Source: an optimization exercise on an open RTL-to-GDS flow (aim: small area). Production flows keep margins and buffers that such runs may drop.
At most, simulation tests tie the RTL to the original design; equivalence was not proved.
The series may have gaps, and a smaller design here may also do less where the tests do not look.
Only the layout flow was run in runs 7 to 10; the RTL was not checked for function there.

===== design/flow/config.mk =====
export PLATFORM = sky130hd
export DESIGN_NAME = ImagineThinker
export DESIGN_NICKNAME = ImagineThinker
export VERILOG_FILES = /design/flow/design.v
export SDC_FILE = /design/flow/constraint.sdc
export NUM_CORES = 4
export LEC_CHECK = 0
export ABC_CLOCK_PERIOD_IN_PS = 10000
export CAP_MARGIN = 20
export CORE_MARGIN = 2
export CORE_UTILIZATION = 45
export SLEW_MARGIN = 20

===== design/flow/constraint.sdc =====
create_clock -name core_clock -period 10.0 [get_ports {clk}]
set_input_delay 2.0000 -clock core_clock [delete_from_list [all_inputs] [get_ports {clk}]]
set_output_delay 2.0000 -clock core_clock [all_outputs]
set_load 0.01 [all_outputs]

===== design/flow/design.v =====
module it_mul1(x1, x2, y1, y2, s, u);
    input [7:0] x1, x2, y1, y2;
    input s;
    output [16:0] u;
    wire m1_1;
    wire m1_2;
    assign m1_1 = (x1[0] & y1[6]) ^ (x1[1] & y1[5]) ^ (x1[2] & y1[4]);
    assign m1_2 = ((x1[0] & y1[6]) & (x1[1] & y1[5])) | ((x1[2] & y1[4]) & ((x1[0] & y1[6]) ^ (x1[1] & y1[5])));
    wire m1_3;
    wire m1_4;
    assign m1_3 = ~(x1[0] & y1[7]) ^ (x1[1] & y1[6]) ^ (x1[2] & y1[5]);
    assign m1_4 = (~(x1[0] & y1[7]) & (x1[1] & y1[6])) | ((x1[2] & y1[5]) & (~(x1[0] & y1[7]) ^ (x1[1] & y1[6])));
    wire m1_5;
    wire m1_6;
    assign m1_5 = (x1[3] & y1[4]) ^ (x1[4] & y1[3]) ^ (x1[5] & y1[2]);
    assign m1_6 = ((x1[3] & y1[4]) & (x1[4] & y1[3])) | ((x1[5] & y1[2]) & ((x1[3] & y1[4]) ^ (x1[4] & y1[3])));
    wire m1_7;
    wire m1_8;
    assign m1_7 = (x1[6] & y1[1]) ^ ~(x1[7] & y1[0]) ^ ~(x2[0] & y2[7]);
    assign m1_8 = ((x1[6] & y1[1]) & ~(x1[7] & y1[0])) | (~(x2[0] & y2[7]) & ((x1[6] & y1[1]) ^ ~(x1[7] & y1[0])));
    wire m1_9;
    wire m1_10;
    assign m1_9 = ~(x1[1] & y1[7]) ^ (x1[2] & y1[6]) ^ (x1[3] & y1[5]);
    assign m1_10 = (~(x1[1] & y1[7]) & (x1[2] & y1[6])) | ((x1[3] & y1[5]) & (~(x1[1] & y1[7]) ^ (x1[2] & y1[6])));
    wire m1_11;
    wire m1_12;
    assign m1_11 = (x1[4] & y1[4]) ^ (x1[5] & y1[3]) ^ (x1[6] & y1[2]);
    assign m1_12 = ((x1[4] & y1[4]) & (x1[5] & y1[3])) | ((x1[6] & y1[2]) & ((x1[4] & y1[4]) ^ (x1[5] & y1[3])));
    wire m1_13;
    wire m1_14;
    assign m1_13 = ~(x1[7] & y1[1]) ^ ~(x2[1] & y2[7]);
    assign m1_14 = ~(x1[7] & y1[1]) & ~(x2[1] & y2[7]);
    wire m1_15;
    wire m1_16;
    assign m1_15 = ~(x1[2] & y1[7]) ^ (x1[3] & y1[6]) ^ (x1[4] & y1[5]);
    assign m1_16 = (~(x1[2] & y1[7]) & (x1[3] & y1[6])) | ((x1[4] & y1[5]) & (~(x1[2] & y1[7]) ^ (x1[3] & y1[6])));
    wire m1_17;
    wire m1_18;
    assign m1_17 = (x1[0] & y1[4]) ^ (x1[1] & y1[3]) ^ (x1[2] & y1[2]);
    assign m1_18 = ((x1[0] & y1[4]) & (x1[1] & y1[3])) | ((x1[2] & y1[2]) & ((x1[0] & y1[4]) ^ (x1[1] & y1[3])));
    wire m1_19;
    wire m1_20;
    assign m1_19 = (x1[0] & y1[5]) ^ (x1[1] & y1[4]) ^ (x1[2] & y1[3]);
    assign m1_20 = ((x1[0] & y1[5]) & (x1[1] & y1[4])) | ((x1[2] & y1[3]) & ((x1[0] & y1[5]) ^ (x1[1] & y1[4])));
    wire m1_21;
    wire m1_22;
    assign m1_21 = (x1[3] & y1[2]) ^ (x1[4] & y1[1]) ^ (x1[5] & y1[0]);
    assign m1_22 = ((x1[3] & y1[2]) & (x1[4] & y1[1])) | ((x1[5] & y1[0]) & ((x1[3] & y1[2]) ^ (x1[4] & y1[1])));
    wire m1_23;
    wire m1_24;
    assign m1_23 = (x2[0] & y2[5]) ^ (x2[1] & y2[4]);
    assign m1_24 = (x2[0] & y2[5]) & (x2[1] & y2[4]);
    wire m1_25;
    wire m1_26;
    assign m1_25 = m1_1 ^ (x1[3] & y1[3]) ^ (x1[4] & y1[2]);
    assign m1_26 = (m1_1 & (x1[3] & y1[3])) | ((x1[4] & y1[2]) & (m1_1 ^ (x1[3] & y1[3])));
    wire m1_27;
    wire m1_28;
    assign m1_27 = (x1[5] & y1[1]) ^ (x1[6] & y1[0]) ^ (x2[0] & y2[6]);
    assign m1_28 = ((x1[5] & y1[1]) & (x1[6] & y1[0])) | ((x2[0] & y2[6]) & ((x1[5] & y1[1]) ^ (x1[6] & y1[0])));
    wire m1_29;
    wire m1_30;
    assign m1_29 = (x2[1] & y2[5]) ^ (x2[2] & y2[4]) ^ (x2[3] & y2[3]);
    assign m1_30 = ((x2[1] & y2[5]) & (x2[2] & y2[4])) | ((x2[3] & y2[3]) & ((x2[1] & y2[5]) ^ (x2[2] & y2[4])));
    wire m1_31;
    wire m1_32;
    assign m1_31 = (x2[4] & y2[2]) ^ (x2[5] & y2[1]);
    assign m1_32 = (x2[4] & y2[2]) & (x2[5] & y2[1]);
    wire m1_33;
    wire m1_34;
    assign m1_33 = m1_3 ^ m1_5 ^ m1_7;
    assign m1_34 = (m1_3 & m1_5) | (m1_7 & (m1_3 ^ m1_5));
    wire m1_35;
    wire m1_36;
    assign m1_35 = (x2[1] & y2[6]) ^ (x2[2] & y2[5]) ^ (x2[3] & y2[4]);
    assign m1_36 = ((x2[1] & y2[6]) & (x2[2] & y2[5])) | ((x2[3] & y2[4]) & ((x2[1] & y2[6]) ^ (x2[2] & y2[5])));
    wire m1_37;
    wire m1_38;
    assign m1_37 = (x2[4] & y2[3]) ^ (x2[5] & y2[2]) ^ (x2[6] & y2[1]);
    assign m1_38 = ((x2[4] & y2[3]) & (x2[5] & y2[2])) | ((x2[6] & y2[1]) & ((x2[4] & y2[3]) ^ (x2[5] & y2[2])));
    wire m1_39;
    wire m1_40;
    assign m1_39 = ~(x2[7] & y2[0]) ^ ~(s & y2[7]) ^ 1'b1;
    assign m1_40 = (~(x2[7] & y2[0]) & ~(s & y2[7])) | (1'b1 & (~(x2[7] & y2[0]) ^ ~(s & y2[7])));
    wire m1_41;
    wire m1_42;
    assign m1_41 = m1_9 ^ m1_11 ^ m1_13;
    assign m1_42 = (m1_9 & m1_11) | (m1_13 & (m1_9 ^ m1_11));
    wire m1_43;
    wire m1_44;
    assign m1_43 = (x2[2] & y2[6]) ^ (x2[3] & y2[5]) ^ (x2[4] & y2[4]);
    assign m1_44 = ((x2[2] & y2[6]) & (x2[3] & y2[5])) | ((x2[4] & y2[4]) & ((x2[2] & y2[6]) ^ (x2[3] & y2[5])));
    wire m1_45;
    wire m1_46;
    assign m1_45 = (x2[5] & y2[3]) ^ (x2[6] & y2[2]) ^ ~(x2[7] & y2[1]);
    assign m1_46 = ((x2[5] & y2[3]) & (x2[6] & y2[2])) | (~(x2[7] & y2[1]) & ((x2[5] & y2[3]) ^ (x2[6] & y2[2])));
    wire m1_47;
    wire m1_48;
    assign m1_47 = 1'b1 ^ m1_4 ^ m1_6;
    assign m1_48 = (1'b1 & m1_4) | (m1_6 & (1'b1 ^ m1_4));
    wire m1_49;
    wire m1_50;
    assign m1_49 = m1_15 ^ (x1[5] & y1[4]) ^ (x1[6] & y1[3]);
    assign m1_50 = (m1_15 & (x1[5] & y1[4])) | ((x1[6] & y1[3]) & (m1_15 ^ (x1[5] & y1[4])));
    wire m1_51;
    wire m1_52;
    assign m1_51 = ~(x1[7] & y1[2]) ^ ~(x2[2] & y2[7]) ^ (x2[3] & y2[6]);
    assign m1_52 = (~(x1[7] & y1[2]) & ~(x2[2] & y2[7])) | ((x2[3] & y2[6]) & (~(x1[7] & y1[2]) ^ ~(x2[2] & y2[7])));
    wire m1_53;
    wire m1_54;
    assign m1_53 = (x2[4] & y2[5]) ^ (x2[5] & y2[4]) ^ (x2[6] & y2[3]);
    assign m1_54 = ((x2[4] & y2[5]) & (x2[5] & y2[4])) | ((x2[6] & y2[3]) & ((x2[4] & y2[5]) ^ (x2[5] & y2[4])));
    wire m1_55;
    wire m1_56;
    assign m1_55 = ~(x2[7] & y2[2]) ^ m1_10 ^ m1_12;
    assign m1_56 = (~(x2[7] & y2[2]) & m1_10) | (m1_12 & (~(x2[7] & y2[2]) ^ m1_10));
    wire m1_57;
    wire m1_58;
    assign m1_57 = ~(x1[3] & y1[7]) ^ (x1[4] & y1[6]) ^ (x1[5] & y1[5]);
    assign m1_58 = (~(x1[3] & y1[7]) & (x1[4] & y1[6])) | ((x1[5] & y1[5]) & (~(x1[3] & y1[7]) ^ (x1[4] & y1[6])));
    wire m1_59;
    wire m1_60;
    assign m1_59 = (x1[6] & y1[4]) ^ ~(x1[7] & y1[3]) ^ ~(x2[3] & y2[7]);
    assign m1_60 = ((x1[6] & y1[4]) & ~(x1[7] & y1[3])) | (~(x2[3] & y2[7]) & ((x1[6] & y1[4]) ^ ~(x1[7] & y1[3])));
    wire m1_61;
    wire m1_62;
    assign m1_61 = (x2[4] & y2[6]) ^ (x2[5] & y2[5]) ^ (x2[6] & y2[4]);
    assign m1_62 = ((x2[4] & y2[6]) & (x2[5] & y2[5])) | ((x2[6] & y2[4]) & ((x2[4] & y2[6]) ^ (x2[5] & y2[5])));
    wire m1_63;
    wire m1_64;
    assign m1_63 = ~(x1[4] & y1[7]) ^ (x1[5] & y1[6]) ^ (x1[6] & y1[5]);
    assign m1_64 = (~(x1[4] & y1[7]) & (x1[5] & y1[6])) | ((x1[6] & y1[5]) & (~(x1[4] & y1[7]) ^ (x1[5] & y1[6])));
    wire m1_65;
    wire m1_66;
    assign m1_65 = (x1[0] & y1[2]) ^ (x1[1] & y1[1]);
    assign m1_66 = (x1[0] & y1[2]) & (x1[1] & y1[1]);
    wire m1_67;
    wire m1_68;
    assign m1_67 = (x1[0] & y1[3]) ^ (x1[1] & y1[2]) ^ (x1[2] & y1[1]);
    assign m1_68 = ((x1[0] & y1[3]) & (x1[1] & y1[2])) | ((x1[2] & y1[1]) & ((x1[0] & y1[3]) ^ (x1[1] & y1[2])));
    wire m1_69;
    wire m1_70;
    assign m1_69 = (x1[3] & y1[0]) ^ (x2[0] & y2[3]) ^ (x2[1] & y2[2]);
    assign m1_70 = ((x1[3] & y1[0]) & (x2[0] & y2[3])) | ((x2[1] & y2[2]) & ((x1[3] & y1[0]) ^ (x2[0] & y2[3])));
    wire m1_71;
    wire m1_72;
    assign m1_71 = m1_17 ^ (x1[3] & y1[1]) ^ (x1[4] & y1[0]);
    assign m1_72 = (m1_17 & (x1[3] & y1[1])) | ((x1[4] & y1[0]) & (m1_17 ^ (x1[3] & y1[1])));
    wire m1_73;
    wire m1_74;
    assign m1_73 = (x2[0] & y2[4]) ^ (x2[1] & y2[3]) ^ (x2[2] & y2[2]);
    assign m1_74 = ((x2[0] & y2[4]) & (x2[1] & y2[3])) | ((x2[2] & y2[2]) & ((x2[0] & y2[4]) ^ (x2[1] & y2[3])));
    wire m1_75;
    wire m1_76;
    assign m1_75 = (x2[3] & y2[1]) ^ (x2[4] & y2[0]);
    assign m1_76 = (x2[3] & y2[1]) & (x2[4] & y2[0]);
    wire m1_77;
    wire m1_78;
    assign m1_77 = m1_19 ^ m1_21 ^ m1_23;
    assign m1_78 = (m1_19 & m1_21) | (m1_23 & (m1_19 ^ m1_21));
    wire m1_79;
    wire m1_80;
    assign m1_79 = (x2[2] & y2[3]) ^ (x2[3] & y2[2]) ^ (x2[4] & y2[1]);
    assign m1_80 = ((x2[2] & y2[3]) & (x2[3] & y2[2])) | ((x2[4] & y2[1]) & ((x2[2] & y2[3]) ^ (x2[3] & y2[2])));
    wire m1_81;
    wire m1_82;
    assign m1_81 = (x2[5] & y2[0]) ^ (s & y2[5]) ^ m1_18;
    assign m1_82 = ((x2[5] & y2[0]) & (s & y2[5])) | (m1_18 & ((x2[5] & y2[0]) ^ (s & y2[5])));
    wire m1_83;
    wire m1_84;
    assign m1_83 = m1_25 ^ m1_27 ^ m1_29;
    assign m1_84 = (m1_25 & m1_27) | (m1_29 & (m1_25 ^ m1_27));
    wire m1_85;
    wire m1_86;
    assign m1_85 = m1_31 ^ (x2[6] & y2[0]) ^ (s & y2[6]);
    assign m1_86 = (m1_31 & (x2[6] & y2[0])) | ((s & y2[6]) & (m1_31 ^ (x2[6] & y2[0])));
    wire m1_87;
    wire m1_88;
    assign m1_87 = m1_20 ^ m1_22 ^ m1_24;
    assign m1_88 = (m1_20 & m1_22) | (m1_24 & (m1_20 ^ m1_22));
    wire m1_89;
    wire m1_90;
    assign m1_89 = m1_33 ^ m1_35 ^ m1_37;
    assign m1_90 = (m1_33 & m1_35) | (m1_37 & (m1_33 ^ m1_35));
    wire m1_91;
    wire m1_92;
    assign m1_91 = m1_39 ^ m1_2 ^ m1_26;
    assign m1_92 = (m1_39 & m1_2) | (m1_26 & (m1_39 ^ m1_2));
    wire m1_93;
    wire m1_94;
    assign m1_93 = m1_28 ^ m1_30 ^ m1_32;
    assign m1_94 = (m1_28 & m1_30) | (m1_32 & (m1_28 ^ m1_30));
    wire m1_95;
    wire m1_96;
    assign m1_95 = m1_41 ^ m1_43 ^ m1_45;
    assign m1_96 = (m1_41 & m1_43) | (m1_45 & (m1_41 ^ m1_43));
    wire m1_97;
    wire m1_98;
    assign m1_97 = m1_47 ^ m1_8 ^ m1_34;
    assign m1_98 = (m1_47 & m1_8) | (m1_34 & (m1_47 ^ m1_8));
    wire m1_99;
    wire m1_100;
    assign m1_99 = m1_36 ^ m1_38 ^ m1_40;
    assign m1_100 = (m1_36 & m1_38) | (m1_40 & (m1_36 ^ m1_38));
    wire m1_101;
    wire m1_102;
    assign m1_101 = m1_49 ^ m1_51 ^ m1_53;
    assign m1_102 = (m1_49 & m1_51) | (m1_53 & (m1_49 ^ m1_51));
    wire m1_103;
    wire m1_104;
    assign m1_103 = m1_55 ^ m1_14 ^ m1_42;
    assign m1_104 = (m1_55 & m1_14) | (m1_42 & (m1_55 ^ m1_14));
    wire m1_105;
    wire m1_106;
    assign m1_105 = m1_44 ^ m1_46 ^ m1_48;
    assign m1_106 = (m1_44 & m1_46) | (m1_48 & (m1_44 ^ m1_46));
    wire m1_107;
    wire m1_108;
    assign m1_107 = m1_57 ^ m1_59 ^ m1_61;
    assign m1_108 = (m1_57 & m1_59) | (m1_61 & (m1_57 ^ m1_59));
    wire m1_109;
    wire m1_110;
    assign m1_109 = ~(x2[7] & y2[3]) ^ m1_16 ^ m1_50;
    assign m1_110 = (~(x2[7] & y2[3]) & m1_16) | (m1_50 & (~(x2[7] & y2[3]) ^ m1_16));
    wire m1_111;
    wire m1_112;
    assign m1_111 = m1_52 ^ m1_54 ^ m1_56;
    assign m1_112 = (m1_52 & m1_54) | (m1_56 & (m1_52 ^ m1_54));
    wire m1_113;
    wire m1_114;
    assign m1_113 = m1_63 ^ ~(x1[7] & y1[4]) ^ ~(x2[4] & y2[7]);
    assign m1_114 = (m1_63 & ~(x1[7] & y1[4])) | (~(x2[4] & y2[7]) & (m1_63 ^ ~(x1[7] & y1[4])));
    wire m1_115;
    wire m1_116;
    assign m1_115 = (x2[5] & y2[6]) ^ (x2[6] & y2[5]) ^ ~(x2[7] & y2[4]);
    assign m1_116 = ((x2[5] & y2[6]) & (x2[6] & y2[5])) | (~(x2[7] & y2[4]) & ((x2[5] & y2[6]) ^ (x2[6] & y2[5])));
    wire m1_117;
    wire m1_118;
    assign m1_117 = m1_58 ^ m1_60 ^ m1_62;
    assign m1_118 = (m1_58 & m1_60) | (m1_62 & (m1_58 ^ m1_60));
    wire m1_119;
    wire m1_120;
    assign m1_119 = ~(x1[5] & y1[7]) ^ (x1[6] & y1[6]) ^ ~(x1[7] & y1[5]);
    assign m1_120 = (~(x1[5] & y1[7]) & (x1[6] & y1[6])) | (~(x1[7] & y1[5]) & (~(x1[5] & y1[7]) ^ (x1[6] & y1[6])));
    wire m1_121;
    wire m1_122;
    assign m1_121 = ~(x2[5] & y2[7]) ^ (x2[6] & y2[6]) ^ ~(x2[7] & y2[5]);
    assign m1_122 = (~(x2[5] & y2[7]) & (x2[6] & y2[6])) | (~(x2[7] & y2[5]) & (~(x2[5] & y2[7]) ^ (x2[6] & y2[6])));
    wire m1_123;
    wire m1_124;
    assign m1_123 = (x1[0] & y1[1]) ^ (x1[1] & y1[0]);
    assign m1_124 = (x1[0] & y1[1]) & (x1[1] & y1[0]);
    wire m1_125;
    wire m1_126;
    assign m1_125 = m1_65 ^ (x1[2] & y1[0]) ^ (x2[0] & y2[2]);
    assign m1_126 = (m1_65 & (x1[2] & y1[0])) | ((x2[0] & y2[2]) & (m1_65 ^ (x1[2] & y1[0])));
    wire m1_127;
    wire m1_128;
    assign m1_127 = (x2[1] & y2[1]) ^ (x2[2] & y2[0]);
    assign m1_128 = (x2[1] & y2[1]) & (x2[2] & y2[0]);
    wire m1_129;
    wire m1_130;
    assign m1_129 = m1_67 ^ m1_69 ^ (x2[2] & y2[1]);
    assign m1_130 = (m1_67 & m1_69) | ((x2[2] & y2[1]) & (m1_67 ^ m1_69));
    wire m1_131;
    wire m1_132;
    assign m1_131 = (x2[3] & y2[0]) ^ (s & y2[3]) ^ m1_66;
    assign m1_132 = ((x2[3] & y2[0]) & (s & y2[3])) | (m1_66 & ((x2[3] & y2[0]) ^ (s & y2[3])));
    wire m1_133;
    wire m1_134;
    assign m1_133 = m1_71 ^ m1_73 ^ m1_75;
    assign m1_134 = (m1_71 & m1_73) | (m1_75 & (m1_71 ^ m1_73));
    wire m1_135;
    wire m1_136;
    assign m1_135 = (s & y2[4]) ^ m1_68 ^ m1_70;
    assign m1_136 = ((s & y2[4]) & m1_68) | (m1_70 & ((s & y2[4]) ^ m1_68));
    wire m1_137;
    wire m1_138;
    assign m1_137 = m1_77 ^ m1_79 ^ m1_81;
    assign m1_138 = (m1_77 & m1_79) | (m1_81 & (m1_77 ^ m1_79));
    wire m1_139;
    wire m1_140;
    assign m1_139 = m1_72 ^ m1_74 ^ m1_76;
    assign m1_140 = (m1_72 & m1_74) | (m1_76 & (m1_72 ^ m1_74));
    wire m1_141;
    wire m1_142;
    assign m1_141 = m1_83 ^ m1_85 ^ m1_87;
    assign m1_142 = (m1_83 & m1_85) | (m1_87 & (m1_83 ^ m1_85));
    wire m1_143;
    wire m1_144;
    assign m1_143 = m1_78 ^ m1_80 ^ m1_82;
    assign m1_144 = (m1_78 & m1_80) | (m1_82 & (m1_78 ^ m1_80));
    wire m1_145;
    wire m1_146;
    assign m1_145 = m1_89 ^ m1_91 ^ m1_93;
    assign m1_146 = (m1_89 & m1_91) | (m1_93 & (m1_89 ^ m1_91));
    wire m1_147;
    wire m1_148;
    assign m1_147 = m1_84 ^ m1_86 ^ m1_88;
    assign m1_148 = (m1_84 & m1_86) | (m1_88 & (m1_84 ^ m1_86));
    wire m1_149;
    wire m1_150;
    assign m1_149 = m1_95 ^ m1_97 ^ m1_99;
    assign m1_150 = (m1_95 & m1_97) | (m1_99 & (m1_95 ^ m1_97));
    wire m1_151;
    wire m1_152;
    assign m1_151 = m1_90 ^ m1_92 ^ m1_94;
    assign m1_152 = (m1_90 & m1_92) | (m1_94 & (m1_90 ^ m1_92));
    wire m1_153;
    wire m1_154;
    assign m1_153 = m1_101 ^ m1_103 ^ m1_105;
    assign m1_154 = (m1_101 & m1_103) | (m1_105 & (m1_101 ^ m1_103));
    wire m1_155;
    wire m1_156;
    assign m1_155 = m1_96 ^ m1_98 ^ m1_100;
    assign m1_156 = (m1_96 & m1_98) | (m1_100 & (m1_96 ^ m1_98));
    wire m1_157;
    wire m1_158;
    assign m1_157 = m1_107 ^ m1_109 ^ m1_111;
    assign m1_158 = (m1_107 & m1_109) | (m1_111 & (m1_107 ^ m1_109));
    wire m1_159;
    wire m1_160;
    assign m1_159 = m1_102 ^ m1_104 ^ m1_106;
    assign m1_160 = (m1_102 & m1_104) | (m1_106 & (m1_102 ^ m1_104));
    wire m1_161;
    wire m1_162;
    assign m1_161 = m1_113 ^ m1_115 ^ m1_117;
    assign m1_162 = (m1_113 & m1_115) | (m1_117 & (m1_113 ^ m1_115));
    wire m1_163;
    wire m1_164;
    assign m1_163 = m1_108 ^ m1_110 ^ m1_112;
    assign m1_164 = (m1_108 & m1_110) | (m1_112 & (m1_108 ^ m1_110));
    wire m1_165;
    wire m1_166;
    assign m1_165 = m1_119 ^ m1_121 ^ m1_64;
    assign m1_166 = (m1_119 & m1_121) | (m1_64 & (m1_119 ^ m1_121));
    wire m1_167;
    wire m1_168;
    assign m1_167 = m1_114 ^ m1_116 ^ m1_118;
    assign m1_168 = (m1_114 & m1_116) | (m1_118 & (m1_114 ^ m1_116));
    wire m1_169;
    wire m1_170;
    assign m1_169 = ~(x1[6] & y1[7]) ^ ~(x1[7] & y1[6]) ^ ~(x2[6] & y2[7]);
    assign m1_170 = (~(x1[6] & y1[7]) & ~(x1[7] & y1[6])) | (~(x2[6] & y2[7]) & (~(x1[6] & y1[7]) ^ ~(x1[7] & y1[6])));
    wire m1_171;
    wire m1_172;
    assign m1_171 = ~(x2[7] & y2[6]) ^ m1_120 ^ m1_122;
    assign m1_172 = (~(x2[7] & y2[6]) & m1_120) | (m1_122 & (~(x2[7] & y2[6]) ^ m1_120));
    wire m1_173;
    wire m1_174;
    assign m1_173 = m1_123 ^ (x2[0] & y2[1]);
    assign m1_174 = m1_123 & (x2[0] & y2[1]);
    wire m1_175;
    wire m1_176;
    assign m1_175 = m1_125 ^ m1_127 ^ (s & y2[2]);
    assign m1_176 = (m1_125 & m1_127) | ((s & y2[2]) & (m1_125 ^ m1_127));
    wire m1_177;
    wire m1_178;
    assign m1_177 = m1_129 ^ m1_131 ^ m1_126;
    assign m1_178 = (m1_129 & m1_131) | (m1_126 & (m1_129 ^ m1_131));
    wire m1_179;
    wire m1_180;
    assign m1_179 = m1_133 ^ m1_135 ^ m1_130;
    assign m1_180 = (m1_133 & m1_135) | (m1_130 & (m1_133 ^ m1_135));
    wire m1_181;
    wire m1_182;
    assign m1_181 = m1_137 ^ m1_139 ^ m1_134;
    assign m1_182 = (m1_137 & m1_139) | (m1_134 & (m1_137 ^ m1_139));
    wire m1_183;
    wire m1_184;
    assign m1_183 = m1_141 ^ m1_143 ^ m1_138;
    assign m1_184 = (m1_141 & m1_143) | (m1_138 & (m1_141 ^ m1_143));
    wire m1_185;
    wire m1_186;
    assign m1_185 = m1_145 ^ m1_147 ^ m1_142;
    assign m1_186 = (m1_145 & m1_147) | (m1_142 & (m1_145 ^ m1_147));
    wire m1_187;
    wire m1_188;
    assign m1_187 = m1_149 ^ m1_151 ^ m1_146;
    assign m1_188 = (m1_149 & m1_151) | (m1_146 & (m1_149 ^ m1_151));
    wire m1_189;
    wire m1_190;
    assign m1_189 = m1_153 ^ m1_155 ^ m1_150;
    assign m1_190 = (m1_153 & m1_155) | (m1_150 & (m1_153 ^ m1_155));
    wire m1_191;
    wire m1_192;
    assign m1_191 = m1_157 ^ m1_159 ^ m1_154;
    assign m1_192 = (m1_157 & m1_159) | (m1_154 & (m1_157 ^ m1_159));
    wire m1_193;
    wire m1_194;
    assign m1_193 = m1_161 ^ m1_163 ^ m1_158;
    assign m1_194 = (m1_161 & m1_163) | (m1_158 & (m1_161 ^ m1_163));
    wire m1_195;
    wire m1_196;
    assign m1_195 = m1_165 ^ m1_167 ^ m1_162;
    assign m1_196 = (m1_165 & m1_167) | (m1_162 & (m1_165 ^ m1_167));
    wire m1_197;
    wire m1_198;
    assign m1_197 = m1_169 ^ m1_171 ^ m1_166;
    assign m1_198 = (m1_169 & m1_171) | (m1_166 & (m1_169 ^ m1_171));
    wire m1_199;
    wire m1_200;
    assign m1_199 = (x1[7] & y1[7]) ^ (x2[7] & y2[7]) ^ m1_170;
    assign m1_200 = ((x1[7] & y1[7]) & (x2[7] & y2[7])) | (m1_170 & ((x1[7] & y1[7]) ^ (x2[7] & y2[7])));
    wire m1_201;
    wire m1_202;
    assign m1_201 = (x1[0] & y1[0]) ^ (x2[0] & y2[0]);
    assign m1_202 = (x1[0] & y1[0]) & (x2[0] & y2[0]);
    wire m1_203;
    wire m1_204;
    assign m1_203 = m1_173 ^ (x2[1] & y2[0]) ^ (s & y2[1]);
    assign m1_204 = (m1_173 & (x2[1] & y2[0])) | ((s & y2[1]) & (m1_173 ^ (x2[1] & y2[0])));
    wire m1_205;
    wire m1_206;
    assign m1_205 = m1_175 ^ m1_124 ^ m1_174;
    assign m1_206 = (m1_175 & m1_124) | (m1_174 & (m1_175 ^ m1_124));
    wire m1_207;
    wire m1_208;
    assign m1_207 = m1_177 ^ m1_128 ^ m1_176;
    assign m1_208 = (m1_177 & m1_128) | (m1_176 & (m1_177 ^ m1_128));
    wire m1_209;
    wire m1_210;
    assign m1_209 = m1_179 ^ m1_132 ^ m1_178;
    assign m1_210 = (m1_179 & m1_132) | (m1_178 & (m1_179 ^ m1_132));
    wire m1_211;
    wire m1_212;
    assign m1_211 = m1_181 ^ m1_136 ^ m1_180;
    assign m1_212 = (m1_181 & m1_136) | (m1_180 & (m1_181 ^ m1_136));
    wire m1_213;
    wire m1_214;
    assign m1_213 = m1_183 ^ m1_140 ^ m1_182;
    assign m1_214 = (m1_183 & m1_140) | (m1_182 & (m1_183 ^ m1_140));
    wire m1_215;
    wire m1_216;
    assign m1_215 = m1_185 ^ m1_144 ^ m1_184;
    assign m1_216 = (m1_185 & m1_144) | (m1_184 & (m1_185 ^ m1_144));
    wire m1_217;
    wire m1_218;
    assign m1_217 = m1_187 ^ m1_148 ^ m1_186;
    assign m1_218 = (m1_187 & m1_148) | (m1_186 & (m1_187 ^ m1_148));
    wire m1_219;
    wire m1_220;
    assign m1_219 = m1_189 ^ m1_152 ^ m1_188;
    assign m1_220 = (m1_189 & m1_152) | (m1_188 & (m1_189 ^ m1_152));
    wire m1_221;
    wire m1_222;
    assign m1_221 = m1_191 ^ m1_156 ^ m1_190;
    assign m1_222 = (m1_191 & m1_156) | (m1_190 & (m1_191 ^ m1_156));
    wire m1_223;
    wire m1_224;
    assign m1_223 = m1_193 ^ m1_160 ^ m1_192;
    assign m1_224 = (m1_193 & m1_160) | (m1_192 & (m1_193 ^ m1_160));
    wire m1_225;
    wire m1_226;
    assign m1_225 = m1_195 ^ m1_164 ^ m1_194;
    assign m1_226 = (m1_195 & m1_164) | (m1_194 & (m1_195 ^ m1_164));
    wire m1_227;
    wire m1_228;
    assign m1_227 = m1_197 ^ m1_168 ^ m1_196;
    assign m1_228 = (m1_197 & m1_168) | (m1_196 & (m1_197 ^ m1_168));
    wire m1_229;
    wire m1_230;
    assign m1_229 = m1_199 ^ m1_172 ^ m1_198;
    assign m1_230 = (m1_199 & m1_172) | (m1_198 & (m1_199 ^ m1_172));
    wire m1_231;
    wire m1_232;
    assign m1_231 = m1_201 ^ (s & y2[0]);
    assign m1_232 = m1_201 & (s & y2[0]);
    assign u[0] = m1_231;
    wire m1_233;
    wire m1_234;
    assign m1_233 = m1_203 ^ m1_202 ^ m1_232;
    assign m1_234 = (m1_203 & m1_202) | (m1_232 & (m1_203 ^ m1_202));
    assign u[1] = m1_233;
    wire m1_235;
    wire m1_236;
    assign m1_235 = m1_205 ^ m1_204 ^ m1_234;
    assign m1_236 = (m1_205 & m1_204) | (m1_234 & (m1_205 ^ m1_204));
    assign u[2] = m1_235;
    wire m1_237;
    wire m1_238;
    assign m1_237 = m1_207 ^ m1_206 ^ m1_236;
    assign m1_238 = (m1_207 & m1_206) | (m1_236 & (m1_207 ^ m1_206));
    assign u[3] = m1_237;
    wire m1_239;
    wire m1_240;
    assign m1_239 = m1_209 ^ m1_208 ^ m1_238;
    assign m1_240 = (m1_209 & m1_208) | (m1_238 & (m1_209 ^ m1_208));
    assign u[4] = m1_239;
    wire m1_241;
    wire m1_242;
    assign m1_241 = m1_211 ^ m1_210 ^ m1_240;
    assign m1_242 = (m1_211 & m1_210) | (m1_240 & (m1_211 ^ m1_210));
    assign u[5] = m1_241;
    wire m1_243;
    wire m1_244;
    assign m1_243 = m1_213 ^ m1_212 ^ m1_242;
    assign m1_244 = (m1_213 & m1_212) | (m1_242 & (m1_213 ^ m1_212));
    assign u[6] = m1_243;
    wire m1_245;
    wire m1_246;
    assign m1_245 = m1_215 ^ m1_214 ^ m1_244;
    assign m1_246 = (m1_215 & m1_214) | (m1_244 & (m1_215 ^ m1_214));
    assign u[7] = m1_245;
    wire m1_247;
    wire m1_248;
    assign m1_247 = m1_217 ^ m1_216 ^ m1_246;
    assign m1_248 = (m1_217 & m1_216) | (m1_246 & (m1_217 ^ m1_216));
    assign u[8] = m1_247;
    wire m1_249;
    wire m1_250;
    assign m1_249 = m1_219 ^ m1_218 ^ m1_248;
    assign m1_250 = (m1_219 & m1_218) | (m1_248 & (m1_219 ^ m1_218));
    assign u[9] = m1_249;
    wire m1_251;
    wire m1_252;
    assign m1_251 = m1_221 ^ m1_220 ^ m1_250;
    assign m1_252 = (m1_221 & m1_220) | (m1_250 & (m1_221 ^ m1_220));
    assign u[10] = m1_251;
    wire m1_253;
    wire m1_254;
    assign m1_253 = m1_223 ^ m1_222 ^ m1_252;
    assign m1_254 = (m1_223 & m1_222) | (m1_252 & (m1_223 ^ m1_222));
    assign u[11] = m1_253;
    wire m1_255;
    wire m1_256;
    assign m1_255 = m1_225 ^ m1_224 ^ m1_254;
    assign m1_256 = (m1_225 & m1_224) | (m1_254 & (m1_225 ^ m1_224));
    assign u[12] = m1_255;
    wire m1_257;
    wire m1_258;
    assign m1_257 = m1_227 ^ m1_226 ^ m1_256;
    assign m1_258 = (m1_227 & m1_226) | (m1_256 & (m1_227 ^ m1_226));
    assign u[13] = m1_257;
    wire m1_259;
    wire m1_260;
    assign m1_259 = m1_229 ^ m1_228 ^ m1_258;
    assign m1_260 = (m1_229 & m1_228) | (m1_258 & (m1_229 ^ m1_228));
    assign u[14] = m1_259;
    wire m1_261;
    wire m1_262;
    assign m1_261 = m1_200 ^ m1_230 ^ m1_260;
    assign m1_262 = (m1_200 & m1_230) | (m1_260 & (m1_200 ^ m1_230));
    assign u[15] = m1_261;
    wire m1_263;
    wire m1_264;
    assign m1_263 = 1'b1 ^ m1_262;
    assign m1_264 = 1'b1 & m1_262;
    assign u[16] = m1_263;
endmodule
module it_mul2(a1, a2, b1, b2, u);
    input [7:0] a1, a2, b1, b2;
    output [7:0] u;
    wire m2_1;
    wire m2_2;
    assign m2_1 = (a1[0] & b2[6]) ^ (a1[1] & b2[5]);
    assign m2_2 = (a1[0] & b2[6]) & (a1[1] & b2[5]);
    wire m2_3;
    wire m2_4;
    assign m2_3 = (a1[0] & b2[7]) ^ (a1[1] & b2[6]) ^ (a1[2] & b2[5]);
    assign m2_4 = ((a1[0] & b2[7]) & (a1[1] & b2[6])) | ((a1[2] & b2[5]) & ((a1[0] & b2[7]) ^ (a1[1] & b2[6])));
    wire m2_5;
    wire m2_6;
    assign m2_5 = (a1[3] & b2[4]) ^ (a1[4] & b2[3]) ^ (a1[5] & b2[2]);
    assign m2_6 = ((a1[3] & b2[4]) & (a1[4] & b2[3])) | ((a1[5] & b2[2]) & ((a1[3] & b2[4]) ^ (a1[4] & b2[3])));
    wire m2_7;
    wire m2_8;
    assign m2_7 = (a1[0] & b2[4]) ^ (a1[1] & b2[3]);
    assign m2_8 = (a1[0] & b2[4]) & (a1[1] & b2[3]);
    wire m2_9;
    wire m2_10;
    assign m2_9 = (a1[0] & b2[5]) ^ (a1[1] & b2[4]) ^ (a1[2] & b2[3]);
    assign m2_10 = ((a1[0] & b2[5]) & (a1[1] & b2[4])) | ((a1[2] & b2[3]) & ((a1[0] & b2[5]) ^ (a1[1] & b2[4])));
    wire m2_11;
    wire m2_12;
    assign m2_11 = (a1[3] & b2[2]) ^ (a1[4] & b2[1]) ^ (a1[5] & b2[0]);
    assign m2_12 = ((a1[3] & b2[2]) & (a1[4] & b2[1])) | ((a1[5] & b2[0]) & ((a1[3] & b2[2]) ^ (a1[4] & b2[1])));
    wire m2_13;
    wire m2_14;
    assign m2_13 = m2_1 ^ (a1[2] & b2[4]) ^ (a1[3] & b2[3]);
    assign m2_14 = (m2_1 & (a1[2] & b2[4])) | ((a1[3] & b2[3]) & (m2_1 ^ (a1[2] & b2[4])));
    wire m2_15;
    wire m2_16;
    assign m2_15 = (a1[4] & b2[2]) ^ (a1[5] & b2[1]) ^ (a1[6] & b2[0]);
    assign m2_16 = ((a1[4] & b2[2]) & (a1[5] & b2[1])) | ((a1[6] & b2[0]) & ((a1[4] & b2[2]) ^ (a1[5] & b2[1])));
    wire m2_17;
    wire m2_18;
    assign m2_17 = (a2[0] & b1[6]) ^ (a2[1] & b1[5]) ^ (a2[2] & b1[4]);
    assign m2_18 = ((a2[0] & b1[6]) & (a2[1] & b1[5])) | ((a2[2] & b1[4]) & ((a2[0] & b1[6]) ^ (a2[1] & b1[5])));
    wire m2_19;
    wire m2_20;
    assign m2_19 = m2_3 ^ m2_5 ^ (a1[6] & b2[1]);
    assign m2_20 = (m2_3 & m2_5) | ((a1[6] & b2[1]) & (m2_3 ^ m2_5));
    wire m2_21;
    wire m2_22;
    assign m2_21 = (a1[7] & b2[0]) ^ (a2[0] & b1[7]) ^ (a2[1] & b1[6]);
    assign m2_22 = ((a1[7] & b2[0]) & (a2[0] & b1[7])) | ((a2[1] & b1[6]) & ((a1[7] & b2[0]) ^ (a2[0] & b1[7])));
    wire m2_23;
    wire m2_24;
    assign m2_23 = (a2[2] & b1[5]) ^ (a2[3] & b1[4]) ^ (a2[4] & b1[3]);
    assign m2_24 = ((a2[2] & b1[5]) & (a2[3] & b1[4])) | ((a2[4] & b1[3]) & ((a2[2] & b1[5]) ^ (a2[3] & b1[4])));
    wire m2_25;
    wire m2_26;
    assign m2_25 = (a2[5] & b1[2]) ^ (a2[6] & b1[1]);
    assign m2_26 = (a2[5] & b1[2]) & (a2[6] & b1[1]);
    wire m2_27;
    wire m2_28;
    assign m2_27 = (a1[0] & b2[3]) ^ (a1[1] & b2[2]) ^ (a1[2] & b2[1]);
    assign m2_28 = ((a1[0] & b2[3]) & (a1[1] & b2[2])) | ((a1[2] & b2[1]) & ((a1[0] & b2[3]) ^ (a1[1] & b2[2])));
    wire m2_29;
    wire m2_30;
    assign m2_29 = m2_7 ^ (a1[2] & b2[2]) ^ (a1[3] & b2[1]);
    assign m2_30 = (m2_7 & (a1[2] & b2[2])) | ((a1[3] & b2[1]) & (m2_7 ^ (a1[2] & b2[2])));
    wire m2_31;
    wire m2_32;
    assign m2_31 = (a1[4] & b2[0]) ^ (a2[0] & b1[4]) ^ (a2[1] & b1[3]);
    assign m2_32 = ((a1[4] & b2[0]) & (a2[0] & b1[4])) | ((a2[1] & b1[3]) & ((a1[4] & b2[0]) ^ (a2[0] & b1[4])));
    wire m2_33;
    wire m2_34;
    assign m2_33 = m2_9 ^ m2_11 ^ (a2[0] & b1[5]);
    assign m2_34 = (m2_9 & m2_11) | ((a2[0] & b1[5]) & (m2_9 ^ m2_11));
    wire m2_35;
    wire m2_36;
    assign m2_35 = (a2[1] & b1[4]) ^ (a2[2] & b1[3]) ^ (a2[3] & b1[2]);
    assign m2_36 = ((a2[1] & b1[4]) & (a2[2] & b1[3])) | ((a2[3] & b1[2]) & ((a2[1] & b1[4]) ^ (a2[2] & b1[3])));
    wire m2_37;
    wire m2_38;
    assign m2_37 = (a2[4] & b1[1]) ^ (a2[5] & b1[0]);
    assign m2_38 = (a2[4] & b1[1]) & (a2[5] & b1[0]);
    wire m2_39;
    wire m2_40;
    assign m2_39 = m2_13 ^ m2_15 ^ m2_17;
    assign m2_40 = (m2_13 & m2_15) | (m2_17 & (m2_13 ^ m2_15));
    wire m2_41;
    wire m2_42;
    assign m2_41 = (a2[3] & b1[3]) ^ (a2[4] & b1[2]) ^ (a2[5] & b1[1]);
    assign m2_42 = ((a2[3] & b1[3]) & (a2[4] & b1[2])) | ((a2[5] & b1[1]) & ((a2[3] & b1[3]) ^ (a2[4] & b1[2])));
    wire m2_43;
    wire m2_44;
    assign m2_43 = (a2[6] & b1[0]) ^ m2_10 ^ m2_12;
    assign m2_44 = ((a2[6] & b1[0]) & m2_10) | (m2_12 & ((a2[6] & b1[0]) ^ m2_10));
    wire m2_45;
    wire m2_46;
    assign m2_45 = m2_19 ^ m2_21 ^ m2_23;
    assign m2_46 = (m2_19 & m2_21) | (m2_23 & (m2_19 ^ m2_21));
    wire m2_47;
    wire m2_48;
    assign m2_47 = m2_25 ^ (a2[7] & b1[0]) ^ m2_2;
    assign m2_48 = (m2_25 & (a2[7] & b1[0])) | (m2_2 & (m2_25 ^ (a2[7] & b1[0])));
    wire m2_49;
    wire m2_50;
    assign m2_49 = m2_14 ^ m2_16 ^ m2_18;
    assign m2_50 = (m2_14 & m2_16) | (m2_18 & (m2_14 ^ m2_16));
    wire m2_51;
    wire m2_52;
    assign m2_51 = (a1[0] & b2[2]) ^ (a1[1] & b2[1]) ^ (a1[2] & b2[0]);
    assign m2_52 = ((a1[0] & b2[2]) & (a1[1] & b2[1])) | ((a1[2] & b2[0]) & ((a1[0] & b2[2]) ^ (a1[1] & b2[1])));
    wire m2_53;
    wire m2_54;
    assign m2_53 = m2_27 ^ (a1[3] & b2[0]) ^ (a2[0] & b1[3]);
    assign m2_54 = (m2_27 & (a1[3] & b2[0])) | ((a2[0] & b1[3]) & (m2_27 ^ (a1[3] & b2[0])));
    wire m2_55;
    wire m2_56;
    assign m2_55 = (a2[1] & b1[2]) ^ (a2[2] & b1[1]);
    assign m2_56 = (a2[1] & b1[2]) & (a2[2] & b1[1]);
    wire m2_57;
    wire m2_58;
    assign m2_57 = m2_29 ^ m2_31 ^ (a2[2] & b1[2]);
    assign m2_58 = (m2_29 & m2_31) | ((a2[2] & b1[2]) & (m2_29 ^ m2_31));
    wire m2_59;
    wire m2_60;
    assign m2_59 = (a2[3] & b1[1]) ^ (a2[4] & b1[0]) ^ m2_28;
    assign m2_60 = ((a2[3] & b1[1]) & (a2[4] & b1[0])) | (m2_28 & ((a2[3] & b1[1]) ^ (a2[4] & b1[0])));
    wire m2_61;
    wire m2_62;
    assign m2_61 = m2_33 ^ m2_35 ^ m2_37;
    assign m2_62 = (m2_33 & m2_35) | (m2_37 & (m2_33 ^ m2_35));
    wire m2_63;
    wire m2_64;
    assign m2_63 = m2_8 ^ m2_30 ^ m2_32;
    assign m2_64 = (m2_8 & m2_30) | (m2_32 & (m2_8 ^ m2_30));
    wire m2_65;
    wire m2_66;
    assign m2_65 = m2_39 ^ m2_41 ^ m2_43;
    assign m2_66 = (m2_39 & m2_41) | (m2_43 & (m2_39 ^ m2_41));
    wire m2_67;
    wire m2_68;
    assign m2_67 = m2_34 ^ m2_36 ^ m2_38;
    assign m2_68 = (m2_34 & m2_36) | (m2_38 & (m2_34 ^ m2_36));
    wire m2_69;
    wire m2_70;
    assign m2_69 = m2_45 ^ m2_47 ^ m2_49;
    assign m2_70 = (m2_45 & m2_47) | (m2_49 & (m2_45 ^ m2_47));
    wire m2_71;
    wire m2_72;
    assign m2_71 = m2_40 ^ m2_42 ^ m2_44;
    assign m2_72 = (m2_40 & m2_42) | (m2_44 & (m2_40 ^ m2_42));
    wire m2_73;
    wire m2_74;
    assign m2_73 = (a1[0] & b2[1]) ^ (a1[1] & b2[0]);
    assign m2_74 = (a1[0] & b2[1]) & (a1[1] & b2[0]);
    wire m2_75;
    wire m2_76;
    assign m2_75 = m2_51 ^ (a2[0] & b1[2]) ^ (a2[1] & b1[1]);
    assign m2_76 = (m2_51 & (a2[0] & b1[2])) | ((a2[1] & b1[1]) & (m2_51 ^ (a2[0] & b1[2])));
    wire m2_77;
    wire m2_78;
    assign m2_77 = m2_53 ^ m2_55 ^ (a2[3] & b1[0]);
    assign m2_78 = (m2_53 & m2_55) | ((a2[3] & b1[0]) & (m2_53 ^ m2_55));
    wire m2_79;
    wire m2_80;
    assign m2_79 = m2_57 ^ m2_59 ^ m2_54;
    assign m2_80 = (m2_57 & m2_59) | (m2_54 & (m2_57 ^ m2_59));
    wire m2_81;
    wire m2_82;
    assign m2_81 = m2_61 ^ m2_63 ^ m2_58;
    assign m2_82 = (m2_61 & m2_63) | (m2_58 & (m2_61 ^ m2_63));
    wire m2_83;
    wire m2_84;
    assign m2_83 = m2_65 ^ m2_67 ^ m2_62;
    assign m2_84 = (m2_65 & m2_67) | (m2_62 & (m2_65 ^ m2_67));
    wire m2_85;
    wire m2_86;
    assign m2_85 = m2_69 ^ m2_71 ^ m2_66;
    assign m2_86 = (m2_69 & m2_71) | (m2_66 & (m2_69 ^ m2_71));
    wire m2_87;
    wire m2_88;
    assign m2_87 = m2_73 ^ (a2[0] & b1[1]);
    assign m2_88 = m2_73 & (a2[0] & b1[1]);
    wire m2_89;
    wire m2_90;
    assign m2_89 = m2_75 ^ (a2[2] & b1[0]) ^ m2_74;
    assign m2_90 = (m2_75 & (a2[2] & b1[0])) | (m2_74 & (m2_75 ^ (a2[2] & b1[0])));
    wire m2_91;
    wire m2_92;
    assign m2_91 = m2_77 ^ m2_52 ^ m2_76;
    assign m2_92 = (m2_77 & m2_52) | (m2_76 & (m2_77 ^ m2_52));
    wire m2_93;
    wire m2_94;
    assign m2_93 = m2_79 ^ m2_56 ^ m2_78;
    assign m2_94 = (m2_79 & m2_56) | (m2_78 & (m2_79 ^ m2_56));
    wire m2_95;
    wire m2_96;
    assign m2_95 = m2_81 ^ m2_60 ^ m2_80;
    assign m2_96 = (m2_81 & m2_60) | (m2_80 & (m2_81 ^ m2_60));
    wire m2_97;
    wire m2_98;
    assign m2_97 = m2_83 ^ m2_64 ^ m2_82;
    assign m2_98 = (m2_83 & m2_64) | (m2_82 & (m2_83 ^ m2_64));
    wire m2_99;
    wire m2_100;
    assign m2_99 = m2_85 ^ m2_68 ^ m2_84;
    assign m2_100 = (m2_85 & m2_68) | (m2_84 & (m2_85 ^ m2_68));
    wire m2_101;
    wire m2_102;
    assign m2_101 = (a1[0] & b2[0]) ^ (a2[0] & b1[0]);
    assign m2_102 = (a1[0] & b2[0]) & (a2[0] & b1[0]);
    assign u[0] = m2_101;
    wire m2_103;
    wire m2_104;
    assign m2_103 = m2_87 ^ (a2[1] & b1[0]) ^ m2_102;
    assign m2_104 = (m2_87 & (a2[1] & b1[0])) | (m2_102 & (m2_87 ^ (a2[1] & b1[0])));
    assign u[1] = m2_103;
    wire m2_105;
    wire m2_106;
    assign m2_105 = m2_89 ^ m2_88 ^ m2_104;
    assign m2_106 = (m2_89 & m2_88) | (m2_104 & (m2_89 ^ m2_88));
    assign u[2] = m2_105;
    wire m2_107;
    wire m2_108;
    assign m2_107 = m2_91 ^ m2_90 ^ m2_106;
    assign m2_108 = (m2_91 & m2_90) | (m2_106 & (m2_91 ^ m2_90));
    assign u[3] = m2_107;
    wire m2_109;
    wire m2_110;
    assign m2_109 = m2_93 ^ m2_92 ^ m2_108;
    assign m2_110 = (m2_93 & m2_92) | (m2_108 & (m2_93 ^ m2_92));
    assign u[4] = m2_109;
    wire m2_111;
    wire m2_112;
    assign m2_111 = m2_95 ^ m2_94 ^ m2_110;
    assign m2_112 = (m2_95 & m2_94) | (m2_110 & (m2_95 ^ m2_94));
    assign u[5] = m2_111;
    wire m2_113;
    wire m2_114;
    assign m2_113 = m2_97 ^ m2_96 ^ m2_112;
    assign m2_114 = (m2_97 & m2_96) | (m2_112 & (m2_97 ^ m2_96));
    assign u[6] = m2_113;
    wire m2_115;
    wire m2_116;
    assign m2_115 = m2_99 ^ m2_98 ^ m2_114;
    assign m2_116 = (m2_99 & m2_98) | (m2_114 & (m2_99 ^ m2_98));
    assign u[7] = m2_115;
endmodule
`timescale 1ns / 1ps
module ImagineThinker(clk,rst,inst_addr,inst_data,data_addr,data_rdata,data_wdata,data_we);
    input clk;
    input rst;
    output [15:0] inst_addr;
    input [31:0] inst_data;
    output [15:0] data_addr;
    input [15:0] data_rdata;
    output [15:0] data_wdata;
    output data_we;
    reg [15:0] pc;
    reg [7:0]  d_op, d_a, d_b, d_c;           
    reg [7:0]  e_op, e_a, e_b, e_c;           
    reg [15:0] e_da, e_db;
    reg [15:0] m_res, m_wdata;                
    reg        m_we, m_rwe, m_ld;
    reg [4:0]  m_c;
    reg        comp;                          
    reg [3:0]  st;                            
    reg [15:0] pn1, pn2;                      
    reg [5:0]  l1, l2;                        
    reg        n1, n2;                        
    wire stall;
    function [16:0] radd16;
        input [15:0] x, y;
        input c;
        integer k;
        reg cc;
        begin
            cc = c;
            for (k = 0; k < 16; k = k + 1) begin
                radd16[k] = x[k] ^ y[k] ^ cc;
                cc = (x[k] & y[k]) | (cc & (x[k] ^ y[k]));
            end
            radd16[16] = cc;
        end
    endfunction
    function [17:0] radd17;
        input [16:0] x, y;
        input c;
        integer k;
        reg cc;
        begin
            cc = c;
            for (k = 0; k < 17; k = k + 1) begin
                radd17[k] = x[k] ^ y[k] ^ cc;
                cc = (x[k] & y[k]) | (cc & (x[k] ^ y[k]));
            end
            radd17[17] = cc;
        end
    endfunction
    function [6:0] rinc7;
        input [6:0] x;
        input c;
        integer k;
        reg cc;
        begin
            cc = c;
            for (k = 0; k < 7; k = k + 1) begin
                rinc7[k] = x[k] ^ cc;
                cc = x[k] & cc;
            end
        end
    endfunction
    function [8:0] radd8;
        input [7:0] x, y;
        input c;
        integer k;
        reg cc;
        begin
            cc = c;
            for (k = 0; k < 8; k = k + 1) begin
                radd8[k] = x[k] ^ y[k] ^ cc;
                cc = (x[k] & y[k]) | (cc & (x[k] ^ y[k]));
            end
            radd8[8] = cc;
        end
    endfunction
    function [15:0] rinc16;
        input [15:0] x;
        input c;
        integer k;
        reg cc;
        begin
            cc = c;
            for (k = 0; k < 16; k = k + 1) begin
                rinc16[k] = x[k] ^ cc;
                cc = x[k] & cc;
            end
        end
    endfunction
    function [7:0] rinc8;
        input [7:0] x;
        input c;
        integer k;
        reg cc;
        begin
            cc = c;
            for (k = 0; k < 8; k = k + 1) begin
                rinc8[k] = x[k] ^ cc;
                cc = x[k] & cc;
            end
        end
    endfunction
    reg [15:0] rf [0:31];
    wire       rf_we = m_rwe & ~stall & ~rst;
    wire [15:0] rf_wd = m_ld ? data_rdata : m_res;
    always @(posedge clk)
        if (rf_we) rf[m_c] <= rf_wd;
    reg [15:0] rd_a, rd_b;
    integer i;
    always @* begin
        rd_a = 16'd0;
        rd_b = 16'd0;
        for (i = 0; i < 32; i = i + 1) begin
            rd_a = rd_a | (rf[i] & {16{d_a[4:0] == i}});
            rd_b = rd_b | (rf[i] & {16{d_b[4:0] == i}});
        end
    end
    always @(posedge clk)
        if (rst) begin
            d_op <= 8'h08;
        end else if (~stall) begin
            d_op <= inst_data[31:24];
        end
    always @(posedge clk)
        if (~stall) begin
            d_a <= inst_data[23:16];
            d_b <= inst_data[15:8];
            d_c <= inst_data[7:0];
        end
    always @(posedge clk)
        if (rst) begin
            e_op <= 8'h08;
        end else if (~stall) begin
            e_op <= d_op;
        end
    always @(posedge clk)
        if (~stall) begin
            e_a  <= d_a;
            e_b  <= d_b;
            e_c  <= d_c;
            e_db <= rd_b;
        end
    always @(posedge clk)
        if (~stall)
            e_da <= rd_a;
        else if (f_c2)
            e_da <= e_db;
    wire [3:0] op = e_op[3:0];
    wire is_j   = (e_op == 8'hB0);
    wire is_br  = (e_op == 8'h90);
    wire is_st  = (e_op == 8'h8F);
    wire is_ld  = (e_op == 8'h9F);
    wire is_mem = is_st | is_ld;
    wire is_div = (e_op == 8'h83);
    wire is_im  = (e_op == 8'hA0);
    wire is_rwe = (e_op[7:3] == 5'b10000) | is_im | is_ld;
    wire [7:0] a1 = e_da[15:8];
    wire [7:0] a2 = e_da[7:0];
    wire [7:0] b1 = e_db[15:8];
    wire [7:0] b2 = e_db[7:0];
    wire sub  = (op == 4'd1) | ((op >= 4'd9) & (op <= 4'd14));
    wire link = (op == 4'd15);
    wire [15:0] yb  = is_mem ? {8'd0, (is_st ? e_c : e_b)} : e_db;
    wire [15:0] yv  = yb ^ {16{sub}};
    wire [8:0]  slo = radd8(a2, yv[7:0], sub);
    wire [8:0]  shi = radd8(a1, yv[15:8], (link ? slo[8] : sub));
    wire eq1 = (shi[7:0] == 8'd0);
    wire eq2 = (slo[7:0] == 8'd0);
    wire lt1 = ~shi[8];
    wire cmp_res = (op == 4'd9)  ? lt1 :
                   (op == 4'd10) ? (eq1 & eq2) :
                   (op == 4'd11) ? (lt1 | eq1) :
                   (op == 4'd12) ? ~(lt1 | eq1) :
                   (op == 4'd13) ? ~(eq1 & eq2) :
                                   ~lt1;
    wire is_cmp = (op >= 4'd9) & (op <= 4'd14);
    wire div_op = (op == 4'd3);
    assign stall = div_op & (st != 4'd1);
    reg f_c1, f_c2, f_den;
    always @(posedge clk) begin
        f_c1  <= ~rst & ~stall & (d_op[3:0] == 4'd3);
        f_c2  <= ~rst & div_op & (st == 4'd0);
        f_den <= ~rst & div_op & (st != 4'd0) & (st != 4'd1);
    end
    wire [7:0] x1 = f_c2 ? a2 : a1;
    wire [7:0] x2 = f_c2 ? a1 : a2;
    wire neg2nd = ~(f_c1 | f_den);
    wire [7:0] x2n = x2 ^ {8{neg2nd}};
    wire [16:0] u1;
    wire [7:0]  u2;
    it_mul1 mul1(.x1(x1), .x2(x2n), .y1(b1), .y2(b2), .s(neg2nd), .u(u1));
    it_mul2 mul2(.a1(a1), .a2(a2), .b1(b1), .b2(b2), .u(u2));
    wire        u1neg = u1[16];
    reg  [15:0] above;
    integer j;
    always @* begin
        above[0] = 1'b0;
        for (j = 1; j < 16; j = j + 1)
            above[j] = above[j-1] | u1[j-1];
    end
    wire [15:0] mag  = u1[15:0] ^ (above & {16{u1neg}});
    wire [15:0] den  = u1[15:0];
    wire [16:0] sm1  = radd16(pn1, den, 1'b0);
    wire [16:0] sm2  = radd16(pn2, den, 1'b0);
    wire ge1 = ~sm1[16];                       
    wire ge2 = ~sm2[16];
    wire step = f_den & (st != 4'd1);
    wire [15:0] ld_pn = ~{6'd0, mag[15:6]};
    wire [15:0] pn1_t = f_c1 ? ld_pn : {sm1[14:0], ~l1[5]};
    wire [15:0] pn1_f = f_c1 ? ld_pn : {pn1[14:0], ~l1[5]};
    wire [15:0] pn2_t = f_c2 ? ld_pn : {sm2[14:0], ~l2[5]};
    wire [15:0] pn2_f = f_c2 ? ld_pn : {pn2[14:0], ~l2[5]};
    always @(posedge clk) begin
        if (f_c1 | step)
            pn1 <= ge1 ? pn1_t : pn1_f;
        if (f_c1) begin
            l1  <= mag[5:0];
            n1  <= u1neg;
        end else if (step) begin
            l1  <= {l1[4:0], ge1};
        end
        if (f_c2 | step)
            pn2 <= ge2 ? pn2_t : pn2_f;
        if (f_c2) begin
            l2  <= mag[5:0];
            n2  <= u1neg;
        end else if (step) begin
            l2  <= {l2[4:0], ge2};
        end
    end
    wire [6:0] nl1 = rinc7(~{1'b0, l1}, 1'b1);
    wire [6:0] nl2 = rinc7(~{1'b0, l2}, 1'b1);
    wire [7:0] dv1_1 = n1 ? {1'b1, ~l1, 1'b1} : {1'b0, l1, 1'b1};
    wire [7:0] dv1_0 = n1 ? {nl1, 1'b0}        : {1'b0, l1, 1'b0};
    wire [7:0] dv2_1 = n2 ? {1'b1, ~l2, 1'b1} : {1'b0, l2, 1'b1};
    wire [7:0] dv2_0 = n2 ? {nl2, 1'b0}        : {1'b0, l2, 1'b0};
    always @(posedge clk)
        if (rst) st <= 4'd0;
        else if (div_op) st <= (st == 4'd0) ? 4'd8 : st - 4'd1;
    reg [15:0] alu;
    always @* begin
        case (op)
            4'd0, 4'd1, 4'd15: alu = {shi[7:0], slo[7:0]};
            4'd2:  alu = {u1[7:0], u2};
            4'd3:  alu = 16'd0;
            4'd4:  alu = {a1, 8'd0};
            4'd5:  alu = {a2, 8'd0};
            4'd6:  alu = {a1, rinc8(~a2, 1'b1)};
            4'd7:  alu = {a1, a2};
            4'd8:  alu = 16'd0;
            default: alu = {16{cmp_res}};
        endcase
    end
    wire [15:0] result = is_im ? {e_a, e_b} : alu;
    wire [15:0] res_t = result | (is_div ? {dv1_1, dv2_1} : 16'd0);
    wire [15:0] res_f = result | (is_div ? {dv1_0, dv2_0} : 16'd0);
    wire [15:0] mr_t = rst ? 16'd0 : (stall ? m_res : res_t);
    wire [15:0] mr_f = rst ? 16'd0 : (stall ? m_res : res_f);
    always @(posedge clk)
        if (rst) comp <= 1'b0;
        else if (is_cmp) comp <= cmp_res;
    wire jump = is_j | (is_br & comp);
    wire [15:0] ab_hi = ~rinc16({3'b000, ~e_a, ~e_b[7:3]}, 1'b1);    
    wire [15:0] pc_inc = jump ? {ab_hi[12:0], e_b[2:0]} : 16'd4;
    wire [16:0] pc_nx = radd16(pc, pc_inc, 1'b0);
    always @(posedge clk)
        if (rst) pc <= 16'd0;
        else if (~stall) pc <= pc_nx[15:0];
    always @(posedge clk) begin
        m_res[15:8] <= ge1 ? mr_t[15:8] : mr_f[15:8];
        m_res[7:0]  <= ge2 ? mr_t[7:0]  : mr_f[7:0];
    end
    always @(posedge clk)
        if (rst) begin
            m_we  <= 1'b0;
            m_rwe <= 1'b0;
        end else if (~stall) begin
            m_we  <= is_st;
            m_rwe <= is_rwe;
        end
    always @(posedge clk)
        if (~stall) begin
            m_ld    <= is_ld;
            m_c     <= e_c[4:0];
            m_wdata <= e_db;
        end
    assign inst_addr  = pc;
    assign data_addr  = m_res;
    assign data_wdata = m_wdata;
    assign data_we    = m_we;
endmodule

===== design/flow/flow/run.sh =====
#!/bin/bash
# Own layout flow: the standard ORFS flow (standard.sh) with a copy of the
# ORFS scripts in which
#  - synthesis maps logic with an area-oriented ABC script (flow/abc_area.script);
#    flip-flops are mapped by the unchanged dfflibmap step, before ABC,
#  - port buffering uses the smallest buffer cell,
#  - clock tree synthesis inserts no dummy loads.
set -euo pipefail
W=$(pwd)
S=$W/myscripts
{
  rm -rf "$S"
  cp -r "$FLOW_HOME/scripts" "$S"
  cp "$W/flow/abc_area.script" "$S/abc_speed.script"
  cp "$W/flow/abc_area.script" "$S/abc_area.script"
  sed -i 's/buffer_ports {\*}\[env_var_or_empty BUFFER_PORTS_ARGS\]/buffer_ports -buffer_cell sky130_fd_sc_hd__buf_1/' "$S/global_place.tcl"
  sed -i 's/^  -repair_clock_nets\]/  -repair_clock_nets -dont_use_dummy_load]/' "$S/cts.tcl"
  grep -n "buffer_ports" "$S/global_place.tcl"
  grep -n "dont_use_dummy_load" "$S/cts.tcl"
} > "$W/flow_setup.log" 2>&1
bash standard.sh SCRIPTS_DIR="$S" finish > "$W/flow_make.log" 2>&1

===== design/flow/flow/abc_area.script =====
strash
dch -f
map -a
topo

===== design/flow/standard.sh =====
#!/bin/bash
# synth_recipe.tcl (not shown) runs the flow's synth.tcl, then flattens the netlist and writes it again
# the make line also repeats each setting of config.mk as NAME=value (left out here)
make -C /OpenROAD-flow-scripts/flow DESIGN_CONFIG=/design/flow/config.mk WORK_HOME=/design/flow/orfs CLKGATE_MAP_FILE= SYNTH_SCRIPT=/design/flow/synth_recipe.tcl "${@:-finish}"

==> results.toml, run 1 <==
[sta]
max_slew_margin_pct = 29.43
clock.fmax_mhz = 103.0
finalMaxSlewViolations = 0
setup-violations-final = 0
worst_pin_slew_ps = 1059
min_period_ps = 9707
post-route-period-util_pct = 97.07
hold_viol_final = 0

[layout]
buffer_area_share_pct = 5.261
seq_cells = 718
final-instance-count-excl-fill = 4729
nFillCells = 7370
n_clock_buffer = 80
antennaDiodeCount = 1
multi_input_area_mm2 = 0.01508
syn_to_final_growth_pct = 15.85
final_common_cell = "edfxtp_1"
final_cell_mix = "676 x edfxtp_1, 580 x nand2_1, 439 x clkinv_1"
inverters = 458
drive_gt1_share_pct = 13.08
layout.nets = 3964
clk_share_pct = 4.588
multi_input_area_share_pct = 34.57
dominant-cell-class = "flip-flops and latches"
seqCellArea_mm2 = 0.02115
signal_buffers = 349
sh_seq_area_pct = 48.47
multi_input_cells = 2043

[setup_path]
worst_path_largest_cell_delay_ps = 580
arrival_ps = 10050
crit_path_end_kind = "flop"
crit_type = "flop to flop"
reg2reg_depth = 34
path_common_cell = "fa_1"
crit_required_ps = 10340
cp_max_fo = 5
cp-start-kind = "flop"
cp_slowest_cell = "fa_2"

[detailed_routing]
initialDrtViolationCount = 3494
first_pass_iters = 6
routed_wl_mm = 130.2
via_per_inst = 6.067
wl_per_cell_um = 27.53
vias = 28690
final_antenna_net_count = 0
route.detailed.drc = 0

[floorplan]
die-area_mm2 = 0.08603
io_pins = 99
coreArea_mm2 = 0.08329
tap_cells = 1080
die_h_um = 293.3
rows = 106
die_w_um = 293.3
initial_core_util_pct = 45.22

[synth]
synthesis.nets = 3533
syn_area_mm2 = 0.03767
async_flop_share_pct = 0
synth_seq_cells = 718
synth_area_leaders = "edfxtp_1 54%, fa_1 11%, nand2_1 5.8%"
synth-main-ff-cell = "edfxtp_1"
syn_inst = 3219
yosysWarnings = 1
yosys.area.top_type_share_pct = 53.89
synth.distinct_cells = 37
synth-seq-area-share_pct = 56.13
yosysTopAreaCell = "edfxtp_1"
syn_avg_cell_area_um2 = 11.70
synth-edff-count = 676

[placed_design]
dp.final_hpwl_mm = 93.43
place.gp.congestion = 1.003
portBuffers = 98
dp.cells = 4635

[clock_network]
cts_tree = "built"
hold_buffers = 0
cts_resized = 12
cts_buffer_depth = 3
cts_root_buf = "clkbuf_16"
h-tree-depth = 3
clkTransAtPathRegs_ps = 70
cts_setup_buffers = 1

[global_route]
grt_max_degree = 57
grt_overflow = 0
antenna_found_initial = 3
grt_first_pass_wirelength_mm = 189.0
first_global_vias = 28300
grt.total_usage_pct = 30.26

[min_path]
worstHoldPathCells = 0
hp-class = "flop to flop"

[status]
outcome = "finished clean"

[run]
max_cap_violations = 0
run 1: critical path, delay by kind of cell (launching register included):
kind                       cells  cell delay (ps)
DFF                            1              370
buffers and inverters          7              690
AOI/OAI and AO/OA              5              600
and+or+nand+nor                5              550
adders and majority gates     17             7210
run 1: layer usage:
metal  track usage [%]  part of all wire (%)
met3             5.386                   8.3
met5                 0                 0.014
met4             15.32                   5.6
met2             49.19                    47
met1             39.15                    39
run 1: registers in the layout, indices dropped and copies added (netlist names), 16 cells and up:
register,count
m_wdata,16
rf,512
m_res,16
e_da,16
pc,16
pn2,16
e_db,16
pn1,16
run 1: worst paths after layout:
kind	startpoint	to	slack [ps]
hold / removal	d_c[3]$_DFFE_PN_	e_c[3]$_DFFE_PN_	410
setup reg to reg	f_c2$_DFF_P_	m_res[6]$_DFFE_PP_	290
setup / recovery	f_c2$_DFF_P_	m_res[6]$_DFFE_PP_	290
hold reg to reg	d_c[3]$_DFFE_PN_	e_c[3]$_DFFE_PN_	410
run 1: synthesized netlist by cell type, drive strengths merged, types with 50 or more instances:
master / number
edfxtp: 676
clkinv: 458
xor2: 50
a21oi: 67
nor2: 262
ha: 51
nand2: 584
nand3: 74
fa: 213
o21ai: 119
nand4: 57
a221oi: 157
a22oi: 162
run 1: stage by stage:
| step | util, % | hold WS (ps) | cell area, um^2 | setup TNS, ps | setup WS (ps) |
|---|---|---|---|---|---|
| after floorplan | - | 397.1 | 37770 | 0 | 39.17 |
| after global placement | 49.64 | 402.4 | 41340 | -85.89 | -28.29 |
| after detailed placement | 49.64 | 404.5 | 41340 | -2516 | -207.4 |
| after CTS | 52.09 | 416.5 | 43390 | 0 | 0.5969 |
| after global routing | 52.39 | 423.3 | 43630 | -126.2 | -52.97 |
| final | 52.39 | 412.8 | 43640 | 0 | 293.2 |
run 1: kinds of logic after synthesis:
group           after synthesis  share of synthesized area [%]
buf+inv                     458                          4.564
xor+xnor                     67                          1.558
simple gates               1003                          10.77
compound gates              690                          13.41
flops                       718                          56.13
fa+ha+maj                   264                          13.01
mux                          19                         0.5581
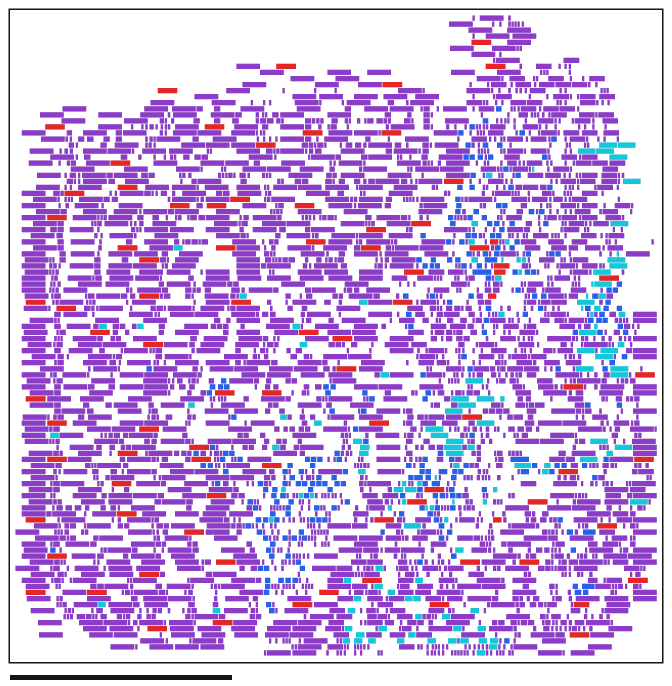
*Cells by drive strength, run 1*
Bar = 100 um.
size	colour	cells	share
drive 6 and up	red	86	2.4%
drive 2	cyan	130	3.6%
drive 3 to 4	blue	261	7.2%
drive 1 or less	purple	3,171	87%

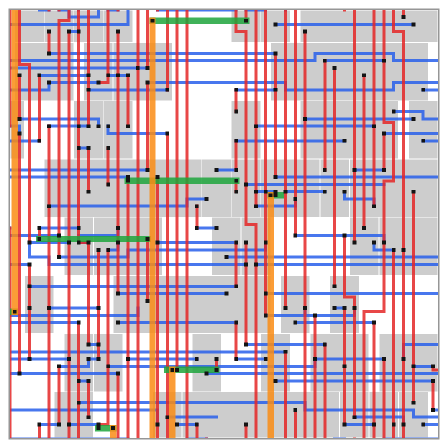
*Close-up of the layout, run 1*
Window x 210 to 230, y 210 to 230 um. Cells in grey, sequential cells in the stronger grey; small squares are vias.
layer	colour
met2	red
met4	orange
met3	green
met1	blue
most frequent	nor2_1 (10), clkinv_1 (10), nand2_1 (9)
cells with their middle in the window	44
sequential cells in the window	0

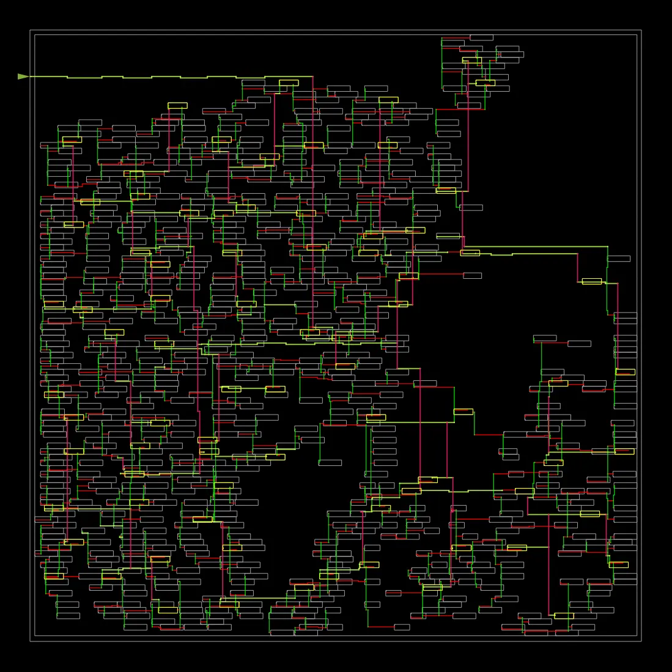
*Clock nets, run 1*
Clock Skew: 96.31 ps
worst-skew pair later-pin latency: 660 ps
clock sinks: 718
CTS Buf Count: 80

### Logic cells by family, run 1

Bar = 100 um.
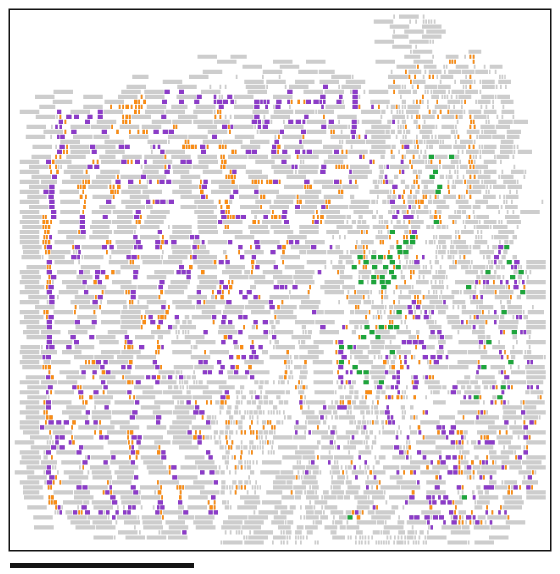

## Run 2: what changed since run 1
--- a/design/flow/design.v
+++ b/design/flow/design.v
@@ -793,6 +793,30 @@
     assign u[7] = m2_115;
 endmodule
 `timescale 1ns / 1ps
+module Reg_Block(clk, we, waddr, wdata, raddr_a, raddr_b, rdata_a, rdata_b);
+    input         clk;
+    input         we;
+    input  [4:0]  waddr;
+    input  [15:0] wdata;
+    input  [4:0]  raddr_a, raddr_b;
+    output [15:0] rdata_a, rdata_b;
+    reg [15:0] rfn [0:31];
+    always @(posedge clk)
+        if (we) rfn[waddr] <= ~wdata;
+    reg [15:0] ta, tb;
+    integer i;
+    always @* begin
+        ta = 16'hffff;
+        tb = 16'hffff;
+        for (i = 0; i < 32; i = i + 1) begin
+            ta = ta & (rfn[i] | {16{raddr_a != i}});
+            tb = tb & (rfn[i] | {16{raddr_b != i}});
+        end
+    end
+    assign rdata_a = ~ta;
+    assign rdata_b = ~tb;
+endmodule
+`timescale 1ns / 1ps
 module ImagineThinker(clk,rst,inst_addr,inst_data,data_addr,data_rdata,data_wdata,data_we);
     input clk;
     input rst;
@@ -896,21 +920,11 @@
             end
         end
     endfunction
-    reg [15:0] rf [0:31];
     wire       rf_we = m_rwe & ~stall & ~rst;
     wire [15:0] rf_wd = m_ld ? data_rdata : m_res;
-    always @(posedge clk)
-        if (rf_we) rf[m_c] <= rf_wd;
-    reg [15:0] rd_a, rd_b;
-    integer i;
-    always @* begin
-        rd_a = 16'd0;
-        rd_b = 16'd0;
-        for (i = 0; i < 32; i = i + 1) begin
-            rd_a = rd_a | (rf[i] & {16{d_a[4:0] == i}});
-            rd_b = rd_b | (rf[i] & {16{d_b[4:0] == i}});
-        end
-    end
+    wire [15:0] rd_a, rd_b;
+    Reg_Block regs(.clk(clk), .we(rf_we), .waddr(m_c), .wdata(rf_wd),
+                   .raddr_a(d_a[4:0]), .raddr_b(d_b[4:0]), .rdata_a(rd_a), .rdata_b(rd_b));
     always @(posedge clk)
         if (rst) begin
             d_op <= 8'h08;
--- a/design/flow/flow/run.sh
+++ b/design/flow/flow/run.sh
@@ -4,7 +4,10 @@
 #  - synthesis maps logic with an area-oriented ABC script (flow/abc_area.script);
 #    flip-flops are mapped by the unchanged dfflibmap step, before ABC,
 #  - port buffering uses the smallest buffer cell,
-#  - clock tree synthesis inserts no dummy loads.
+#  - clock tree synthesis inserts no dummy loads,
+#  - synthesis keeps the module hierarchy through technology mapping
+#    (SYNTH_HIERARCHICAL=1, then flattened by the standard flow's synthesis script as usual),
+#    so that each module is mapped on its own.
 set -euo pipefail
 W=$(pwd)
 S=$W/myscripts
@@ -18,4 +21,4 @@
   grep -n "buffer_ports" "$S/global_place.tcl"
   grep -n "dont_use_dummy_load" "$S/cts.tcl"
 } > "$W/flow_setup.log" 2>&1
-bash standard.sh SCRIPTS_DIR="$S" finish > "$W/flow_make.log" 2>&1
+bash standard.sh SCRIPTS_DIR="$S" SYNTH_HIERARCHICAL=1 finish > "$W/flow_make.log" 2>&1
--- a/design/flow/config.mk
+++ b/design/flow/config.mk
@@ -9,4 +9,6 @@
 export CAP_MARGIN = 20
 export CORE_MARGIN = 2
 export CORE_UTILIZATION = 45
+export CTS_BUF_LIST = sky130_fd_sc_hd__clkbuf_4
+export GPL_TIMING_DRIVEN = 0
 export SLEW_MARGIN = 20
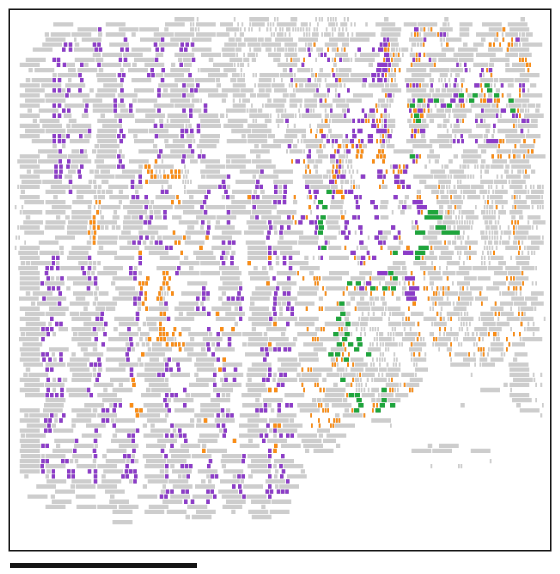
*Logic cells by family, run 2*
Bar = 100 um.
family	colour	cells	most used
XOR/XNOR gates	green	66	xor2_1
inverting AOI/OAI gates	purple	728	o22ai_1
NAND gates	orange	462	nand2_1

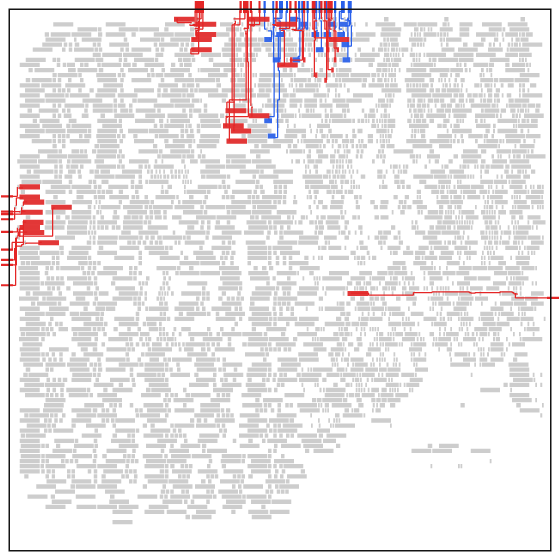
*Wires at chosen ports, followed through buffers, run 2*
port	colour	bits	direction	edge	end cells	wire
`inst_data`	red	32	input	22 top, 9 left, 1 right	32	1,110 um
`data_rdata`	blue	16	input	top	16	401 um

==> results.toml, run 2 <==
[setup_path]
cp_slowest_cell = "edfxtp_1"
cp-start-kind = "flop"
arrival_ps = 10520
crit_type = "flop to flop"
path_common_cell = "fa_2"
path_buf_inv = 7
crit_path_end_kind = "flop"
cpLargestDelayFamily = "adder cells"
cp_max_fo = 11
worst_path_largest_cell_delay_ps = 740
crit_required_ps = 10760

[floorplan]
die_h_um = 289.2
coreArea_mm2 = 0.08055
rows = 104
die-area_mm2 = 0.08363
initial_core_util_pct = 45.44
die_w_um = 289.2
io_pins = 99

[synth]
yosysTopAreaCell = "edfxtp_1"
synth_most_common_cell = "edfxtp_1"
synth_area_leaders = "edfxtp_1 55%, fa_1 12%, o22ai_1 8.9%"
synth-edff-count = 676
synthesis.nets = 3319
syn_area_mm2 = 0.03660
syn_inst = 3005
synth_seq_cells = 718
syn_avg_cell_area_um2 = 12.18
synth-seq-area-share_pct = 57.76
synth-main-ff-cell = "edfxtp_1"
synth_commonest_cells = "676 x edfxtp_1, 518 x o22ai_1, 349 x clkinv_1"
async_flop_share_pct = 0
yosysWarnings = 8
synth.distinct_cells = 31
yosys.area.top_type_share_pct = 55.46

[sta]
worst_pin_slew_ps = 1291
min_period_ps = 9762
tns_ps = 0
post-route-period-util_pct = 97.62
hold_viol_final = 0
finalMaxSlewViolations = 0
clock.fmax_mhz = 102.4
setup-violations-final = 0
skew_ps = 155.2
setup_slack_ps = 238.0
hold_ws_ps = 409.1
max_slew_margin_pct = 13.12

[placed_design]
dp_slack_ps = -1778
place.gp.congestion = 0.9371
portBuffers = 98
dpl_cell_area_mm2 = 0.03912
dp.cells = 4204
dp.final_hpwl_mm = 86.01

[layout]
fin_area_mm2 = 0.04191
finish.utilization_pct = 52.03
regMostFlops = "regs.rfn"
syn_to_final_growth_pct = 14.49
drive_gt1_share_pct = 16.77
final_cell_mix = "676 x edfxtp_1, 518 x o22ai_1, 312 x nand2_1"
final-instance-count-excl-fill = 4493
nFillCells = 7042
largest_reg_flops = 512
layout.nets = 3744
final_common_cell = "edfxtp_1"

[detailed_routing]
routed_wl_mm = 128.8
initialDrtViolationCount = 3778
first_pass_iters = 9
vias = 28800
wl_per_cell_um = 28.67
final_antenna_net_count = 0
via_per_inst = 6.409
route.detailed.drc = 0

[global_route]
grt_first_pass_wirelength_mm = 184.7
first_global_vias = 28570
antenna_found_initial = 7
grt_max_degree = 56
grt_overflow = 0
grt.total_usage_pct = 30.68

[clock_network]
cts_sinks = 718
insertion_delay_ps = 1030
h-tree-depth = 4
cts_buffer_depth = 3
clkTransAtPathRegs_ps = 70
hold_buffers = 0
cts_buffers = 183
cts_tree = "built"
cts_root_buf = "clkbuf_4"

[min_path]
hp-class = "flop to flop"

[run]
max_cap_violations = 0

[status]
outcome = "finished clean"
## run 2: changes by cell type after synthesis, moves of 30 or more
cell,delta
nand2_1,-262
nor4_1,+119
a221oi_1,-157
a22oi_1,-146
nand3_1,+30
nor2_1,-43
o21ai_0,-34
clkinv_1,-109
o22ai_1,+496
## run 2: logic make-up (layout without fill, tap and decap cells)
group                      count (synthesis)  in the layout  share of synthesized area (%)
adders and majority gates                264            264                          13.39
DFF                                      718            718                          57.76
xor gates and xnor gates                  66             66                          1.579
other                                      0              5                              0
muxes                                     21             21                         0.6290
and+or+nand+nor                          820            821                          9.941
AOI/OAI and AO/OA                        742            742                          12.61
buffers and inverters                    374            796                          4.092
## run 2: layer usage
metal | track usage [%] | share of wire, % | vias to the layer above
li1 | - | - | 12220
met1 | 37.90 | 36 | 14190
met2 | 50.65 | 48 | 1937
met3 | 6.795 | 10 | 446
met4 | 16.03 | 5.9 | 6
met5 | 0 | 0.027 | -
## run 2: cell type report
type	count	area [um^2]	area share [%]
Timing Repair Buffer	237	1788	4.267
Antenna cell	5	12.51	0.02986
Buffer	24	196.4	0.4688
Tap cell	1060	1326	3.165
Timing Repair inverter	3	22.52	0.05374
Clock buffer	183	1374	3.278
Sequential cell	718	21150	50.48
Inverter	349	1358	3.239
Multi-Input combinational cell	1914	14680	35.02
## run 2: what timing repair did
| item | 4_1_cts | 5_1_grt |
|---|---|---|
| gates resized for setup | 81 | 77 |
| pin swaps | 15 | 41 |
| buffers inserted | 62 | 33 |
| setup endpoints to repair | 61 | 48 |
| cloned | 1 | 3 |
## run 2: final timing paths
check,startpoint,endpoint,slack (ps),cells after the start
min reg2reg,d_a[6]$_DFFE_PN_,e_a[6]$_DFFE_PN_,410,0
max reg2reg,e_db[12]$_DFFE_PN_,pn2[9]$_DFFE_PP_,240,42
min,d_a[6]$_DFFE_PN_,e_a[6]$_DFFE_PN_,410,0
max,e_db[12]$_DFFE_PN_,pn2[9]$_DFFE_PP_,240,42
## run 2: per-module statistics from Yosys (local to each module, per instance)
module	times used	cells
Reg_Block	1	1340
it_mul2	1	208
ImagineThinker	1	1023
it_mul1	1	434
### Cells by drive strength, run 2

Bar = 100 um.
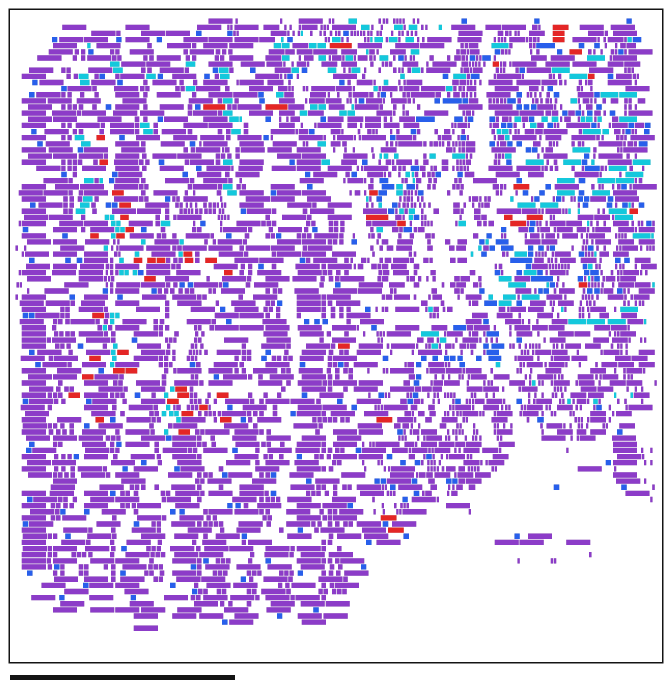

## Run 3: what changed since run 2
--- a/design/flow/config.mk
+++ b/design/flow/config.mk
@@ -10,5 +10,4 @@
 export CORE_MARGIN = 2
 export CORE_UTILIZATION = 45
 export CTS_BUF_LIST = sky130_fd_sc_hd__clkbuf_4
-export GPL_TIMING_DRIVEN = 0
 export SLEW_MARGIN = 20
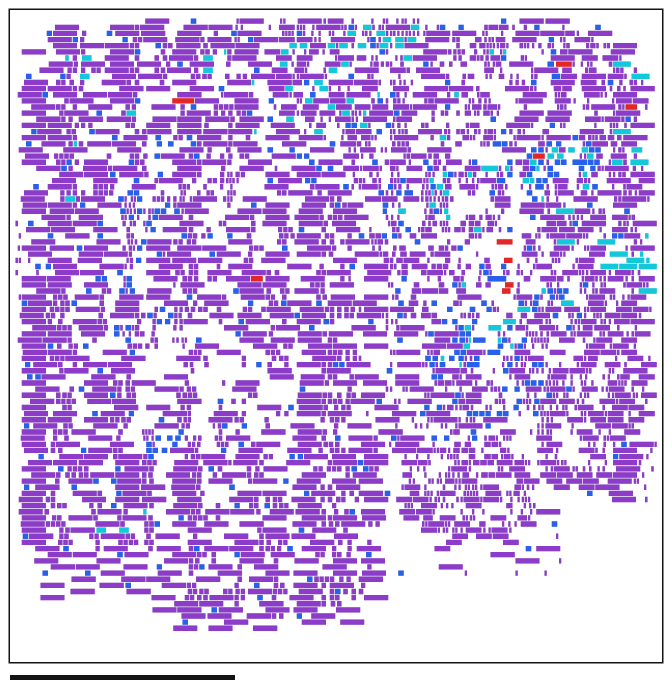
*Cells by drive strength, run 3*
Bar = 100 um.
size	colour	cells	share
drive 3 to 4	blue	390	11%
drive 2	cyan	106	3.1%
drive 1 or less	purple	2,962	85%
drive 6 and up	red	9	0.26%

==> results.toml, run 3 <==
[setup_path]
crit_required_ps = 10770
worstSetupEndpoint = "pn1[2]$_DFFE_PP_"
arrival_ps = 10430
path_buf_inv = 9
crit_path_end_kind = "flop"
timing.rr.end = "pn1[2]$_DFFE_PP_"
cp-start-kind = "flop"
worst_path_largest_cell_delay_ps = 550
crit_start = "f_c2$_DFF_P_"
r2r-start = "f_c2$_DFF_P_"
path_depth = 34
cp_max_fo = 16
cpLargestDelayFamily = "adder cells"
crit_type = "flop to flop"
cp_slowest_cell = "fa_1"
reg2reg_depth = 34
path_common_cell = "fa_1"
reg2reg_slack_ps = 340

[run]
max_cap_violations = 0

[clock_network]
cts_buffers = 190
hold_buffers = 0
cts_tree = "built"
insertion_delay_ps = 1090
cts_setup_buffers = 6
cts_root_buf = "clkbuf_4"
cts_resized = 17
cts_buffer_depth = 3
cts_sinks = 718
h-tree-depth = 4
clkTransAtPathRegs_ps = 70

[global_route]
grt_max_degree = 54
grt.total_usage_pct = 30.89
antenna_found_initial = 5
grt_first_pass_wirelength_mm = 186.4
grt_overflow = 0
first_global_vias = 28200

[layout]
syn_to_final_growth_pct = 13.22
multi_input_area_mm2 = 0.01426
final_cell_mix = "676 x edfxtp_1, 518 x o22ai_1, 328 x clkinv_1"
regMostFlops = "regs.rfn"
nFillCells = 7125
final_common_cell = "edfxtp_1"
layout.nets = 3783
drive_gt1_share_pct = 14.57
largest_reg_flops = 512
finish.utilization_pct = 51.45
seqCellArea_mm2 = 0.02115

[synth]
yosysWarnings = 8
synth.distinct_cells = 31
yosys.area.top_type_share_pct = 55.46
async_flop_share_pct = 0
syn_avg_cell_area_um2 = 12.18
synth_seq_cells = 718
synth-main-ff-cell = "edfxtp_1"
synth-edff-count = 676
synth-seq-area-share_pct = 57.76
synth_most_common_cell = "edfxtp_1"
synth_commonest_cells = "676 x edfxtp_1, 518 x o22ai_1, 349 x clkinv_1"
yosysTopAreaCell = "edfxtp_1"
syn_inst = 3005
synthesis.nets = 3319
syn_area_mm2 = 0.03660
synth_area_leaders = "edfxtp_1 55%, fa_1 12%, o22ai_1 8.9%"

[detailed_routing]
route.detailed.drc = 0
final_antenna_net_count = 0
via_per_inst = 6.322
first_pass_iters = 8
initialDrtViolationCount = 3415
vias = 28680
wl_per_cell_um = 28.57
routed_wl_mm = 129.6

[sta]
hold_ws_ps = 342.0
finalMaxSlewViolations = 0
skew_ps = 151.8
min_period_ps = 9661
setup-violations-final = 0
worst_pin_slew_ps = 1242
max_slew_margin_pct = 16.44
clock.fmax_mhz = 103.5
setup_slack_ps = 339.1
hold_viol_final = 0
post-route-period-util_pct = 96.61

[floorplan]
rows = 104
coreArea_mm2 = 0.08055
initial_core_util_pct = 45.44
die_w_um = 289.2
die-area_mm2 = 0.08363
io_pins = 99
die_h_um = 289.2

[status]
outcome = "finished clean"

[placed_design]
dp.final_hpwl_mm = 88.47
dp_slack_ps = -242.4
place.gp.congestion = 0.9819
portBuffers = 98

[min_path]
hp-class = "flop to flop"
min-delay-start = "d_c[0]$_DFFE_PN_"
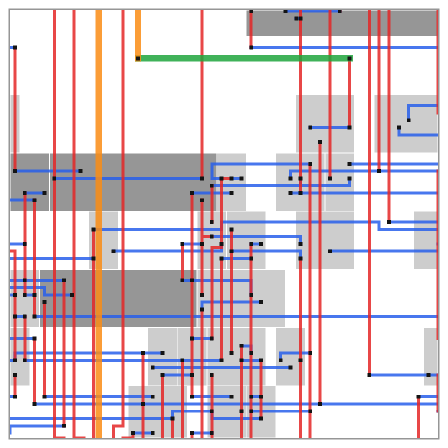
*Close-up of the layout, run 3*
Window x 207 to 227, y 207 to 227 um. Cells in grey, sequential cells in the stronger grey; small squares are vias.
layer	colour
met4	orange
met2	red
met1	blue
met3	green
sequential cells in the window	2
most frequent	clkinv_1 (4), nand2_1 (4)
netlist names of flops here include	`f_c1` (1), `f_den` (1)
cells with their middle in the window	21

## run 3: cell types whose count changed in the layout (fill, tap and decap cells not counted), moves of 17 or more
cell	before	now
buf_4	110	185
buf_8	21	3
clkinv_1	311	328
fa_1	183	200
fa_2	30	13
nor2_1	170	209
nor2_2	38	5
nor4_1	103	120
nor4_2	25	8
## run 3: worst min-delay path by stage
stage | end | slack (ps) | cells after the start
CTS | e_c[0]$_DFFE_PN_ | 340 | 0
floorplan | f_c1$_DFF_P_ | 400 | 1
global placement | e_a[5]$_DFFE_PN_ | 400 | 0
finish | e_c[0]$_DFFE_PN_ | 340 | 0
detailed placement | e_a[5]$_DFFE_PN_ | 410 | 0
global route | e_c[0]$_DFFE_PN_ | 360 | 0
## run 3: logic make-up (layout without fill, tap and decap cells)
group / Yosys count / count (layout) / synth area share (%)
buffers and inverters: 374 / 835 / 4.092
multiplexers: 21 / 21 / 0.6290
adder cells (fa/ha/maj): 264 / 264 / 13.39
other: 0 / 9 / 0
XOR/XNOR: 66 / 66 / 1.579
AO/OA/AOI/OAI: 742 / 742 / 12.61
AND/OR/NAND/NOR: 820 / 821 / 9.941
flip-flops: 718 / 718 / 57.76
## run 3: layout make-up
class / count / share of cell area (%)
Antenna cell: 9 / 0.05435
Clock buffer: 190 / 3.442
Inverter: 349 / 3.231
Multi-Input combinational cell: 1914 / 34.41
Sequential cell: 718 / 51.03
Tap cell: 1060 / 3.200
Timing Repair Buffer: 295 / 4.629
Timing Repair inverter: 1 / 0.01208
## run 3: metal layers
| metal | global-route usage (%) | part of all wire (%) | up-vias |
|---|---|---|---|
| met1 | 38.90 | 37 | 14210 |
| met4 | 16.37 | 5.6 | 4 |
| met3 | 7.024 | 9.5 | 374 |
| li1 | - | - | 12290 |
| met2 | 49.89 | 48 | 1802 |
| met5 | 0 | 0.019 | - |
## run 3: through the flow
step,cell area [um^2],cells,setup TNS [ps]
3_5_place_dp,39590,4317,-2907
2_1_floorplan,36670,3005,0
4_1_cts,41090,4513,0
6_report,41440,4536,0
5_1_grt,41430,4532,-134.7
3_3_place_gp,39550,4315,-778.3
### Logic cells by family, run 3

Bar = 100 um.
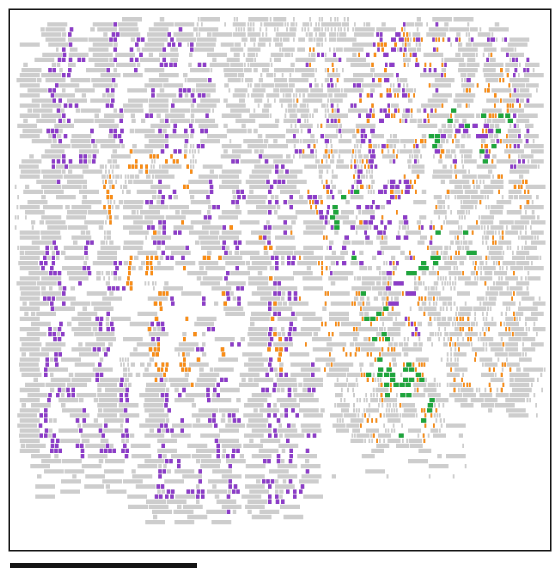

## Run 4: what changed since run 3
==> design/flow/flow/abc_area.script (replaced) <==
strash
dch -f
map -a
strash
dch -f
map -a
topo
--- a/design/flow/config.mk
+++ b/design/flow/config.mk
@@ -8,6 +8,8 @@
 export ABC_CLOCK_PERIOD_IN_PS = 10000
 export CAP_MARGIN = 20
 export CORE_MARGIN = 2
-export CORE_UTILIZATION = 45
+export CORE_UTILIZATION = 50
 export CTS_BUF_LIST = sky130_fd_sc_hd__clkbuf_4
+export CTS_CLUSTER_DIAMETER = 60
+export CTS_CLUSTER_SIZE = 7
 export SLEW_MARGIN = 20
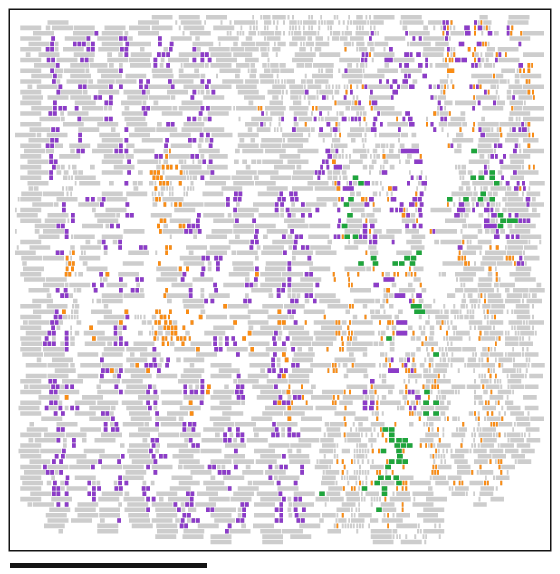
*Logic cells by family, run 4*
Bar = 100 um.
family	colour	cells	most used
inverting AOI/OAI gates	purple	748	o22ai_1
XOR/XNOR gates	green	67	xor2_1
NAND gates	orange	414	nand2_1

==> results.toml, run 4 <==
[run]
max_cap_violations = 0

[setup_path]
cp_max_fo = 9
r2r-start = "f_den$_DFF_P_"
crit_path_end_kind = "flop"
reg2reg_slack_ps = 360
crit_required_ps = 10610
crit_type = "flop to flop"
timing.rr.end = "pn1[9]$_DFFE_PP_"
arrival_ps = 10260
reg2reg_depth = 44
cp-start-kind = "flop"

[detailed_routing]
final_antenna_net_count = 0
initialDrtViolationCount = 3608
route.detailed.drc = 0
vias = 28470
via_per_inst = 6.529
met3_wirelength_mm = 12.35
first_pass_iters = 6

[synth]
synthAdderAreaFrac_pct = 13.42
syn_inst = 2985
synth-edff-count = 676
synth_xor_area_share_pct = 1.607
synthSimpleGateAreaFrac_pct = 9.417
synth_most_common_cell = "edfxtp_1"
yosysWarnings = 8
synth-main-ff-cell = "edfxtp_1"
synth-seq-area-share_pct = 57.88
synth_area_leaders = "edfxtp_1 56%, fa_1 12%, o22ai_1 9.3%"
yosys.area.top_type_share_pct = 55.57
synth_commonest_cells = "676 x edfxtp_1, 543 x o22ai_1, 359 x clkinv_1"
synth.distinct_cells = 34
synthesis.nets = 3299
syn_avg_cell_area_um2 = 12.24
async_flop_share_pct = 0
synth_seq_cells = 718
synth_top_family_by_area = "adder cells"

[sta]
hold_ws_ps = 422.7
setup-violations-final = 0
finalMaxSlewViolations = 0
worst_pin_slew_ps = 1373
skew_ps = 203.2
hold_viol_final = 0
clock.fmax_mhz = 103.7
max_slew_margin_pct = 7.615

[placed_design]
dpl_cell_area_mm2 = 0.03957
dp.cells = 4213
portBuffers = 98
dp_slack_ps = -218.4
dp.final_hpwl_mm = 91.59

[layout]
finish.utilization_pct = 56.55
nFillCells = 6162
fin_area_mm2 = 0.04105
final_cell_mix = "676 x edfxtp_1, 542 x o22ai_1, 329 x clkinv_1"
syn_to_final_growth_pct = 12.38
drive_gt1_share_pct = 14.32
final-instance-count-excl-fill = 4361
largest_reg_flops = 512

[floorplan]
die_h_um = 274.3
die_w_um = 274.3
initial_core_util_pct = 50.32

[global_route]
grt_max_degree = 77
grt.total_usage_pct = 34.75
grt_busiest_layer = "met2"
grt_overflow = 0

[clock_network]
cts_buffers = 115
hold_buffers = 0
clkTransAtPathRegs_ps = 70
cts_sinks = 718

[min_path]
worstHoldPathCells = 0
min-delay-start = "d_c[3]$_DFFE_PN_"

[status]
outcome = "finished clean"
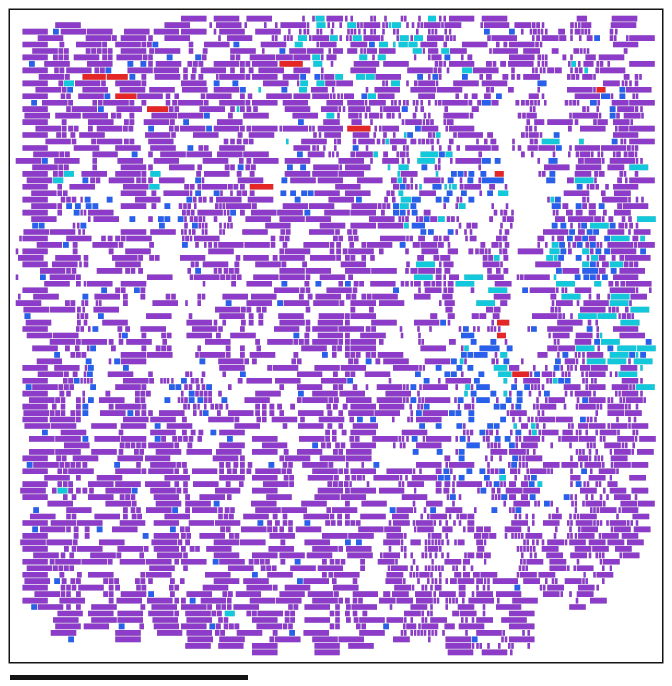
*Cells by drive strength, run 4*
Bar = 100 um.
size	colour	cells	share
drive 1 or less	purple	2,907	86%
drive 3 to 4	blue	345	10%
drive 2	cyan	129	3.8%
drive 6 and up	red	12	0.35%

## run 4: cell types whose count changed after synthesis, sizes merged, moves of 8 or more
cell / change
nand3: -22
o21ai: +9
nand2: -25
clkinv: +10
o22ai: +25
a21oi: -8
## run 4: per-module statistics from Yosys (local to each module, per instance)
module,cell area [um^2],flip-flops and latches,times used,cells inside
Reg_Block,20260,512,1,1341
it_mul1,3734,0,1,434
it_mul2,1609,0,1,208
ImagineThinker,10930,206,1,1002
## run 4: layout make-up
| class | count | area, um^2 | area share [%] |
|---|---|---|---|
| clock buffer | 115 | 863.3 | 2.103 |
| multi-input combinational | 1884 | 14260 | 34.74 |
| timing repair buffer | 316 | 2168 | 5.282 |
| antenna | 9 | 22.52 | 0.05487 |
| timing repair inverter | 1 | 5.005 | 0.01219 |
| sequential | 718 | 21150 | 51.52 |
| inverter | 359 | 1381 | 3.365 |
| tap | 959 | 1200 | 2.923 |
## run 4: timing repair
item,4_1_cts,5_1_grt
setup buffers,4,12
endpoints found under the setup margin,24,43
resized for setup,17,86
cloned,0,2
pin swaps,0,23
## run 4: how the worst max path moves through the flow
stage | start | end | slack, ps | cells past startpoint
final | f_den$_DFF_P_ | pn1[9]$_DFFE_PP_ | 360 | 44
after global routing | f_den$_DFF_P_ | pn1[9]$_DFFE_PP_ | -130 | 45
after CTS | e_op[0]$_SDFFE_PP0N_ | m_res[2]$_DFFE_PP_ | 9 | 40
after detailed placement | e_da[8]$_DFFE_PP_ | m_res[6]$_DFFE_PP_ | -220 | 35
after global placement | e_da[8]$_DFFE_PP_ | m_res[6]$_DFFE_PP_ | -40 | 36
after floorplan | e_da[1]$_DFFE_PP_ | m_res[6]$_DFFE_PP_ | -0.2 | 36
## run 4: worst max-delay path, delay by kind of cell, from the launching register on
kind | cells | cell delay, ps
adder cells (fa/ha/maj) | 16 | 5500
AO/OA/AOI/OAI | 12 | 1580
buffers and inverters | 12 | 1230
XOR/XNOR | 2 | 390
flip-flops | 1 | 330
AND/OR/NAND/NOR | 2 | 290
### Close-up of the layout, run 4

Window x 196 to 216, y 196 to 216 um. Cells in grey, sequential cells in the stronger grey; small squares are vias.
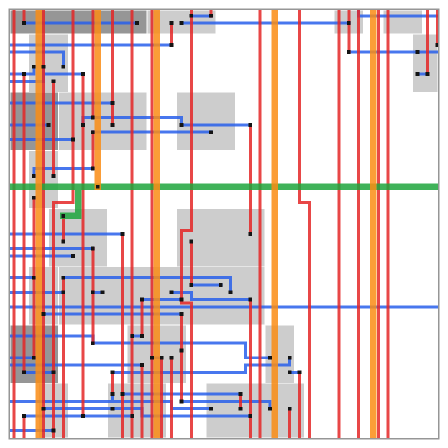

## Run 5: what changed since run 4
--- a/design/flow/design.v
+++ b/design/flow/design.v
@@ -793,16 +793,17 @@
     assign u[7] = m2_115;
 endmodule
 `timescale 1ns / 1ps
-module Reg_Block(clk, we, waddr, wdata, raddr_a, raddr_b, rdata_a, rdata_b);
+module Reg_Block(clk, we, waddr, wdata0, wdata1, wsel, raddr_a, raddr_b, rdata_a, rdata_b);
     input         clk;
     input         we;
     input  [4:0]  waddr;
-    input  [15:0] wdata;
+    input  [15:0] wdata0, wdata1;           
+    input         wsel;
     input  [4:0]  raddr_a, raddr_b;
     output [15:0] rdata_a, rdata_b;
     reg [15:0] rfn [0:31];
     always @(posedge clk)
-        if (we) rfn[waddr] <= ~wdata;
+        if (we) rfn[waddr] <= ~(wsel ? wdata1 : wdata0);
     reg [15:0] ta, tb;
     integer i;
     always @* begin
@@ -921,9 +922,8 @@
         end
     endfunction
     wire       rf_we = m_rwe & ~stall & ~rst;
-    wire [15:0] rf_wd = m_ld ? data_rdata : m_res;
     wire [15:0] rd_a, rd_b;
-    Reg_Block regs(.clk(clk), .we(rf_we), .waddr(m_c), .wdata(rf_wd),
+    Reg_Block regs(.clk(clk), .we(rf_we), .waddr(m_c), .wdata0(m_res), .wdata1(data_rdata), .wsel(m_ld),
                    .raddr_a(d_a[4:0]), .raddr_b(d_b[4:0]), .rdata_a(rd_a), .rdata_b(rd_b));
     always @(posedge clk)
         if (rst) begin
==> design/flow/flow/run.sh (replaced) <==
#!/bin/bash
# Own layout flow: the standard ORFS flow (standard.sh) with a copy of the
# ORFS scripts in which
#  - synthesis maps logic with an area-oriented ABC script (flow/abc_area.script)
#    and keeps the module hierarchy through technology mapping
#    (SYNTH_HIERARCHICAL=1; the standard flow's synthesis script flattens it afterwards as
#    usual), so that each module is mapped on its own; flip-flops are mapped
#    by the unchanged dfflibmap step, before ABC;
#  - the quick ABC pass inside Yosys's synth is skipped for the multiplier
#    modules only (flow/synth_proc.tcl);
#  - port buffering uses the smallest buffer cell;
#  - clock tree synthesis inserts no dummy loads.
# Each tool's output goes to ORFS's own per-step logs under orfs/logs; this
# script's own output goes to flow_setup.log and flow_make.log.
set -euo pipefail
W=$(pwd)
S=$W/myscripts
{
  rm -rf "$S"
  cp -r "$FLOW_HOME/scripts" "$S"
  cp "$W/flow/abc_area.script" "$S/abc_speed.script"
  cp "$W/flow/abc_area.script" "$S/abc_area.script"
  sed -i 's/buffer_ports {\*}\[env_var_or_empty BUFFER_PORTS_ARGS\]/buffer_ports -buffer_cell sky130_fd_sc_hd__buf_1/' "$S/global_place.tcl"
  sed -i 's/^  -repair_clock_nets\]/  -repair_clock_nets -dont_use_dummy_load]/' "$S/cts.tcl"
  { cat "$W/flow/synth_proc.tcl"; tail -n +2 "$W/synth_recipe.tcl"; } > "$W/my_synth.tcl"
  grep -n "buffer_ports" "$S/global_place.tcl"
  grep -n "dont_use_dummy_load" "$S/cts.tcl"
  cat "$W/my_synth.tcl"
} > "$W/flow_setup.log" 2>&1
bash standard.sh SCRIPTS_DIR="$S" SYNTH_HIERARCHICAL=1 SYNTH_SCRIPT="$W/my_synth.tcl" GPL_KEEP_OVERFLOW=0 finish > "$W/flow_make.log" 2>&1
==> design/flow/flow/synth_proc.tcl (new file) <==
# Replaces the first line of the standard flow's synth_recipe.tcl.  Every synth call still
# runs with -nofsm -noshare.  In the fine stage, the quick ABC pass that
# Yosys's synth runs is skipped for the multiplier modules (it_mul*), whose
# bit-level full-adder equations then reach extract_fa unchanged; every
# other module (all of the registers) gets that pass exactly as before.
proc synth {args} {
  if {[lsearch -exact $args fine:] >= 0} {
    yosys synth -nofsm -noshare -noabc {*}$args
    yosys abc -fast {*}[lsearch -all -inline -not [yosys tee -q -s result.string select -list-mod *] it_mul*]
    yosys opt -fast
  } else {
    yosys synth -nofsm -noshare {*}$args
  }
}
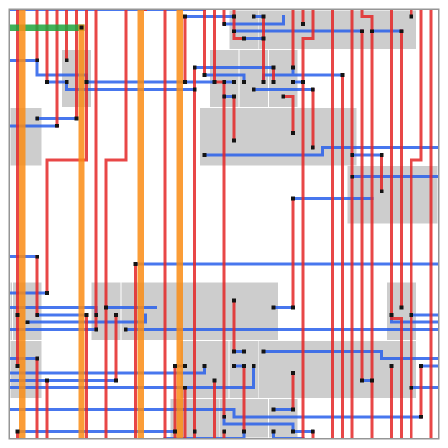
*Close-up of the layout, run 5*
Window x 194 to 214, y 194 to 214 um. Cells in grey, sequential cells in the stronger grey; small squares are vias.
layer	colour
met4	orange
met3	green
met2	red
met1	blue
most frequent	nor2_1 (10), fa_1 (5), nor2_2 (4)
sequential cells in the window	0
cells with their middle in the window	19

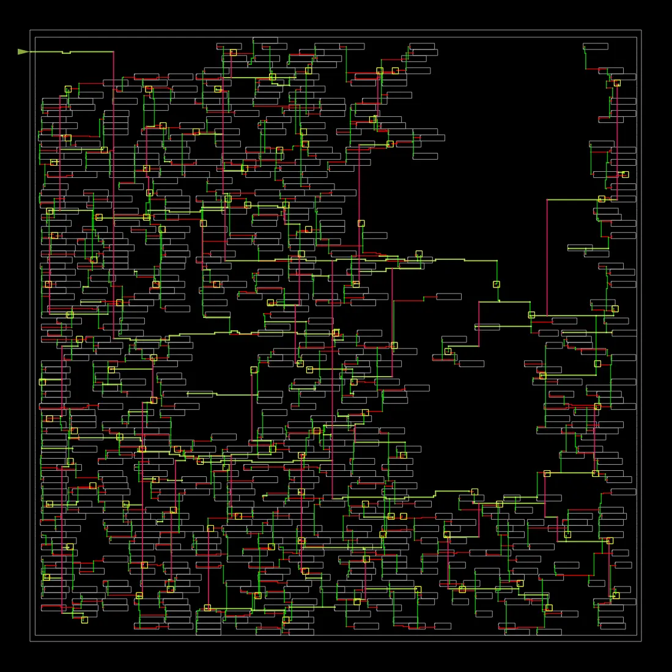
*Clock nets, run 5*
clock buffers: 114
FF+latch count: 718
worst-skew pair later-pin latency: 990 ps
Clock Skew: 138.9 ps

==> results.toml, run 5 <==
[setup_path]
arrival_ps = 10460
worst_path_largest_cell_delay_ps = 540
crit_path_end_kind = "flop"
cp_slowest_cell = "fa_1"
path_common_cell = "fa_2"
crit_type = "flop to flop"

[synth]
synth-edff-count = 676
synth_most_common_cell = "edfxtp_1"
synth.area.mux_share_pct = 0.4442
async_flop_share_pct = 0
syn_inst = 2867
yosys.area.top_type_share_pct = 56.31
syn_area_mm2 = 0.03605
synth_xor_area_share_pct = 1.579
synth-seq-area-share_pct = 58.64
yosysWarnings = 8
yosysTopAreaCell = "edfxtp_1"
synth-main-ff-cell = "edfxtp_1"
synth_top_family_by_area = "adder cells"
synth_compound_area_share_pct = 13.09
synth_commonest_cells = "676 x edfxtp_1, 529 x o22ai_1, 301 x nor2_1"
synthesis.nets = 3181

[global_route]
grt_max_degree = 60
antenna_found_initial = 9
first_global_vias = 27810
grt_first_pass_wirelength_mm = 186.5
grt.total_usage_pct = 34.74

[sta]
finalMaxSlewViolations = 0
min_period_ps = 9853
hold_viol_final = 0

[run]
max_cap_violations = 0

[floorplan]
die-area_mm2 = 0.07426
coreArea_mm2 = 0.07149
initial_core_util_pct = 50.43
io_pins = 99
die_w_um = 272.5
die_h_um = 272.5

[clock_network]
cts_buffers = 114
cts_root_buf = "clkbuf_4"
clkTransAtPathRegs_ps = 100
cts_buffer_depth = 3
hold_buffers = 0
cts_sinks = 718

[detailed_routing]
wl_per_cell_um = 31.05
route.detailed.drc = 0
vias = 27980
first_pass_iters = 8
routed_wl_mm = 129.7

[placed_design]
dp.final_hpwl_mm = 91.86
place.gp.congestion = 1.002
portBuffers = 98

[layout]
final_common_cell = "edfxtp_1"
fin_area_mm2 = 0.04111
layout.nets = 3535
drive_gt1_share_pct = 15.91
syn_to_final_growth_pct = 14.03
final_cell_mix = "676 x edfxtp_1, 528 x o22ai_1, 238 x nor2_1"

[status]
outcome = "finished clean"

[min_path]
hp-class = "flop to flop"
[run 5: cell count changes in the layout (fill, tap and decap cells not counted), sizes merged, moves of 5 or more]
cell    previous run  this run
clkinv           339       219
nor2             213       303
nand2            297       217
buf              313       260
mux2              16         0
mux2i              0        16
a21oi             52        66
o22ai            543       529
o211ai            18        27
o21ai             94        87
o31ai              6         1
[run 5: final cells by class]
type                            instances  area (um^2)  area share (%)
Sequential cell                       718        21150           51.45
Multi-Input combinational cell       1894        14820           36.05
Timing Repair Buffer                  261         2141           5.208
Tap cell                              950         1189           2.891
Inverter                              232        932.1           2.267
Clock buffer                          114        855.8           2.082
Antenna cell                            9        22.52         0.05478
[run 5: worst max-delay path, delay by kind of cell, from the launching register on]
kind / cells / cell delay [ps]
adders and majority gates: 17 / 6530
buffers and inverters: 9 / 1000
DFF: 1 / 430
AOI/OAI and AO/OA: 8 / 740
and+or+nand+nor: 5 / 530
xor gates and xnor gates: 2 / 370
[run 5: timing repair]
item,in CTS,in global routing
cloned,1,1
pin swaps,18,37
buffers inserted,68,41
resized for setup,74,87
endpoints found under the setup margin,50,34
[run 5: path summary, 6_finish.rpt]
kind                startpoint               end  slack [ps]  cells past startpoint
min           d_c[6]$_DFFE_PN_  e_c[6]$_DFFE_PN_         420                      0
min reg2reg   d_c[6]$_DFFE_PN_  e_c[6]$_DFFE_PN_         420                      0
max reg2reg  e_da[9]$_DFFE_PP_  pn1[3]$_DFFE_PP_         150                     41
max          e_da[9]$_DFFE_PP_  pn1[3]$_DFFE_PP_         150                     41
[run 5: metal layers]
metal	part of all wire [%]	vias to the layer above	global-route usage (%)
li1	-	11750	-
met1	36	13970	42.90
met2	48	1801	57.88
met3	9.2	440	6.669
met4	6.7	8	19.17
met5	0.033	-	0
[run 5: stage by stage]
| stage | worst slack, ps | util [%] | std cells | hold WS (ps) | setup TNS (ps) |
|---|---|---|---|---|---|
| floorplan | 21.62 | - | 2867 | 400.3 | 0 |
| global placement | -2151 | 52.45 | 3890 | 402.6 | -925740 |
| detailed placement | -2133 | 54.37 | 3945 | 405.2 | -58180 |
| CTS | -151.9 | 56.59 | 4128 | 422.7 | -1103 |
| global route | -154.7 | 57.50 | 4175 | 427.0 | -985.9 |
| finish | 147.3 | 57.51 | 4178 | 424.1 | 0 |
### Logic cells by family, run 5

Bar = 100 um.
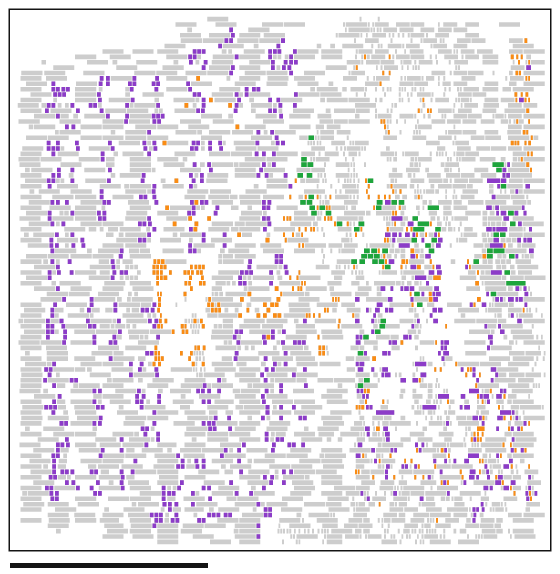

## Run 6: what changed since run 5
--- a/design/flow/flow/run.sh
+++ b/design/flow/flow/run.sh
@@ -27,4 +27,4 @@
   grep -n "dont_use_dummy_load" "$S/cts.tcl"
   cat "$W/my_synth.tcl"
 } > "$W/flow_setup.log" 2>&1
-bash standard.sh SCRIPTS_DIR="$S" SYNTH_HIERARCHICAL=1 SYNTH_SCRIPT="$W/my_synth.tcl" GPL_KEEP_OVERFLOW=0 finish > "$W/flow_make.log" 2>&1
+bash standard.sh SCRIPTS_DIR="$S" SYNTH_HIERARCHICAL=1 SYNTH_SCRIPT="$W/my_synth.tcl" finish > "$W/flow_make.log" 2>&1
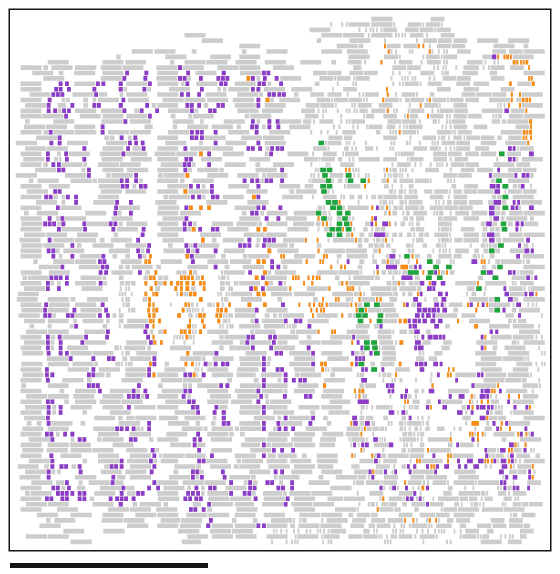
*Logic cells by family, run 6*
Bar = 100 um.
family	colour	cells	most used
inverting AOI/OAI gates	purple	748	o22ai_1
XOR/XNOR gates	green	65	xor2_1
NAND gates	orange	334	nand2_1

==> results.toml, run 6 <==
[synth]
syn_avg_cell_area_um2 = 12.57
synthesis.nets = 3181
synth_most_common_cell = "edfxtp_1"
synth_seq_cells = 718
synth_compound_area_share_pct = 13.09
synth.distinct_cells = 32
yosysTopAreaCell = "edfxtp_1"
synth_commonest_cells = "676 x edfxtp_1, 529 x o22ai_1, 301 x nor2_1"
syn_inst = 2867
synthAdderAreaFrac_pct = 13.60
synth-main-ff-cell = "edfxtp_1"
async_flop_share_pct = 0
synth-seq-area-share_pct = 58.64
synth-edff-count = 676
yosys.area.top_type_share_pct = 56.31
syn_area_mm2 = 0.03605
synth_area_leaders = "edfxtp_1 56%, fa_1 12%, o22ai_1 9.2%"
synthSimpleGateAreaFrac_pct = 9.707

[sta]
clock.fmax_mhz = 101.7
skew_ps = 130.0
min_period_ps = 9833
worst_pin_slew_ps = 1242
hold_viol_final = 0

[floorplan]
die_h_um = 272.5
die_w_um = 272.5
initial_core_util_pct = 50.43
io_pins = 99
coreArea_mm2 = 0.07149

[detailed_routing]
via_per_inst = 6.589
routed_wl_mm = 126.0
final_antenna_net_count = 0
initialDrtViolationCount = 3471
wl_met1_mm = 45.51
top_layer = "met5"
vias = 28060
route.detailed.drc = 0
met2_wirelength_mm = 61.26

[global_route]
first_global_vias = 27830
grt_first_pass_wirelength_mm = 182.9
grt_overflow = 0
grt_max_degree = 74
use_met1_pct = 41.15
gr-usage-met2_pct = 56.98

[layout]
final_common_cell = "edfxtp_1"
fin_area_mm2 = 0.04102
largest_reg_flops = 512
layout.nets = 3622
nFillCells = 5884
syn_to_final_growth_pct = 13.77

[placed_design]
dp.final_hpwl_mm = 88.82
dp.cells = 4100
portBuffers = 98
place.gp.congestion = 1.006

[clock_network]
hold_buffers = 0
cts_sinks = 718
cts_tree = "built"
clkTransAtPathRegs_ps = 90

[setup_path]
reg2reg_slack_ps = 170
cp_slowest_cell = "fa_1"
path_common_cell = "fa_2"
cp_max_fo = 8

[run]
max_cap_violations = 0

[status]
outcome = "finished clean"
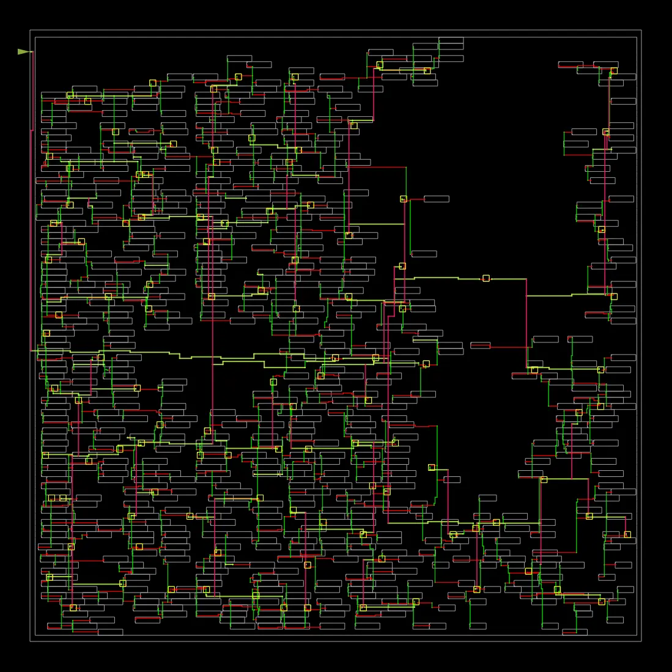
*Clock nets, run 6*
CTS Buf Count: 114

run 6: kinds of logic after synthesis:
kind of cell / Yosys count
XOR/XNOR: 65
buffers and inverters: 257
AO/OA/AOI/OAI: 761
AND/OR/NAND/NOR: 786
multiplexers: 16
adder cells (fa/ha/maj): 264
flip-flops: 718
run 6: Yosys stat by module, one instance, submodules excluded:
module	area, um^2	cells
it_mul1	3441	356
Reg_Block	20360	1341
it_mul2	1500	179
ImagineThinker	10750	991
run 6: worst max-delay path, delay by kind of cell, from the launching register on:
family	cells	cell delay, ps
buffers and inverters	4	430
xor gates and xnor gates	1	210
AOI/OAI and AO/OA	14	1310
adders and majority gates	18	6730
DFF	1	380
and+or+nand+nor	4	470
run 6: layout make-up:
| type | instances | area (um^2) | area share (%) |
|---|---|---|---|
| sequential | 718 | 21150 | 51.56 |
| multi-input combinational | 1893 | 14430 | 35.17 |
| timing repair buffer | 349 | 2510 | 6.119 |
| tap | 950 | 1189 | 2.898 |
| inverter | 232 | 884.6 | 2.157 |
| clock buffer | 114 | 855.8 | 2.087 |
| antenna | 2 | 5.005 | 0.01220 |
run 6: worst paths after layout:
kind / to / startpoint / cells after the start
worst min-delay path: e_c[5]$_DFFE_PN_ / d_c[5]$_DFFE_PN_ / 0
worst max-delay path: pn1[9]$_DFFE_PP_ / f_c2$_DFF_P_ / 41
worst max register to register: pn1[9]$_DFFE_PP_ / f_c2$_DFF_P_ / 41
worst min register to register: e_c[5]$_DFFE_PN_ / d_c[5]$_DFFE_PN_ / 0
run 6: what timing repair did:
item,in CTS,in global routing
setup buffers,8,19
pin swaps,9,19
resized for setup,10,58
cloned,0,1
setup endpoints to repair,30,34
run 6: per-stage QoR:
stage / worst slack, ps / hold WS, ps / util [%]
after floorplan: 21.62 / 400.3 / -
final: 166.6 / 422.4 / 57.38
after CTS: 15.78 / 423.6 / 56.42
after global routing: -166.4 / 433.4 / 57.37
after detailed placement: -373.2 / 408.9 / 55.10
after global placement: -174.6 / 404.0 / 54.95
### Close-up of the layout, run 6

Window x 194 to 214, y 194 to 214 um. Cells in grey, sequential cells in the stronger grey; small squares are vias.
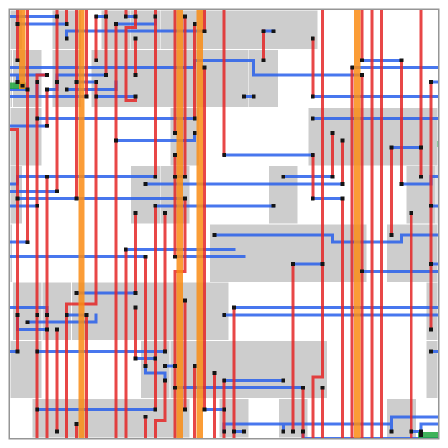

## Run 7: what changed since run 6
--- a/design/flow/design.v
+++ b/design/flow/design.v
@@ -969,10 +969,13 @@
     wire [7:0] b1 = e_db[15:8];
     wire [7:0] b2 = e_db[7:0];
     wire sub  = (op == 4'd1) | ((op >= 4'd9) & (op <= 4'd14));
+    wire conj = (op == 4'd6);
     wire link = (op == 4'd15);
-    wire [15:0] yb  = is_mem ? {8'd0, (is_st ? e_c : e_b)} : e_db;
-    wire [15:0] yv  = yb ^ {16{sub}};
-    wire [8:0]  slo = radd8(a2, yv[7:0], sub);
+    wire sublo = sub | conj;
+    wire [15:0] yb  = is_mem ? {8'd0, (is_st ? e_c : e_b)} : (conj ? {8'd0, a2} : e_db);
+    wire [15:0] yv  = yb ^ {{8{sub}}, {8{sublo}}};
+    wire [7:0]  xlo = conj ? 8'd0 : a2;
+    wire [8:0]  slo = radd8(xlo, yv[7:0], sublo);
     wire [8:0]  shi = radd8(a1, yv[15:8], (link ? slo[8] : sub));
     wire eq1 = (shi[7:0] == 8'd0);
     wire eq2 = (slo[7:0] == 8'd0);
@@ -1050,12 +1053,11 @@
     reg [15:0] alu;
     always @* begin
         case (op)
-            4'd0, 4'd1, 4'd15: alu = {shi[7:0], slo[7:0]};
+            4'd0, 4'd1, 4'd6, 4'd15: alu = {shi[7:0], slo[7:0]};
             4'd2:  alu = {u1[7:0], u2};
             4'd3:  alu = 16'd0;
             4'd4:  alu = {a1, 8'd0};
             4'd5:  alu = {a2, 8'd0};
-            4'd6:  alu = {a1, rinc8(~a2, 1'b1)};
             4'd7:  alu = {a1, a2};
             4'd8:  alu = 16'd0;
             default: alu = {16{cmp_res}};
--- a/design/flow/flow/run.sh
+++ b/design/flow/flow/run.sh
@@ -9,7 +9,8 @@
 #  - the quick ABC pass inside Yosys's synth is skipped for the multiplier
 #    modules only (flow/synth_proc.tcl);
 #  - port buffering uses the smallest buffer cell;
-#  - clock tree synthesis inserts no dummy loads.
+#  - clock tree synthesis inserts no dummy loads;
+#  - the larger buffers are not used, so repairs use small buffers.
 # Each tool's output goes to ORFS's own per-step logs under orfs/logs; this
 # script's own output goes to flow_setup.log and flow_make.log.
 set -euo pipefail
@@ -27,4 +28,5 @@
   grep -n "dont_use_dummy_load" "$S/cts.tcl"
   cat "$W/my_synth.tcl"
 } > "$W/flow_setup.log" 2>&1
+DONT_USE_CELLS="sky130_fd_sc_hd__buf_4 sky130_fd_sc_hd__buf_6 sky130_fd_sc_hd__buf_8 sky130_fd_sc_hd__buf_12 sky130_fd_sc_hd__buf_16" \
 bash standard.sh SCRIPTS_DIR="$S" SYNTH_HIERARCHICAL=1 SYNTH_SCRIPT="$W/my_synth.tcl" finish > "$W/flow_make.log" 2>&1
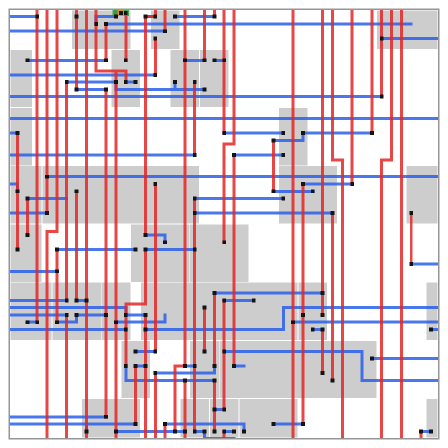
*Close-up of the layout, run 7*
Window x 194 to 214, y 194 to 214 um. Cells in grey, sequential cells in the stronger grey; small squares are vias.
layer	colour
met4	orange
met2	red
met3	green
met1	blue
sequential cells in the window	0
most frequent	nor2_1 (8), buf_4 (8), fa_1 (3)
cells with their middle in the window	24

==> results.toml, run 7 <==
[detailed_routing]
initialDrtViolationCount = 3986
first_pass_iters = 6
routed_wl_mm = 129.3
route.detailed.drc = 0
wl_met1_mm = 47.50
final_antenna_net_count = 0
met3_wirelength_mm = 12.80
met2_wirelength_mm = 60.79
top_layer = "met5"
via_per_inst = 6.584
vias = 28160

[setup_path]
path_common_cell = "fa_2"
arrival_ps = 10290
worst_path_largest_cell_delay_ps = 570
reg2reg_depth = 42
cp-start-kind = "flop"
path_depth = 42
crit_required_ps = 10530
timing.rr.end = "pn1[8]$_DFFE_PP_"
reg2reg_slack_ps = 240
crit_path_end_kind = "flop"
cpLargestDelayFamily = "adder cells"
crit_type = "flop to flop"
r2r-start = "f_c2$_DFF_P_"
path_buf_inv = 6
cp_max_fo = 6

[layout]
seqCellArea_mm2 = 0.02115
drive_gt1_share_pct = 14.95
final_common_cell = "edfxtp_1"
final-instance-count-excl-fill = 4277
regMostFlops = "regs.rfn"
multi_input_area_mm2 = 0.01438
nFillCells = 5949
largest_reg_flops = 512
syn_to_final_growth_pct = 13.90
final_cell_mix = "676 x edfxtp_1, 532 x o22ai_1, 292 x nor2_1"

[sta]
setup-violations-final = 0
min_period_ps = 9756
skew_ps = 168.3
hold_ws_ps = 344.7
post-route-period-util_pct = 97.56
finalMaxSlewViolations = 0
clock.fmax_mhz = 102.5
max_slew_margin_pct = 16.58
hold_viol_final = 0

[synth]
syn_avg_cell_area_um2 = 12.52
synth-seq-area-share_pct = 58.63
synth_most_common_cell = "edfxtp_1"
synth_area_leaders = "edfxtp_1 56%, fa_1 12%, o22ai_1 9.2%"
synth.distinct_cells = 35
yosysWarnings = 8
synth-edff-count = 676
synth_seq_cells = 718
synth_commonest_cells = "676 x edfxtp_1, 533 x o22ai_1, 311 x nor2_1"
syn_area_mm2 = 0.03606
yosysTopAreaCell = "edfxtp_1"
yosys.area.top_type_share_pct = 56.29
syn_inst = 2881
async_flop_share_pct = 0
synthesis.nets = 3189

[clock_network]
cts_buffers = 114
hold_buffers = 0
insertion_delay_ps = 980
cts_tree = "built"
cts_buffer_depth = 3
cts_root_buf = "clkbuf_4"
h-tree-depth = 3
clkTransAtPathRegs_ps = 100
cts_sinks = 718

[floorplan]
io_pins = 99
die-area_mm2 = 0.07428
die_h_um = 272.6
die_w_um = 272.6
rows = 98
coreArea_mm2 = 0.07149

[placed_design]
portBuffers = 98
dpl_cell_area_mm2 = 0.03954
dp.cells = 4132
dp.final_hpwl_mm = 90.72
place.gp.congestion = 1.044

[global_route]
antenna_found_initial = 6
grt.total_usage_pct = 34.79
grt_first_pass_wirelength_mm = 186.7
grt_overflow = 0
grtUsageMet3_pct = 7.012
gr-usage-met2_pct = 56.78
first_global_vias = 27680
grt_max_degree = 77

[run]
max_cap_violations = 0

[min_path]
worstHoldPathCells = 0
hp-class = "flop to flop"
min_to = "e_c[1]$_DFFE_PN_"
min-delay-start = "d_c[1]$_DFFE_PN_"

[status]
outcome = "finished clean"
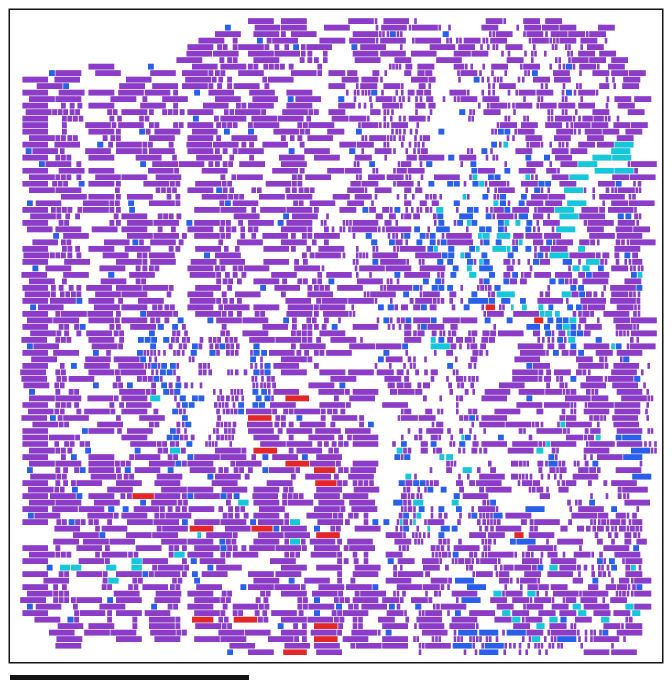
*Cells by drive strength, run 7*
Bar = 100 um.
size	colour	cells	share
drive 2	cyan	99	3.0%
drive 1 or less	purple	2,827	85%
drive 3 to 4	blue	380	11%
drive 6 and up	red	18	0.54%

[run 7: changes by cell type after synthesis, moves of 5 or more]
| cell | change |
|---|---|
| nor2_1 | +10 |
| nand3_1 | +8 |
| a31oi_1 | +6 |
| ha_1 | -6 |
| nand2_1 | +10 |
| a21oi_1 | -13 |
| o211ai_1 | -15 |
| a22oi_1 | -6 |
| o221ai_1 | +5 |
[run 7: through the flow]
step	setup WS (ps)	TNS (ps)
2_1_floorplan	1.585	0
3_3_place_gp	-203.2	-927.7
3_5_place_dp	-328.6	-2436
4_1_cts	13.51	0
5_1_grt	-26.83	-66.08
6_report	244.5	0
[run 7: worst reg2reg max path: cells and delay by family (launching register included)]
family | cells | cell delay, ps
xor gates and xnor gates | 1 | 140
DFF | 1 | 380
and+or+nand+nor | 5 | 490
adders and majority gates | 18 | 6790
AOI/OAI and AO/OA | 12 | 1000
buffers and inverters | 6 | 640
[run 7: how the worst max path moves through the flow]
stage	slack, ps	end	from
2_1_floorplan	2	pn2[9]$_DFFE_PP_	f_c2$_DFF_P_
3_3_place_gp	-200	pn2[9]$_DFFE_PP_	f_c2$_DFF_P_
3_5_place_dp	-330	pn2[9]$_DFFE_PP_	f_c2$_DFF_P_
4_1_cts	10	pn2[9]$_DFFE_PP_	f_c2$_DFF_P_
5_1_grt	-30	pn2[9]$_DFFE_PP_	f_c2$_DFF_P_
6_report	240	pn1[8]$_DFFE_PP_	f_c2$_DFF_P_
[run 7: Yosys stat by module (local to each module, per instance)]
module	flip-flops and latches	copies in the design	area, um^2
it_mul2	0	1	1500
Reg_Block	512	1	20360
ImagineThinker	206	1	10760
it_mul1	0	1	3441
[run 7: cell type report]
type	instances	area share, %
antenna	3	0.01828
timing repair buffer	354	6.306
sequential	718	51.48
tap	950	2.894
clock buffer	114	2.084
inverter	235	2.193
multi-input combinational	1903	35.02
[run 7: repair_timing]
item / in CTS / in global routing
pin swaps: 8 / 17
cloned: 0 / 1
setup endpoints to repair: 12 / 28
resized for setup: 14 / 56
buffers inserted: 9 / 5
[run 7: cell families after synthesis]
| kind of cell | share of synthesized area (%) |
|---|---|
| buf+inv | 2.967 |
| flops | 58.63 |
| simple gates | 9.983 |
| xor+xnor | 1.579 |
| fa+ha+maj | 13.39 |
| mux | 0.4441 |
| compound gates | 13.02 |
### Clock nets, run 7

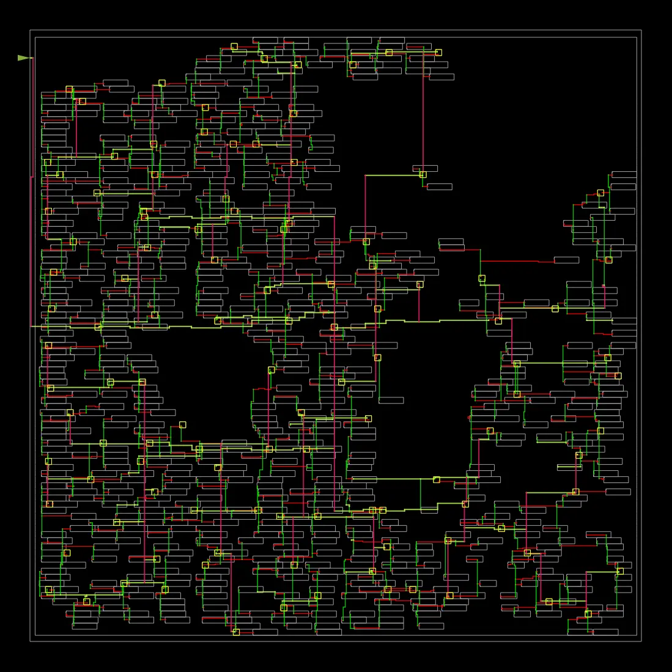

## Run 8: what changed since run 7
--- a/design/flow/design.v
+++ b/design/flow/design.v
@@ -462,91 +462,9 @@
     wire m1_230;
     assign m1_229 = m1_199 ^ m1_172 ^ m1_198;
     assign m1_230 = (m1_199 & m1_172) | (m1_198 & (m1_199 ^ m1_172));
-    wire m1_231;
-    wire m1_232;
-    assign m1_231 = m1_201 ^ (s & y2[0]);
-    assign m1_232 = m1_201 & (s & y2[0]);
-    assign u[0] = m1_231;
-    wire m1_233;
-    wire m1_234;
-    assign m1_233 = m1_203 ^ m1_202 ^ m1_232;
-    assign m1_234 = (m1_203 & m1_202) | (m1_232 & (m1_203 ^ m1_202));
-    assign u[1] = m1_233;
-    wire m1_235;
-    wire m1_236;
-    assign m1_235 = m1_205 ^ m1_204 ^ m1_234;
-    assign m1_236 = (m1_205 & m1_204) | (m1_234 & (m1_205 ^ m1_204));
-    assign u[2] = m1_235;
-    wire m1_237;
-    wire m1_238;
-    assign m1_237 = m1_207 ^ m1_206 ^ m1_236;
-    assign m1_238 = (m1_207 & m1_206) | (m1_236 & (m1_207 ^ m1_206));
-    assign u[3] = m1_237;
-    wire m1_239;
-    wire m1_240;
-    assign m1_239 = m1_209 ^ m1_208 ^ m1_238;
-    assign m1_240 = (m1_209 & m1_208) | (m1_238 & (m1_209 ^ m1_208));
-    assign u[4] = m1_239;
-    wire m1_241;
-    wire m1_242;
-    assign m1_241 = m1_211 ^ m1_210 ^ m1_240;
-    assign m1_242 = (m1_211 & m1_210) | (m1_240 & (m1_211 ^ m1_210));
-    assign u[5] = m1_241;
-    wire m1_243;
-    wire m1_244;
-    assign m1_243 = m1_213 ^ m1_212 ^ m1_242;
-    assign m1_244 = (m1_213 & m1_212) | (m1_242 & (m1_213 ^ m1_212));
-    assign u[6] = m1_243;
-    wire m1_245;
-    wire m1_246;
-    assign m1_245 = m1_215 ^ m1_214 ^ m1_244;
-    assign m1_246 = (m1_215 & m1_214) | (m1_244 & (m1_215 ^ m1_214));
-    assign u[7] = m1_245;
-    wire m1_247;
-    wire m1_248;
-    assign m1_247 = m1_217 ^ m1_216 ^ m1_246;
-    assign m1_248 = (m1_217 & m1_216) | (m1_246 & (m1_217 ^ m1_216));
-    assign u[8] = m1_247;
-    wire m1_249;
-    wire m1_250;
-    assign m1_249 = m1_219 ^ m1_218 ^ m1_248;
-    assign m1_250 = (m1_219 & m1_218) | (m1_248 & (m1_219 ^ m1_218));
-    assign u[9] = m1_249;
-    wire m1_251;
-    wire m1_252;
-    assign m1_251 = m1_221 ^ m1_220 ^ m1_250;
-    assign m1_252 = (m1_221 & m1_220) | (m1_250 & (m1_221 ^ m1_220));
-    assign u[10] = m1_251;
-    wire m1_253;
-    wire m1_254;
-    assign m1_253 = m1_223 ^ m1_222 ^ m1_252;
-    assign m1_254 = (m1_223 & m1_222) | (m1_252 & (m1_223 ^ m1_222));
-    assign u[11] = m1_253;
-    wire m1_255;
-    wire m1_256;
-    assign m1_255 = m1_225 ^ m1_224 ^ m1_254;
-    assign m1_256 = (m1_225 & m1_224) | (m1_254 & (m1_225 ^ m1_224));
-    assign u[12] = m1_255;
-    wire m1_257;
-    wire m1_258;
-    assign m1_257 = m1_227 ^ m1_226 ^ m1_256;
-    assign m1_258 = (m1_227 & m1_226) | (m1_256 & (m1_227 ^ m1_226));
-    assign u[13] = m1_257;
-    wire m1_259;
-    wire m1_260;
-    assign m1_259 = m1_229 ^ m1_228 ^ m1_258;
-    assign m1_260 = (m1_229 & m1_228) | (m1_258 & (m1_229 ^ m1_228));
-    assign u[14] = m1_259;
-    wire m1_261;
-    wire m1_262;
-    assign m1_261 = m1_200 ^ m1_230 ^ m1_260;
-    assign m1_262 = (m1_200 & m1_230) | (m1_260 & (m1_200 ^ m1_230));
-    assign u[15] = m1_261;
-    wire m1_263;
-    wire m1_264;
-    assign m1_263 = 1'b1 ^ m1_262;
-    assign m1_264 = 1'b1 & m1_262;
-    assign u[16] = m1_263;
+    wire [16:0] m1_ra = {1'b1, m1_200, m1_229, m1_227, m1_225, m1_223, m1_221, m1_219, m1_217, m1_215, m1_213, m1_211, m1_209, m1_207, m1_205, m1_203, m1_201};
+    wire [16:0] m1_rb = {1'b0, m1_230, m1_228, m1_226, m1_224, m1_222, m1_220, m1_218, m1_216, m1_214, m1_212, m1_210, m1_208, m1_206, m1_204, m1_202, (s & y2[0])};
+    it_cpa17 m1_add(.a(m1_ra), .b(m1_rb), .s(u));
 endmodule
 module it_mul2(a1, a2, b1, b2, u);
     input [7:0] a1, a2, b1, b2;
@@ -792,6 +710,21 @@
     assign m2_116 = (m2_99 & m2_98) | (m2_114 & (m2_99 ^ m2_98));
     assign u[7] = m2_115;
 endmodule
+module it_cpa17(a, b, s);
+    input  [16:0] a, b;
+    output [16:0] s;
+    wire   [16:0] g = a & b;
+    wire   [16:0] p = a ^ b;
+    wire   [17:0] c;
+    assign c[0] = 1'b0;
+    genvar i;
+    generate
+        for (i = 0; i < 17; i = i + 1) begin : carry
+            assign c[i+1] = g[i] | (p[i] & c[i]);
+        end
+    endgenerate
+    assign s = p ^ c[16:0];
+endmodule
 `timescale 1ns / 1ps
 module Reg_Block(clk, we, waddr, wdata0, wdata1, wsel, raddr_a, raddr_b, rdata_a, rdata_b);
     input         clk;
--- a/design/flow/flow/run.sh
+++ b/design/flow/flow/run.sh
@@ -8,9 +8,11 @@
 #    by the unchanged dfflibmap step, before ABC;
 #  - the quick ABC pass inside Yosys's synth is skipped for the multiplier
 #    modules only (flow/synth_proc.tcl);
+#  - full adders are not extracted in the multiplier's final carry-propagate
+#    adder (module it_cpa17), so ABC maps its carry chain as plain gates,
+#    which are faster than a chain of full-adder cells;
 #  - port buffering uses the smallest buffer cell;
-#  - clock tree synthesis inserts no dummy loads;
-#  - the larger buffers are not used, so repairs use small buffers.
+#  - clock tree synthesis inserts no dummy loads.
 # Each tool's output goes to ORFS's own per-step logs under orfs/logs; this
 # script's own output goes to flow_setup.log and flow_make.log.
 set -euo pipefail
@@ -24,9 +26,10 @@
   sed -i 's/buffer_ports {\*}\[env_var_or_empty BUFFER_PORTS_ARGS\]/buffer_ports -buffer_cell sky130_fd_sc_hd__buf_1/' "$S/global_place.tcl"
   sed -i 's/^  -repair_clock_nets\]/  -repair_clock_nets -dont_use_dummy_load]/' "$S/cts.tcl"
   { cat "$W/flow/synth_proc.tcl"; tail -n +2 "$W/synth_recipe.tcl"; } > "$W/my_synth.tcl"
+  sed -i 's/^  extract_fa {\*}\[dont_use_extract_fa_args\]$/  extract_fa {*}[dont_use_extract_fa_args] {*}[lsearch -all -inline -not [tee -q -s result.string select -list-mod *] it_cpa*]/' "$S/synth.tcl"
+  grep -n "extract_fa {" "$S/synth.tcl"
   grep -n "buffer_ports" "$S/global_place.tcl"
   grep -n "dont_use_dummy_load" "$S/cts.tcl"
   cat "$W/my_synth.tcl"
 } > "$W/flow_setup.log" 2>&1
-DONT_USE_CELLS="sky130_fd_sc_hd__buf_4 sky130_fd_sc_hd__buf_6 sky130_fd_sc_hd__buf_8 sky130_fd_sc_hd__buf_12 sky130_fd_sc_hd__buf_16" \
 bash standard.sh SCRIPTS_DIR="$S" SYNTH_HIERARCHICAL=1 SYNTH_SCRIPT="$W/my_synth.tcl" finish > "$W/flow_make.log" 2>&1
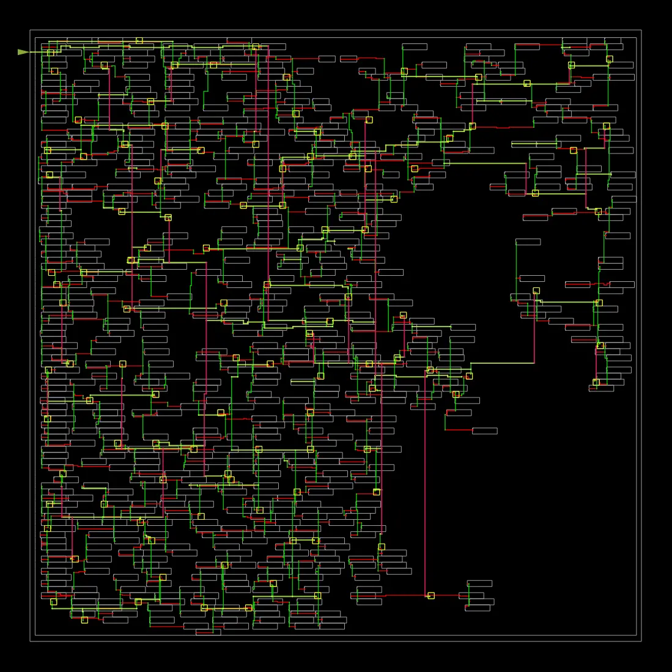
*Clock nets, run 8*
clock buffers: 113
Clock Skew: 163.5 ps
worst-skew pair later-pin latency: 1000 ps
CTS Buf Count: 113

==> results.toml, run 8 <==
[status]
outcome = "finished clean"

[layout]
nFillCells = 5979
fin_area_mm2 = 0.04108
largest_reg_flops = 512
final_common_cell = "edfxtp_1"
drive_gt1_share_pct = 13.74
final_cell_mix = "676 x edfxtp_1, 532 x o22ai_1, 322 x nor2_1"
finish.utilization_pct = 57.46
layout.nets = 3700

[setup_path]
cp_slowest_cell = "fa_1"
r2r-start = "e_da[10]$_DFFE_PP_"
crit_start = "e_da[10]$_DFFE_PP_"
crit_path_end_kind = "flop"
path_common_cell = "fa_1"
cp_max_fo = 17
cp-start-kind = "flop"
arrival_ps = 10260
crit_type = "flop to flop"
crit_required_ps = 10600

[synth]
synth-main-ff-cell = "edfxtp_1"
synth_area_leaders = "edfxtp_1 56%, fa_1 11%, o22ai_1 9.2%"
synth-edff-count = 676
syn_avg_cell_area_um2 = 12.20
synth-seq-area-share_pct = 58.56
synth_commonest_cells = "676 x edfxtp_1, 532 x o22ai_1, 348 x nor2_1"
synth_seq_cells = 718
synth_most_common_cell = "edfxtp_1"
syn_area_mm2 = 0.03610
yosysWarnings = 8
syn_inst = 2958
yosys.area.top_type_share_pct = 56.23
synthesis.nets = 3250
synth.distinct_cells = 35

[detailed_routing]
routed_wl_mm = 130.1
top_layer = "met5"
initialDrtViolationCount = 3427
met2_wirelength_mm = 62.55
via_per_inst = 6.564
met3_wirelength_mm = 12.02
first_pass_iters = 6
vias = 28600
wl_met1_mm = 47.91
wl_per_cell_um = 29.85
final_antenna_net_count = 0

[placed_design]
portBuffers = 98
dpl_cell_area_mm2 = 0.03972
dp.final_hpwl_mm = 90.52

[global_route]
grt_first_pass_wirelength_mm = 186.9
use_met1_pct = 43.91
grt_max_degree = 58
grt.total_usage_pct = 34.69
grt_busiest_layer = "met2"
grt_overflow = 0
gr-usage-met2_pct = 57.02
antenna_found_initial = 7
first_global_vias = 28140

[clock_network]
cts_tree = "built"
cts_buffer_depth = 3
clkTransAtPathRegs_ps = 90
cts_sinks = 718

[min_path]
hp-class = "flop to flop"
min-delay-start = "d_b[6]$_DFFE_PN_"

[sta]
setup_slack_ps = 338.3
post-route-period-util_pct = 96.62
setup-violations-final = 0
hold_viol_final = 0

[floorplan]
initial_core_util_pct = 50.50
rows = 98
die-area_mm2 = 0.07436
die_h_um = 272.7
io_pins = 99

[run]
max_cap_violations = 0
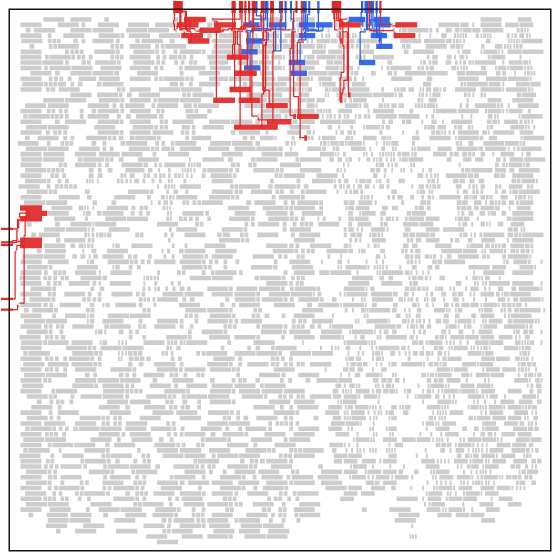
*Wires at chosen ports, followed through buffers, run 8*
port	colour	bits	direction	edge	end cells	wire
`inst_data`	red	32	input	27 top, 5 left	32	1,220 um
`data_rdata`	blue	16	input	top	16	401 um

-- run 8: changes by cell type after synthesis, moves of 14 or more --
cell,delta
fa_1,-15
nor2_1,+37
a21oi_1,+29
clkinv_1,+24
nand2_1,+14
buf_4,-17
-- run 8: per-module statistics from Yosys (local to each module, per instance) --
| module | area [um^2] | copies in the design |
|---|---|---|
| it_mul1 | 3004 | 1 |
| ImagineThinker | 10760 | 1 |
| it_mul2 | 1500 | 1 |
| it_cpa17 | 475.5 | 1 |
| Reg_Block | 20360 | 1 |
-- run 8: critical path: cells and delay by family, from the launching register on --
family | cells | cell delay [ps]
adder cells (fa/ha/maj) | 16 | 6640
buffers and inverters | 9 | 1140
AO/OA/AOI/OAI | 5 | 680
AND/OR/NAND/NOR | 5 | 580
flip-flops | 1 | 360
-- run 8: area by class of cell --
type | instances | area (um^2) | area share, %
sequential | 718 | 21150 | 51.48
timing repair buffer | 343 | 2484 | 6.046
inverter | 259 | 987.2 | 2.403
multi-input combinational | 1973 | 14420 | 35.10
tap | 950 | 1189 | 2.894
antenna | 1 | 2.502 | 0.006092
clock buffer | 113 | 848.3 | 2.065
-- run 8: repair_timing --
action / in CTS / in global routing
setup endpoints to repair: 11 / 53
hold buffers: 0 / 0
hold endpoints to repair: 0 / 0
gates resized for setup: 5 / 82
pin swaps: 0 / 19
setup buffers: 1 / 11
-- run 8: worst paths after layout --
path / end / slack [ps] / depth (start not counted)
setup / recovery: pn1[2]$_DFFE_PP_ / 340 / 35
hold / removal: e_b[6]$_DFFE_PN_ / 420 / 0
setup reg to reg: pn1[2]$_DFFE_PP_ / 340 / 35
hold reg to reg: e_b[6]$_DFFE_PN_ / 420 / 0
-- run 8: per-stage QoR --
stage	hold WS, ps	TNS [ps]
after floorplan	400.3	0
after global routing	437.3	-796.4
after detailed placement	410.6	-930.3
final	417.5	0
after CTS	422.4	0
after global placement	402.2	0
-- run 8: cells by family (layout without fill, tap and decap cells) --
family / count (synthesis) / in the layout / share of synthesized area [%]
AO/OA/AOI/OAI: 788 / 788 / 13.50
XOR/XNOR: 71 / 71 / 1.723
adder cells (fa/ha/maj): 242 / 242 / 12.51
buffers and inverters: 267 / 715 / 2.860
flip-flops: 718 / 718 / 58.56
multiplexers: 16 / 16 / 0.4436
other: 2 / 3 / 0.02080
AND/OR/NAND/NOR: 854 / 854 / 10.38
### Logic cells by family, run 8

Bar = 100 um.
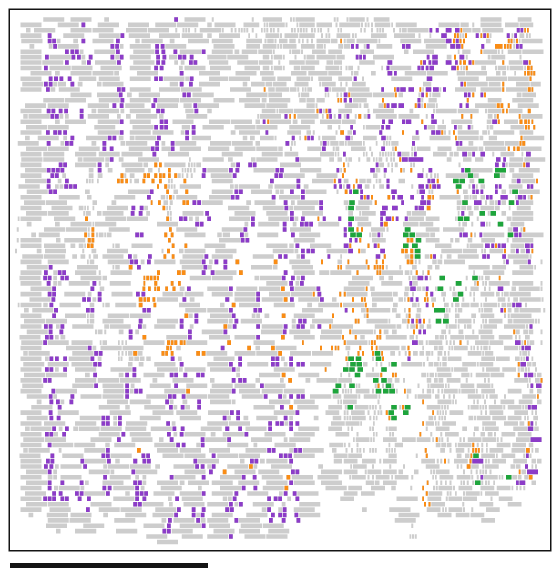

## Run 9: what changed since run 8
--- a/design/flow/design.v
+++ b/design/flow/design.v
@@ -713,17 +713,24 @@
 module it_cpa17(a, b, s);
     input  [16:0] a, b;
     output [16:0] s;
-    wire   [16:0] g = a & b;
-    wire   [16:0] p = a ^ b;
-    wire   [17:0] c;
-    assign c[0] = 1'b0;
-    genvar i;
-    generate
-        for (i = 0; i < 17; i = i + 1) begin : carry
-            assign c[i+1] = g[i] | (p[i] & c[i]);
+    function [9:0] radd;         
+        input [8:0] x, y;
+        input c;
+        integer k;
+        reg cc;
+        begin
+            cc = c;
+            for (k = 0; k < 9; k = k + 1) begin
+                radd[k] = x[k] ^ y[k] ^ cc;
+                cc = (x[k] & y[k]) | (cc & (x[k] ^ y[k]));
+            end
+            radd[9] = cc;
         end
-    endgenerate
-    assign s = p ^ c[16:0];
+    endfunction
+    wire [9:0] lo  = radd({1'b0, a[7:0]}, {1'b0, b[7:0]}, 1'b0);
+    wire [9:0] hi0 = radd(a[16:8], b[16:8], 1'b0);
+    wire [9:0] hi1 = radd(a[16:8], b[16:8], 1'b1);
+    assign s = {(lo[8] ? hi1[8:0] : hi0[8:0]), lo[7:0]};
 endmodule
 `timescale 1ns / 1ps
 module Reg_Block(clk, we, waddr, wdata0, wdata1, wsel, raddr_a, raddr_b, rdata_a, rdata_b);
--- a/design/flow/flow/run.sh
+++ b/design/flow/flow/run.sh
@@ -8,9 +8,6 @@
 #    by the unchanged dfflibmap step, before ABC;
 #  - the quick ABC pass inside Yosys's synth is skipped for the multiplier
 #    modules only (flow/synth_proc.tcl);
-#  - full adders are not extracted in the multiplier's final carry-propagate
-#    adder (module it_cpa17), so ABC maps its carry chain as plain gates,
-#    which are faster than a chain of full-adder cells;
 #  - port buffering uses the smallest buffer cell;
 #  - clock tree synthesis inserts no dummy loads.
 # Each tool's output goes to ORFS's own per-step logs under orfs/logs; this
@@ -26,8 +23,6 @@
   sed -i 's/buffer_ports {\*}\[env_var_or_empty BUFFER_PORTS_ARGS\]/buffer_ports -buffer_cell sky130_fd_sc_hd__buf_1/' "$S/global_place.tcl"
   sed -i 's/^  -repair_clock_nets\]/  -repair_clock_nets -dont_use_dummy_load]/' "$S/cts.tcl"
   { cat "$W/flow/synth_proc.tcl"; tail -n +2 "$W/synth_recipe.tcl"; } > "$W/my_synth.tcl"
-  sed -i 's/^  extract_fa {\*}\[dont_use_extract_fa_args\]$/  extract_fa {*}[dont_use_extract_fa_args] {*}[lsearch -all -inline -not [tee -q -s result.string select -list-mod *] it_cpa*]/' "$S/synth.tcl"
-  grep -n "extract_fa {" "$S/synth.tcl"
   grep -n "buffer_ports" "$S/global_place.tcl"
   grep -n "dont_use_dummy_load" "$S/cts.tcl"
   cat "$W/my_synth.tcl"
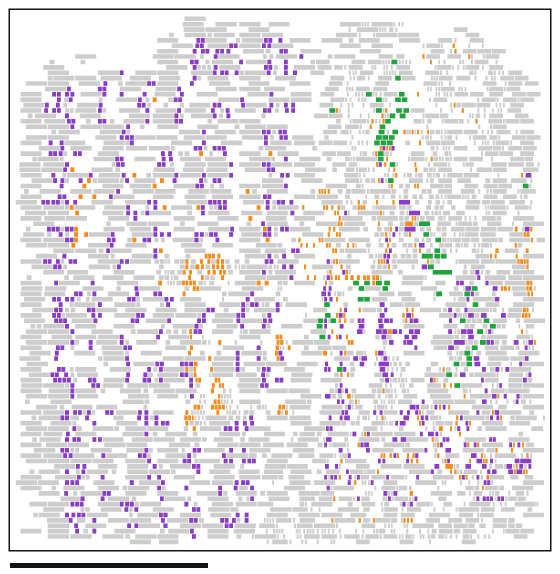
*Logic cells by family, run 9*
Bar = 100 um.
family	colour	cells	most used
NAND gates	orange	346	nand2_1
inverting AOI/OAI gates	purple	753	o22ai_1
XOR/XNOR gates	green	68	xor2_1

==> results.toml, run 9 <==
[sta]
finalMaxSlewViolations = 0
worst_pin_slew_ps = 1230
min_period_ps = 9782
setup-violations-final = 0
setup_slack_ps = 217.7
post-route-period-util_pct = 97.82
max_slew_margin_pct = 17.27
tns_ps = 0
rsz0062_at_grt = "yes"
clock.fmax_mhz = 102.2
hold_viol_final = 0

[setup_path]
worstSetupEndpoint = "pn1[7]$_DFFE_PP_"
crit_type = "flop to flop"
worst_path_largest_cell_delay_ps = 570
cp-start-kind = "flop"
path_depth = 41
cpLargestDelayFamily = "adder cells"
arrival_ps = 10360
path_buf_inv = 6
crit_path_end_kind = "flop"
crit_required_ps = 10580
cp_slowest_cell = "fa_1"
cp_max_fo = 7
crit_start = "f_c2$_DFF_P_"
path_common_cell = "fa_2"
timing.rr.end = "pn1[7]$_DFFE_PP_"
r2r-start = "f_c2$_DFF_P_"
reg2reg_depth = 41
reg2reg_slack_ps = 220

[detailed_routing]
route.detailed.drc = 0
routed_wl_mm = 128.2
final_antenna_net_count = 0
via_per_inst = 6.587
initialDrtViolationCount = 3822
wl_per_cell_um = 29.79
vias = 28340
first_pass_iters = 9

[clock_network]
cts_sinks = 718
clkTransAtPathRegs_ps = 90
cts_buffer_depth = 3
h-tree-depth = 3
cts_root_buf = "clkbuf_4"
cts_buffers = 114
cts_tree = "built"

[synth]
synth-main-ff-cell = "edfxtp_1"
synth_commonest_cells = "676 x edfxtp_1, 529 x o22ai_1, 305 x nor2_1"
synth-edff-count = 676
synth.distinct_cells = 32
synthesis.nets = 3190
syn_avg_cell_area_um2 = 12.50
syn_inst = 2881
yosysTopAreaCell = "edfxtp_1"
yosysWarnings = 9
yosys.area.top_type_share_pct = 56.37
synth_most_common_cell = "edfxtp_1"
syn_area_mm2 = 0.03601
synth_area_leaders = "edfxtp_1 56%, fa_1 12%, o22ai_1 9.2%"
synth-seq-area-share_pct = 58.71
synth_seq_cells = 718
async_flop_share_pct = 0

[global_route]
grt_overflow = 0
grt_max_degree = 60
antenna_found_initial = 6
grt_first_pass_wirelength_mm = 185.3
grt.total_usage_pct = 34.33
grtUsageMet3_pct = 6.515
first_global_vias = 27990
gr-usage-met2_pct = 56.19
use_met1_pct = 43.84
grt_busiest_layer = "met2"

[layout]
syn_to_final_growth_pct = 14.32
final-instance-count-excl-fill = 4303
final_cell_mix = "676 x edfxtp_1, 529 x o22ai_1, 280 x nor2_1"
fin_area_mm2 = 0.04117
layout.nets = 3661
drive_gt1_share_pct = 15.52
regMostFlops = "regs.rfn"
largest_reg_flops = 512
final_common_cell = "edfxtp_1"

[floorplan]
io_pins = 99
die_w_um = 272.4
die_h_um = 272.4
rows = 98
coreArea_mm2 = 0.07136
initial_core_util_pct = 50.46
die-area_mm2 = 0.07419

[min_path]
min_to = "e_c[2]$_DFFE_PN_"
hp-class = "flop to flop"
worstHoldPathCells = 0
min-delay-start = "d_c[2]$_DFFE_PN_"

[placed_design]
dp.final_hpwl_mm = 89.39
place.gp.congestion = 1.034
dp.cells = 4143
portBuffers = 98
dp_slack_ps = -249.8
dpl_cell_area_mm2 = 0.03950

[status]
outcome = "finished clean"

[run]
max_cap_violations = 0
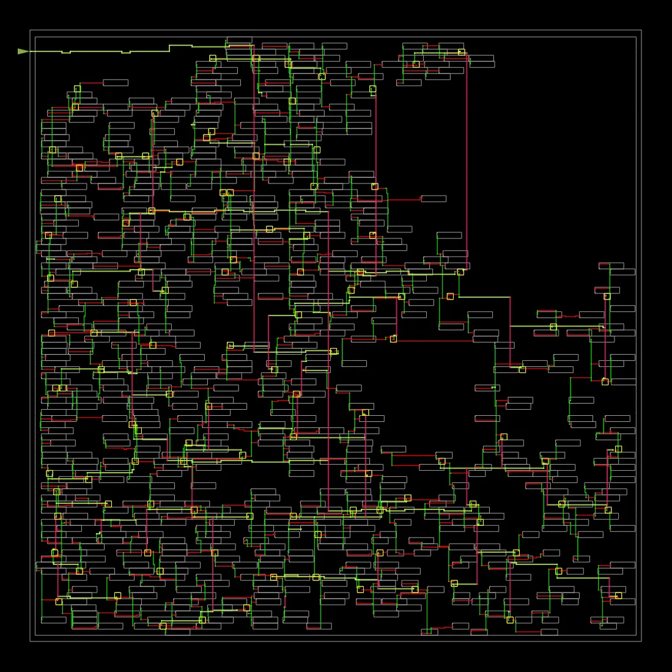
*Clock nets, run 9*
worst-skew pair later-pin latency: 970 ps
Clock Skew: 119.6 ps
clock buffers: 114

run 9: cell types whose count changed after synthesis, sizes merged, moves of 3 or more:
| cell | change |
|---|---|
| nor3 | +4 |
| o21ai | +6 |
| a21oi | -19 |
| nand2 | -19 |
| xor2 | -5 |
| ha | +3 |
| fa | +14 |
| a221oi | +6 |
| nor2 | -43 |
| clkinv | -14 |
| o211ai | +5 |
| o221ai | -6 |
| o22ai | -3 |
| or2 | +3 |
run 9: final cells by class:
cell class                 instances  area, um^2
antenna                            3       7.507
clock buffer                     114       855.8
fill                            5971       30200
inverter                         245       949.7
multi-input combinational       1911       14470
sequential                       718       21140
tap                              950        1189
timing repair buffer             362        2555
run 9: per-module statistics from Yosys, one instance, submodules excluded:
module	cells	times used
it_mul2	179	1
it_mul1	324	1
ImagineThinker	1009	1
Reg_Block	1341	1
it_cpa17	28	1
run 9: layer usage:
metal  routed length (um)  vias to the layer above
li1                     -                    12040
met1                47170                    14010
met2                60730                     1883
met3                12200                      406
met4                 8081                        4
met5                   22                        -
run 9: cell families after synthesis:
kind of cell               synth area share, %
xor gates and xnor gates                 1.654
DFF                                      58.71
muxes                                   0.4447
AOI/OAI and AO/OA                        13.18
adders and majority gates                13.42
and+or+nand+nor                          9.861
other                                  0.02085
buffers and inverters                    2.721
run 9: metrics by stage:
| step | hold slack, ps | utilization, % |
|---|---|---|
| final | 395.9 | 57.69 |
| after CTS | 404.5 | 56.86 |
| after global placement | 409.2 | 55.31 |
| after detailed placement | 406.1 | 55.35 |
| after global routing | 410.5 | 57.69 |
| after floorplan | 400.3 | - |
run 9: worst register-to-register path, delay by kind of cell, from the launching register on:
kind	cells	cell delay [ps]
fa+ha+maj	16	6400
compound gates	14	1330
buf+inv	6	610
xor+xnor	3	600
flops	1	390
simple gates	2	180
run 9: what timing repair did:
action                                  in CTS  in global routing
buffers inserted                            17                 13
pin swaps                                   18                 49
endpoints found under the setup margin      25                 38
cloned                                       1                  0
hold buffers                                 0                  0
resized for setup                           30                 72
### Wires at chosen ports, followed through buffers, run 9

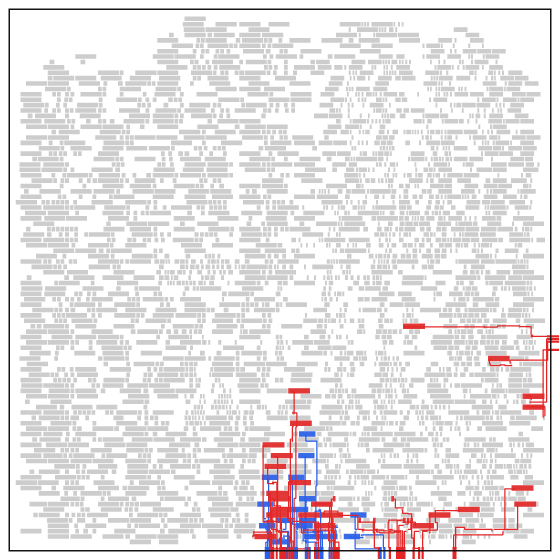

## Run 10: what changed since run 9
--- a/design/flow/config.mk
+++ b/design/flow/config.mk
@@ -8,7 +8,7 @@
 export ABC_CLOCK_PERIOD_IN_PS = 10000
 export CAP_MARGIN = 20
 export CORE_MARGIN = 2
-export CORE_UTILIZATION = 50
+export CORE_UTILIZATION = 58
 export CTS_BUF_LIST = sky130_fd_sc_hd__clkbuf_4
 export CTS_CLUSTER_DIAMETER = 60
 export CTS_CLUSTER_SIZE = 7
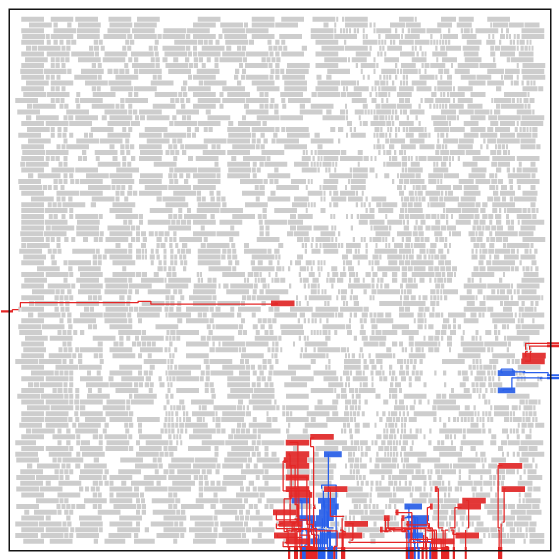
*Wires at chosen ports, followed through buffers, run 10*
port	colour	bits	direction	edge	end cells	wire
`data_rdata`	blue	16	input	14 bottom, 2 right	16	392 um
`inst_data`	red	32	input	29 bottom, 2 right, 1 left	32	1,250 um

==> results.toml, run 10 <==
[global_route]
use_met1_pct = 49.61
antenna_found_initial = 2
grt.total_usage_pct = 38.94
grt_busiest_layer = "met2"
grt_overflow = 0
grtUsageMet3_pct = 7.206
grt_first_pass_wirelength_mm = 180.2
grt_max_degree = 71
first_global_vias = 28260
gr-usage-met2_pct = 62.34

[synth]
synth_commonest_cells = "676 x edfxtp_1, 529 x o22ai_1, 305 x nor2_1"
synth_seq_cells = 718
synth.distinct_cells = 32
synth-edff-count = 676
syn_avg_cell_area_um2 = 12.50
yosys.area.top_type_share_pct = 56.37
synth_most_common_cell = "edfxtp_1"
synth_area_leaders = "edfxtp_1 56%, fa_1 12%, o22ai_1 9.2%"
synthesis.nets = 3190
synth-seq-area-share_pct = 58.71
yosysTopAreaCell = "edfxtp_1"
yosysWarnings = 9
syn_area_mm2 = 0.03601
async_flop_share_pct = 0
syn_inst = 2881

[setup_path]
r2r-start = "f_c2$_DFF_P_"
path_buf_inv = 6
path_depth = 32
worst_path_largest_cell_delay_ps = 520
cp_max_fo = 13
reg2reg_depth = 32
crit_path_end_kind = "flop"
cpLargestDelayFamily = "adder cells"
arrival_ps = 10330
cp_slowest_cell = "fa_1"

[sta]
rsz0062_at_grt = "yes"
clock.fmax_mhz = 103.5
finalMaxSlewViolations = 0
max_slew_margin_pct = 13.97
worst_pin_slew_ps = 1279
setup-violations-final = 0
post-route-period-util_pct = 96.61
hold_ws_ps = 422.3
min_period_ps = 9661
hold_viol_final = 0

[placed_design]
dp.final_hpwl_mm = 86.64
place.gp.congestion = 1.068
dpl_cell_area_mm2 = 0.03940
portBuffers = 98

[clock_network]
cts_sinks = 718
cts_buffer_depth = 3
cts_buffers = 113
h-tree-depth = 3

[detailed_routing]
route.detailed.drc = 0
via_per_inst = 6.868
wl_per_cell_um = 29.79
initialDrtViolationCount = 3919
vias = 28720
first_pass_iters = 7

[layout]
fin_area_mm2 = 0.04098
final_common_cell = "edfxtp_1"
final_cell_mix = "676 x edfxtp_1, 529 x o22ai_1, 286 x nor2_1"
layout.nets = 3654
drive_gt1_share_pct = 14.99
syn_to_final_growth_pct = 13.80
regMostFlops = "regs.rfn"

[floorplan]
die_w_um = 253.2
io_pins = 99
initial_core_util_pct = 58.46
coreArea_mm2 = 0.06160
die-area_mm2 = 0.06410
rows = 91

[status]
outcome = "finished clean"

[run]
max_cap_violations = 0

[min_path]
worstHoldPathCells = 0
hp-class = "flop to flop"
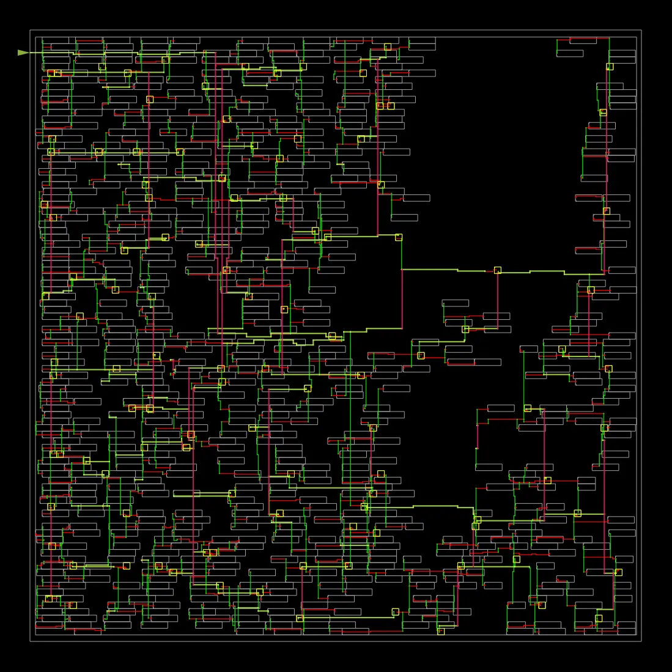
*Clock nets, run 10*
Clock Skew: 120.2 ps
clock buffers: 113

run 10: cell counts after synthesis:
No cell type changed its count.
run 10: repair_timing:
| action | in CTS | in global routing |
|---|---|---|
| setup endpoints to repair | 24 | 31 |
| pin swaps | 20 | 33 |
| resized for setup | 25 | 61 |
| setup buffers | 16 | 7 |
| hold buffers | 0 | 0 |
| cloned | 1 | 0 |
run 10: cell type report:
class	count	area, um^2
tap	837	1047
inverter	245	947.2
multi-input combinational	1911	14410
sequential	718	21150
timing repair buffer	356	2576
fill	4699	20620
antenna	2	5.005
clock buffer	113	848.3
run 10: metrics by stage:
stage          setup slack (ps)  cells  utilization, %  setup TNS [ps]
2_1_floorplan           -0.1465   2881               -         -0.1465
3_3_place_gp             -71.60   4028           63.84          -263.9
3_5_place_dp             -289.7   4032           63.97           -3721
4_1_cts                   27.37   4162           65.69               0
5_1_grt                  -67.46   4182           66.53          -105.0
6_report                  339.2   4182           66.53               0
run 10: worst register-to-register path, delay by kind of cell (launching register included):
family	cells	cell delay [ps]
fa+ha+maj	17	6970
simple gates	5	520
xor+xnor	1	190
compound gates	3	520
flops	1	390
buf+inv	6	870
run 10: final timing paths:
check                        to  slack, ps
max reg2reg  m_res[9]$_DFFE_PP_        340
min reg2reg    e_c[7]$_DFFE_PN_        420
min            e_c[7]$_DFFE_PN_        420
max          m_res[9]$_DFFE_PP_        340
run 10: cells by family (layout without fill, tap and decap cells):
family	after synthesis	count (layout)	synth area share, %
flip-flops	718	718	58.71
other	2	4	0.02085
multiplexers	16	16	0.4447
AND/OR/NAND/NOR	798	799	9.861
adder cells (fa/ha/maj)	259	259	13.42
XOR/XNOR	68	68	1.654
buffers and inverters	253	714	2.721
AO/OA/AOI/OAI	767	767	13.18
run 10: layer usage:
layer	vias up	part of all wire [%]
met5	-	0
met4	0	7.1
met2	2121	47
met3	447	11
li1	12030	-
met1	14120	35
run 10: modules after synthesis (local to each module, per instance):
module | cells | copies in the design
it_cpa17 | 28 | 1
it_mul2 | 179 | 1
ImagineThinker | 1009 | 1
Reg_Block | 1341 | 1
it_mul1 | 324 | 1
### Close-up of the layout, run 10

Window x 180 to 200, y 180 to 200 um. Cells in grey, sequential cells in the stronger grey; small squares are vias.
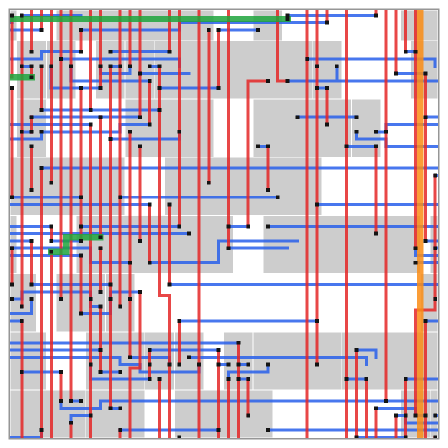

## Run 11: what changed since run 10
--- a/design/flow/design.v
+++ b/design/flow/design.v
@@ -713,24 +713,61 @@
 module it_cpa17(a, b, s);
     input  [16:0] a, b;
     output [16:0] s;
-    function [9:0] radd;         
-        input [8:0] x, y;
-        input c;
-        integer k;
-        reg cc;
-        begin
-            cc = c;
-            for (k = 0; k < 9; k = k + 1) begin
-                radd[k] = x[k] ^ y[k] ^ cc;
-                cc = (x[k] & y[k]) | (cc & (x[k] ^ y[k]));
+    wire [16:0] g = a & b;
+    wire [16:0] p = a ^ b;
+    wire [17:0] c;
+    assign c[0] = 1'b0;
+    genvar i;
+    generate
+        for (i = 0; i < 7; i = i + 1) begin : rip
+            assign c[i+1] = g[i] | (p[i] & c[i]);
+        end
+    endgenerate
+    wire [9:0] g0 = g[16:7];
+    wire [9:0] p0 = p[16:7];
+    wire [9:0] g1, p1, g2, p2, g3, p3, g4, p4;
+    generate
+        for (i = 0; i < 10; i = i + 1) begin : l1
+            if ((i % 2) == 1) begin
+                assign g1[i] = g0[i] | (p0[i] & g0[i-1]);
+                assign p1[i] = p0[i] & p0[i-1];
+            end else begin
+                assign g1[i] = g0[i];
+                assign p1[i] = p0[i];
+            end
+        end
+        for (i = 0; i < 10; i = i + 1) begin : l2
+            if ((i % 4) >= 2) begin
+                assign g2[i] = g1[i] | (p1[i] & g1[i - (i % 4) + 1]);
+                assign p2[i] = p1[i] & p1[i - (i % 4) + 1];
+            end else begin
+                assign g2[i] = g1[i];
+                assign p2[i] = p1[i];
+            end
+        end
+        for (i = 0; i < 10; i = i + 1) begin : l3
+            if ((i % 8) >= 4) begin
+                assign g3[i] = g2[i] | (p2[i] & g2[i - (i % 8) + 3]);
+                assign p3[i] = p2[i] & p2[i - (i % 8) + 3];
+            end else begin
+                assign g3[i] = g2[i];
+                assign p3[i] = p2[i];
+            end
+        end
+        for (i = 0; i < 10; i = i + 1) begin : l4
+            if ((i % 16) >= 8) begin
+                assign g4[i] = g3[i] | (p3[i] & g3[7]);
+                assign p4[i] = p3[i] & p3[7];
+            end else begin
+                assign g4[i] = g3[i];
+                assign p4[i] = p3[i];
             end
-            radd[9] = cc;
         end
-    endfunction
-    wire [9:0] lo  = radd({1'b0, a[7:0]}, {1'b0, b[7:0]}, 1'b0);
-    wire [9:0] hi0 = radd(a[16:8], b[16:8], 1'b0);
-    wire [9:0] hi1 = radd(a[16:8], b[16:8], 1'b1);
-    assign s = {(lo[8] ? hi1[8:0] : hi0[8:0]), lo[7:0]};
+        for (i = 0; i < 10; i = i + 1) begin : cy
+            assign c[8+i] = g4[i] | (p4[i] & c[7]);
+        end
+    endgenerate
+    assign s = p ^ c[16:0];
 endmodule
 `timescale 1ns / 1ps
 module Reg_Block(clk, we, waddr, wdata0, wdata1, wsel, raddr_a, raddr_b, rdata_a, rdata_b);
--- a/design/flow/flow/run.sh
+++ b/design/flow/flow/run.sh
@@ -8,6 +8,9 @@
 #    by the unchanged dfflibmap step, before ABC;
 #  - the quick ABC pass inside Yosys's synth is skipped for the multiplier
 #    modules only (flow/synth_proc.tcl);
+#  - full adders are not extracted in the multiplier's final carry-propagate
+#    adder (module it_cpa17), so ABC maps its carry chain as plain gates,
+#    which are faster than a chain of full-adder cells;
 #  - port buffering uses the smallest buffer cell;
 #  - clock tree synthesis inserts no dummy loads.
 # Each tool's output goes to ORFS's own per-step logs under orfs/logs; this
@@ -23,6 +26,8 @@
   sed -i 's/buffer_ports {\*}\[env_var_or_empty BUFFER_PORTS_ARGS\]/buffer_ports -buffer_cell sky130_fd_sc_hd__buf_1/' "$S/global_place.tcl"
   sed -i 's/^  -repair_clock_nets\]/  -repair_clock_nets -dont_use_dummy_load]/' "$S/cts.tcl"
   { cat "$W/flow/synth_proc.tcl"; tail -n +2 "$W/synth_recipe.tcl"; } > "$W/my_synth.tcl"
+  sed -i 's/^  extract_fa {\*}\[dont_use_extract_fa_args\]$/  extract_fa {*}[dont_use_extract_fa_args] {*}[lsearch -all -inline -not [tee -q -s result.string select -list-mod *] it_cpa*]/' "$S/synth.tcl"
+  grep -n "extract_fa {" "$S/synth.tcl"
   grep -n "buffer_ports" "$S/global_place.tcl"
   grep -n "dont_use_dummy_load" "$S/cts.tcl"
   cat "$W/my_synth.tcl"
--- a/design/flow/config.mk
+++ b/design/flow/config.mk
@@ -8,7 +8,7 @@
 export ABC_CLOCK_PERIOD_IN_PS = 10000
 export CAP_MARGIN = 20
 export CORE_MARGIN = 2
-export CORE_UTILIZATION = 58
+export CORE_UTILIZATION = 50
 export CTS_BUF_LIST = sky130_fd_sc_hd__clkbuf_4
 export CTS_CLUSTER_DIAMETER = 60
 export CTS_CLUSTER_SIZE = 7
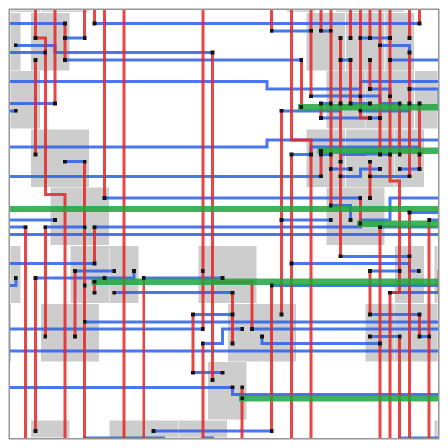
*Close-up of the layout, run 11*
Window x 195 to 215, y 195 to 215 um. Cells in grey, sequential cells in the stronger grey; small squares are vias.
layer	colour
met1	blue
met2	red
met3	green
cells with their middle in the window	22
sequential cells in the window	0
most frequent	buf_4 (6), nor2_1 (4), o21ai_0 (3)

==> results.toml, run 11 <==
[synth]
synth-main-ff-cell = "edfxtp_1"
synth-seq-area-share_pct = 58.38
synth.distinct_cells = 35
yosys.area.top_type_share_pct = 56.06
yosysWarnings = 8
synth_area_leaders = "edfxtp_1 56%, fa_1 11%, o22ai_1 9.4%"
synthesis.nets = 3269
synth_most_common_cell = "edfxtp_1"
synth-edff-count = 676
async_flop_share_pct = 0
synth_commonest_cells = "676 x edfxtp_1, 542 x o22ai_1, 363 x nor2_1"
syn_inst = 2977
syn_area_mm2 = 0.03621
syn_avg_cell_area_um2 = 12.16
yosysTopAreaCell = "edfxtp_1"
synth_seq_cells = 718

[sta]
min_period_ps = 9656
post-route-period-util_pct = 96.56
max_slew_margin_pct = 7.825
hold_viol_final = 0
worst_pin_slew_ps = 1370
setup-violations-final = 0
setup_slack_ps = 343.6
finalMaxSlewViolations = 0
clock.fmax_mhz = 103.6
skew_ps = 186.7
tns_ps = 0

[global_route]
grt_busiest_layer = "met2"
grt.total_usage_pct = 34.01
grt_max_degree = 87
use_met1_pct = 42.87
grt_overflow = 0
grtUsageMet3_pct = 7.952
first_global_vias = 27990
grt_first_pass_wirelength_mm = 184.1
gr-usage-met2_pct = 54.37
antenna_found_initial = 9

[layout]
final_common_cell = "edfxtp_1"
fin_area_mm2 = 0.04087
nFillCells = 6037
drive_gt1_share_pct = 13.09
final_cell_mix = "676 x edfxtp_1, 542 x o22ai_1, 337 x nor2_1"
regMostFlops = "regs.rfn"
layout.nets = 3671
largest_reg_flops = 512
syn_to_final_growth_pct = 12.86

[setup_path]
cp_max_fo = 8
cp_slowest_cell = "fa_1"
crit_required_ps = 10610
crit_type = "flop to flop"
cp-start-kind = "flop"
crit_path_end_kind = "flop"
worst_path_largest_cell_delay_ps = 570
reg2reg_depth = 35
path_common_cell = "fa_1"
reg2reg_slack_ps = 340
arrival_ps = 10270

[clock_network]
hold_buffers = 0
cts_sinks = 718
h-tree-depth = 3
cts_root_buf = "clkbuf_4"
cts_buffer_depth = 3
insertion_delay_ps = 980
cts_buffers = 113
cts_tree = "built"
clkTransAtPathRegs_ps = 90

[detailed_routing]
initialDrtViolationCount = 3638
vias = 28450
final_antenna_net_count = 0
first_pass_iters = 7
via_per_inst = 6.568
routed_wl_mm = 128.1
route.detailed.drc = 0
wl_per_cell_um = 29.57

[placed_design]
dpl_cell_area_mm2 = 0.03919
dp_slack_ps = -322.3
portBuffers = 98
dp.final_hpwl_mm = 87.85
place.gp.congestion = 1.043

[floorplan]
io_pins = 99
die-area_mm2 = 0.07459
coreArea_mm2 = 0.07161
initial_core_util_pct = 50.57
rows = 98
die_h_um = 273.1
die_w_um = 273.1

[run]
max_cap_violations = 0

[status]
outcome = "finished clean"

[min_path]
hp-class = "flop to flop"
worstHoldPathCells = 0
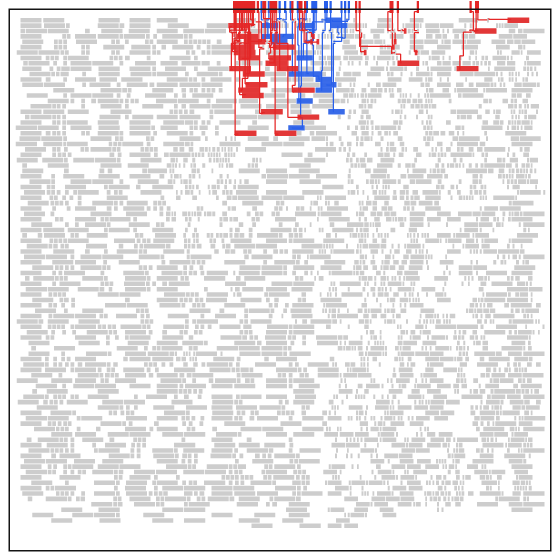
*Wires at chosen ports, followed through buffers, run 11*
port	colour	bits	direction	edge	end cells	wire
`inst_data`	red	32	input	top	32	1,060 um
`data_rdata`	blue	16	input	top	16	517 um

==> run 11: path summary, 6_finish.rpt <==
check / endpoint / startpoint
worst min-delay path: e_a[7]$_DFFE_PN_ / d_a[7]$_DFFE_PN_
worst min register to register: e_a[7]$_DFFE_PN_ / d_a[7]$_DFFE_PN_
worst max register to register: m_res[11]$_DFFE_PP_ / f_c2$_DFF_P_
worst max-delay path: m_res[11]$_DFFE_PP_ / f_c2$_DFF_P_
==> run 11: per-module statistics from Yosys (local to each module, per instance) <==
module          cell area (um^2)  flip-flops and latches
ImagineThinker             10780                     206
Reg_Block                  20360                     512
it_cpa17                   568.0                       0
it_mul1                     3004                       0
it_mul2                     1500                       0
==> run 11: worst max-delay path: cells and delay by family (launching register included) <==
kind	cells	cell delay, ps
compound gates	6	830
fa+ha+maj	16	6490
buf+inv	7	890
flops	1	380
simple gates	6	740
==> run 11: layer usage <==
metal  up-vias  share of wire (%)
li1      12190                  -
met1     14040                 36
met2      1800                 47
met3       414                9.9
met4         6                6.5
met5         -              0.032
==> run 11: area by class of cell <==
class	count	area, um^2	area share [%]
Sequential cell	718	21140	51.74
Multi-Input combinational cell	2003	14570	35.64
Timing Repair Buffer	294	2150	5.260
Tap cell	950	1189	2.908
Inverter	249	962.2	2.354
Clock buffer	113	848.3	2.076
Antenna cell	4	10.01	0.02449
==> run 11: cell families after synthesis <==
| group | share of synthesized area [%] |
|---|---|
| simple gates | 10.80 |
| compound gates | 13.23 |
| flops | 58.38 |
| buf+inv | 2.747 |
| fa+ha+maj | 12.47 |
| xor+xnor | 1.911 |
| mux | 0.4423 |
| other cells | 0.02074 |
==> run 11: metrics by stage <==
stage	cells	util (%)	hold slack, ps
global placement	4171	54.60	401.2
floorplan	2977	-	400.3
detailed placement	4175	54.73	405.2
global route	4329	57.06	420.9
finish	4331	57.07	416.4
CTS	4290	55.99	415.4
==> run 11: timing repair <==
action,in CTS,in global routing
gates cloned,1,1
resized for setup,18,81
buffers inserted,1,25
setup endpoints to repair,28,49
pin swaps,6,16
## Run 12: what changed since run 11
--- a/design/flow/flow/run.sh
+++ b/design/flow/flow/run.sh
@@ -9,8 +9,8 @@
 #  - the quick ABC pass inside Yosys's synth is skipped for the multiplier
 #    modules only (flow/synth_proc.tcl);
 #  - full adders are not extracted in the multiplier's final carry-propagate
-#    adder (module it_cpa17), so ABC maps its carry chain as plain gates,
-#    which are faster than a chain of full-adder cells;
+#    adder (module it_cpa17, a parallel-prefix adder), so ABC maps it as
+#    written;
 #  - port buffering uses the smallest buffer cell;
 #  - clock tree synthesis inserts no dummy loads.
 # Each tool's output goes to ORFS's own per-step logs under orfs/logs; this
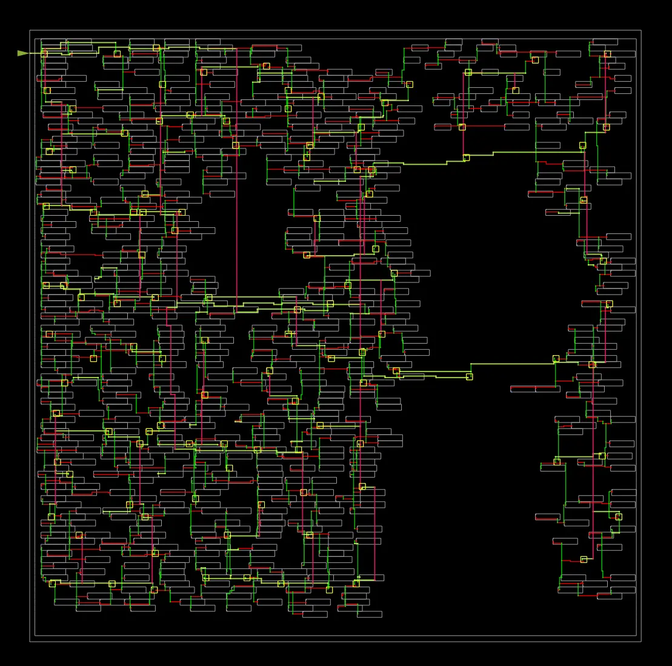
*Clock nets, run 12*
Clock Skew: 186.7 ps
worst-skew pair later-pin latency: 980 ps

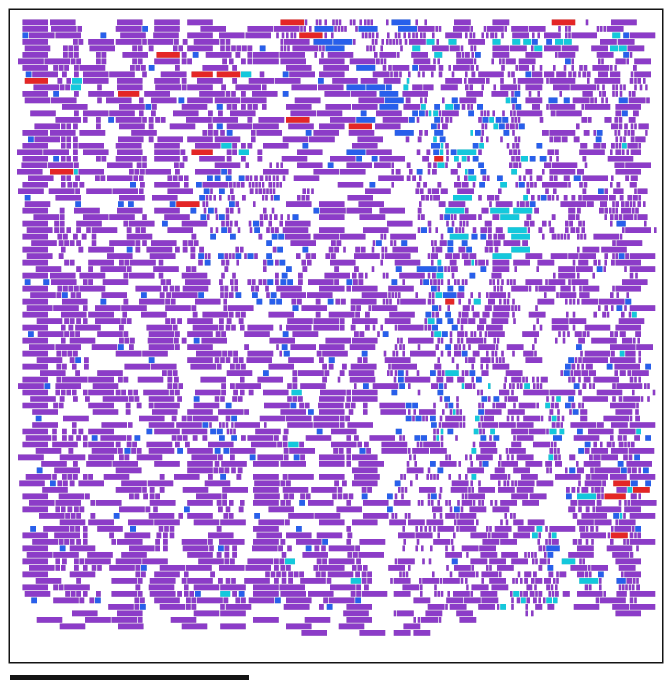
*Cells by drive strength, run 12*
Bar = 100 um.
size	colour	cells	share
drive 1 or less	purple	2,935	87%
drive 2	cyan	100	3.0%
drive 3 to 4	blue	323	9.6%
drive 6 and up	red	19	0.56%

==> results.toml, run 12 <==
[placed_design]
place.gp.congestion = 1.043
dp.cells = 4175
dpl_cell_area_mm2 = 0.03919
dp_slack_ps = -322.3
dp.final_hpwl_mm = 87.85
portBuffers = 98

[synth]
syn_inst = 2977
synth_seq_cells = 718
yosysWarnings = 8
synthesis.nets = 3269
yosys.area.top_type_share_pct = 56.06
synth.distinct_cells = 35
synth-edff-count = 676
synth_most_common_cell = "edfxtp_1"
syn_area_mm2 = 0.03621
async_flop_share_pct = 0
synth-seq-area-share_pct = 58.38
yosysTopAreaCell = "edfxtp_1"
synth-main-ff-cell = "edfxtp_1"
syn_avg_cell_area_um2 = 12.16
synth_area_leaders = "edfxtp_1 56%, fa_1 11%, o22ai_1 9.4%"
synth_commonest_cells = "676 x edfxtp_1, 542 x o22ai_1, 363 x nor2_1"

[layout]
final_common_cell = "edfxtp_1"
regMostFlops = "regs.rfn"
largest_reg_flops = 512
final-instance-count-excl-fill = 4331
multi_input_area_mm2 = 0.01457
syn_to_final_growth_pct = 12.86
finish.utilization_pct = 57.07
fin_area_mm2 = 0.04087
drive_gt1_share_pct = 13.09
nFillCells = 6037
final_cell_mix = "676 x edfxtp_1, 542 x o22ai_1, 337 x nor2_1"
seqCellArea_mm2 = 0.02114

[sta]
setup-violations-final = 0
clock.fmax_mhz = 103.6
hold_viol_final = 0
finalMaxSlewViolations = 0
tns_ps = 0
post-route-period-util_pct = 96.56
hold_ws_ps = 416.4
worst_pin_slew_ps = 1370
setup_slack_ps = 343.6
max_slew_margin_pct = 7.825
min_period_ps = 9656

[floorplan]
die_h_um = 273.1
initial_core_util_pct = 50.57
io_pins = 99
coreArea_mm2 = 0.07161
die-area_mm2 = 0.07459
rows = 98
die_w_um = 273.1

[setup_path]
path_common_cell = "fa_1"
cp_slowest_cell = "fa_1"
cp-start-kind = "flop"
reg2reg_depth = 35
arrival_ps = 10270
cp_max_fo = 8
crit_required_ps = 10610
crit_path_end_kind = "flop"
crit_type = "flop to flop"

[global_route]
first_global_vias = 27990
grt_overflow = 0
antenna_found_initial = 9
grt.total_usage_pct = 34.01
grt_first_pass_wirelength_mm = 184.1
grt_max_degree = 87

[clock_network]
h-tree-depth = 3
cts_buffers = 113
cts_sinks = 718
hold_buffers = 0
cts_tree = "built"
cts_root_buf = "clkbuf_4"
cts_buffer_depth = 3
clkTransAtPathRegs_ps = 90

[min_path]
worstHoldPathCells = 0
hp-class = "flop to flop"

[detailed_routing]
route.detailed.drc = 0
first_pass_iters = 7
initialDrtViolationCount = 3638
wl_per_cell_um = 29.57
routed_wl_mm = 128.1
vias = 28450
via_per_inst = 6.568
final_antenna_net_count = 0

[status]
outcome = "finished clean"

[run]
max_cap_violations = 0
run 12: logic make-up (layout without fill, tap and decap cells):
group | count (synthesis) | after routing | share of synthesized area [%]
XOR/XNOR | 79 | 79 | 1.911
buffers and inverters | 257 | 656 | 2.747
AND/OR/NAND/NOR | 882 | 883 | 10.80
AO/OA/AOI/OAI | 781 | 781 | 13.23
multiplexers | 16 | 16 | 0.4423
flip-flops | 718 | 718 | 58.38
adder cells (fa/ha/maj) | 242 | 242 | 12.47
other | 2 | 6 | 0.02074
run 12: area by class of cell:
type / count / area share (%)
Antenna cell: 4 / 0.02449
Tap cell: 950 / 2.908
Sequential cell: 718 / 51.74
Timing Repair Buffer: 294 / 5.260
Multi-Input combinational cell: 2003 / 35.64
Clock buffer: 113 / 2.076
Inverter: 249 / 2.354
run 12: final timing paths:
check                        start             endpoint  slack (ps)
setup / recovery      f_c2$_DFF_P_  m_res[11]$_DFFE_PP_         340
hold / removal    d_a[7]$_DFFE_PN_     e_a[7]$_DFFE_PN_         420
setup reg to reg      f_c2$_DFF_P_  m_res[11]$_DFFE_PP_         340
hold reg to reg   d_a[7]$_DFFE_PN_     e_a[7]$_DFFE_PN_         420
run 12: critical path, delay by kind of cell, from the launching register on:
kind            cells  cell delay, ps
simple gates        6             740
compound gates      6             830
flops               1             380
buf+inv             7             890
fa+ha+maj          16            6490
run 12: Yosys stat by module (local to each module, per instance):
module / flip-flops and latches / times used / cells / cell area (um^2)
ImagineThinker: 206 / 1 / 1018 / 10780
Reg_Block: 512 / 1 / 1341 / 20360
it_cpa17: 0 / 1 / 115 / 568.0
it_mul1: 0 / 1 / 324 / 3004
it_mul2: 0 / 1 / 179 / 1500
run 12: metal layers:
layer / vias to the layer above / wire [um] / GRT usage, %
met2: 1800 / 60390 / 54.37
met4: 6 / 8272 / 19.07
met3: 414 / 12700 / 7.952
met5: - / 41 / 0
li1: 12190 / - / -
met1: 14040 / 46670 / 42.87
run 12: timing repair:
action	CTS	global route
setup endpoints to repair	28	49
pin swaps	6	16
gates cloned	1	1
setup buffers	1	25
gates resized for setup	18	81
### Logic cells by family, run 12

Bar = 100 um.
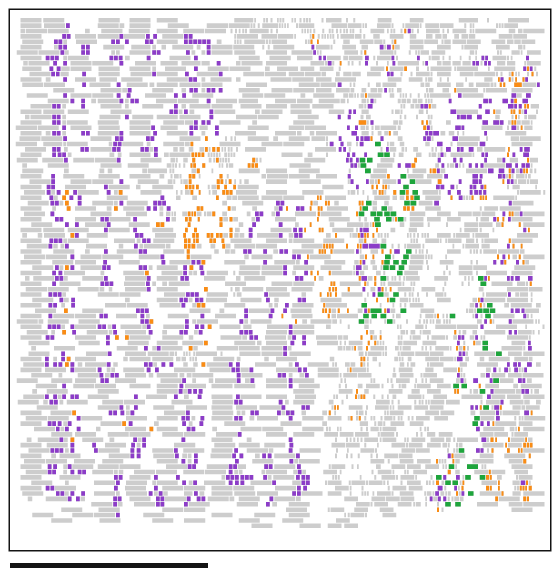

## Run 13: what changed since run 12
--- a/design/flow/design.v
+++ b/design/flow/design.v
@@ -464,7 +464,7 @@
     assign m1_230 = (m1_199 & m1_172) | (m1_198 & (m1_199 ^ m1_172));
     wire [16:0] m1_ra = {1'b1, m1_200, m1_229, m1_227, m1_225, m1_223, m1_221, m1_219, m1_217, m1_215, m1_213, m1_211, m1_209, m1_207, m1_205, m1_203, m1_201};
     wire [16:0] m1_rb = {1'b0, m1_230, m1_228, m1_226, m1_224, m1_222, m1_220, m1_218, m1_216, m1_214, m1_212, m1_210, m1_208, m1_206, m1_204, m1_202, (s & y2[0])};
-    it_cpa17 m1_add(.a(m1_ra), .b(m1_rb), .s(u));
+    it_fast_cpa17 m1_add(.a(m1_ra), .b(m1_rb), .s(u));
 endmodule
 module it_mul2(a1, a2, b1, b2, u);
     input [7:0] a1, a2, b1, b2;
@@ -710,7 +710,7 @@
     assign m2_116 = (m2_99 & m2_98) | (m2_114 & (m2_99 ^ m2_98));
     assign u[7] = m2_115;
 endmodule
-module it_cpa17(a, b, s);
+module it_fast_cpa17(a, b, s);
     input  [16:0] a, b;
     output [16:0] s;
     wire [16:0] g = a & b;
@@ -769,6 +769,21 @@
     endgenerate
     assign s = p ^ c[16:0];
 endmodule
+module it_fast_add16(a, b, s);
+    input  [15:0] a, b;
+    output [16:0] s;
+    wire [15:0] g = a & b;
+    wire [15:0] p = a ^ b;
+    wire [16:0] c;
+    assign c[0] = 1'b0;
+    genvar i;
+    generate
+        for (i = 0; i < 16; i = i + 1) begin : carry
+            assign c[i+1] = g[i] | (p[i] & c[i]);
+        end
+    endgenerate
+    assign s = {c[16], p ^ c[15:0]};
+endmodule
 `timescale 1ns / 1ps
 module Reg_Block(clk, we, waddr, wdata0, wdata1, wsel, raddr_a, raddr_b, rdata_a, rdata_b);
     input         clk;
@@ -990,8 +1005,9 @@
     end
     wire [15:0] mag  = u1[15:0] ^ (above & {16{u1neg}});
     wire [15:0] den  = u1[15:0];
-    wire [16:0] sm1  = radd16(pn1, den, 1'b0);
-    wire [16:0] sm2  = radd16(pn2, den, 1'b0);
+    wire [16:0] sm1, sm2;
+    it_fast_add16 sub1(.a(pn1), .b(den), .s(sm1));
+    it_fast_add16 sub2(.a(pn2), .b(den), .s(sm2));
     wire ge1 = ~sm1[16];                       
     wire ge2 = ~sm2[16];
     wire step = f_den & (st != 4'd1);
--- a/design/flow/flow/run.sh
+++ b/design/flow/flow/run.sh
@@ -8,9 +8,10 @@
 #    by the unchanged dfflibmap step, before ABC;
 #  - the quick ABC pass inside Yosys's synth is skipped for the multiplier
 #    modules only (flow/synth_proc.tcl);
-#  - full adders are not extracted in the multiplier's final carry-propagate
-#    adder (module it_cpa17, a parallel-prefix adder), so ABC maps it as
-#    written;
+#  - full adders are not extracted in the modules named it_fast* (the
+#    multiplier's final parallel-prefix adder and the divider's two
+#    subtractors), so ABC maps their carry logic as plain gates, which are
+#    faster than a chain of full-adder cells;
 #  - port buffering uses the smallest buffer cell;
 #  - clock tree synthesis inserts no dummy loads.
 # Each tool's output goes to ORFS's own per-step logs under orfs/logs; this
@@ -26,7 +27,7 @@
   sed -i 's/buffer_ports {\*}\[env_var_or_empty BUFFER_PORTS_ARGS\]/buffer_ports -buffer_cell sky130_fd_sc_hd__buf_1/' "$S/global_place.tcl"
   sed -i 's/^  -repair_clock_nets\]/  -repair_clock_nets -dont_use_dummy_load]/' "$S/cts.tcl"
   { cat "$W/flow/synth_proc.tcl"; tail -n +2 "$W/synth_recipe.tcl"; } > "$W/my_synth.tcl"
-  sed -i 's/^  extract_fa {\*}\[dont_use_extract_fa_args\]$/  extract_fa {*}[dont_use_extract_fa_args] {*}[lsearch -all -inline -not [tee -q -s result.string select -list-mod *] it_cpa*]/' "$S/synth.tcl"
+  sed -i 's/^  extract_fa {\*}\[dont_use_extract_fa_args\]$/  extract_fa {*}[dont_use_extract_fa_args] {*}[lsearch -all -inline -not [tee -q -s result.string select -list-mod *] it_fast*]/' "$S/synth.tcl"
   grep -n "extract_fa {" "$S/synth.tcl"
   grep -n "buffer_ports" "$S/global_place.tcl"
   grep -n "dont_use_dummy_load" "$S/cts.tcl"
--- a/design/flow/config.mk
+++ b/design/flow/config.mk
@@ -8,7 +8,7 @@
 export ABC_CLOCK_PERIOD_IN_PS = 10000
 export CAP_MARGIN = 20
 export CORE_MARGIN = 2
-export CORE_UTILIZATION = 50
+export CORE_UTILIZATION = 56
 export CTS_BUF_LIST = sky130_fd_sc_hd__clkbuf_4
 export CTS_CLUSTER_DIAMETER = 60
 export CTS_CLUSTER_SIZE = 7
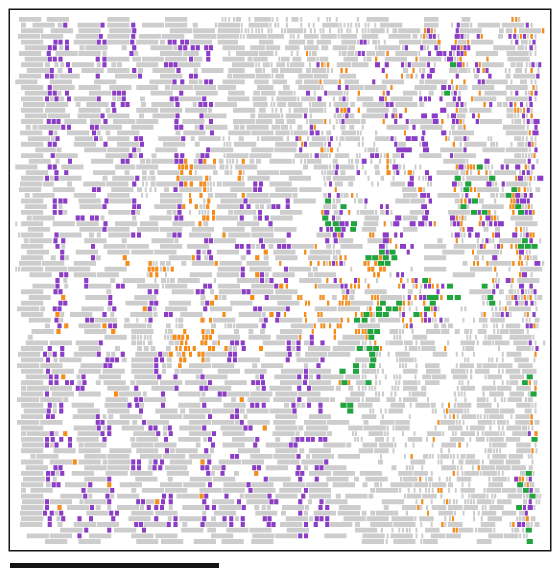
*Logic cells by family, run 13*
Bar = 100 um.
family	colour	cells	most used
NAND gates	orange	395	nand2_1
XOR/XNOR gates	green	84	xor2_1
inverting AOI/OAI gates	purple	799	o22ai_1

==> results.toml, run 13 <==
[layout]
nFillCells = 5178
layout.nets = 3724
syn_to_final_growth_pct = 10.86
multi_input_area_mm2 = 0.01451
regMostFlops = "regs.rfn"
largest_reg_flops = 512

[sta]
setup-violations-final = 0
skew_ps = 106.4
hold_ws_ps = 393.3
rsz0062_at_grt = "no"
finalMaxSlewViolations = 0
tns_ps = 0
clock.fmax_mhz = 104.4
max_slew_margin_pct = 12.22

[clock_network]
hold_buffers = 0
h-tree-depth = 3
clkTransAtPathRegs_ps = 90
cts_root_buf = "clkbuf_4"
cts_tree = "built"
cts_buffer_depth = 3

[global_route]
first_global_vias = 28490
grt_first_pass_wirelength_mm = 184.5
antenna_found_initial = 6
grt.total_usage_pct = 38.00
grt_max_degree = 55
grt_overflow = 0

[placed_design]
place.gp.congestion = 1.017
dp_slack_ps = -233.6
portBuffers = 98

[floorplan]
rows = 93
io_pins = 99
die-area_mm2 = 0.06699
coreArea_mm2 = 0.06435
initial_core_util_pct = 56.51
die_w_um = 258.8
die_h_um = 258.8

[synth]
yosysWarnings = 8
synthesis.nets = 3369
syn_inst = 3109
syn_avg_cell_area_um2 = 11.70
syn_area_mm2 = 0.03636

[setup_path]
cp-start-kind = "flop"
cp_max_fo = 16
reg2reg_slack_ps = 420
path_buf_inv = 5
worst_path_largest_cell_delay_ps = 520

[detailed_routing]
vias = 29040
first_pass_iters = 9
via_per_inst = 6.720
wl_per_cell_um = 29.56
routed_wl_mm = 127.8
final_antenna_net_count = 0
initialDrtViolationCount = 4004
route.detailed.drc = 0

[status]
outcome = "finished clean"

[run]
max_cap_violations = 0
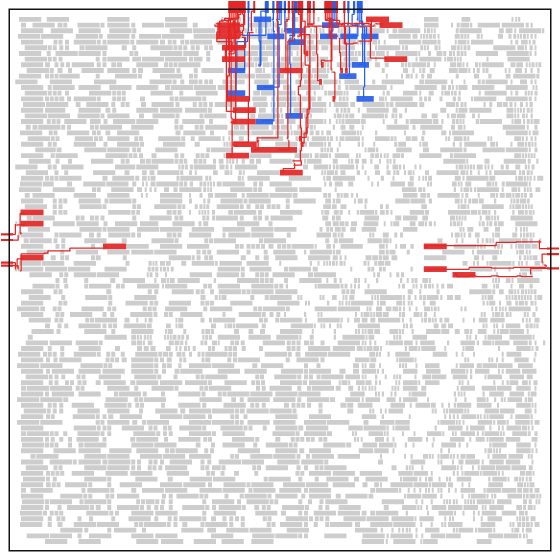
*Wires at chosen ports, followed through buffers, run 13*
port	colour	bits	direction	edge	end cells	wire
`inst_data`	red	32	input	25 top, 4 left, 3 right	32	1,530 um
`data_rdata`	blue	16	input	top	16	514 um

run 13: path summary, 6_finish.rpt:
| kind | cells after the start | endpoint | startpoint |
|---|---|---|---|
| setup / recovery | 35 | m_res[8]$_DFFE_PP_ | e_op[1]$_SDFFE_PP0N_ |
| hold / removal | 1 | f_c1$_DFF_P_ | d_op[3]$_SDFFE_PP1N_ |
| setup reg to reg | 35 | m_res[8]$_DFFE_PP_ | e_op[1]$_SDFFE_PP0N_ |
| hold reg to reg | 1 | f_c1$_DFF_P_ | d_op[3]$_SDFFE_PP1N_ |
run 13: area by class of cell:
cell class                 instances  share of cell area, %
sequential                       718                  52.44
multi-input combinational       2117                  35.99
timing repair buffer             248                  4.280
tap                              855                  2.654
inverter                         266                  2.502
clock buffer                     113                  2.104
antenna                            5                0.03104
run 13: timing repair:
item	CTS	global route
pin swaps	0	1
setup buffers	0	4
gates resized for setup	2	31
endpoints found under the setup margin	16	49
gates cloned	0	0
run 13: metal layers:
metal | vias to the layer above | track usage (%) | routed length [um]
li1 | 12560 | - | -
met1 | 14150 | 47.08 | 45040
met2 | 1903 | 61.96 | 60830
met3 | 423 | 7.893 | 13280
met4 | 4 | 22.64 | 8590
met5 | - | 0 | 21
run 13: worst register-to-register path, delay by kind of cell (launching register included):
family | cells | cell delay (ps)
flops | 1 | 360
compound gates | 8 | 1550
buf+inv | 5 | 540
mux | 1 | 300
fa+ha+maj | 15 | 5810
simple gates | 6 | 770
run 13: metrics by stage:
stage | instance area [um^2] | utilization (%) | std cells
2_1_floorplan | 36360 | - | 3109
6_report | 40310 | 62.65 | 4322
3_5_place_dp | 39020 | 60.64 | 4189
4_1_cts | 39870 | 61.96 | 4302
5_1_grt | 40310 | 62.65 | 4322
3_3_place_gp | 38960 | 60.54 | 4187
### Clock nets, run 13

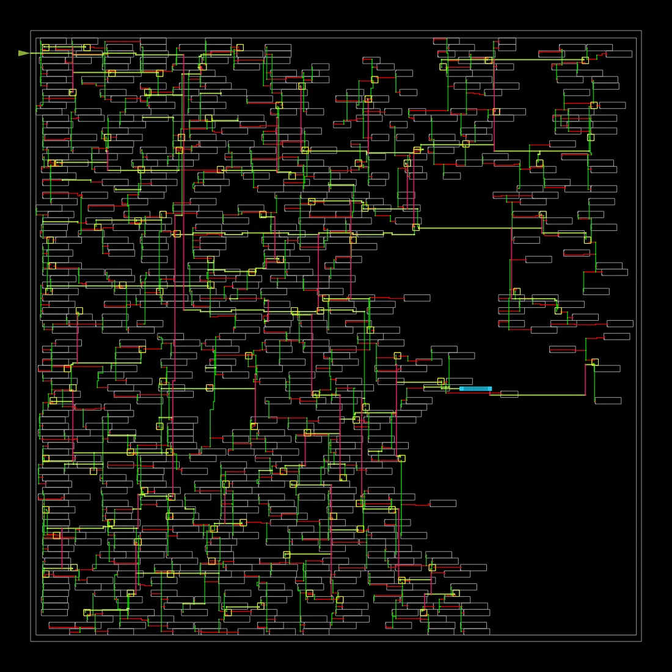

## Run 14: what changed since run 13
--- a/design/flow/config.mk
+++ b/design/flow/config.mk
@@ -8,7 +8,7 @@
 export ABC_CLOCK_PERIOD_IN_PS = 10000
 export CAP_MARGIN = 20
 export CORE_MARGIN = 2
-export CORE_UTILIZATION = 56
+export CORE_UTILIZATION = 50
 export CTS_BUF_LIST = sky130_fd_sc_hd__clkbuf_4
 export CTS_CLUSTER_DIAMETER = 60
 export CTS_CLUSTER_SIZE = 7
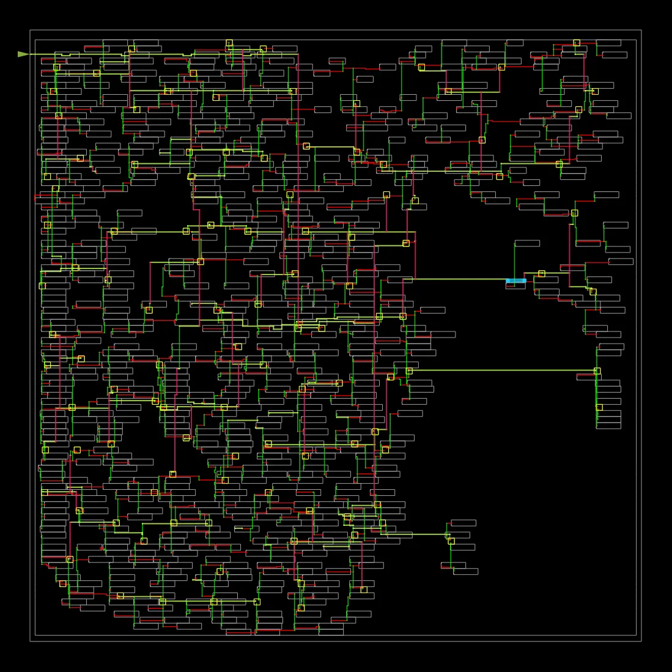
*Clock nets, run 14*
Clock Skew: 187.0 ps

==> results.toml, run 14 <==
[clock_network]
cts_buffer_depth = 3
cts_setup_buffers = 0
cts_sinks = 718
cts_buffers = 114
hold_buffers = 0
clkTransAtPathRegs_ps = 90
insertion_delay_ps = 950

[placed_design]
place.gp.congestion = 0.9591
dp.cells = 4284
portBuffers = 98

[sta]
tns_ps = 0
hold_ws_ps = 423.0
min_period_ps = 9562
clock.fmax_mhz = 104.6

[setup_path]
crit_type = "flop to flop"
crit_required_ps = 10660
arrival_ps = 10220
reg2reg_depth = 36
crit_path_end_kind = "flop"
cp-start-kind = "flop"
worstSetupEndpoint = "m_res[4]$_DFFE_PP_"
r2r-start = "e_op[1]$_SDFFE_PP0N_"
crit_start = "e_op[1]$_SDFFE_PP0N_"
worst_path_largest_cell_delay_ps = 520
cp_slowest_cell = "fa_1"
reg2reg_slack_ps = 440

[detailed_routing]
vias = 29020
via_per_inst = 6.573
first_pass_iters = 8
wl_per_cell_um = 28.83

[layout]
multi_input_area_mm2 = 0.01446
final_cell_mix = "676 x edfxtp_1, 528 x o22ai_1, 425 x nor2_1"
layout.nets = 3725
finish.utilization_pct = 56.30
largest_reg_flops = 512
nFillCells = 6115
syn_to_final_growth_pct = 11.05
drive_gt1_share_pct = 10.19

[status]
outcome = "finished clean"

[floorplan]
die_w_um = 273.7
rows = 98
io_pins = 99
coreArea_mm2 = 0.07173

[global_route]
antenna_found_initial = 4
grt_overflow = 0
first_global_vias = 28240
grt_first_pass_wirelength_mm = 183.9

[synth]
syn_inst = 3109
syn_area_mm2 = 0.03636
yosysWarnings = 8
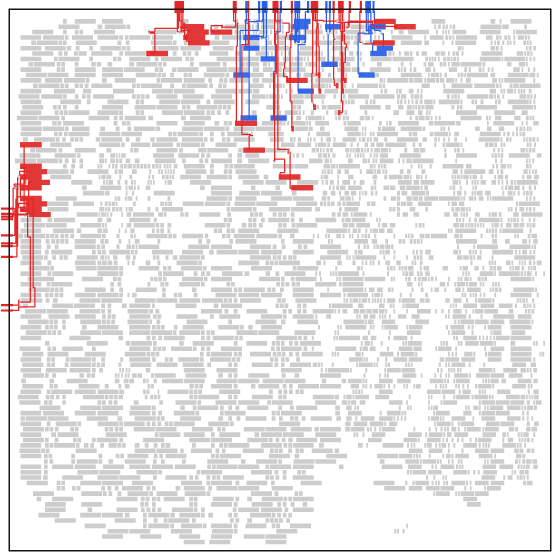
*Wires at chosen ports, followed through buffers, run 14*
port	colour	bits	direction	edge	end cells	wire
`data_rdata`	blue	16	input	top	16	493 um
`inst_data`	red	32	input	22 top, 10 left	32	1,380 um

-- run 14: how the worst min path moves through the flow --
| stage | startpoint | end | slack, ps | cells after the start |
|---|---|---|---|---|
| global placement | d_a[5]$_DFFE_PN_ | e_a[5]$_DFFE_PN_ | 410 | 0 |
| global route | d_a[5]$_DFFE_PN_ | e_a[5]$_DFFE_PN_ | 440 | 0 |
| CTS | d_a[5]$_DFFE_PN_ | e_a[5]$_DFFE_PN_ | 430 | 0 |
| floorplan | d_a[5]$_DFFE_PN_ | e_a[5]$_DFFE_PN_ | 400 | 0 |
| detailed placement | d_c[0]$_DFFE_PN_ | e_c[0]$_DFFE_PN_ | 400 | 0 |
| finish | d_c[0]$_DFFE_PN_ | e_c[0]$_DFFE_PN_ | 420 | 0 |
-- run 14: cell type report --
| type | instances | area share, % |
|---|---|---|
| multi-input cells | 2117 | 35.80 |
| inverters | 266 | 2.479 |
| well taps | 950 | 2.944 |
| repair buffers | 248 | 4.282 |
| diodes | 2 | 0.01239 |
| flip-flops and latches | 718 | 52.36 |
| clock buffers | 114 | 2.119 |
-- run 14: per-stage QoR --
step	setup WS, ps
after floorplan	431.6
after global placement	32.99
after detailed placement	-208.4
after CTS	19.18
after global routing	1.231
final	437.7
-- run 14: critical path: cells and delay by family, from the launching register on --
kind                       cells  cell delay, ps
buffers and inverters          4             430
DFF                            1             360
adders and majority gates     15            5810
and+or+nand+nor                8             980
muxes                          1             370
AOI/OAI and AO/OA              8            1340
-- run 14: routing by layer --
| layer | up-vias | wire length [um] | track usage (%) | share of wire, % |
|---|---|---|---|---|
| met2 | 1919 | 60460 | 55.38 | 48 |
| met5 | - | 7 | 0 | 0.0055 |
| li1 | 12560 | - | - | - |
| met3 | 441 | 12970 | 6.342 | 10 |
| met1 | 14100 | 45590 | 42.06 | 36 |
| met4 | 2 | 8261 | 19.24 | 6.5 |
### Logic cells by family, run 14

Bar = 100 um.
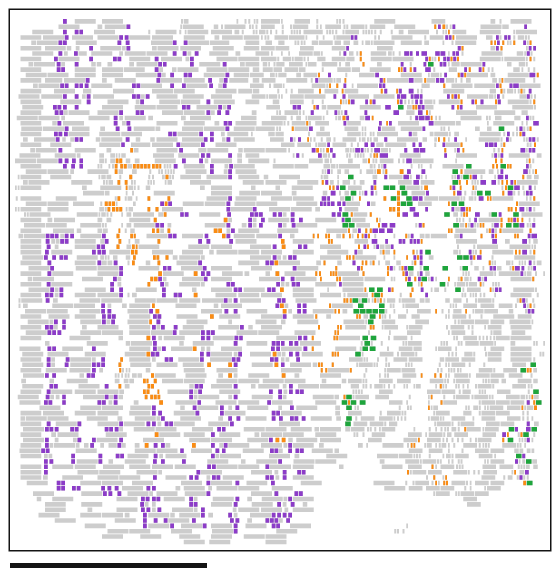

## Run 15: what changed since run 14
--- a/design/flow/config.mk
+++ b/design/flow/config.mk
@@ -6,10 +6,10 @@
 export NUM_CORES = 4
 export LEC_CHECK = 0
 export ABC_CLOCK_PERIOD_IN_PS = 10000
-export CAP_MARGIN = 20
+export CAP_MARGIN = 0
 export CORE_MARGIN = 2
 export CORE_UTILIZATION = 50
 export CTS_BUF_LIST = sky130_fd_sc_hd__clkbuf_4
 export CTS_CLUSTER_DIAMETER = 60
 export CTS_CLUSTER_SIZE = 7
-export SLEW_MARGIN = 20
+export SLEW_MARGIN = 0
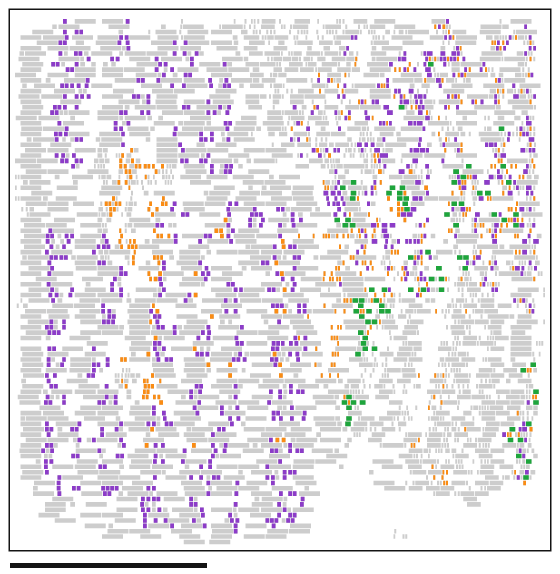
*Logic cells by family, run 15*
Bar = 100 um.
family	colour	cells	most used
NAND gates	orange	395	nand2_1
inverting AOI/OAI gates	purple	799	o22ai_1
XOR/XNOR gates	green	84	xor2_1

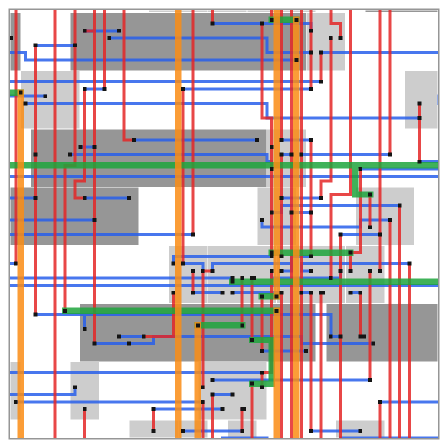
*Close-up of the layout, run 15*
Window x 195 to 215, y 195 to 215 um. Cells in grey, sequential cells in the stronger grey; small squares are vias.
layer	colour
met1	blue
met3	green
met2	red
met4	orange
sequential cells in the window	4
most frequent	a21oi_1 (4), edfxtp_1 (4), o41ai_1 (3)
netlist names of flops here include	`m_res` (4)
cells with their middle in the window	16

==> results.toml, run 15 <==
[status]
outcome = "finished clean"

[clock_network]
clkTransAtPathRegs_ps = 90
cts_tree = "built"
cts_sinks = 718
cts_root_buf = "clkbuf_4"
insertion_delay_ps = 980
cts_buffers = 114
cts_buffer_depth = 3

[setup_path]
cp_max_fo = 16
reg2reg_depth = 36
cpLargestDelayFamily = "adder cells"
timing.rr.end = "m_res[15]$_DFFE_PP_"
worst_path_largest_cell_delay_ps = 520
path_buf_inv = 4
crit_path_end_kind = "flop"
crit_type = "flop to flop"
cp_slowest_cell = "fa_1"
arrival_ps = 10250
crit_required_ps = 10670
r2r-start = "e_op[5]$_SDFFE_PP0N_"
cp-start-kind = "flop"
path_common_cell = "fa_1"

[global_route]
grt.total_usage_pct = 33.72
grtUsageMet3_pct = 6.544
grt_overflow = 0
gr-usage-met2_pct = 54.83
use_met1_pct = 42.01
grt_first_pass_wirelength_mm = 183.8
antenna_found_initial = 5
first_global_vias = 28280
grt_busiest_layer = "met2"
grt_max_degree = 85

[synth]
syn_avg_cell_area_um2 = 11.70
syn_area_mm2 = 0.03636
syn_inst = 3109
synthesis.nets = 3369
yosysWarnings = 8

[placed_design]
dp_slack_ps = -238.0
dp.final_hpwl_mm = 87.43
place.gp.congestion = 0.9591

[detailed_routing]
initialDrtViolationCount = 3707
wl_per_cell_um = 28.83
via_per_inst = 6.569
routed_wl_mm = 127.1
vias = 28960
final_antenna_net_count = 0
route.detailed.drc = 0

[floorplan]
io_pins = 99
initial_core_util_pct = 50.69
die_w_um = 273.7
rows = 98
die-area_mm2 = 0.07490
die_h_um = 273.7
coreArea_mm2 = 0.07173

[layout]
final_cell_mix = "676 x edfxtp_1, 528 x o22ai_1, 425 x nor2_1"
layout.nets = 3716
drive_gt1_share_pct = 9.931
largest_reg_flops = 512
syn_to_final_growth_pct = 10.24

[sta]
skew_ps = 173.9
setup_slack_ps = 418.7
setup-violations-final = 0
max_slew_margin_pct = 9.768
hold_ws_ps = 415.8
hold_viol_final = 0
finalMaxSlewViolations = 0
worst_pin_slew_ps = 1341
post-route-period-util_pct = 95.81

[min_path]
min_to = "e_c[1]$_DFFE_PN_"
min-delay-start = "d_c[1]$_DFFE_PN_"
hp-class = "flop to flop"

[run]
max_cap_violations = 0
run 15: area by class of cell:
class                      instances  area (um^2)
timing repair buffer             239         1426
sequential                       718        21150
fill                            6096        31650
multi-input combinational       2117        14450
clock buffer                     114        855.8
inverter                         266         1005
tap                              950         1189
antenna                            4        10.01
run 15: worst register-to-register path, delay by kind of cell, from the launching register on:
family,cells,cell delay [ps]
adder cells (fa/ha/maj),15,5910
AO/OA/AOI/OAI,8,1220
AND/OR/NAND/NOR,8,1080
buffers and inverters,4,620
flip-flops,1,350
XOR/XNOR,1,170
run 15: how the worst max path moves through the flow:
stage / start / end / slack (ps) / cells after the start
after floorplan: e_op[3]$_SDFFE_PP1N_ / m_res[4]$_DFFE_PP_ / 430 / 35
after CTS: e_op[3]$_SDFFE_PP1N_ / m_res[15]$_DFFE_PP_ / 4 / 37
final: e_op[5]$_SDFFE_PP0N_ / m_res[15]$_DFFE_PP_ / 420 / 36
after global placement: e_op[3]$_SDFFE_PP1N_ / m_res[4]$_DFFE_PP_ / 30 / 36
after global routing: e_op[5]$_SDFFE_PP0N_ / m_res[8]$_DFFE_PP_ / -40 / 36
after detailed placement: e_op[3]$_SDFFE_PP1N_ / m_res[10]$_DFFE_PP_ / -240 / 36
run 15: routing by layer:
layer	part of all wire, %	wire (um)
met1	36	45780
met2	47	60290
met3	9.8	12400
met4	6.8	8602
met5	0	0
run 15: what timing repair did:
action,in CTS,in global routing
endpoints found under the hold margin,0,0
gates resized for setup,2,32
buffers inserted,0,10
endpoints found under the setup margin,16,49
gates cloned,0,0
run 15: stage by stage:
step / instance area (um^2) / setup TNS (ps) / utilization (%) / instances
floorplan: 36360 / 0 / - / 3109
global placement: 39070 / 0 / 54.46 / 4280
detailed placement: 39070 / -2350 / 54.46 / 4280
CTS: 39930 / 0 / 55.66 / 4394
global route: 40080 / -143.9 / 55.87 / 4406
finish: 40080 / 0 / 55.88 / 4408
## Run 16: what changed since run 15
--- a/design/flow/config.mk
+++ b/design/flow/config.mk
@@ -6,10 +6,10 @@
 export NUM_CORES = 4
 export LEC_CHECK = 0
 export ABC_CLOCK_PERIOD_IN_PS = 10000
-export CAP_MARGIN = 0
+export CAP_MARGIN = 5
 export CORE_MARGIN = 2
 export CORE_UTILIZATION = 50
 export CTS_BUF_LIST = sky130_fd_sc_hd__clkbuf_4
 export CTS_CLUSTER_DIAMETER = 60
 export CTS_CLUSTER_SIZE = 7
-export SLEW_MARGIN = 0
+export SLEW_MARGIN = 5
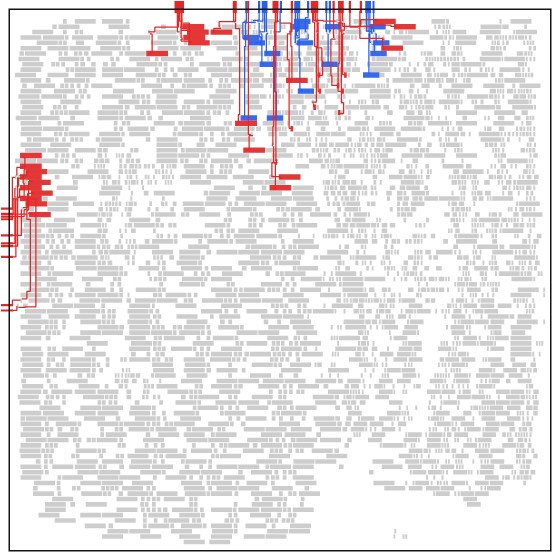
*Wires at chosen ports, followed through buffers, run 16*
port	colour	bits	direction	edge	end cells	wire
`inst_data`	red	32	input	22 top, 10 left	32	1,370 um
`data_rdata`	blue	16	input	top	16	447 um

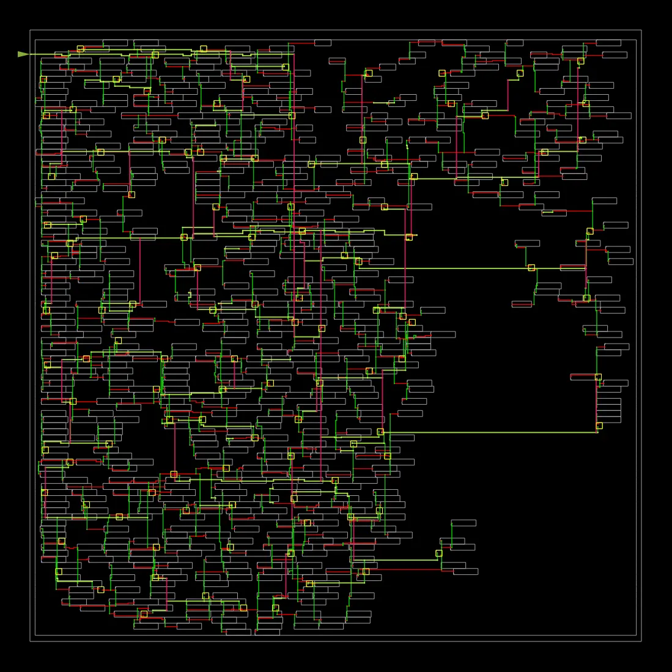
*Clock nets, run 16*
clock buffers: 114
Clock Skew: 173.9 ps
CTS Buf Count: 114

==> results.toml, run 16 <==
[clock_network]
cts_tree = "built"
cts_root_buf = "clkbuf_4"
clkTransAtPathRegs_ps = 90
insertion_delay_ps = 980
cts_sinks = 718
cts_buffer_depth = 3
h-tree-depth = 3

[detailed_routing]
wl_per_cell_um = 28.83
routed_wl_mm = 127.1
first_pass_iters = 6
route.detailed.drc = 0
final_antenna_net_count = 0
vias = 28960
initialDrtViolationCount = 3707
via_per_inst = 6.569

[sta]
clock.fmax_mhz = 104.4
worst_pin_slew_ps = 1341
finalMaxSlewViolations = 0
hold_viol_final = 0
min_period_ps = 9581
setup-violations-final = 0
max_slew_margin_pct = 9.768
post-route-period-util_pct = 95.81
setup_slack_ps = 418.7

[min_path]
hp-class = "flop to flop"

[layout]
largest_reg_flops = 512
layout.nets = 3716
syn_to_final_growth_pct = 10.24
final_common_cell = "edfxtp_1"
finish.utilization_pct = 55.88
drive_gt1_share_pct = 9.931
regMostFlops = "regs.rfn"
final_cell_mix = "676 x edfxtp_1, 528 x o22ai_1, 425 x nor2_1"

[synth]
syn_inst = 3109
synthesis.nets = 3369
yosysWarnings = 8
syn_area_mm2 = 0.03636
syn_avg_cell_area_um2 = 11.70

[placed_design]
dp_slack_ps = -238.0
dp.final_hpwl_mm = 87.43
portBuffers = 98
place.gp.congestion = 0.9591

[setup_path]
cpLargestDelayFamily = "adder cells"
crit_path_end_kind = "flop"
crit_required_ps = 10670
cp_max_fo = 16
arrival_ps = 10250
cp_slowest_cell = "fa_1"
path_buf_inv = 4
cp-start-kind = "flop"
crit_type = "flop to flop"
path_common_cell = "fa_1"
worst_path_largest_cell_delay_ps = 520

[floorplan]
coreArea_mm2 = 0.07173
die-area_mm2 = 0.07490
die_w_um = 273.7
io_pins = 99
die_h_um = 273.7
rows = 98
initial_core_util_pct = 50.69

[global_route]
antenna_found_initial = 5
grt_first_pass_wirelength_mm = 183.8
grt.total_usage_pct = 33.72
grt_overflow = 0
grt_max_degree = 85
first_global_vias = 28280

[run]
max_cap_violations = 0

[status]
outcome = "finished clean"
run 16: cell type report:
cell class	instances	area [um^2]
Multi-Input combinational cell	2117	14450
Sequential cell	718	21150
Timing Repair Buffer	239	1426
Antenna cell	4	10.01
Fill cell	6096	31650
Inverter	266	1005
Clock buffer	114	855.8
Tap cell	950	1189
run 16: path summary, 6_finish.rpt:
path	startpoint	to	slack [ps]	cells after the start
hold reg to reg	d_c[1]$_DFFE_PN_	e_c[1]$_DFFE_PN_	420	0
hold / removal	d_c[1]$_DFFE_PN_	e_c[1]$_DFFE_PN_	420	0
setup reg to reg	e_op[5]$_SDFFE_PP0N_	m_res[15]$_DFFE_PP_	420	36
setup / recovery	e_op[5]$_SDFFE_PP0N_	m_res[15]$_DFFE_PP_	420	36
run 16: metrics by stage:
step / setup TNS, ps / area (um^2) / hold WS [ps] / std cells
2_1_floorplan: 0 / 36360 / 400.3 / 3109
3_3_place_gp: 0 / 39070 / 405.0 / 4280
3_5_place_dp: -2350 / 39070 / 404.5 / 4280
4_1_cts: 0 / 39930 / 419.4 / 4394
5_1_grt: -143.9 / 40080 / 433.0 / 4406
6_report: 0 / 40080 / 415.8 / 4408
run 16: what timing repair did:
action	in CTS	in global routing
setup endpoints to repair	16	49
resized for setup	2	32
hold buffers	0	0
buffers inserted	0	10
gates cloned	0	0
run 16: worst register-to-register path: cells and delay by family (launching register included):
family                   cells  cell delay (ps)
flip-flops                   1              350
adder cells (fa/ha/maj)     15             5910
XOR/XNOR                     1              170
AO/OA/AOI/OAI                8             1220
AND/OR/NAND/NOR              8             1080
buffers and inverters        4              620
run 16: metal layers:
metal,vias up,global-route usage (%),part of all wire [%]
met5,-,0,0
met4,0,20.09,6.8
met2,1854,54.83,47
li1,12530,-,-
met3,429,6.544,9.8
met1,14140,42.01,36
### Cells by drive strength, run 16

Bar = 100 um.
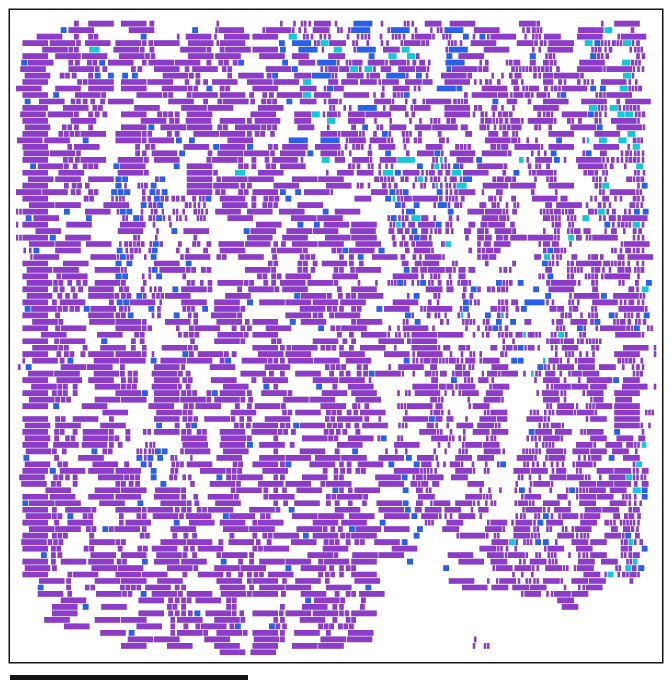

## Run 17: what changed since run 16
--- a/design/flow/config.mk
+++ b/design/flow/config.mk
@@ -8,7 +8,7 @@
 export ABC_CLOCK_PERIOD_IN_PS = 10000
 export CAP_MARGIN = 5
 export CORE_MARGIN = 2
-export CORE_UTILIZATION = 50
+export CORE_UTILIZATION = 45
 export CTS_BUF_LIST = sky130_fd_sc_hd__clkbuf_4
 export CTS_CLUSTER_DIAMETER = 60
 export CTS_CLUSTER_SIZE = 7
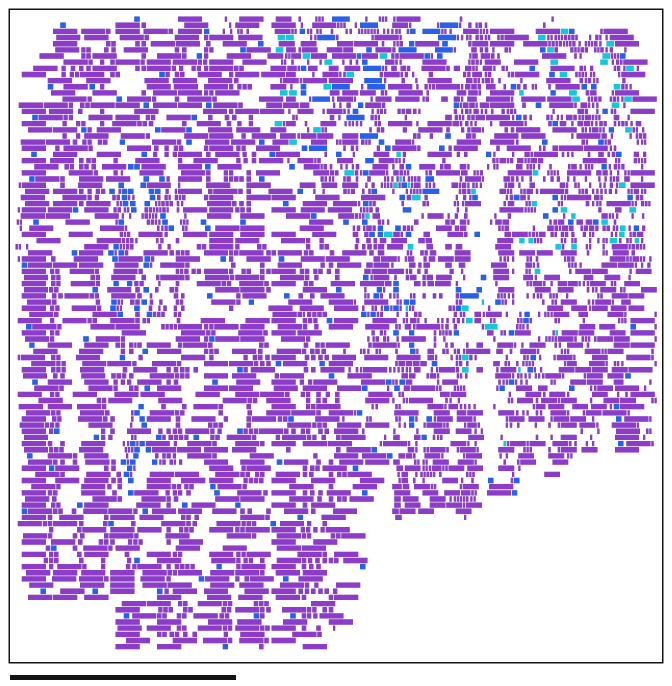
*Cells by drive strength, run 17*
Bar = 100 um.
size	colour	cells	share
drive 2	cyan	65	1.9%
drive 3 to 4	blue	277	8.0%
drive 1 or less	purple	3,110	90%

==> results.toml, run 17 <==
[status]
outcome = "finished clean"

[clock_network]
cts_sinks = 718
cts_tree = "built"
clkTransAtPathRegs_ps = 90
insertion_delay_ps = 990
h-tree-depth = 3
cts_buffer_depth = 3
cts_root_buf = "clkbuf_4"
cts_buffers = 115

[sta]
skew_ps = 213.1
finalMaxSlewViolations = 0
max_slew_margin_pct = 4.109
post-route-period-util_pct = 95.81
hold_viol_final = 0
setup-violations-final = 0
min_period_ps = 9581
tns_ps = 0
worst_pin_slew_ps = 1425
hold_ws_ps = 421.0
clock.fmax_mhz = 104.4

[placed_design]
place.gp.congestion = 1.031
dp.final_hpwl_mm = 88.67
portBuffers = 98
dp.cells = 4384

[global_route]
grt_max_degree = 80
grt_overflow = 0
grt_busiest_layer = "met2"
grt.total_usage_pct = 30.75
grt_first_pass_wirelength_mm = 185.6
grtUsageMet3_pct = 6.177
first_global_vias = 28590
antenna_found_initial = 2
gr-usage-met2_pct = 50.08
use_met1_pct = 38.07

[floorplan]
initial_core_util_pct = 45.29
die-area_mm2 = 0.08309
coreArea_mm2 = 0.08029
io_pins = 99
die_h_um = 288.3
rows = 104
die_w_um = 288.3

[layout]
layout.nets = 3714
drive_gt1_share_pct = 9.907
largest_reg_flops = 512
syn_to_final_growth_pct = 10.64
final_cell_mix = "676 x edfxtp_1, 528 x o22ai_1, 424 x nor2_1"
final_common_cell = "edfxtp_1"
final-instance-count-excl-fill = 4518

[detailed_routing]
first_pass_iters = 7
wl_per_cell_um = 28.64
vias = 29190
routed_wl_mm = 129.4
final_antenna_net_count = 0
route.detailed.drc = 0
via_per_inst = 6.461
initialDrtViolationCount = 3438

[setup_path]
crit_path_end_kind = "flop"
crit_required_ps = 10610
arrival_ps = 10200
cp-start-kind = "flop"
cp_slowest_cell = "fa_1"
crit_type = "flop to flop"
cp_max_fo = 16
path_common_cell = "fa_1"
worst_path_largest_cell_delay_ps = 510

[synth]
syn_avg_cell_area_um2 = 11.70
synthesis.nets = 3369
syn_inst = 3109
yosysWarnings = 8
syn_area_mm2 = 0.03636

[min_path]
hp-class = "flop to flop"

[run]
max_cap_violations = 0
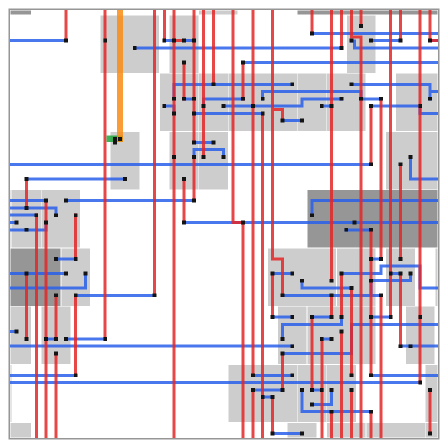
*Close-up of the layout, run 17*
Window x 206 to 226, y 206 to 226 um. Cells in grey, sequential cells in the stronger grey; small squares are vias.
layer	colour
met3	green
met4	orange
met2	red
met1	blue
netlist names of flops here include	`pn2` (1)
sequential cells in the window	1
cells with their middle in the window	28
most frequent	nand2_1 (8), clkinv_1 (6), xor2_1 (5)

## run 17: final timing paths
path / slack (ps) / startpoint / endpoint / depth (start not counted)
worst max-delay path: 420 / e_op[3]$_SDFFE_PP1N_ / m_res[6]$_DFFE_PP_ / 37
worst min register to register: 420 / d_c[5]$_DFFE_PN_ / e_c[5]$_DFFE_PN_ / 0
worst max register to register: 420 / e_op[3]$_SDFFE_PP1N_ / m_res[6]$_DFFE_PP_ / 37
worst min-delay path: 420 / d_c[5]$_DFFE_PN_ / e_c[5]$_DFFE_PN_ / 0
## run 17: final cells by class
type | count | area [um^2]
Timing Repair Buffer | 236 | 1404
Tap cell | 1060 | 1326
Multi-Input combinational cell | 2117 | 14470
Inverter | 266 | 1008
Fill cell | 7112 | 40050
Sequential cell | 718 | 21140
Clock buffer | 115 | 863.3
Antenna cell | 6 | 15.01
## run 17: worst max-delay path, delay by kind of cell (launching register included)
kind | cells | cell delay (ps)
buffers and inverters | 5 | 520
adder cells (fa/ha/maj) | 15 | 5790
AO/OA/AOI/OAI | 8 | 1260
multiplexers | 1 | 360
AND/OR/NAND/NOR | 8 | 980
flip-flops | 1 | 370
## run 17: layer usage
metal / up-vias / wire, um
met5: - / 0
met4: 0 / 8464
met3: 415 / 12170
met2: 1840 / 61010
met1: 14430 / 47760
li1: 12510 / -
## run 17: what timing repair did
item | 4_1_cts | 5_1_grt
gates resized for setup | 1 | 46
hold buffers | 0 | 0
buffers inserted | 0 | 13
setup endpoints to repair | 15 | 49
cloned | 0 | 0
## run 17: per-stage QoR
step           instance area (um^2)  setup slack (ps)  utilization [%]
6_report                      40230             419.5            50.11
5_1_grt                       40220            -30.79            50.10
4_1_cts                       40010             9.091            49.84
3_5_place_dp                  39150            -102.1            48.76
3_3_place_gp                  39150             115.9            48.76
2_1_floorplan                 36360             431.6                -
### Clock nets, run 17

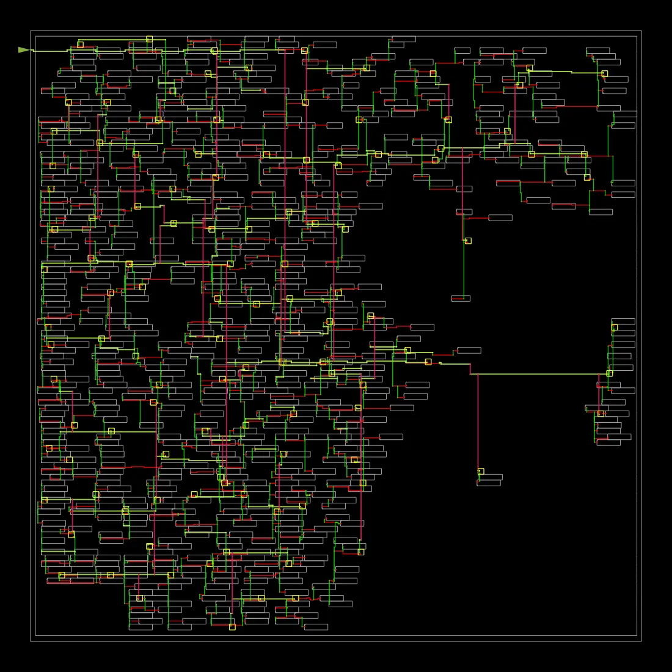

## Run 18: what changed since run 17
--- a/design/flow/config.mk
+++ b/design/flow/config.mk
@@ -8,8 +8,8 @@
 export ABC_CLOCK_PERIOD_IN_PS = 10000
 export CAP_MARGIN = 5
 export CORE_MARGIN = 2
-export CORE_UTILIZATION = 45
+export CORE_UTILIZATION = 50
 export CTS_BUF_LIST = sky130_fd_sc_hd__clkbuf_4
-export CTS_CLUSTER_DIAMETER = 60
-export CTS_CLUSTER_SIZE = 7
+export CTS_CLUSTER_DIAMETER = 50
+export CTS_CLUSTER_SIZE = 8
 export SLEW_MARGIN = 5
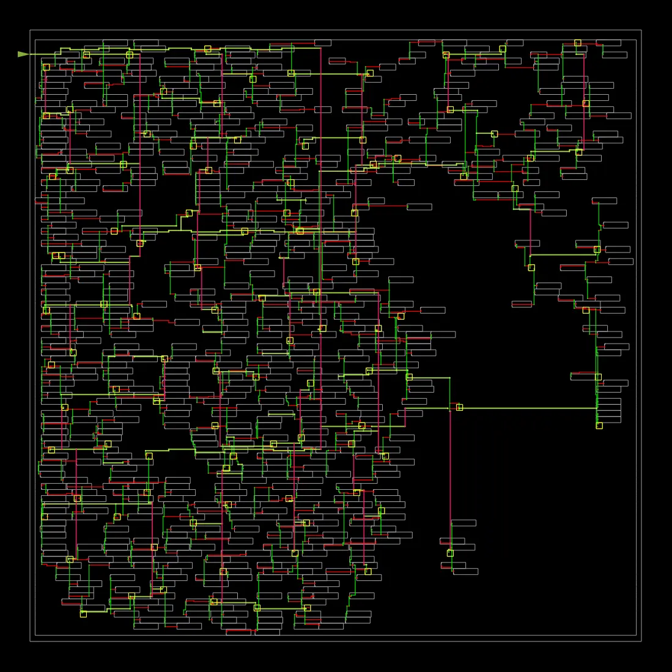
*Clock nets, run 18*
CTS Buf Count: 104
clock buffers: 104
Clock Skew: 134.6 ps
worst-skew pair later-pin latency: 950 ps

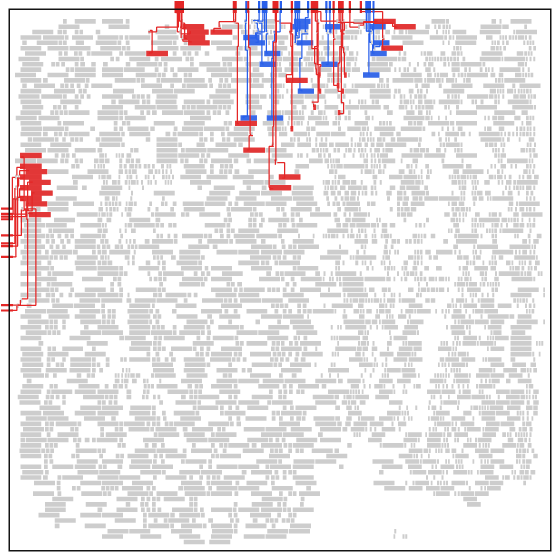
*Wires at chosen ports, followed through buffers, run 18*
port	colour	bits	direction	edge	end cells	wire
`data_rdata`	blue	16	input	top	16	454 um
`inst_data`	red	32	input	22 top, 10 left	32	1,370 um

==> results.toml, run 18 <==
[placed_design]
place.gp.congestion = 0.9591
portBuffers = 98
dp_slack_ps = -238.0

[setup_path]
arrival_ps = 10190
r2r-start = "e_op[1]$_SDFFE_PP0N_"
timing.rr.end = "m_res[15]$_DFFE_PP_"
cpLargestDelayFamily = "adder cells"
path_common_cell = "fa_1"
worst_path_largest_cell_delay_ps = 520
crit_path_end_kind = "flop"
cp_max_fo = 16
path_buf_inv = 5

[floorplan]
io_pins = 99
coreArea_mm2 = 0.07173
die_w_um = 273.7

[global_route]
antenna_found_initial = 6
first_global_vias = 28090
grt.total_usage_pct = 33.66
grt_max_degree = 85

[status]
outcome = "finished clean"

[sta]
setup_slack_ps = 440.5
clock.fmax_mhz = 104.6
hold_ws_ps = 424.5
hold_viol_final = 0
min_period_ps = 9559
finalMaxSlewViolations = 0
worst_pin_slew_ps = 1303

[layout]
final_cell_mix = "676 x edfxtp_1, 528 x o22ai_1, 425 x nor2_1"
final_common_cell = "edfxtp_1"
syn_to_final_growth_pct = 9.999
largest_reg_flops = 512

[synth]
synthesis.nets = 3369
syn_inst = 3109
syn_avg_cell_area_um2 = 11.70

[detailed_routing]
route.detailed.drc = 0
first_pass_iters = 6
routed_wl_mm = 126.7
via_per_inst = 6.578
vias = 28920

[clock_network]
cts_tree = "built"
clkTransAtPathRegs_ps = 90
cts_buffer_depth = 3
h-tree-depth = 3

[min_path]
worstHoldPathCells = 0
[run 18: routing by layer]
metal,up-vias,GRT usage [%],wire length (um)
li1,12490,-,-
met1,14190,42.15,45900
met2,1812,54.98,60320
met3,426,6.263,11880
met4,4,19.43,8521
met5,-,0,69
[run 18: final cells by class]
cell class | instances | area (um^2) | area share (%)
Antenna cell | 4 | 10.01 | 0.02503
Inverter | 266 | 1005 | 2.512
Multi-Input combinational cell | 2117 | 14460 | 36.15
Sequential cell | 718 | 21150 | 52.87
Tap cell | 950 | 1189 | 2.972
Timing Repair Buffer | 237 | 1411 | 3.529
Clock buffer | 104 | 780.7 | 1.952
[run 18: how the worst max path moves through the flow]
stage                               startpoint             endpoint  cells after the start
after floorplan           e_op[3]$_SDFFE_PP1N_   m_res[4]$_DFFE_PP_                     35
after global placement    e_op[3]$_SDFFE_PP1N_   m_res[4]$_DFFE_PP_                     36
final                     e_op[1]$_SDFFE_PP0N_  m_res[15]$_DFFE_PP_                     35
after global routing        e_da[13]$_DFFE_PP_     pn1[9]$_DFFE_PP_                     41
after detailed placement  e_op[3]$_SDFFE_PP1N_  m_res[10]$_DFFE_PP_                     36
after CTS                 e_op[3]$_SDFFE_PP1N_  m_res[15]$_DFFE_PP_                     37
[run 18: timing repair]
action	4_1_cts	5_1_grt
setup buffers	0	8
hold buffers	0	0
gates resized for setup	2	33
setup endpoints to repair	16	49
[run 18: through the flow]
step	TNS [ps]
2_1_floorplan	0
3_3_place_gp	0
3_5_place_dp	-2350
4_1_cts	0
5_1_grt	-28.53
6_report	0
[run 18: worst register-to-register path, delay by kind of cell, from the launching register on]
family	cells	cell delay [ps]
compound gates	8	1540
fa+ha+maj	15	5840
buf+inv	5	550
flops	1	380
mux	1	300
simple gates	6	760

## Gallery

Close-up of the layout.
panel A
Window x 194 to 214, y 194 to 214 um. Cells in grey, sequential cells in the stronger grey; small squares are vias.
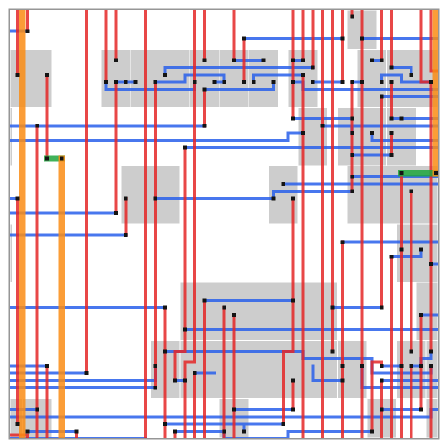
panel B
Window x 195 to 215, y 195 to 215 um. Cells in grey, sequential cells in the stronger grey; small squares are vias.
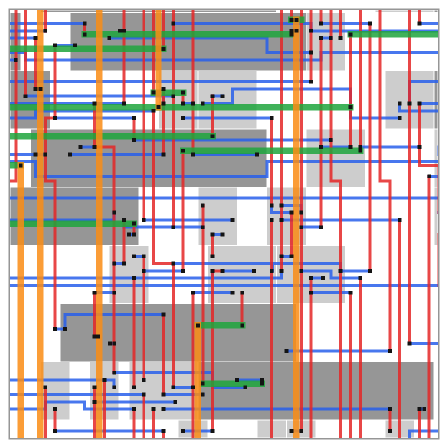
panel C
Window x 195 to 215, y 195 to 215 um. Cells in grey, sequential cells in the stronger grey; small squares are vias.
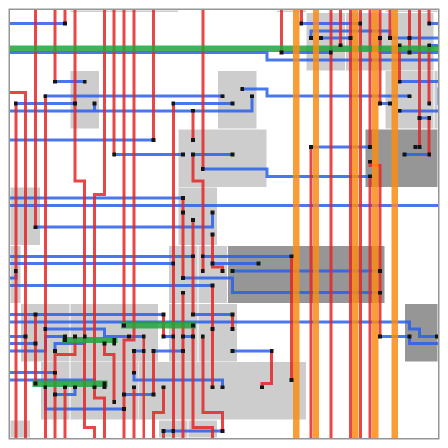
panel D
Window x 184 to 204, y 184 to 204 um. Cells in grey, sequential cells in the stronger grey; small squares are vias.
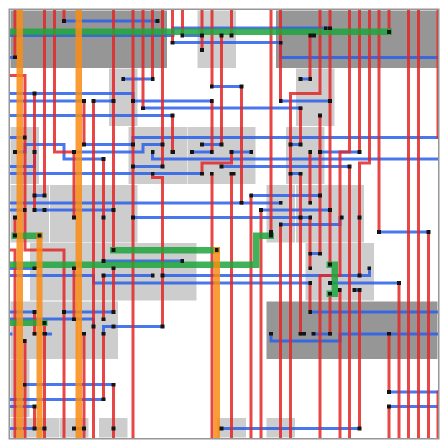
panel E
Window x 195 to 215, y 195 to 215 um. Cells in grey, sequential cells in the stronger grey; small squares are vias.
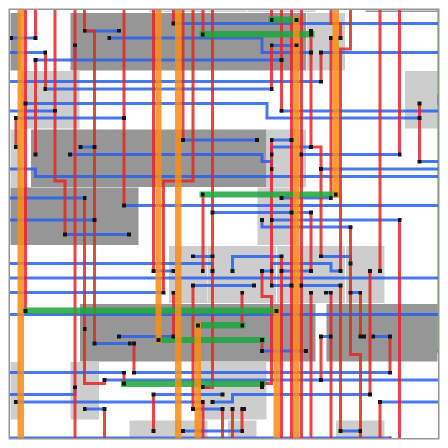
panel F
Window x 207 to 227, y 207 to 227 um. Cells in grey, sequential cells in the stronger grey; small squares are vias.
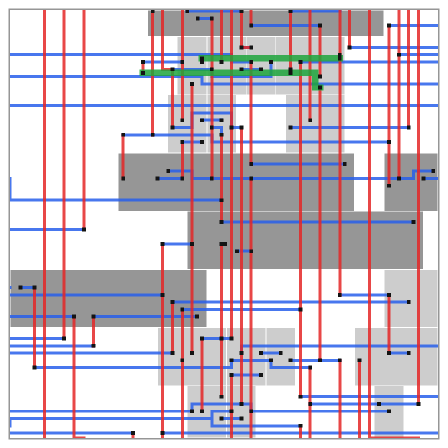
panel C: run 8
panel B: run 14
panel D: run 13
panel E: run 18
panel F: run 2
panel A: run 9

Key to panel C:
layer	colour
met1	blue
met4	orange
met3	green
met2	red
most frequent	o21ai_0 (4)
netlist names of flops here include	`comp` (1)
sequential cells in the window	1
cells with their middle in the window	17

-- static timing again, ports no longer ideal --
The results above use ideal ports. As a check the final layouts listed here were re-extracted and re-timed, cells and wires unchanged.
Step 1 assumes that a clkbuf_16 drives the clock port and a buf_2 every other input.
Step 2 adds t to the input delays and takes it off the output delays; t is the mean of the earliest and latest rising clock arrival at the registers after step 1. Input paths then give back, and output paths get back, about the clock's delay inside the block.
Slacks: no drivers / after step 1 / after step 2; pairs: no drivers / after step 1.
run	t, ns	setup slack, ns	worst hold slack (ns)	worst setup path at the end	slew at the worst register clock pin (ns)
run 1	0.680	0.293 / 0.293 / 0.293	0.413 / 0.413 / 0.413	register to register	0.07 / 0.07
run 2	1.018	0.238 / 0.238 / 0.238	0.409 / 0.409 / 0.409	register to register	0.07 / 0.07
run 3	1.076	0.339 / 0.339 / 0.339	0.342 / 0.342 / 0.342	register to register	0.07 / 0.07
run 4	0.964	0.356 / 0.356 / 0.356	0.423 / 0.423 / 0.423	register to register	0.10 / 0.10
run 5	0.992	0.147 / 0.147 / 0.147	0.424 / 0.424 / 0.424	register to register	0.10 / 0.10
run 6	0.946	0.167 / 0.167 / 0.167	0.422 / 0.422 / 0.422	register to register	0.10 / 0.10
run 7	0.956	0.244 / 0.244 / 0.244	0.345 / 0.345 / 0.345	register to register	0.10 / 0.10
run 8	0.971	0.338 / 0.338 / 0.338	0.417 / 0.417 / 0.417	register to register	0.10 / 0.10
run 9	0.963	0.218 / 0.218 / 0.218	0.396 / 0.396 / 0.396	register to register	0.11 / 0.11
run 10	0.967	0.339 / 0.339 / 0.339	0.422 / 0.422 / 0.422	register to register	0.10 / 0.10
run 11	0.949	0.344 / 0.344 / 0.344	0.416 / 0.416 / 0.416	register to register	0.10 / 0.10
run 12	0.949	0.344 / 0.344 / 0.344	0.416 / 0.416 / 0.416	register to register	0.10 / 0.10
run 13	0.953	0.422 / 0.422 / 0.422	0.393 / 0.393 / 0.393	register to register	0.10 / 0.10
run 14	0.926	0.438 / 0.438 / 0.438	0.423 / 0.423 / 0.423	register to register	0.10 / 0.10
run 15	0.960	0.419 / 0.419 / 0.419	0.416 / 0.416 / 0.416	register to register	0.10 / 0.10
run 16	0.960	0.419 / 0.419 / 0.419	0.416 / 0.416 / 0.416	register to register	0.10 / 0.10
run 17	0.959	0.419 / 0.419 / 0.419	0.421 / 0.421 / 0.421	register to register	0.10 / 0.10
run 18	0.934	0.441 / 0.441 / 0.441	0.425 / 0.425 / 0.425	register to register	0.11 / 0.11
After both steps setup and hold are still met in every run listed.
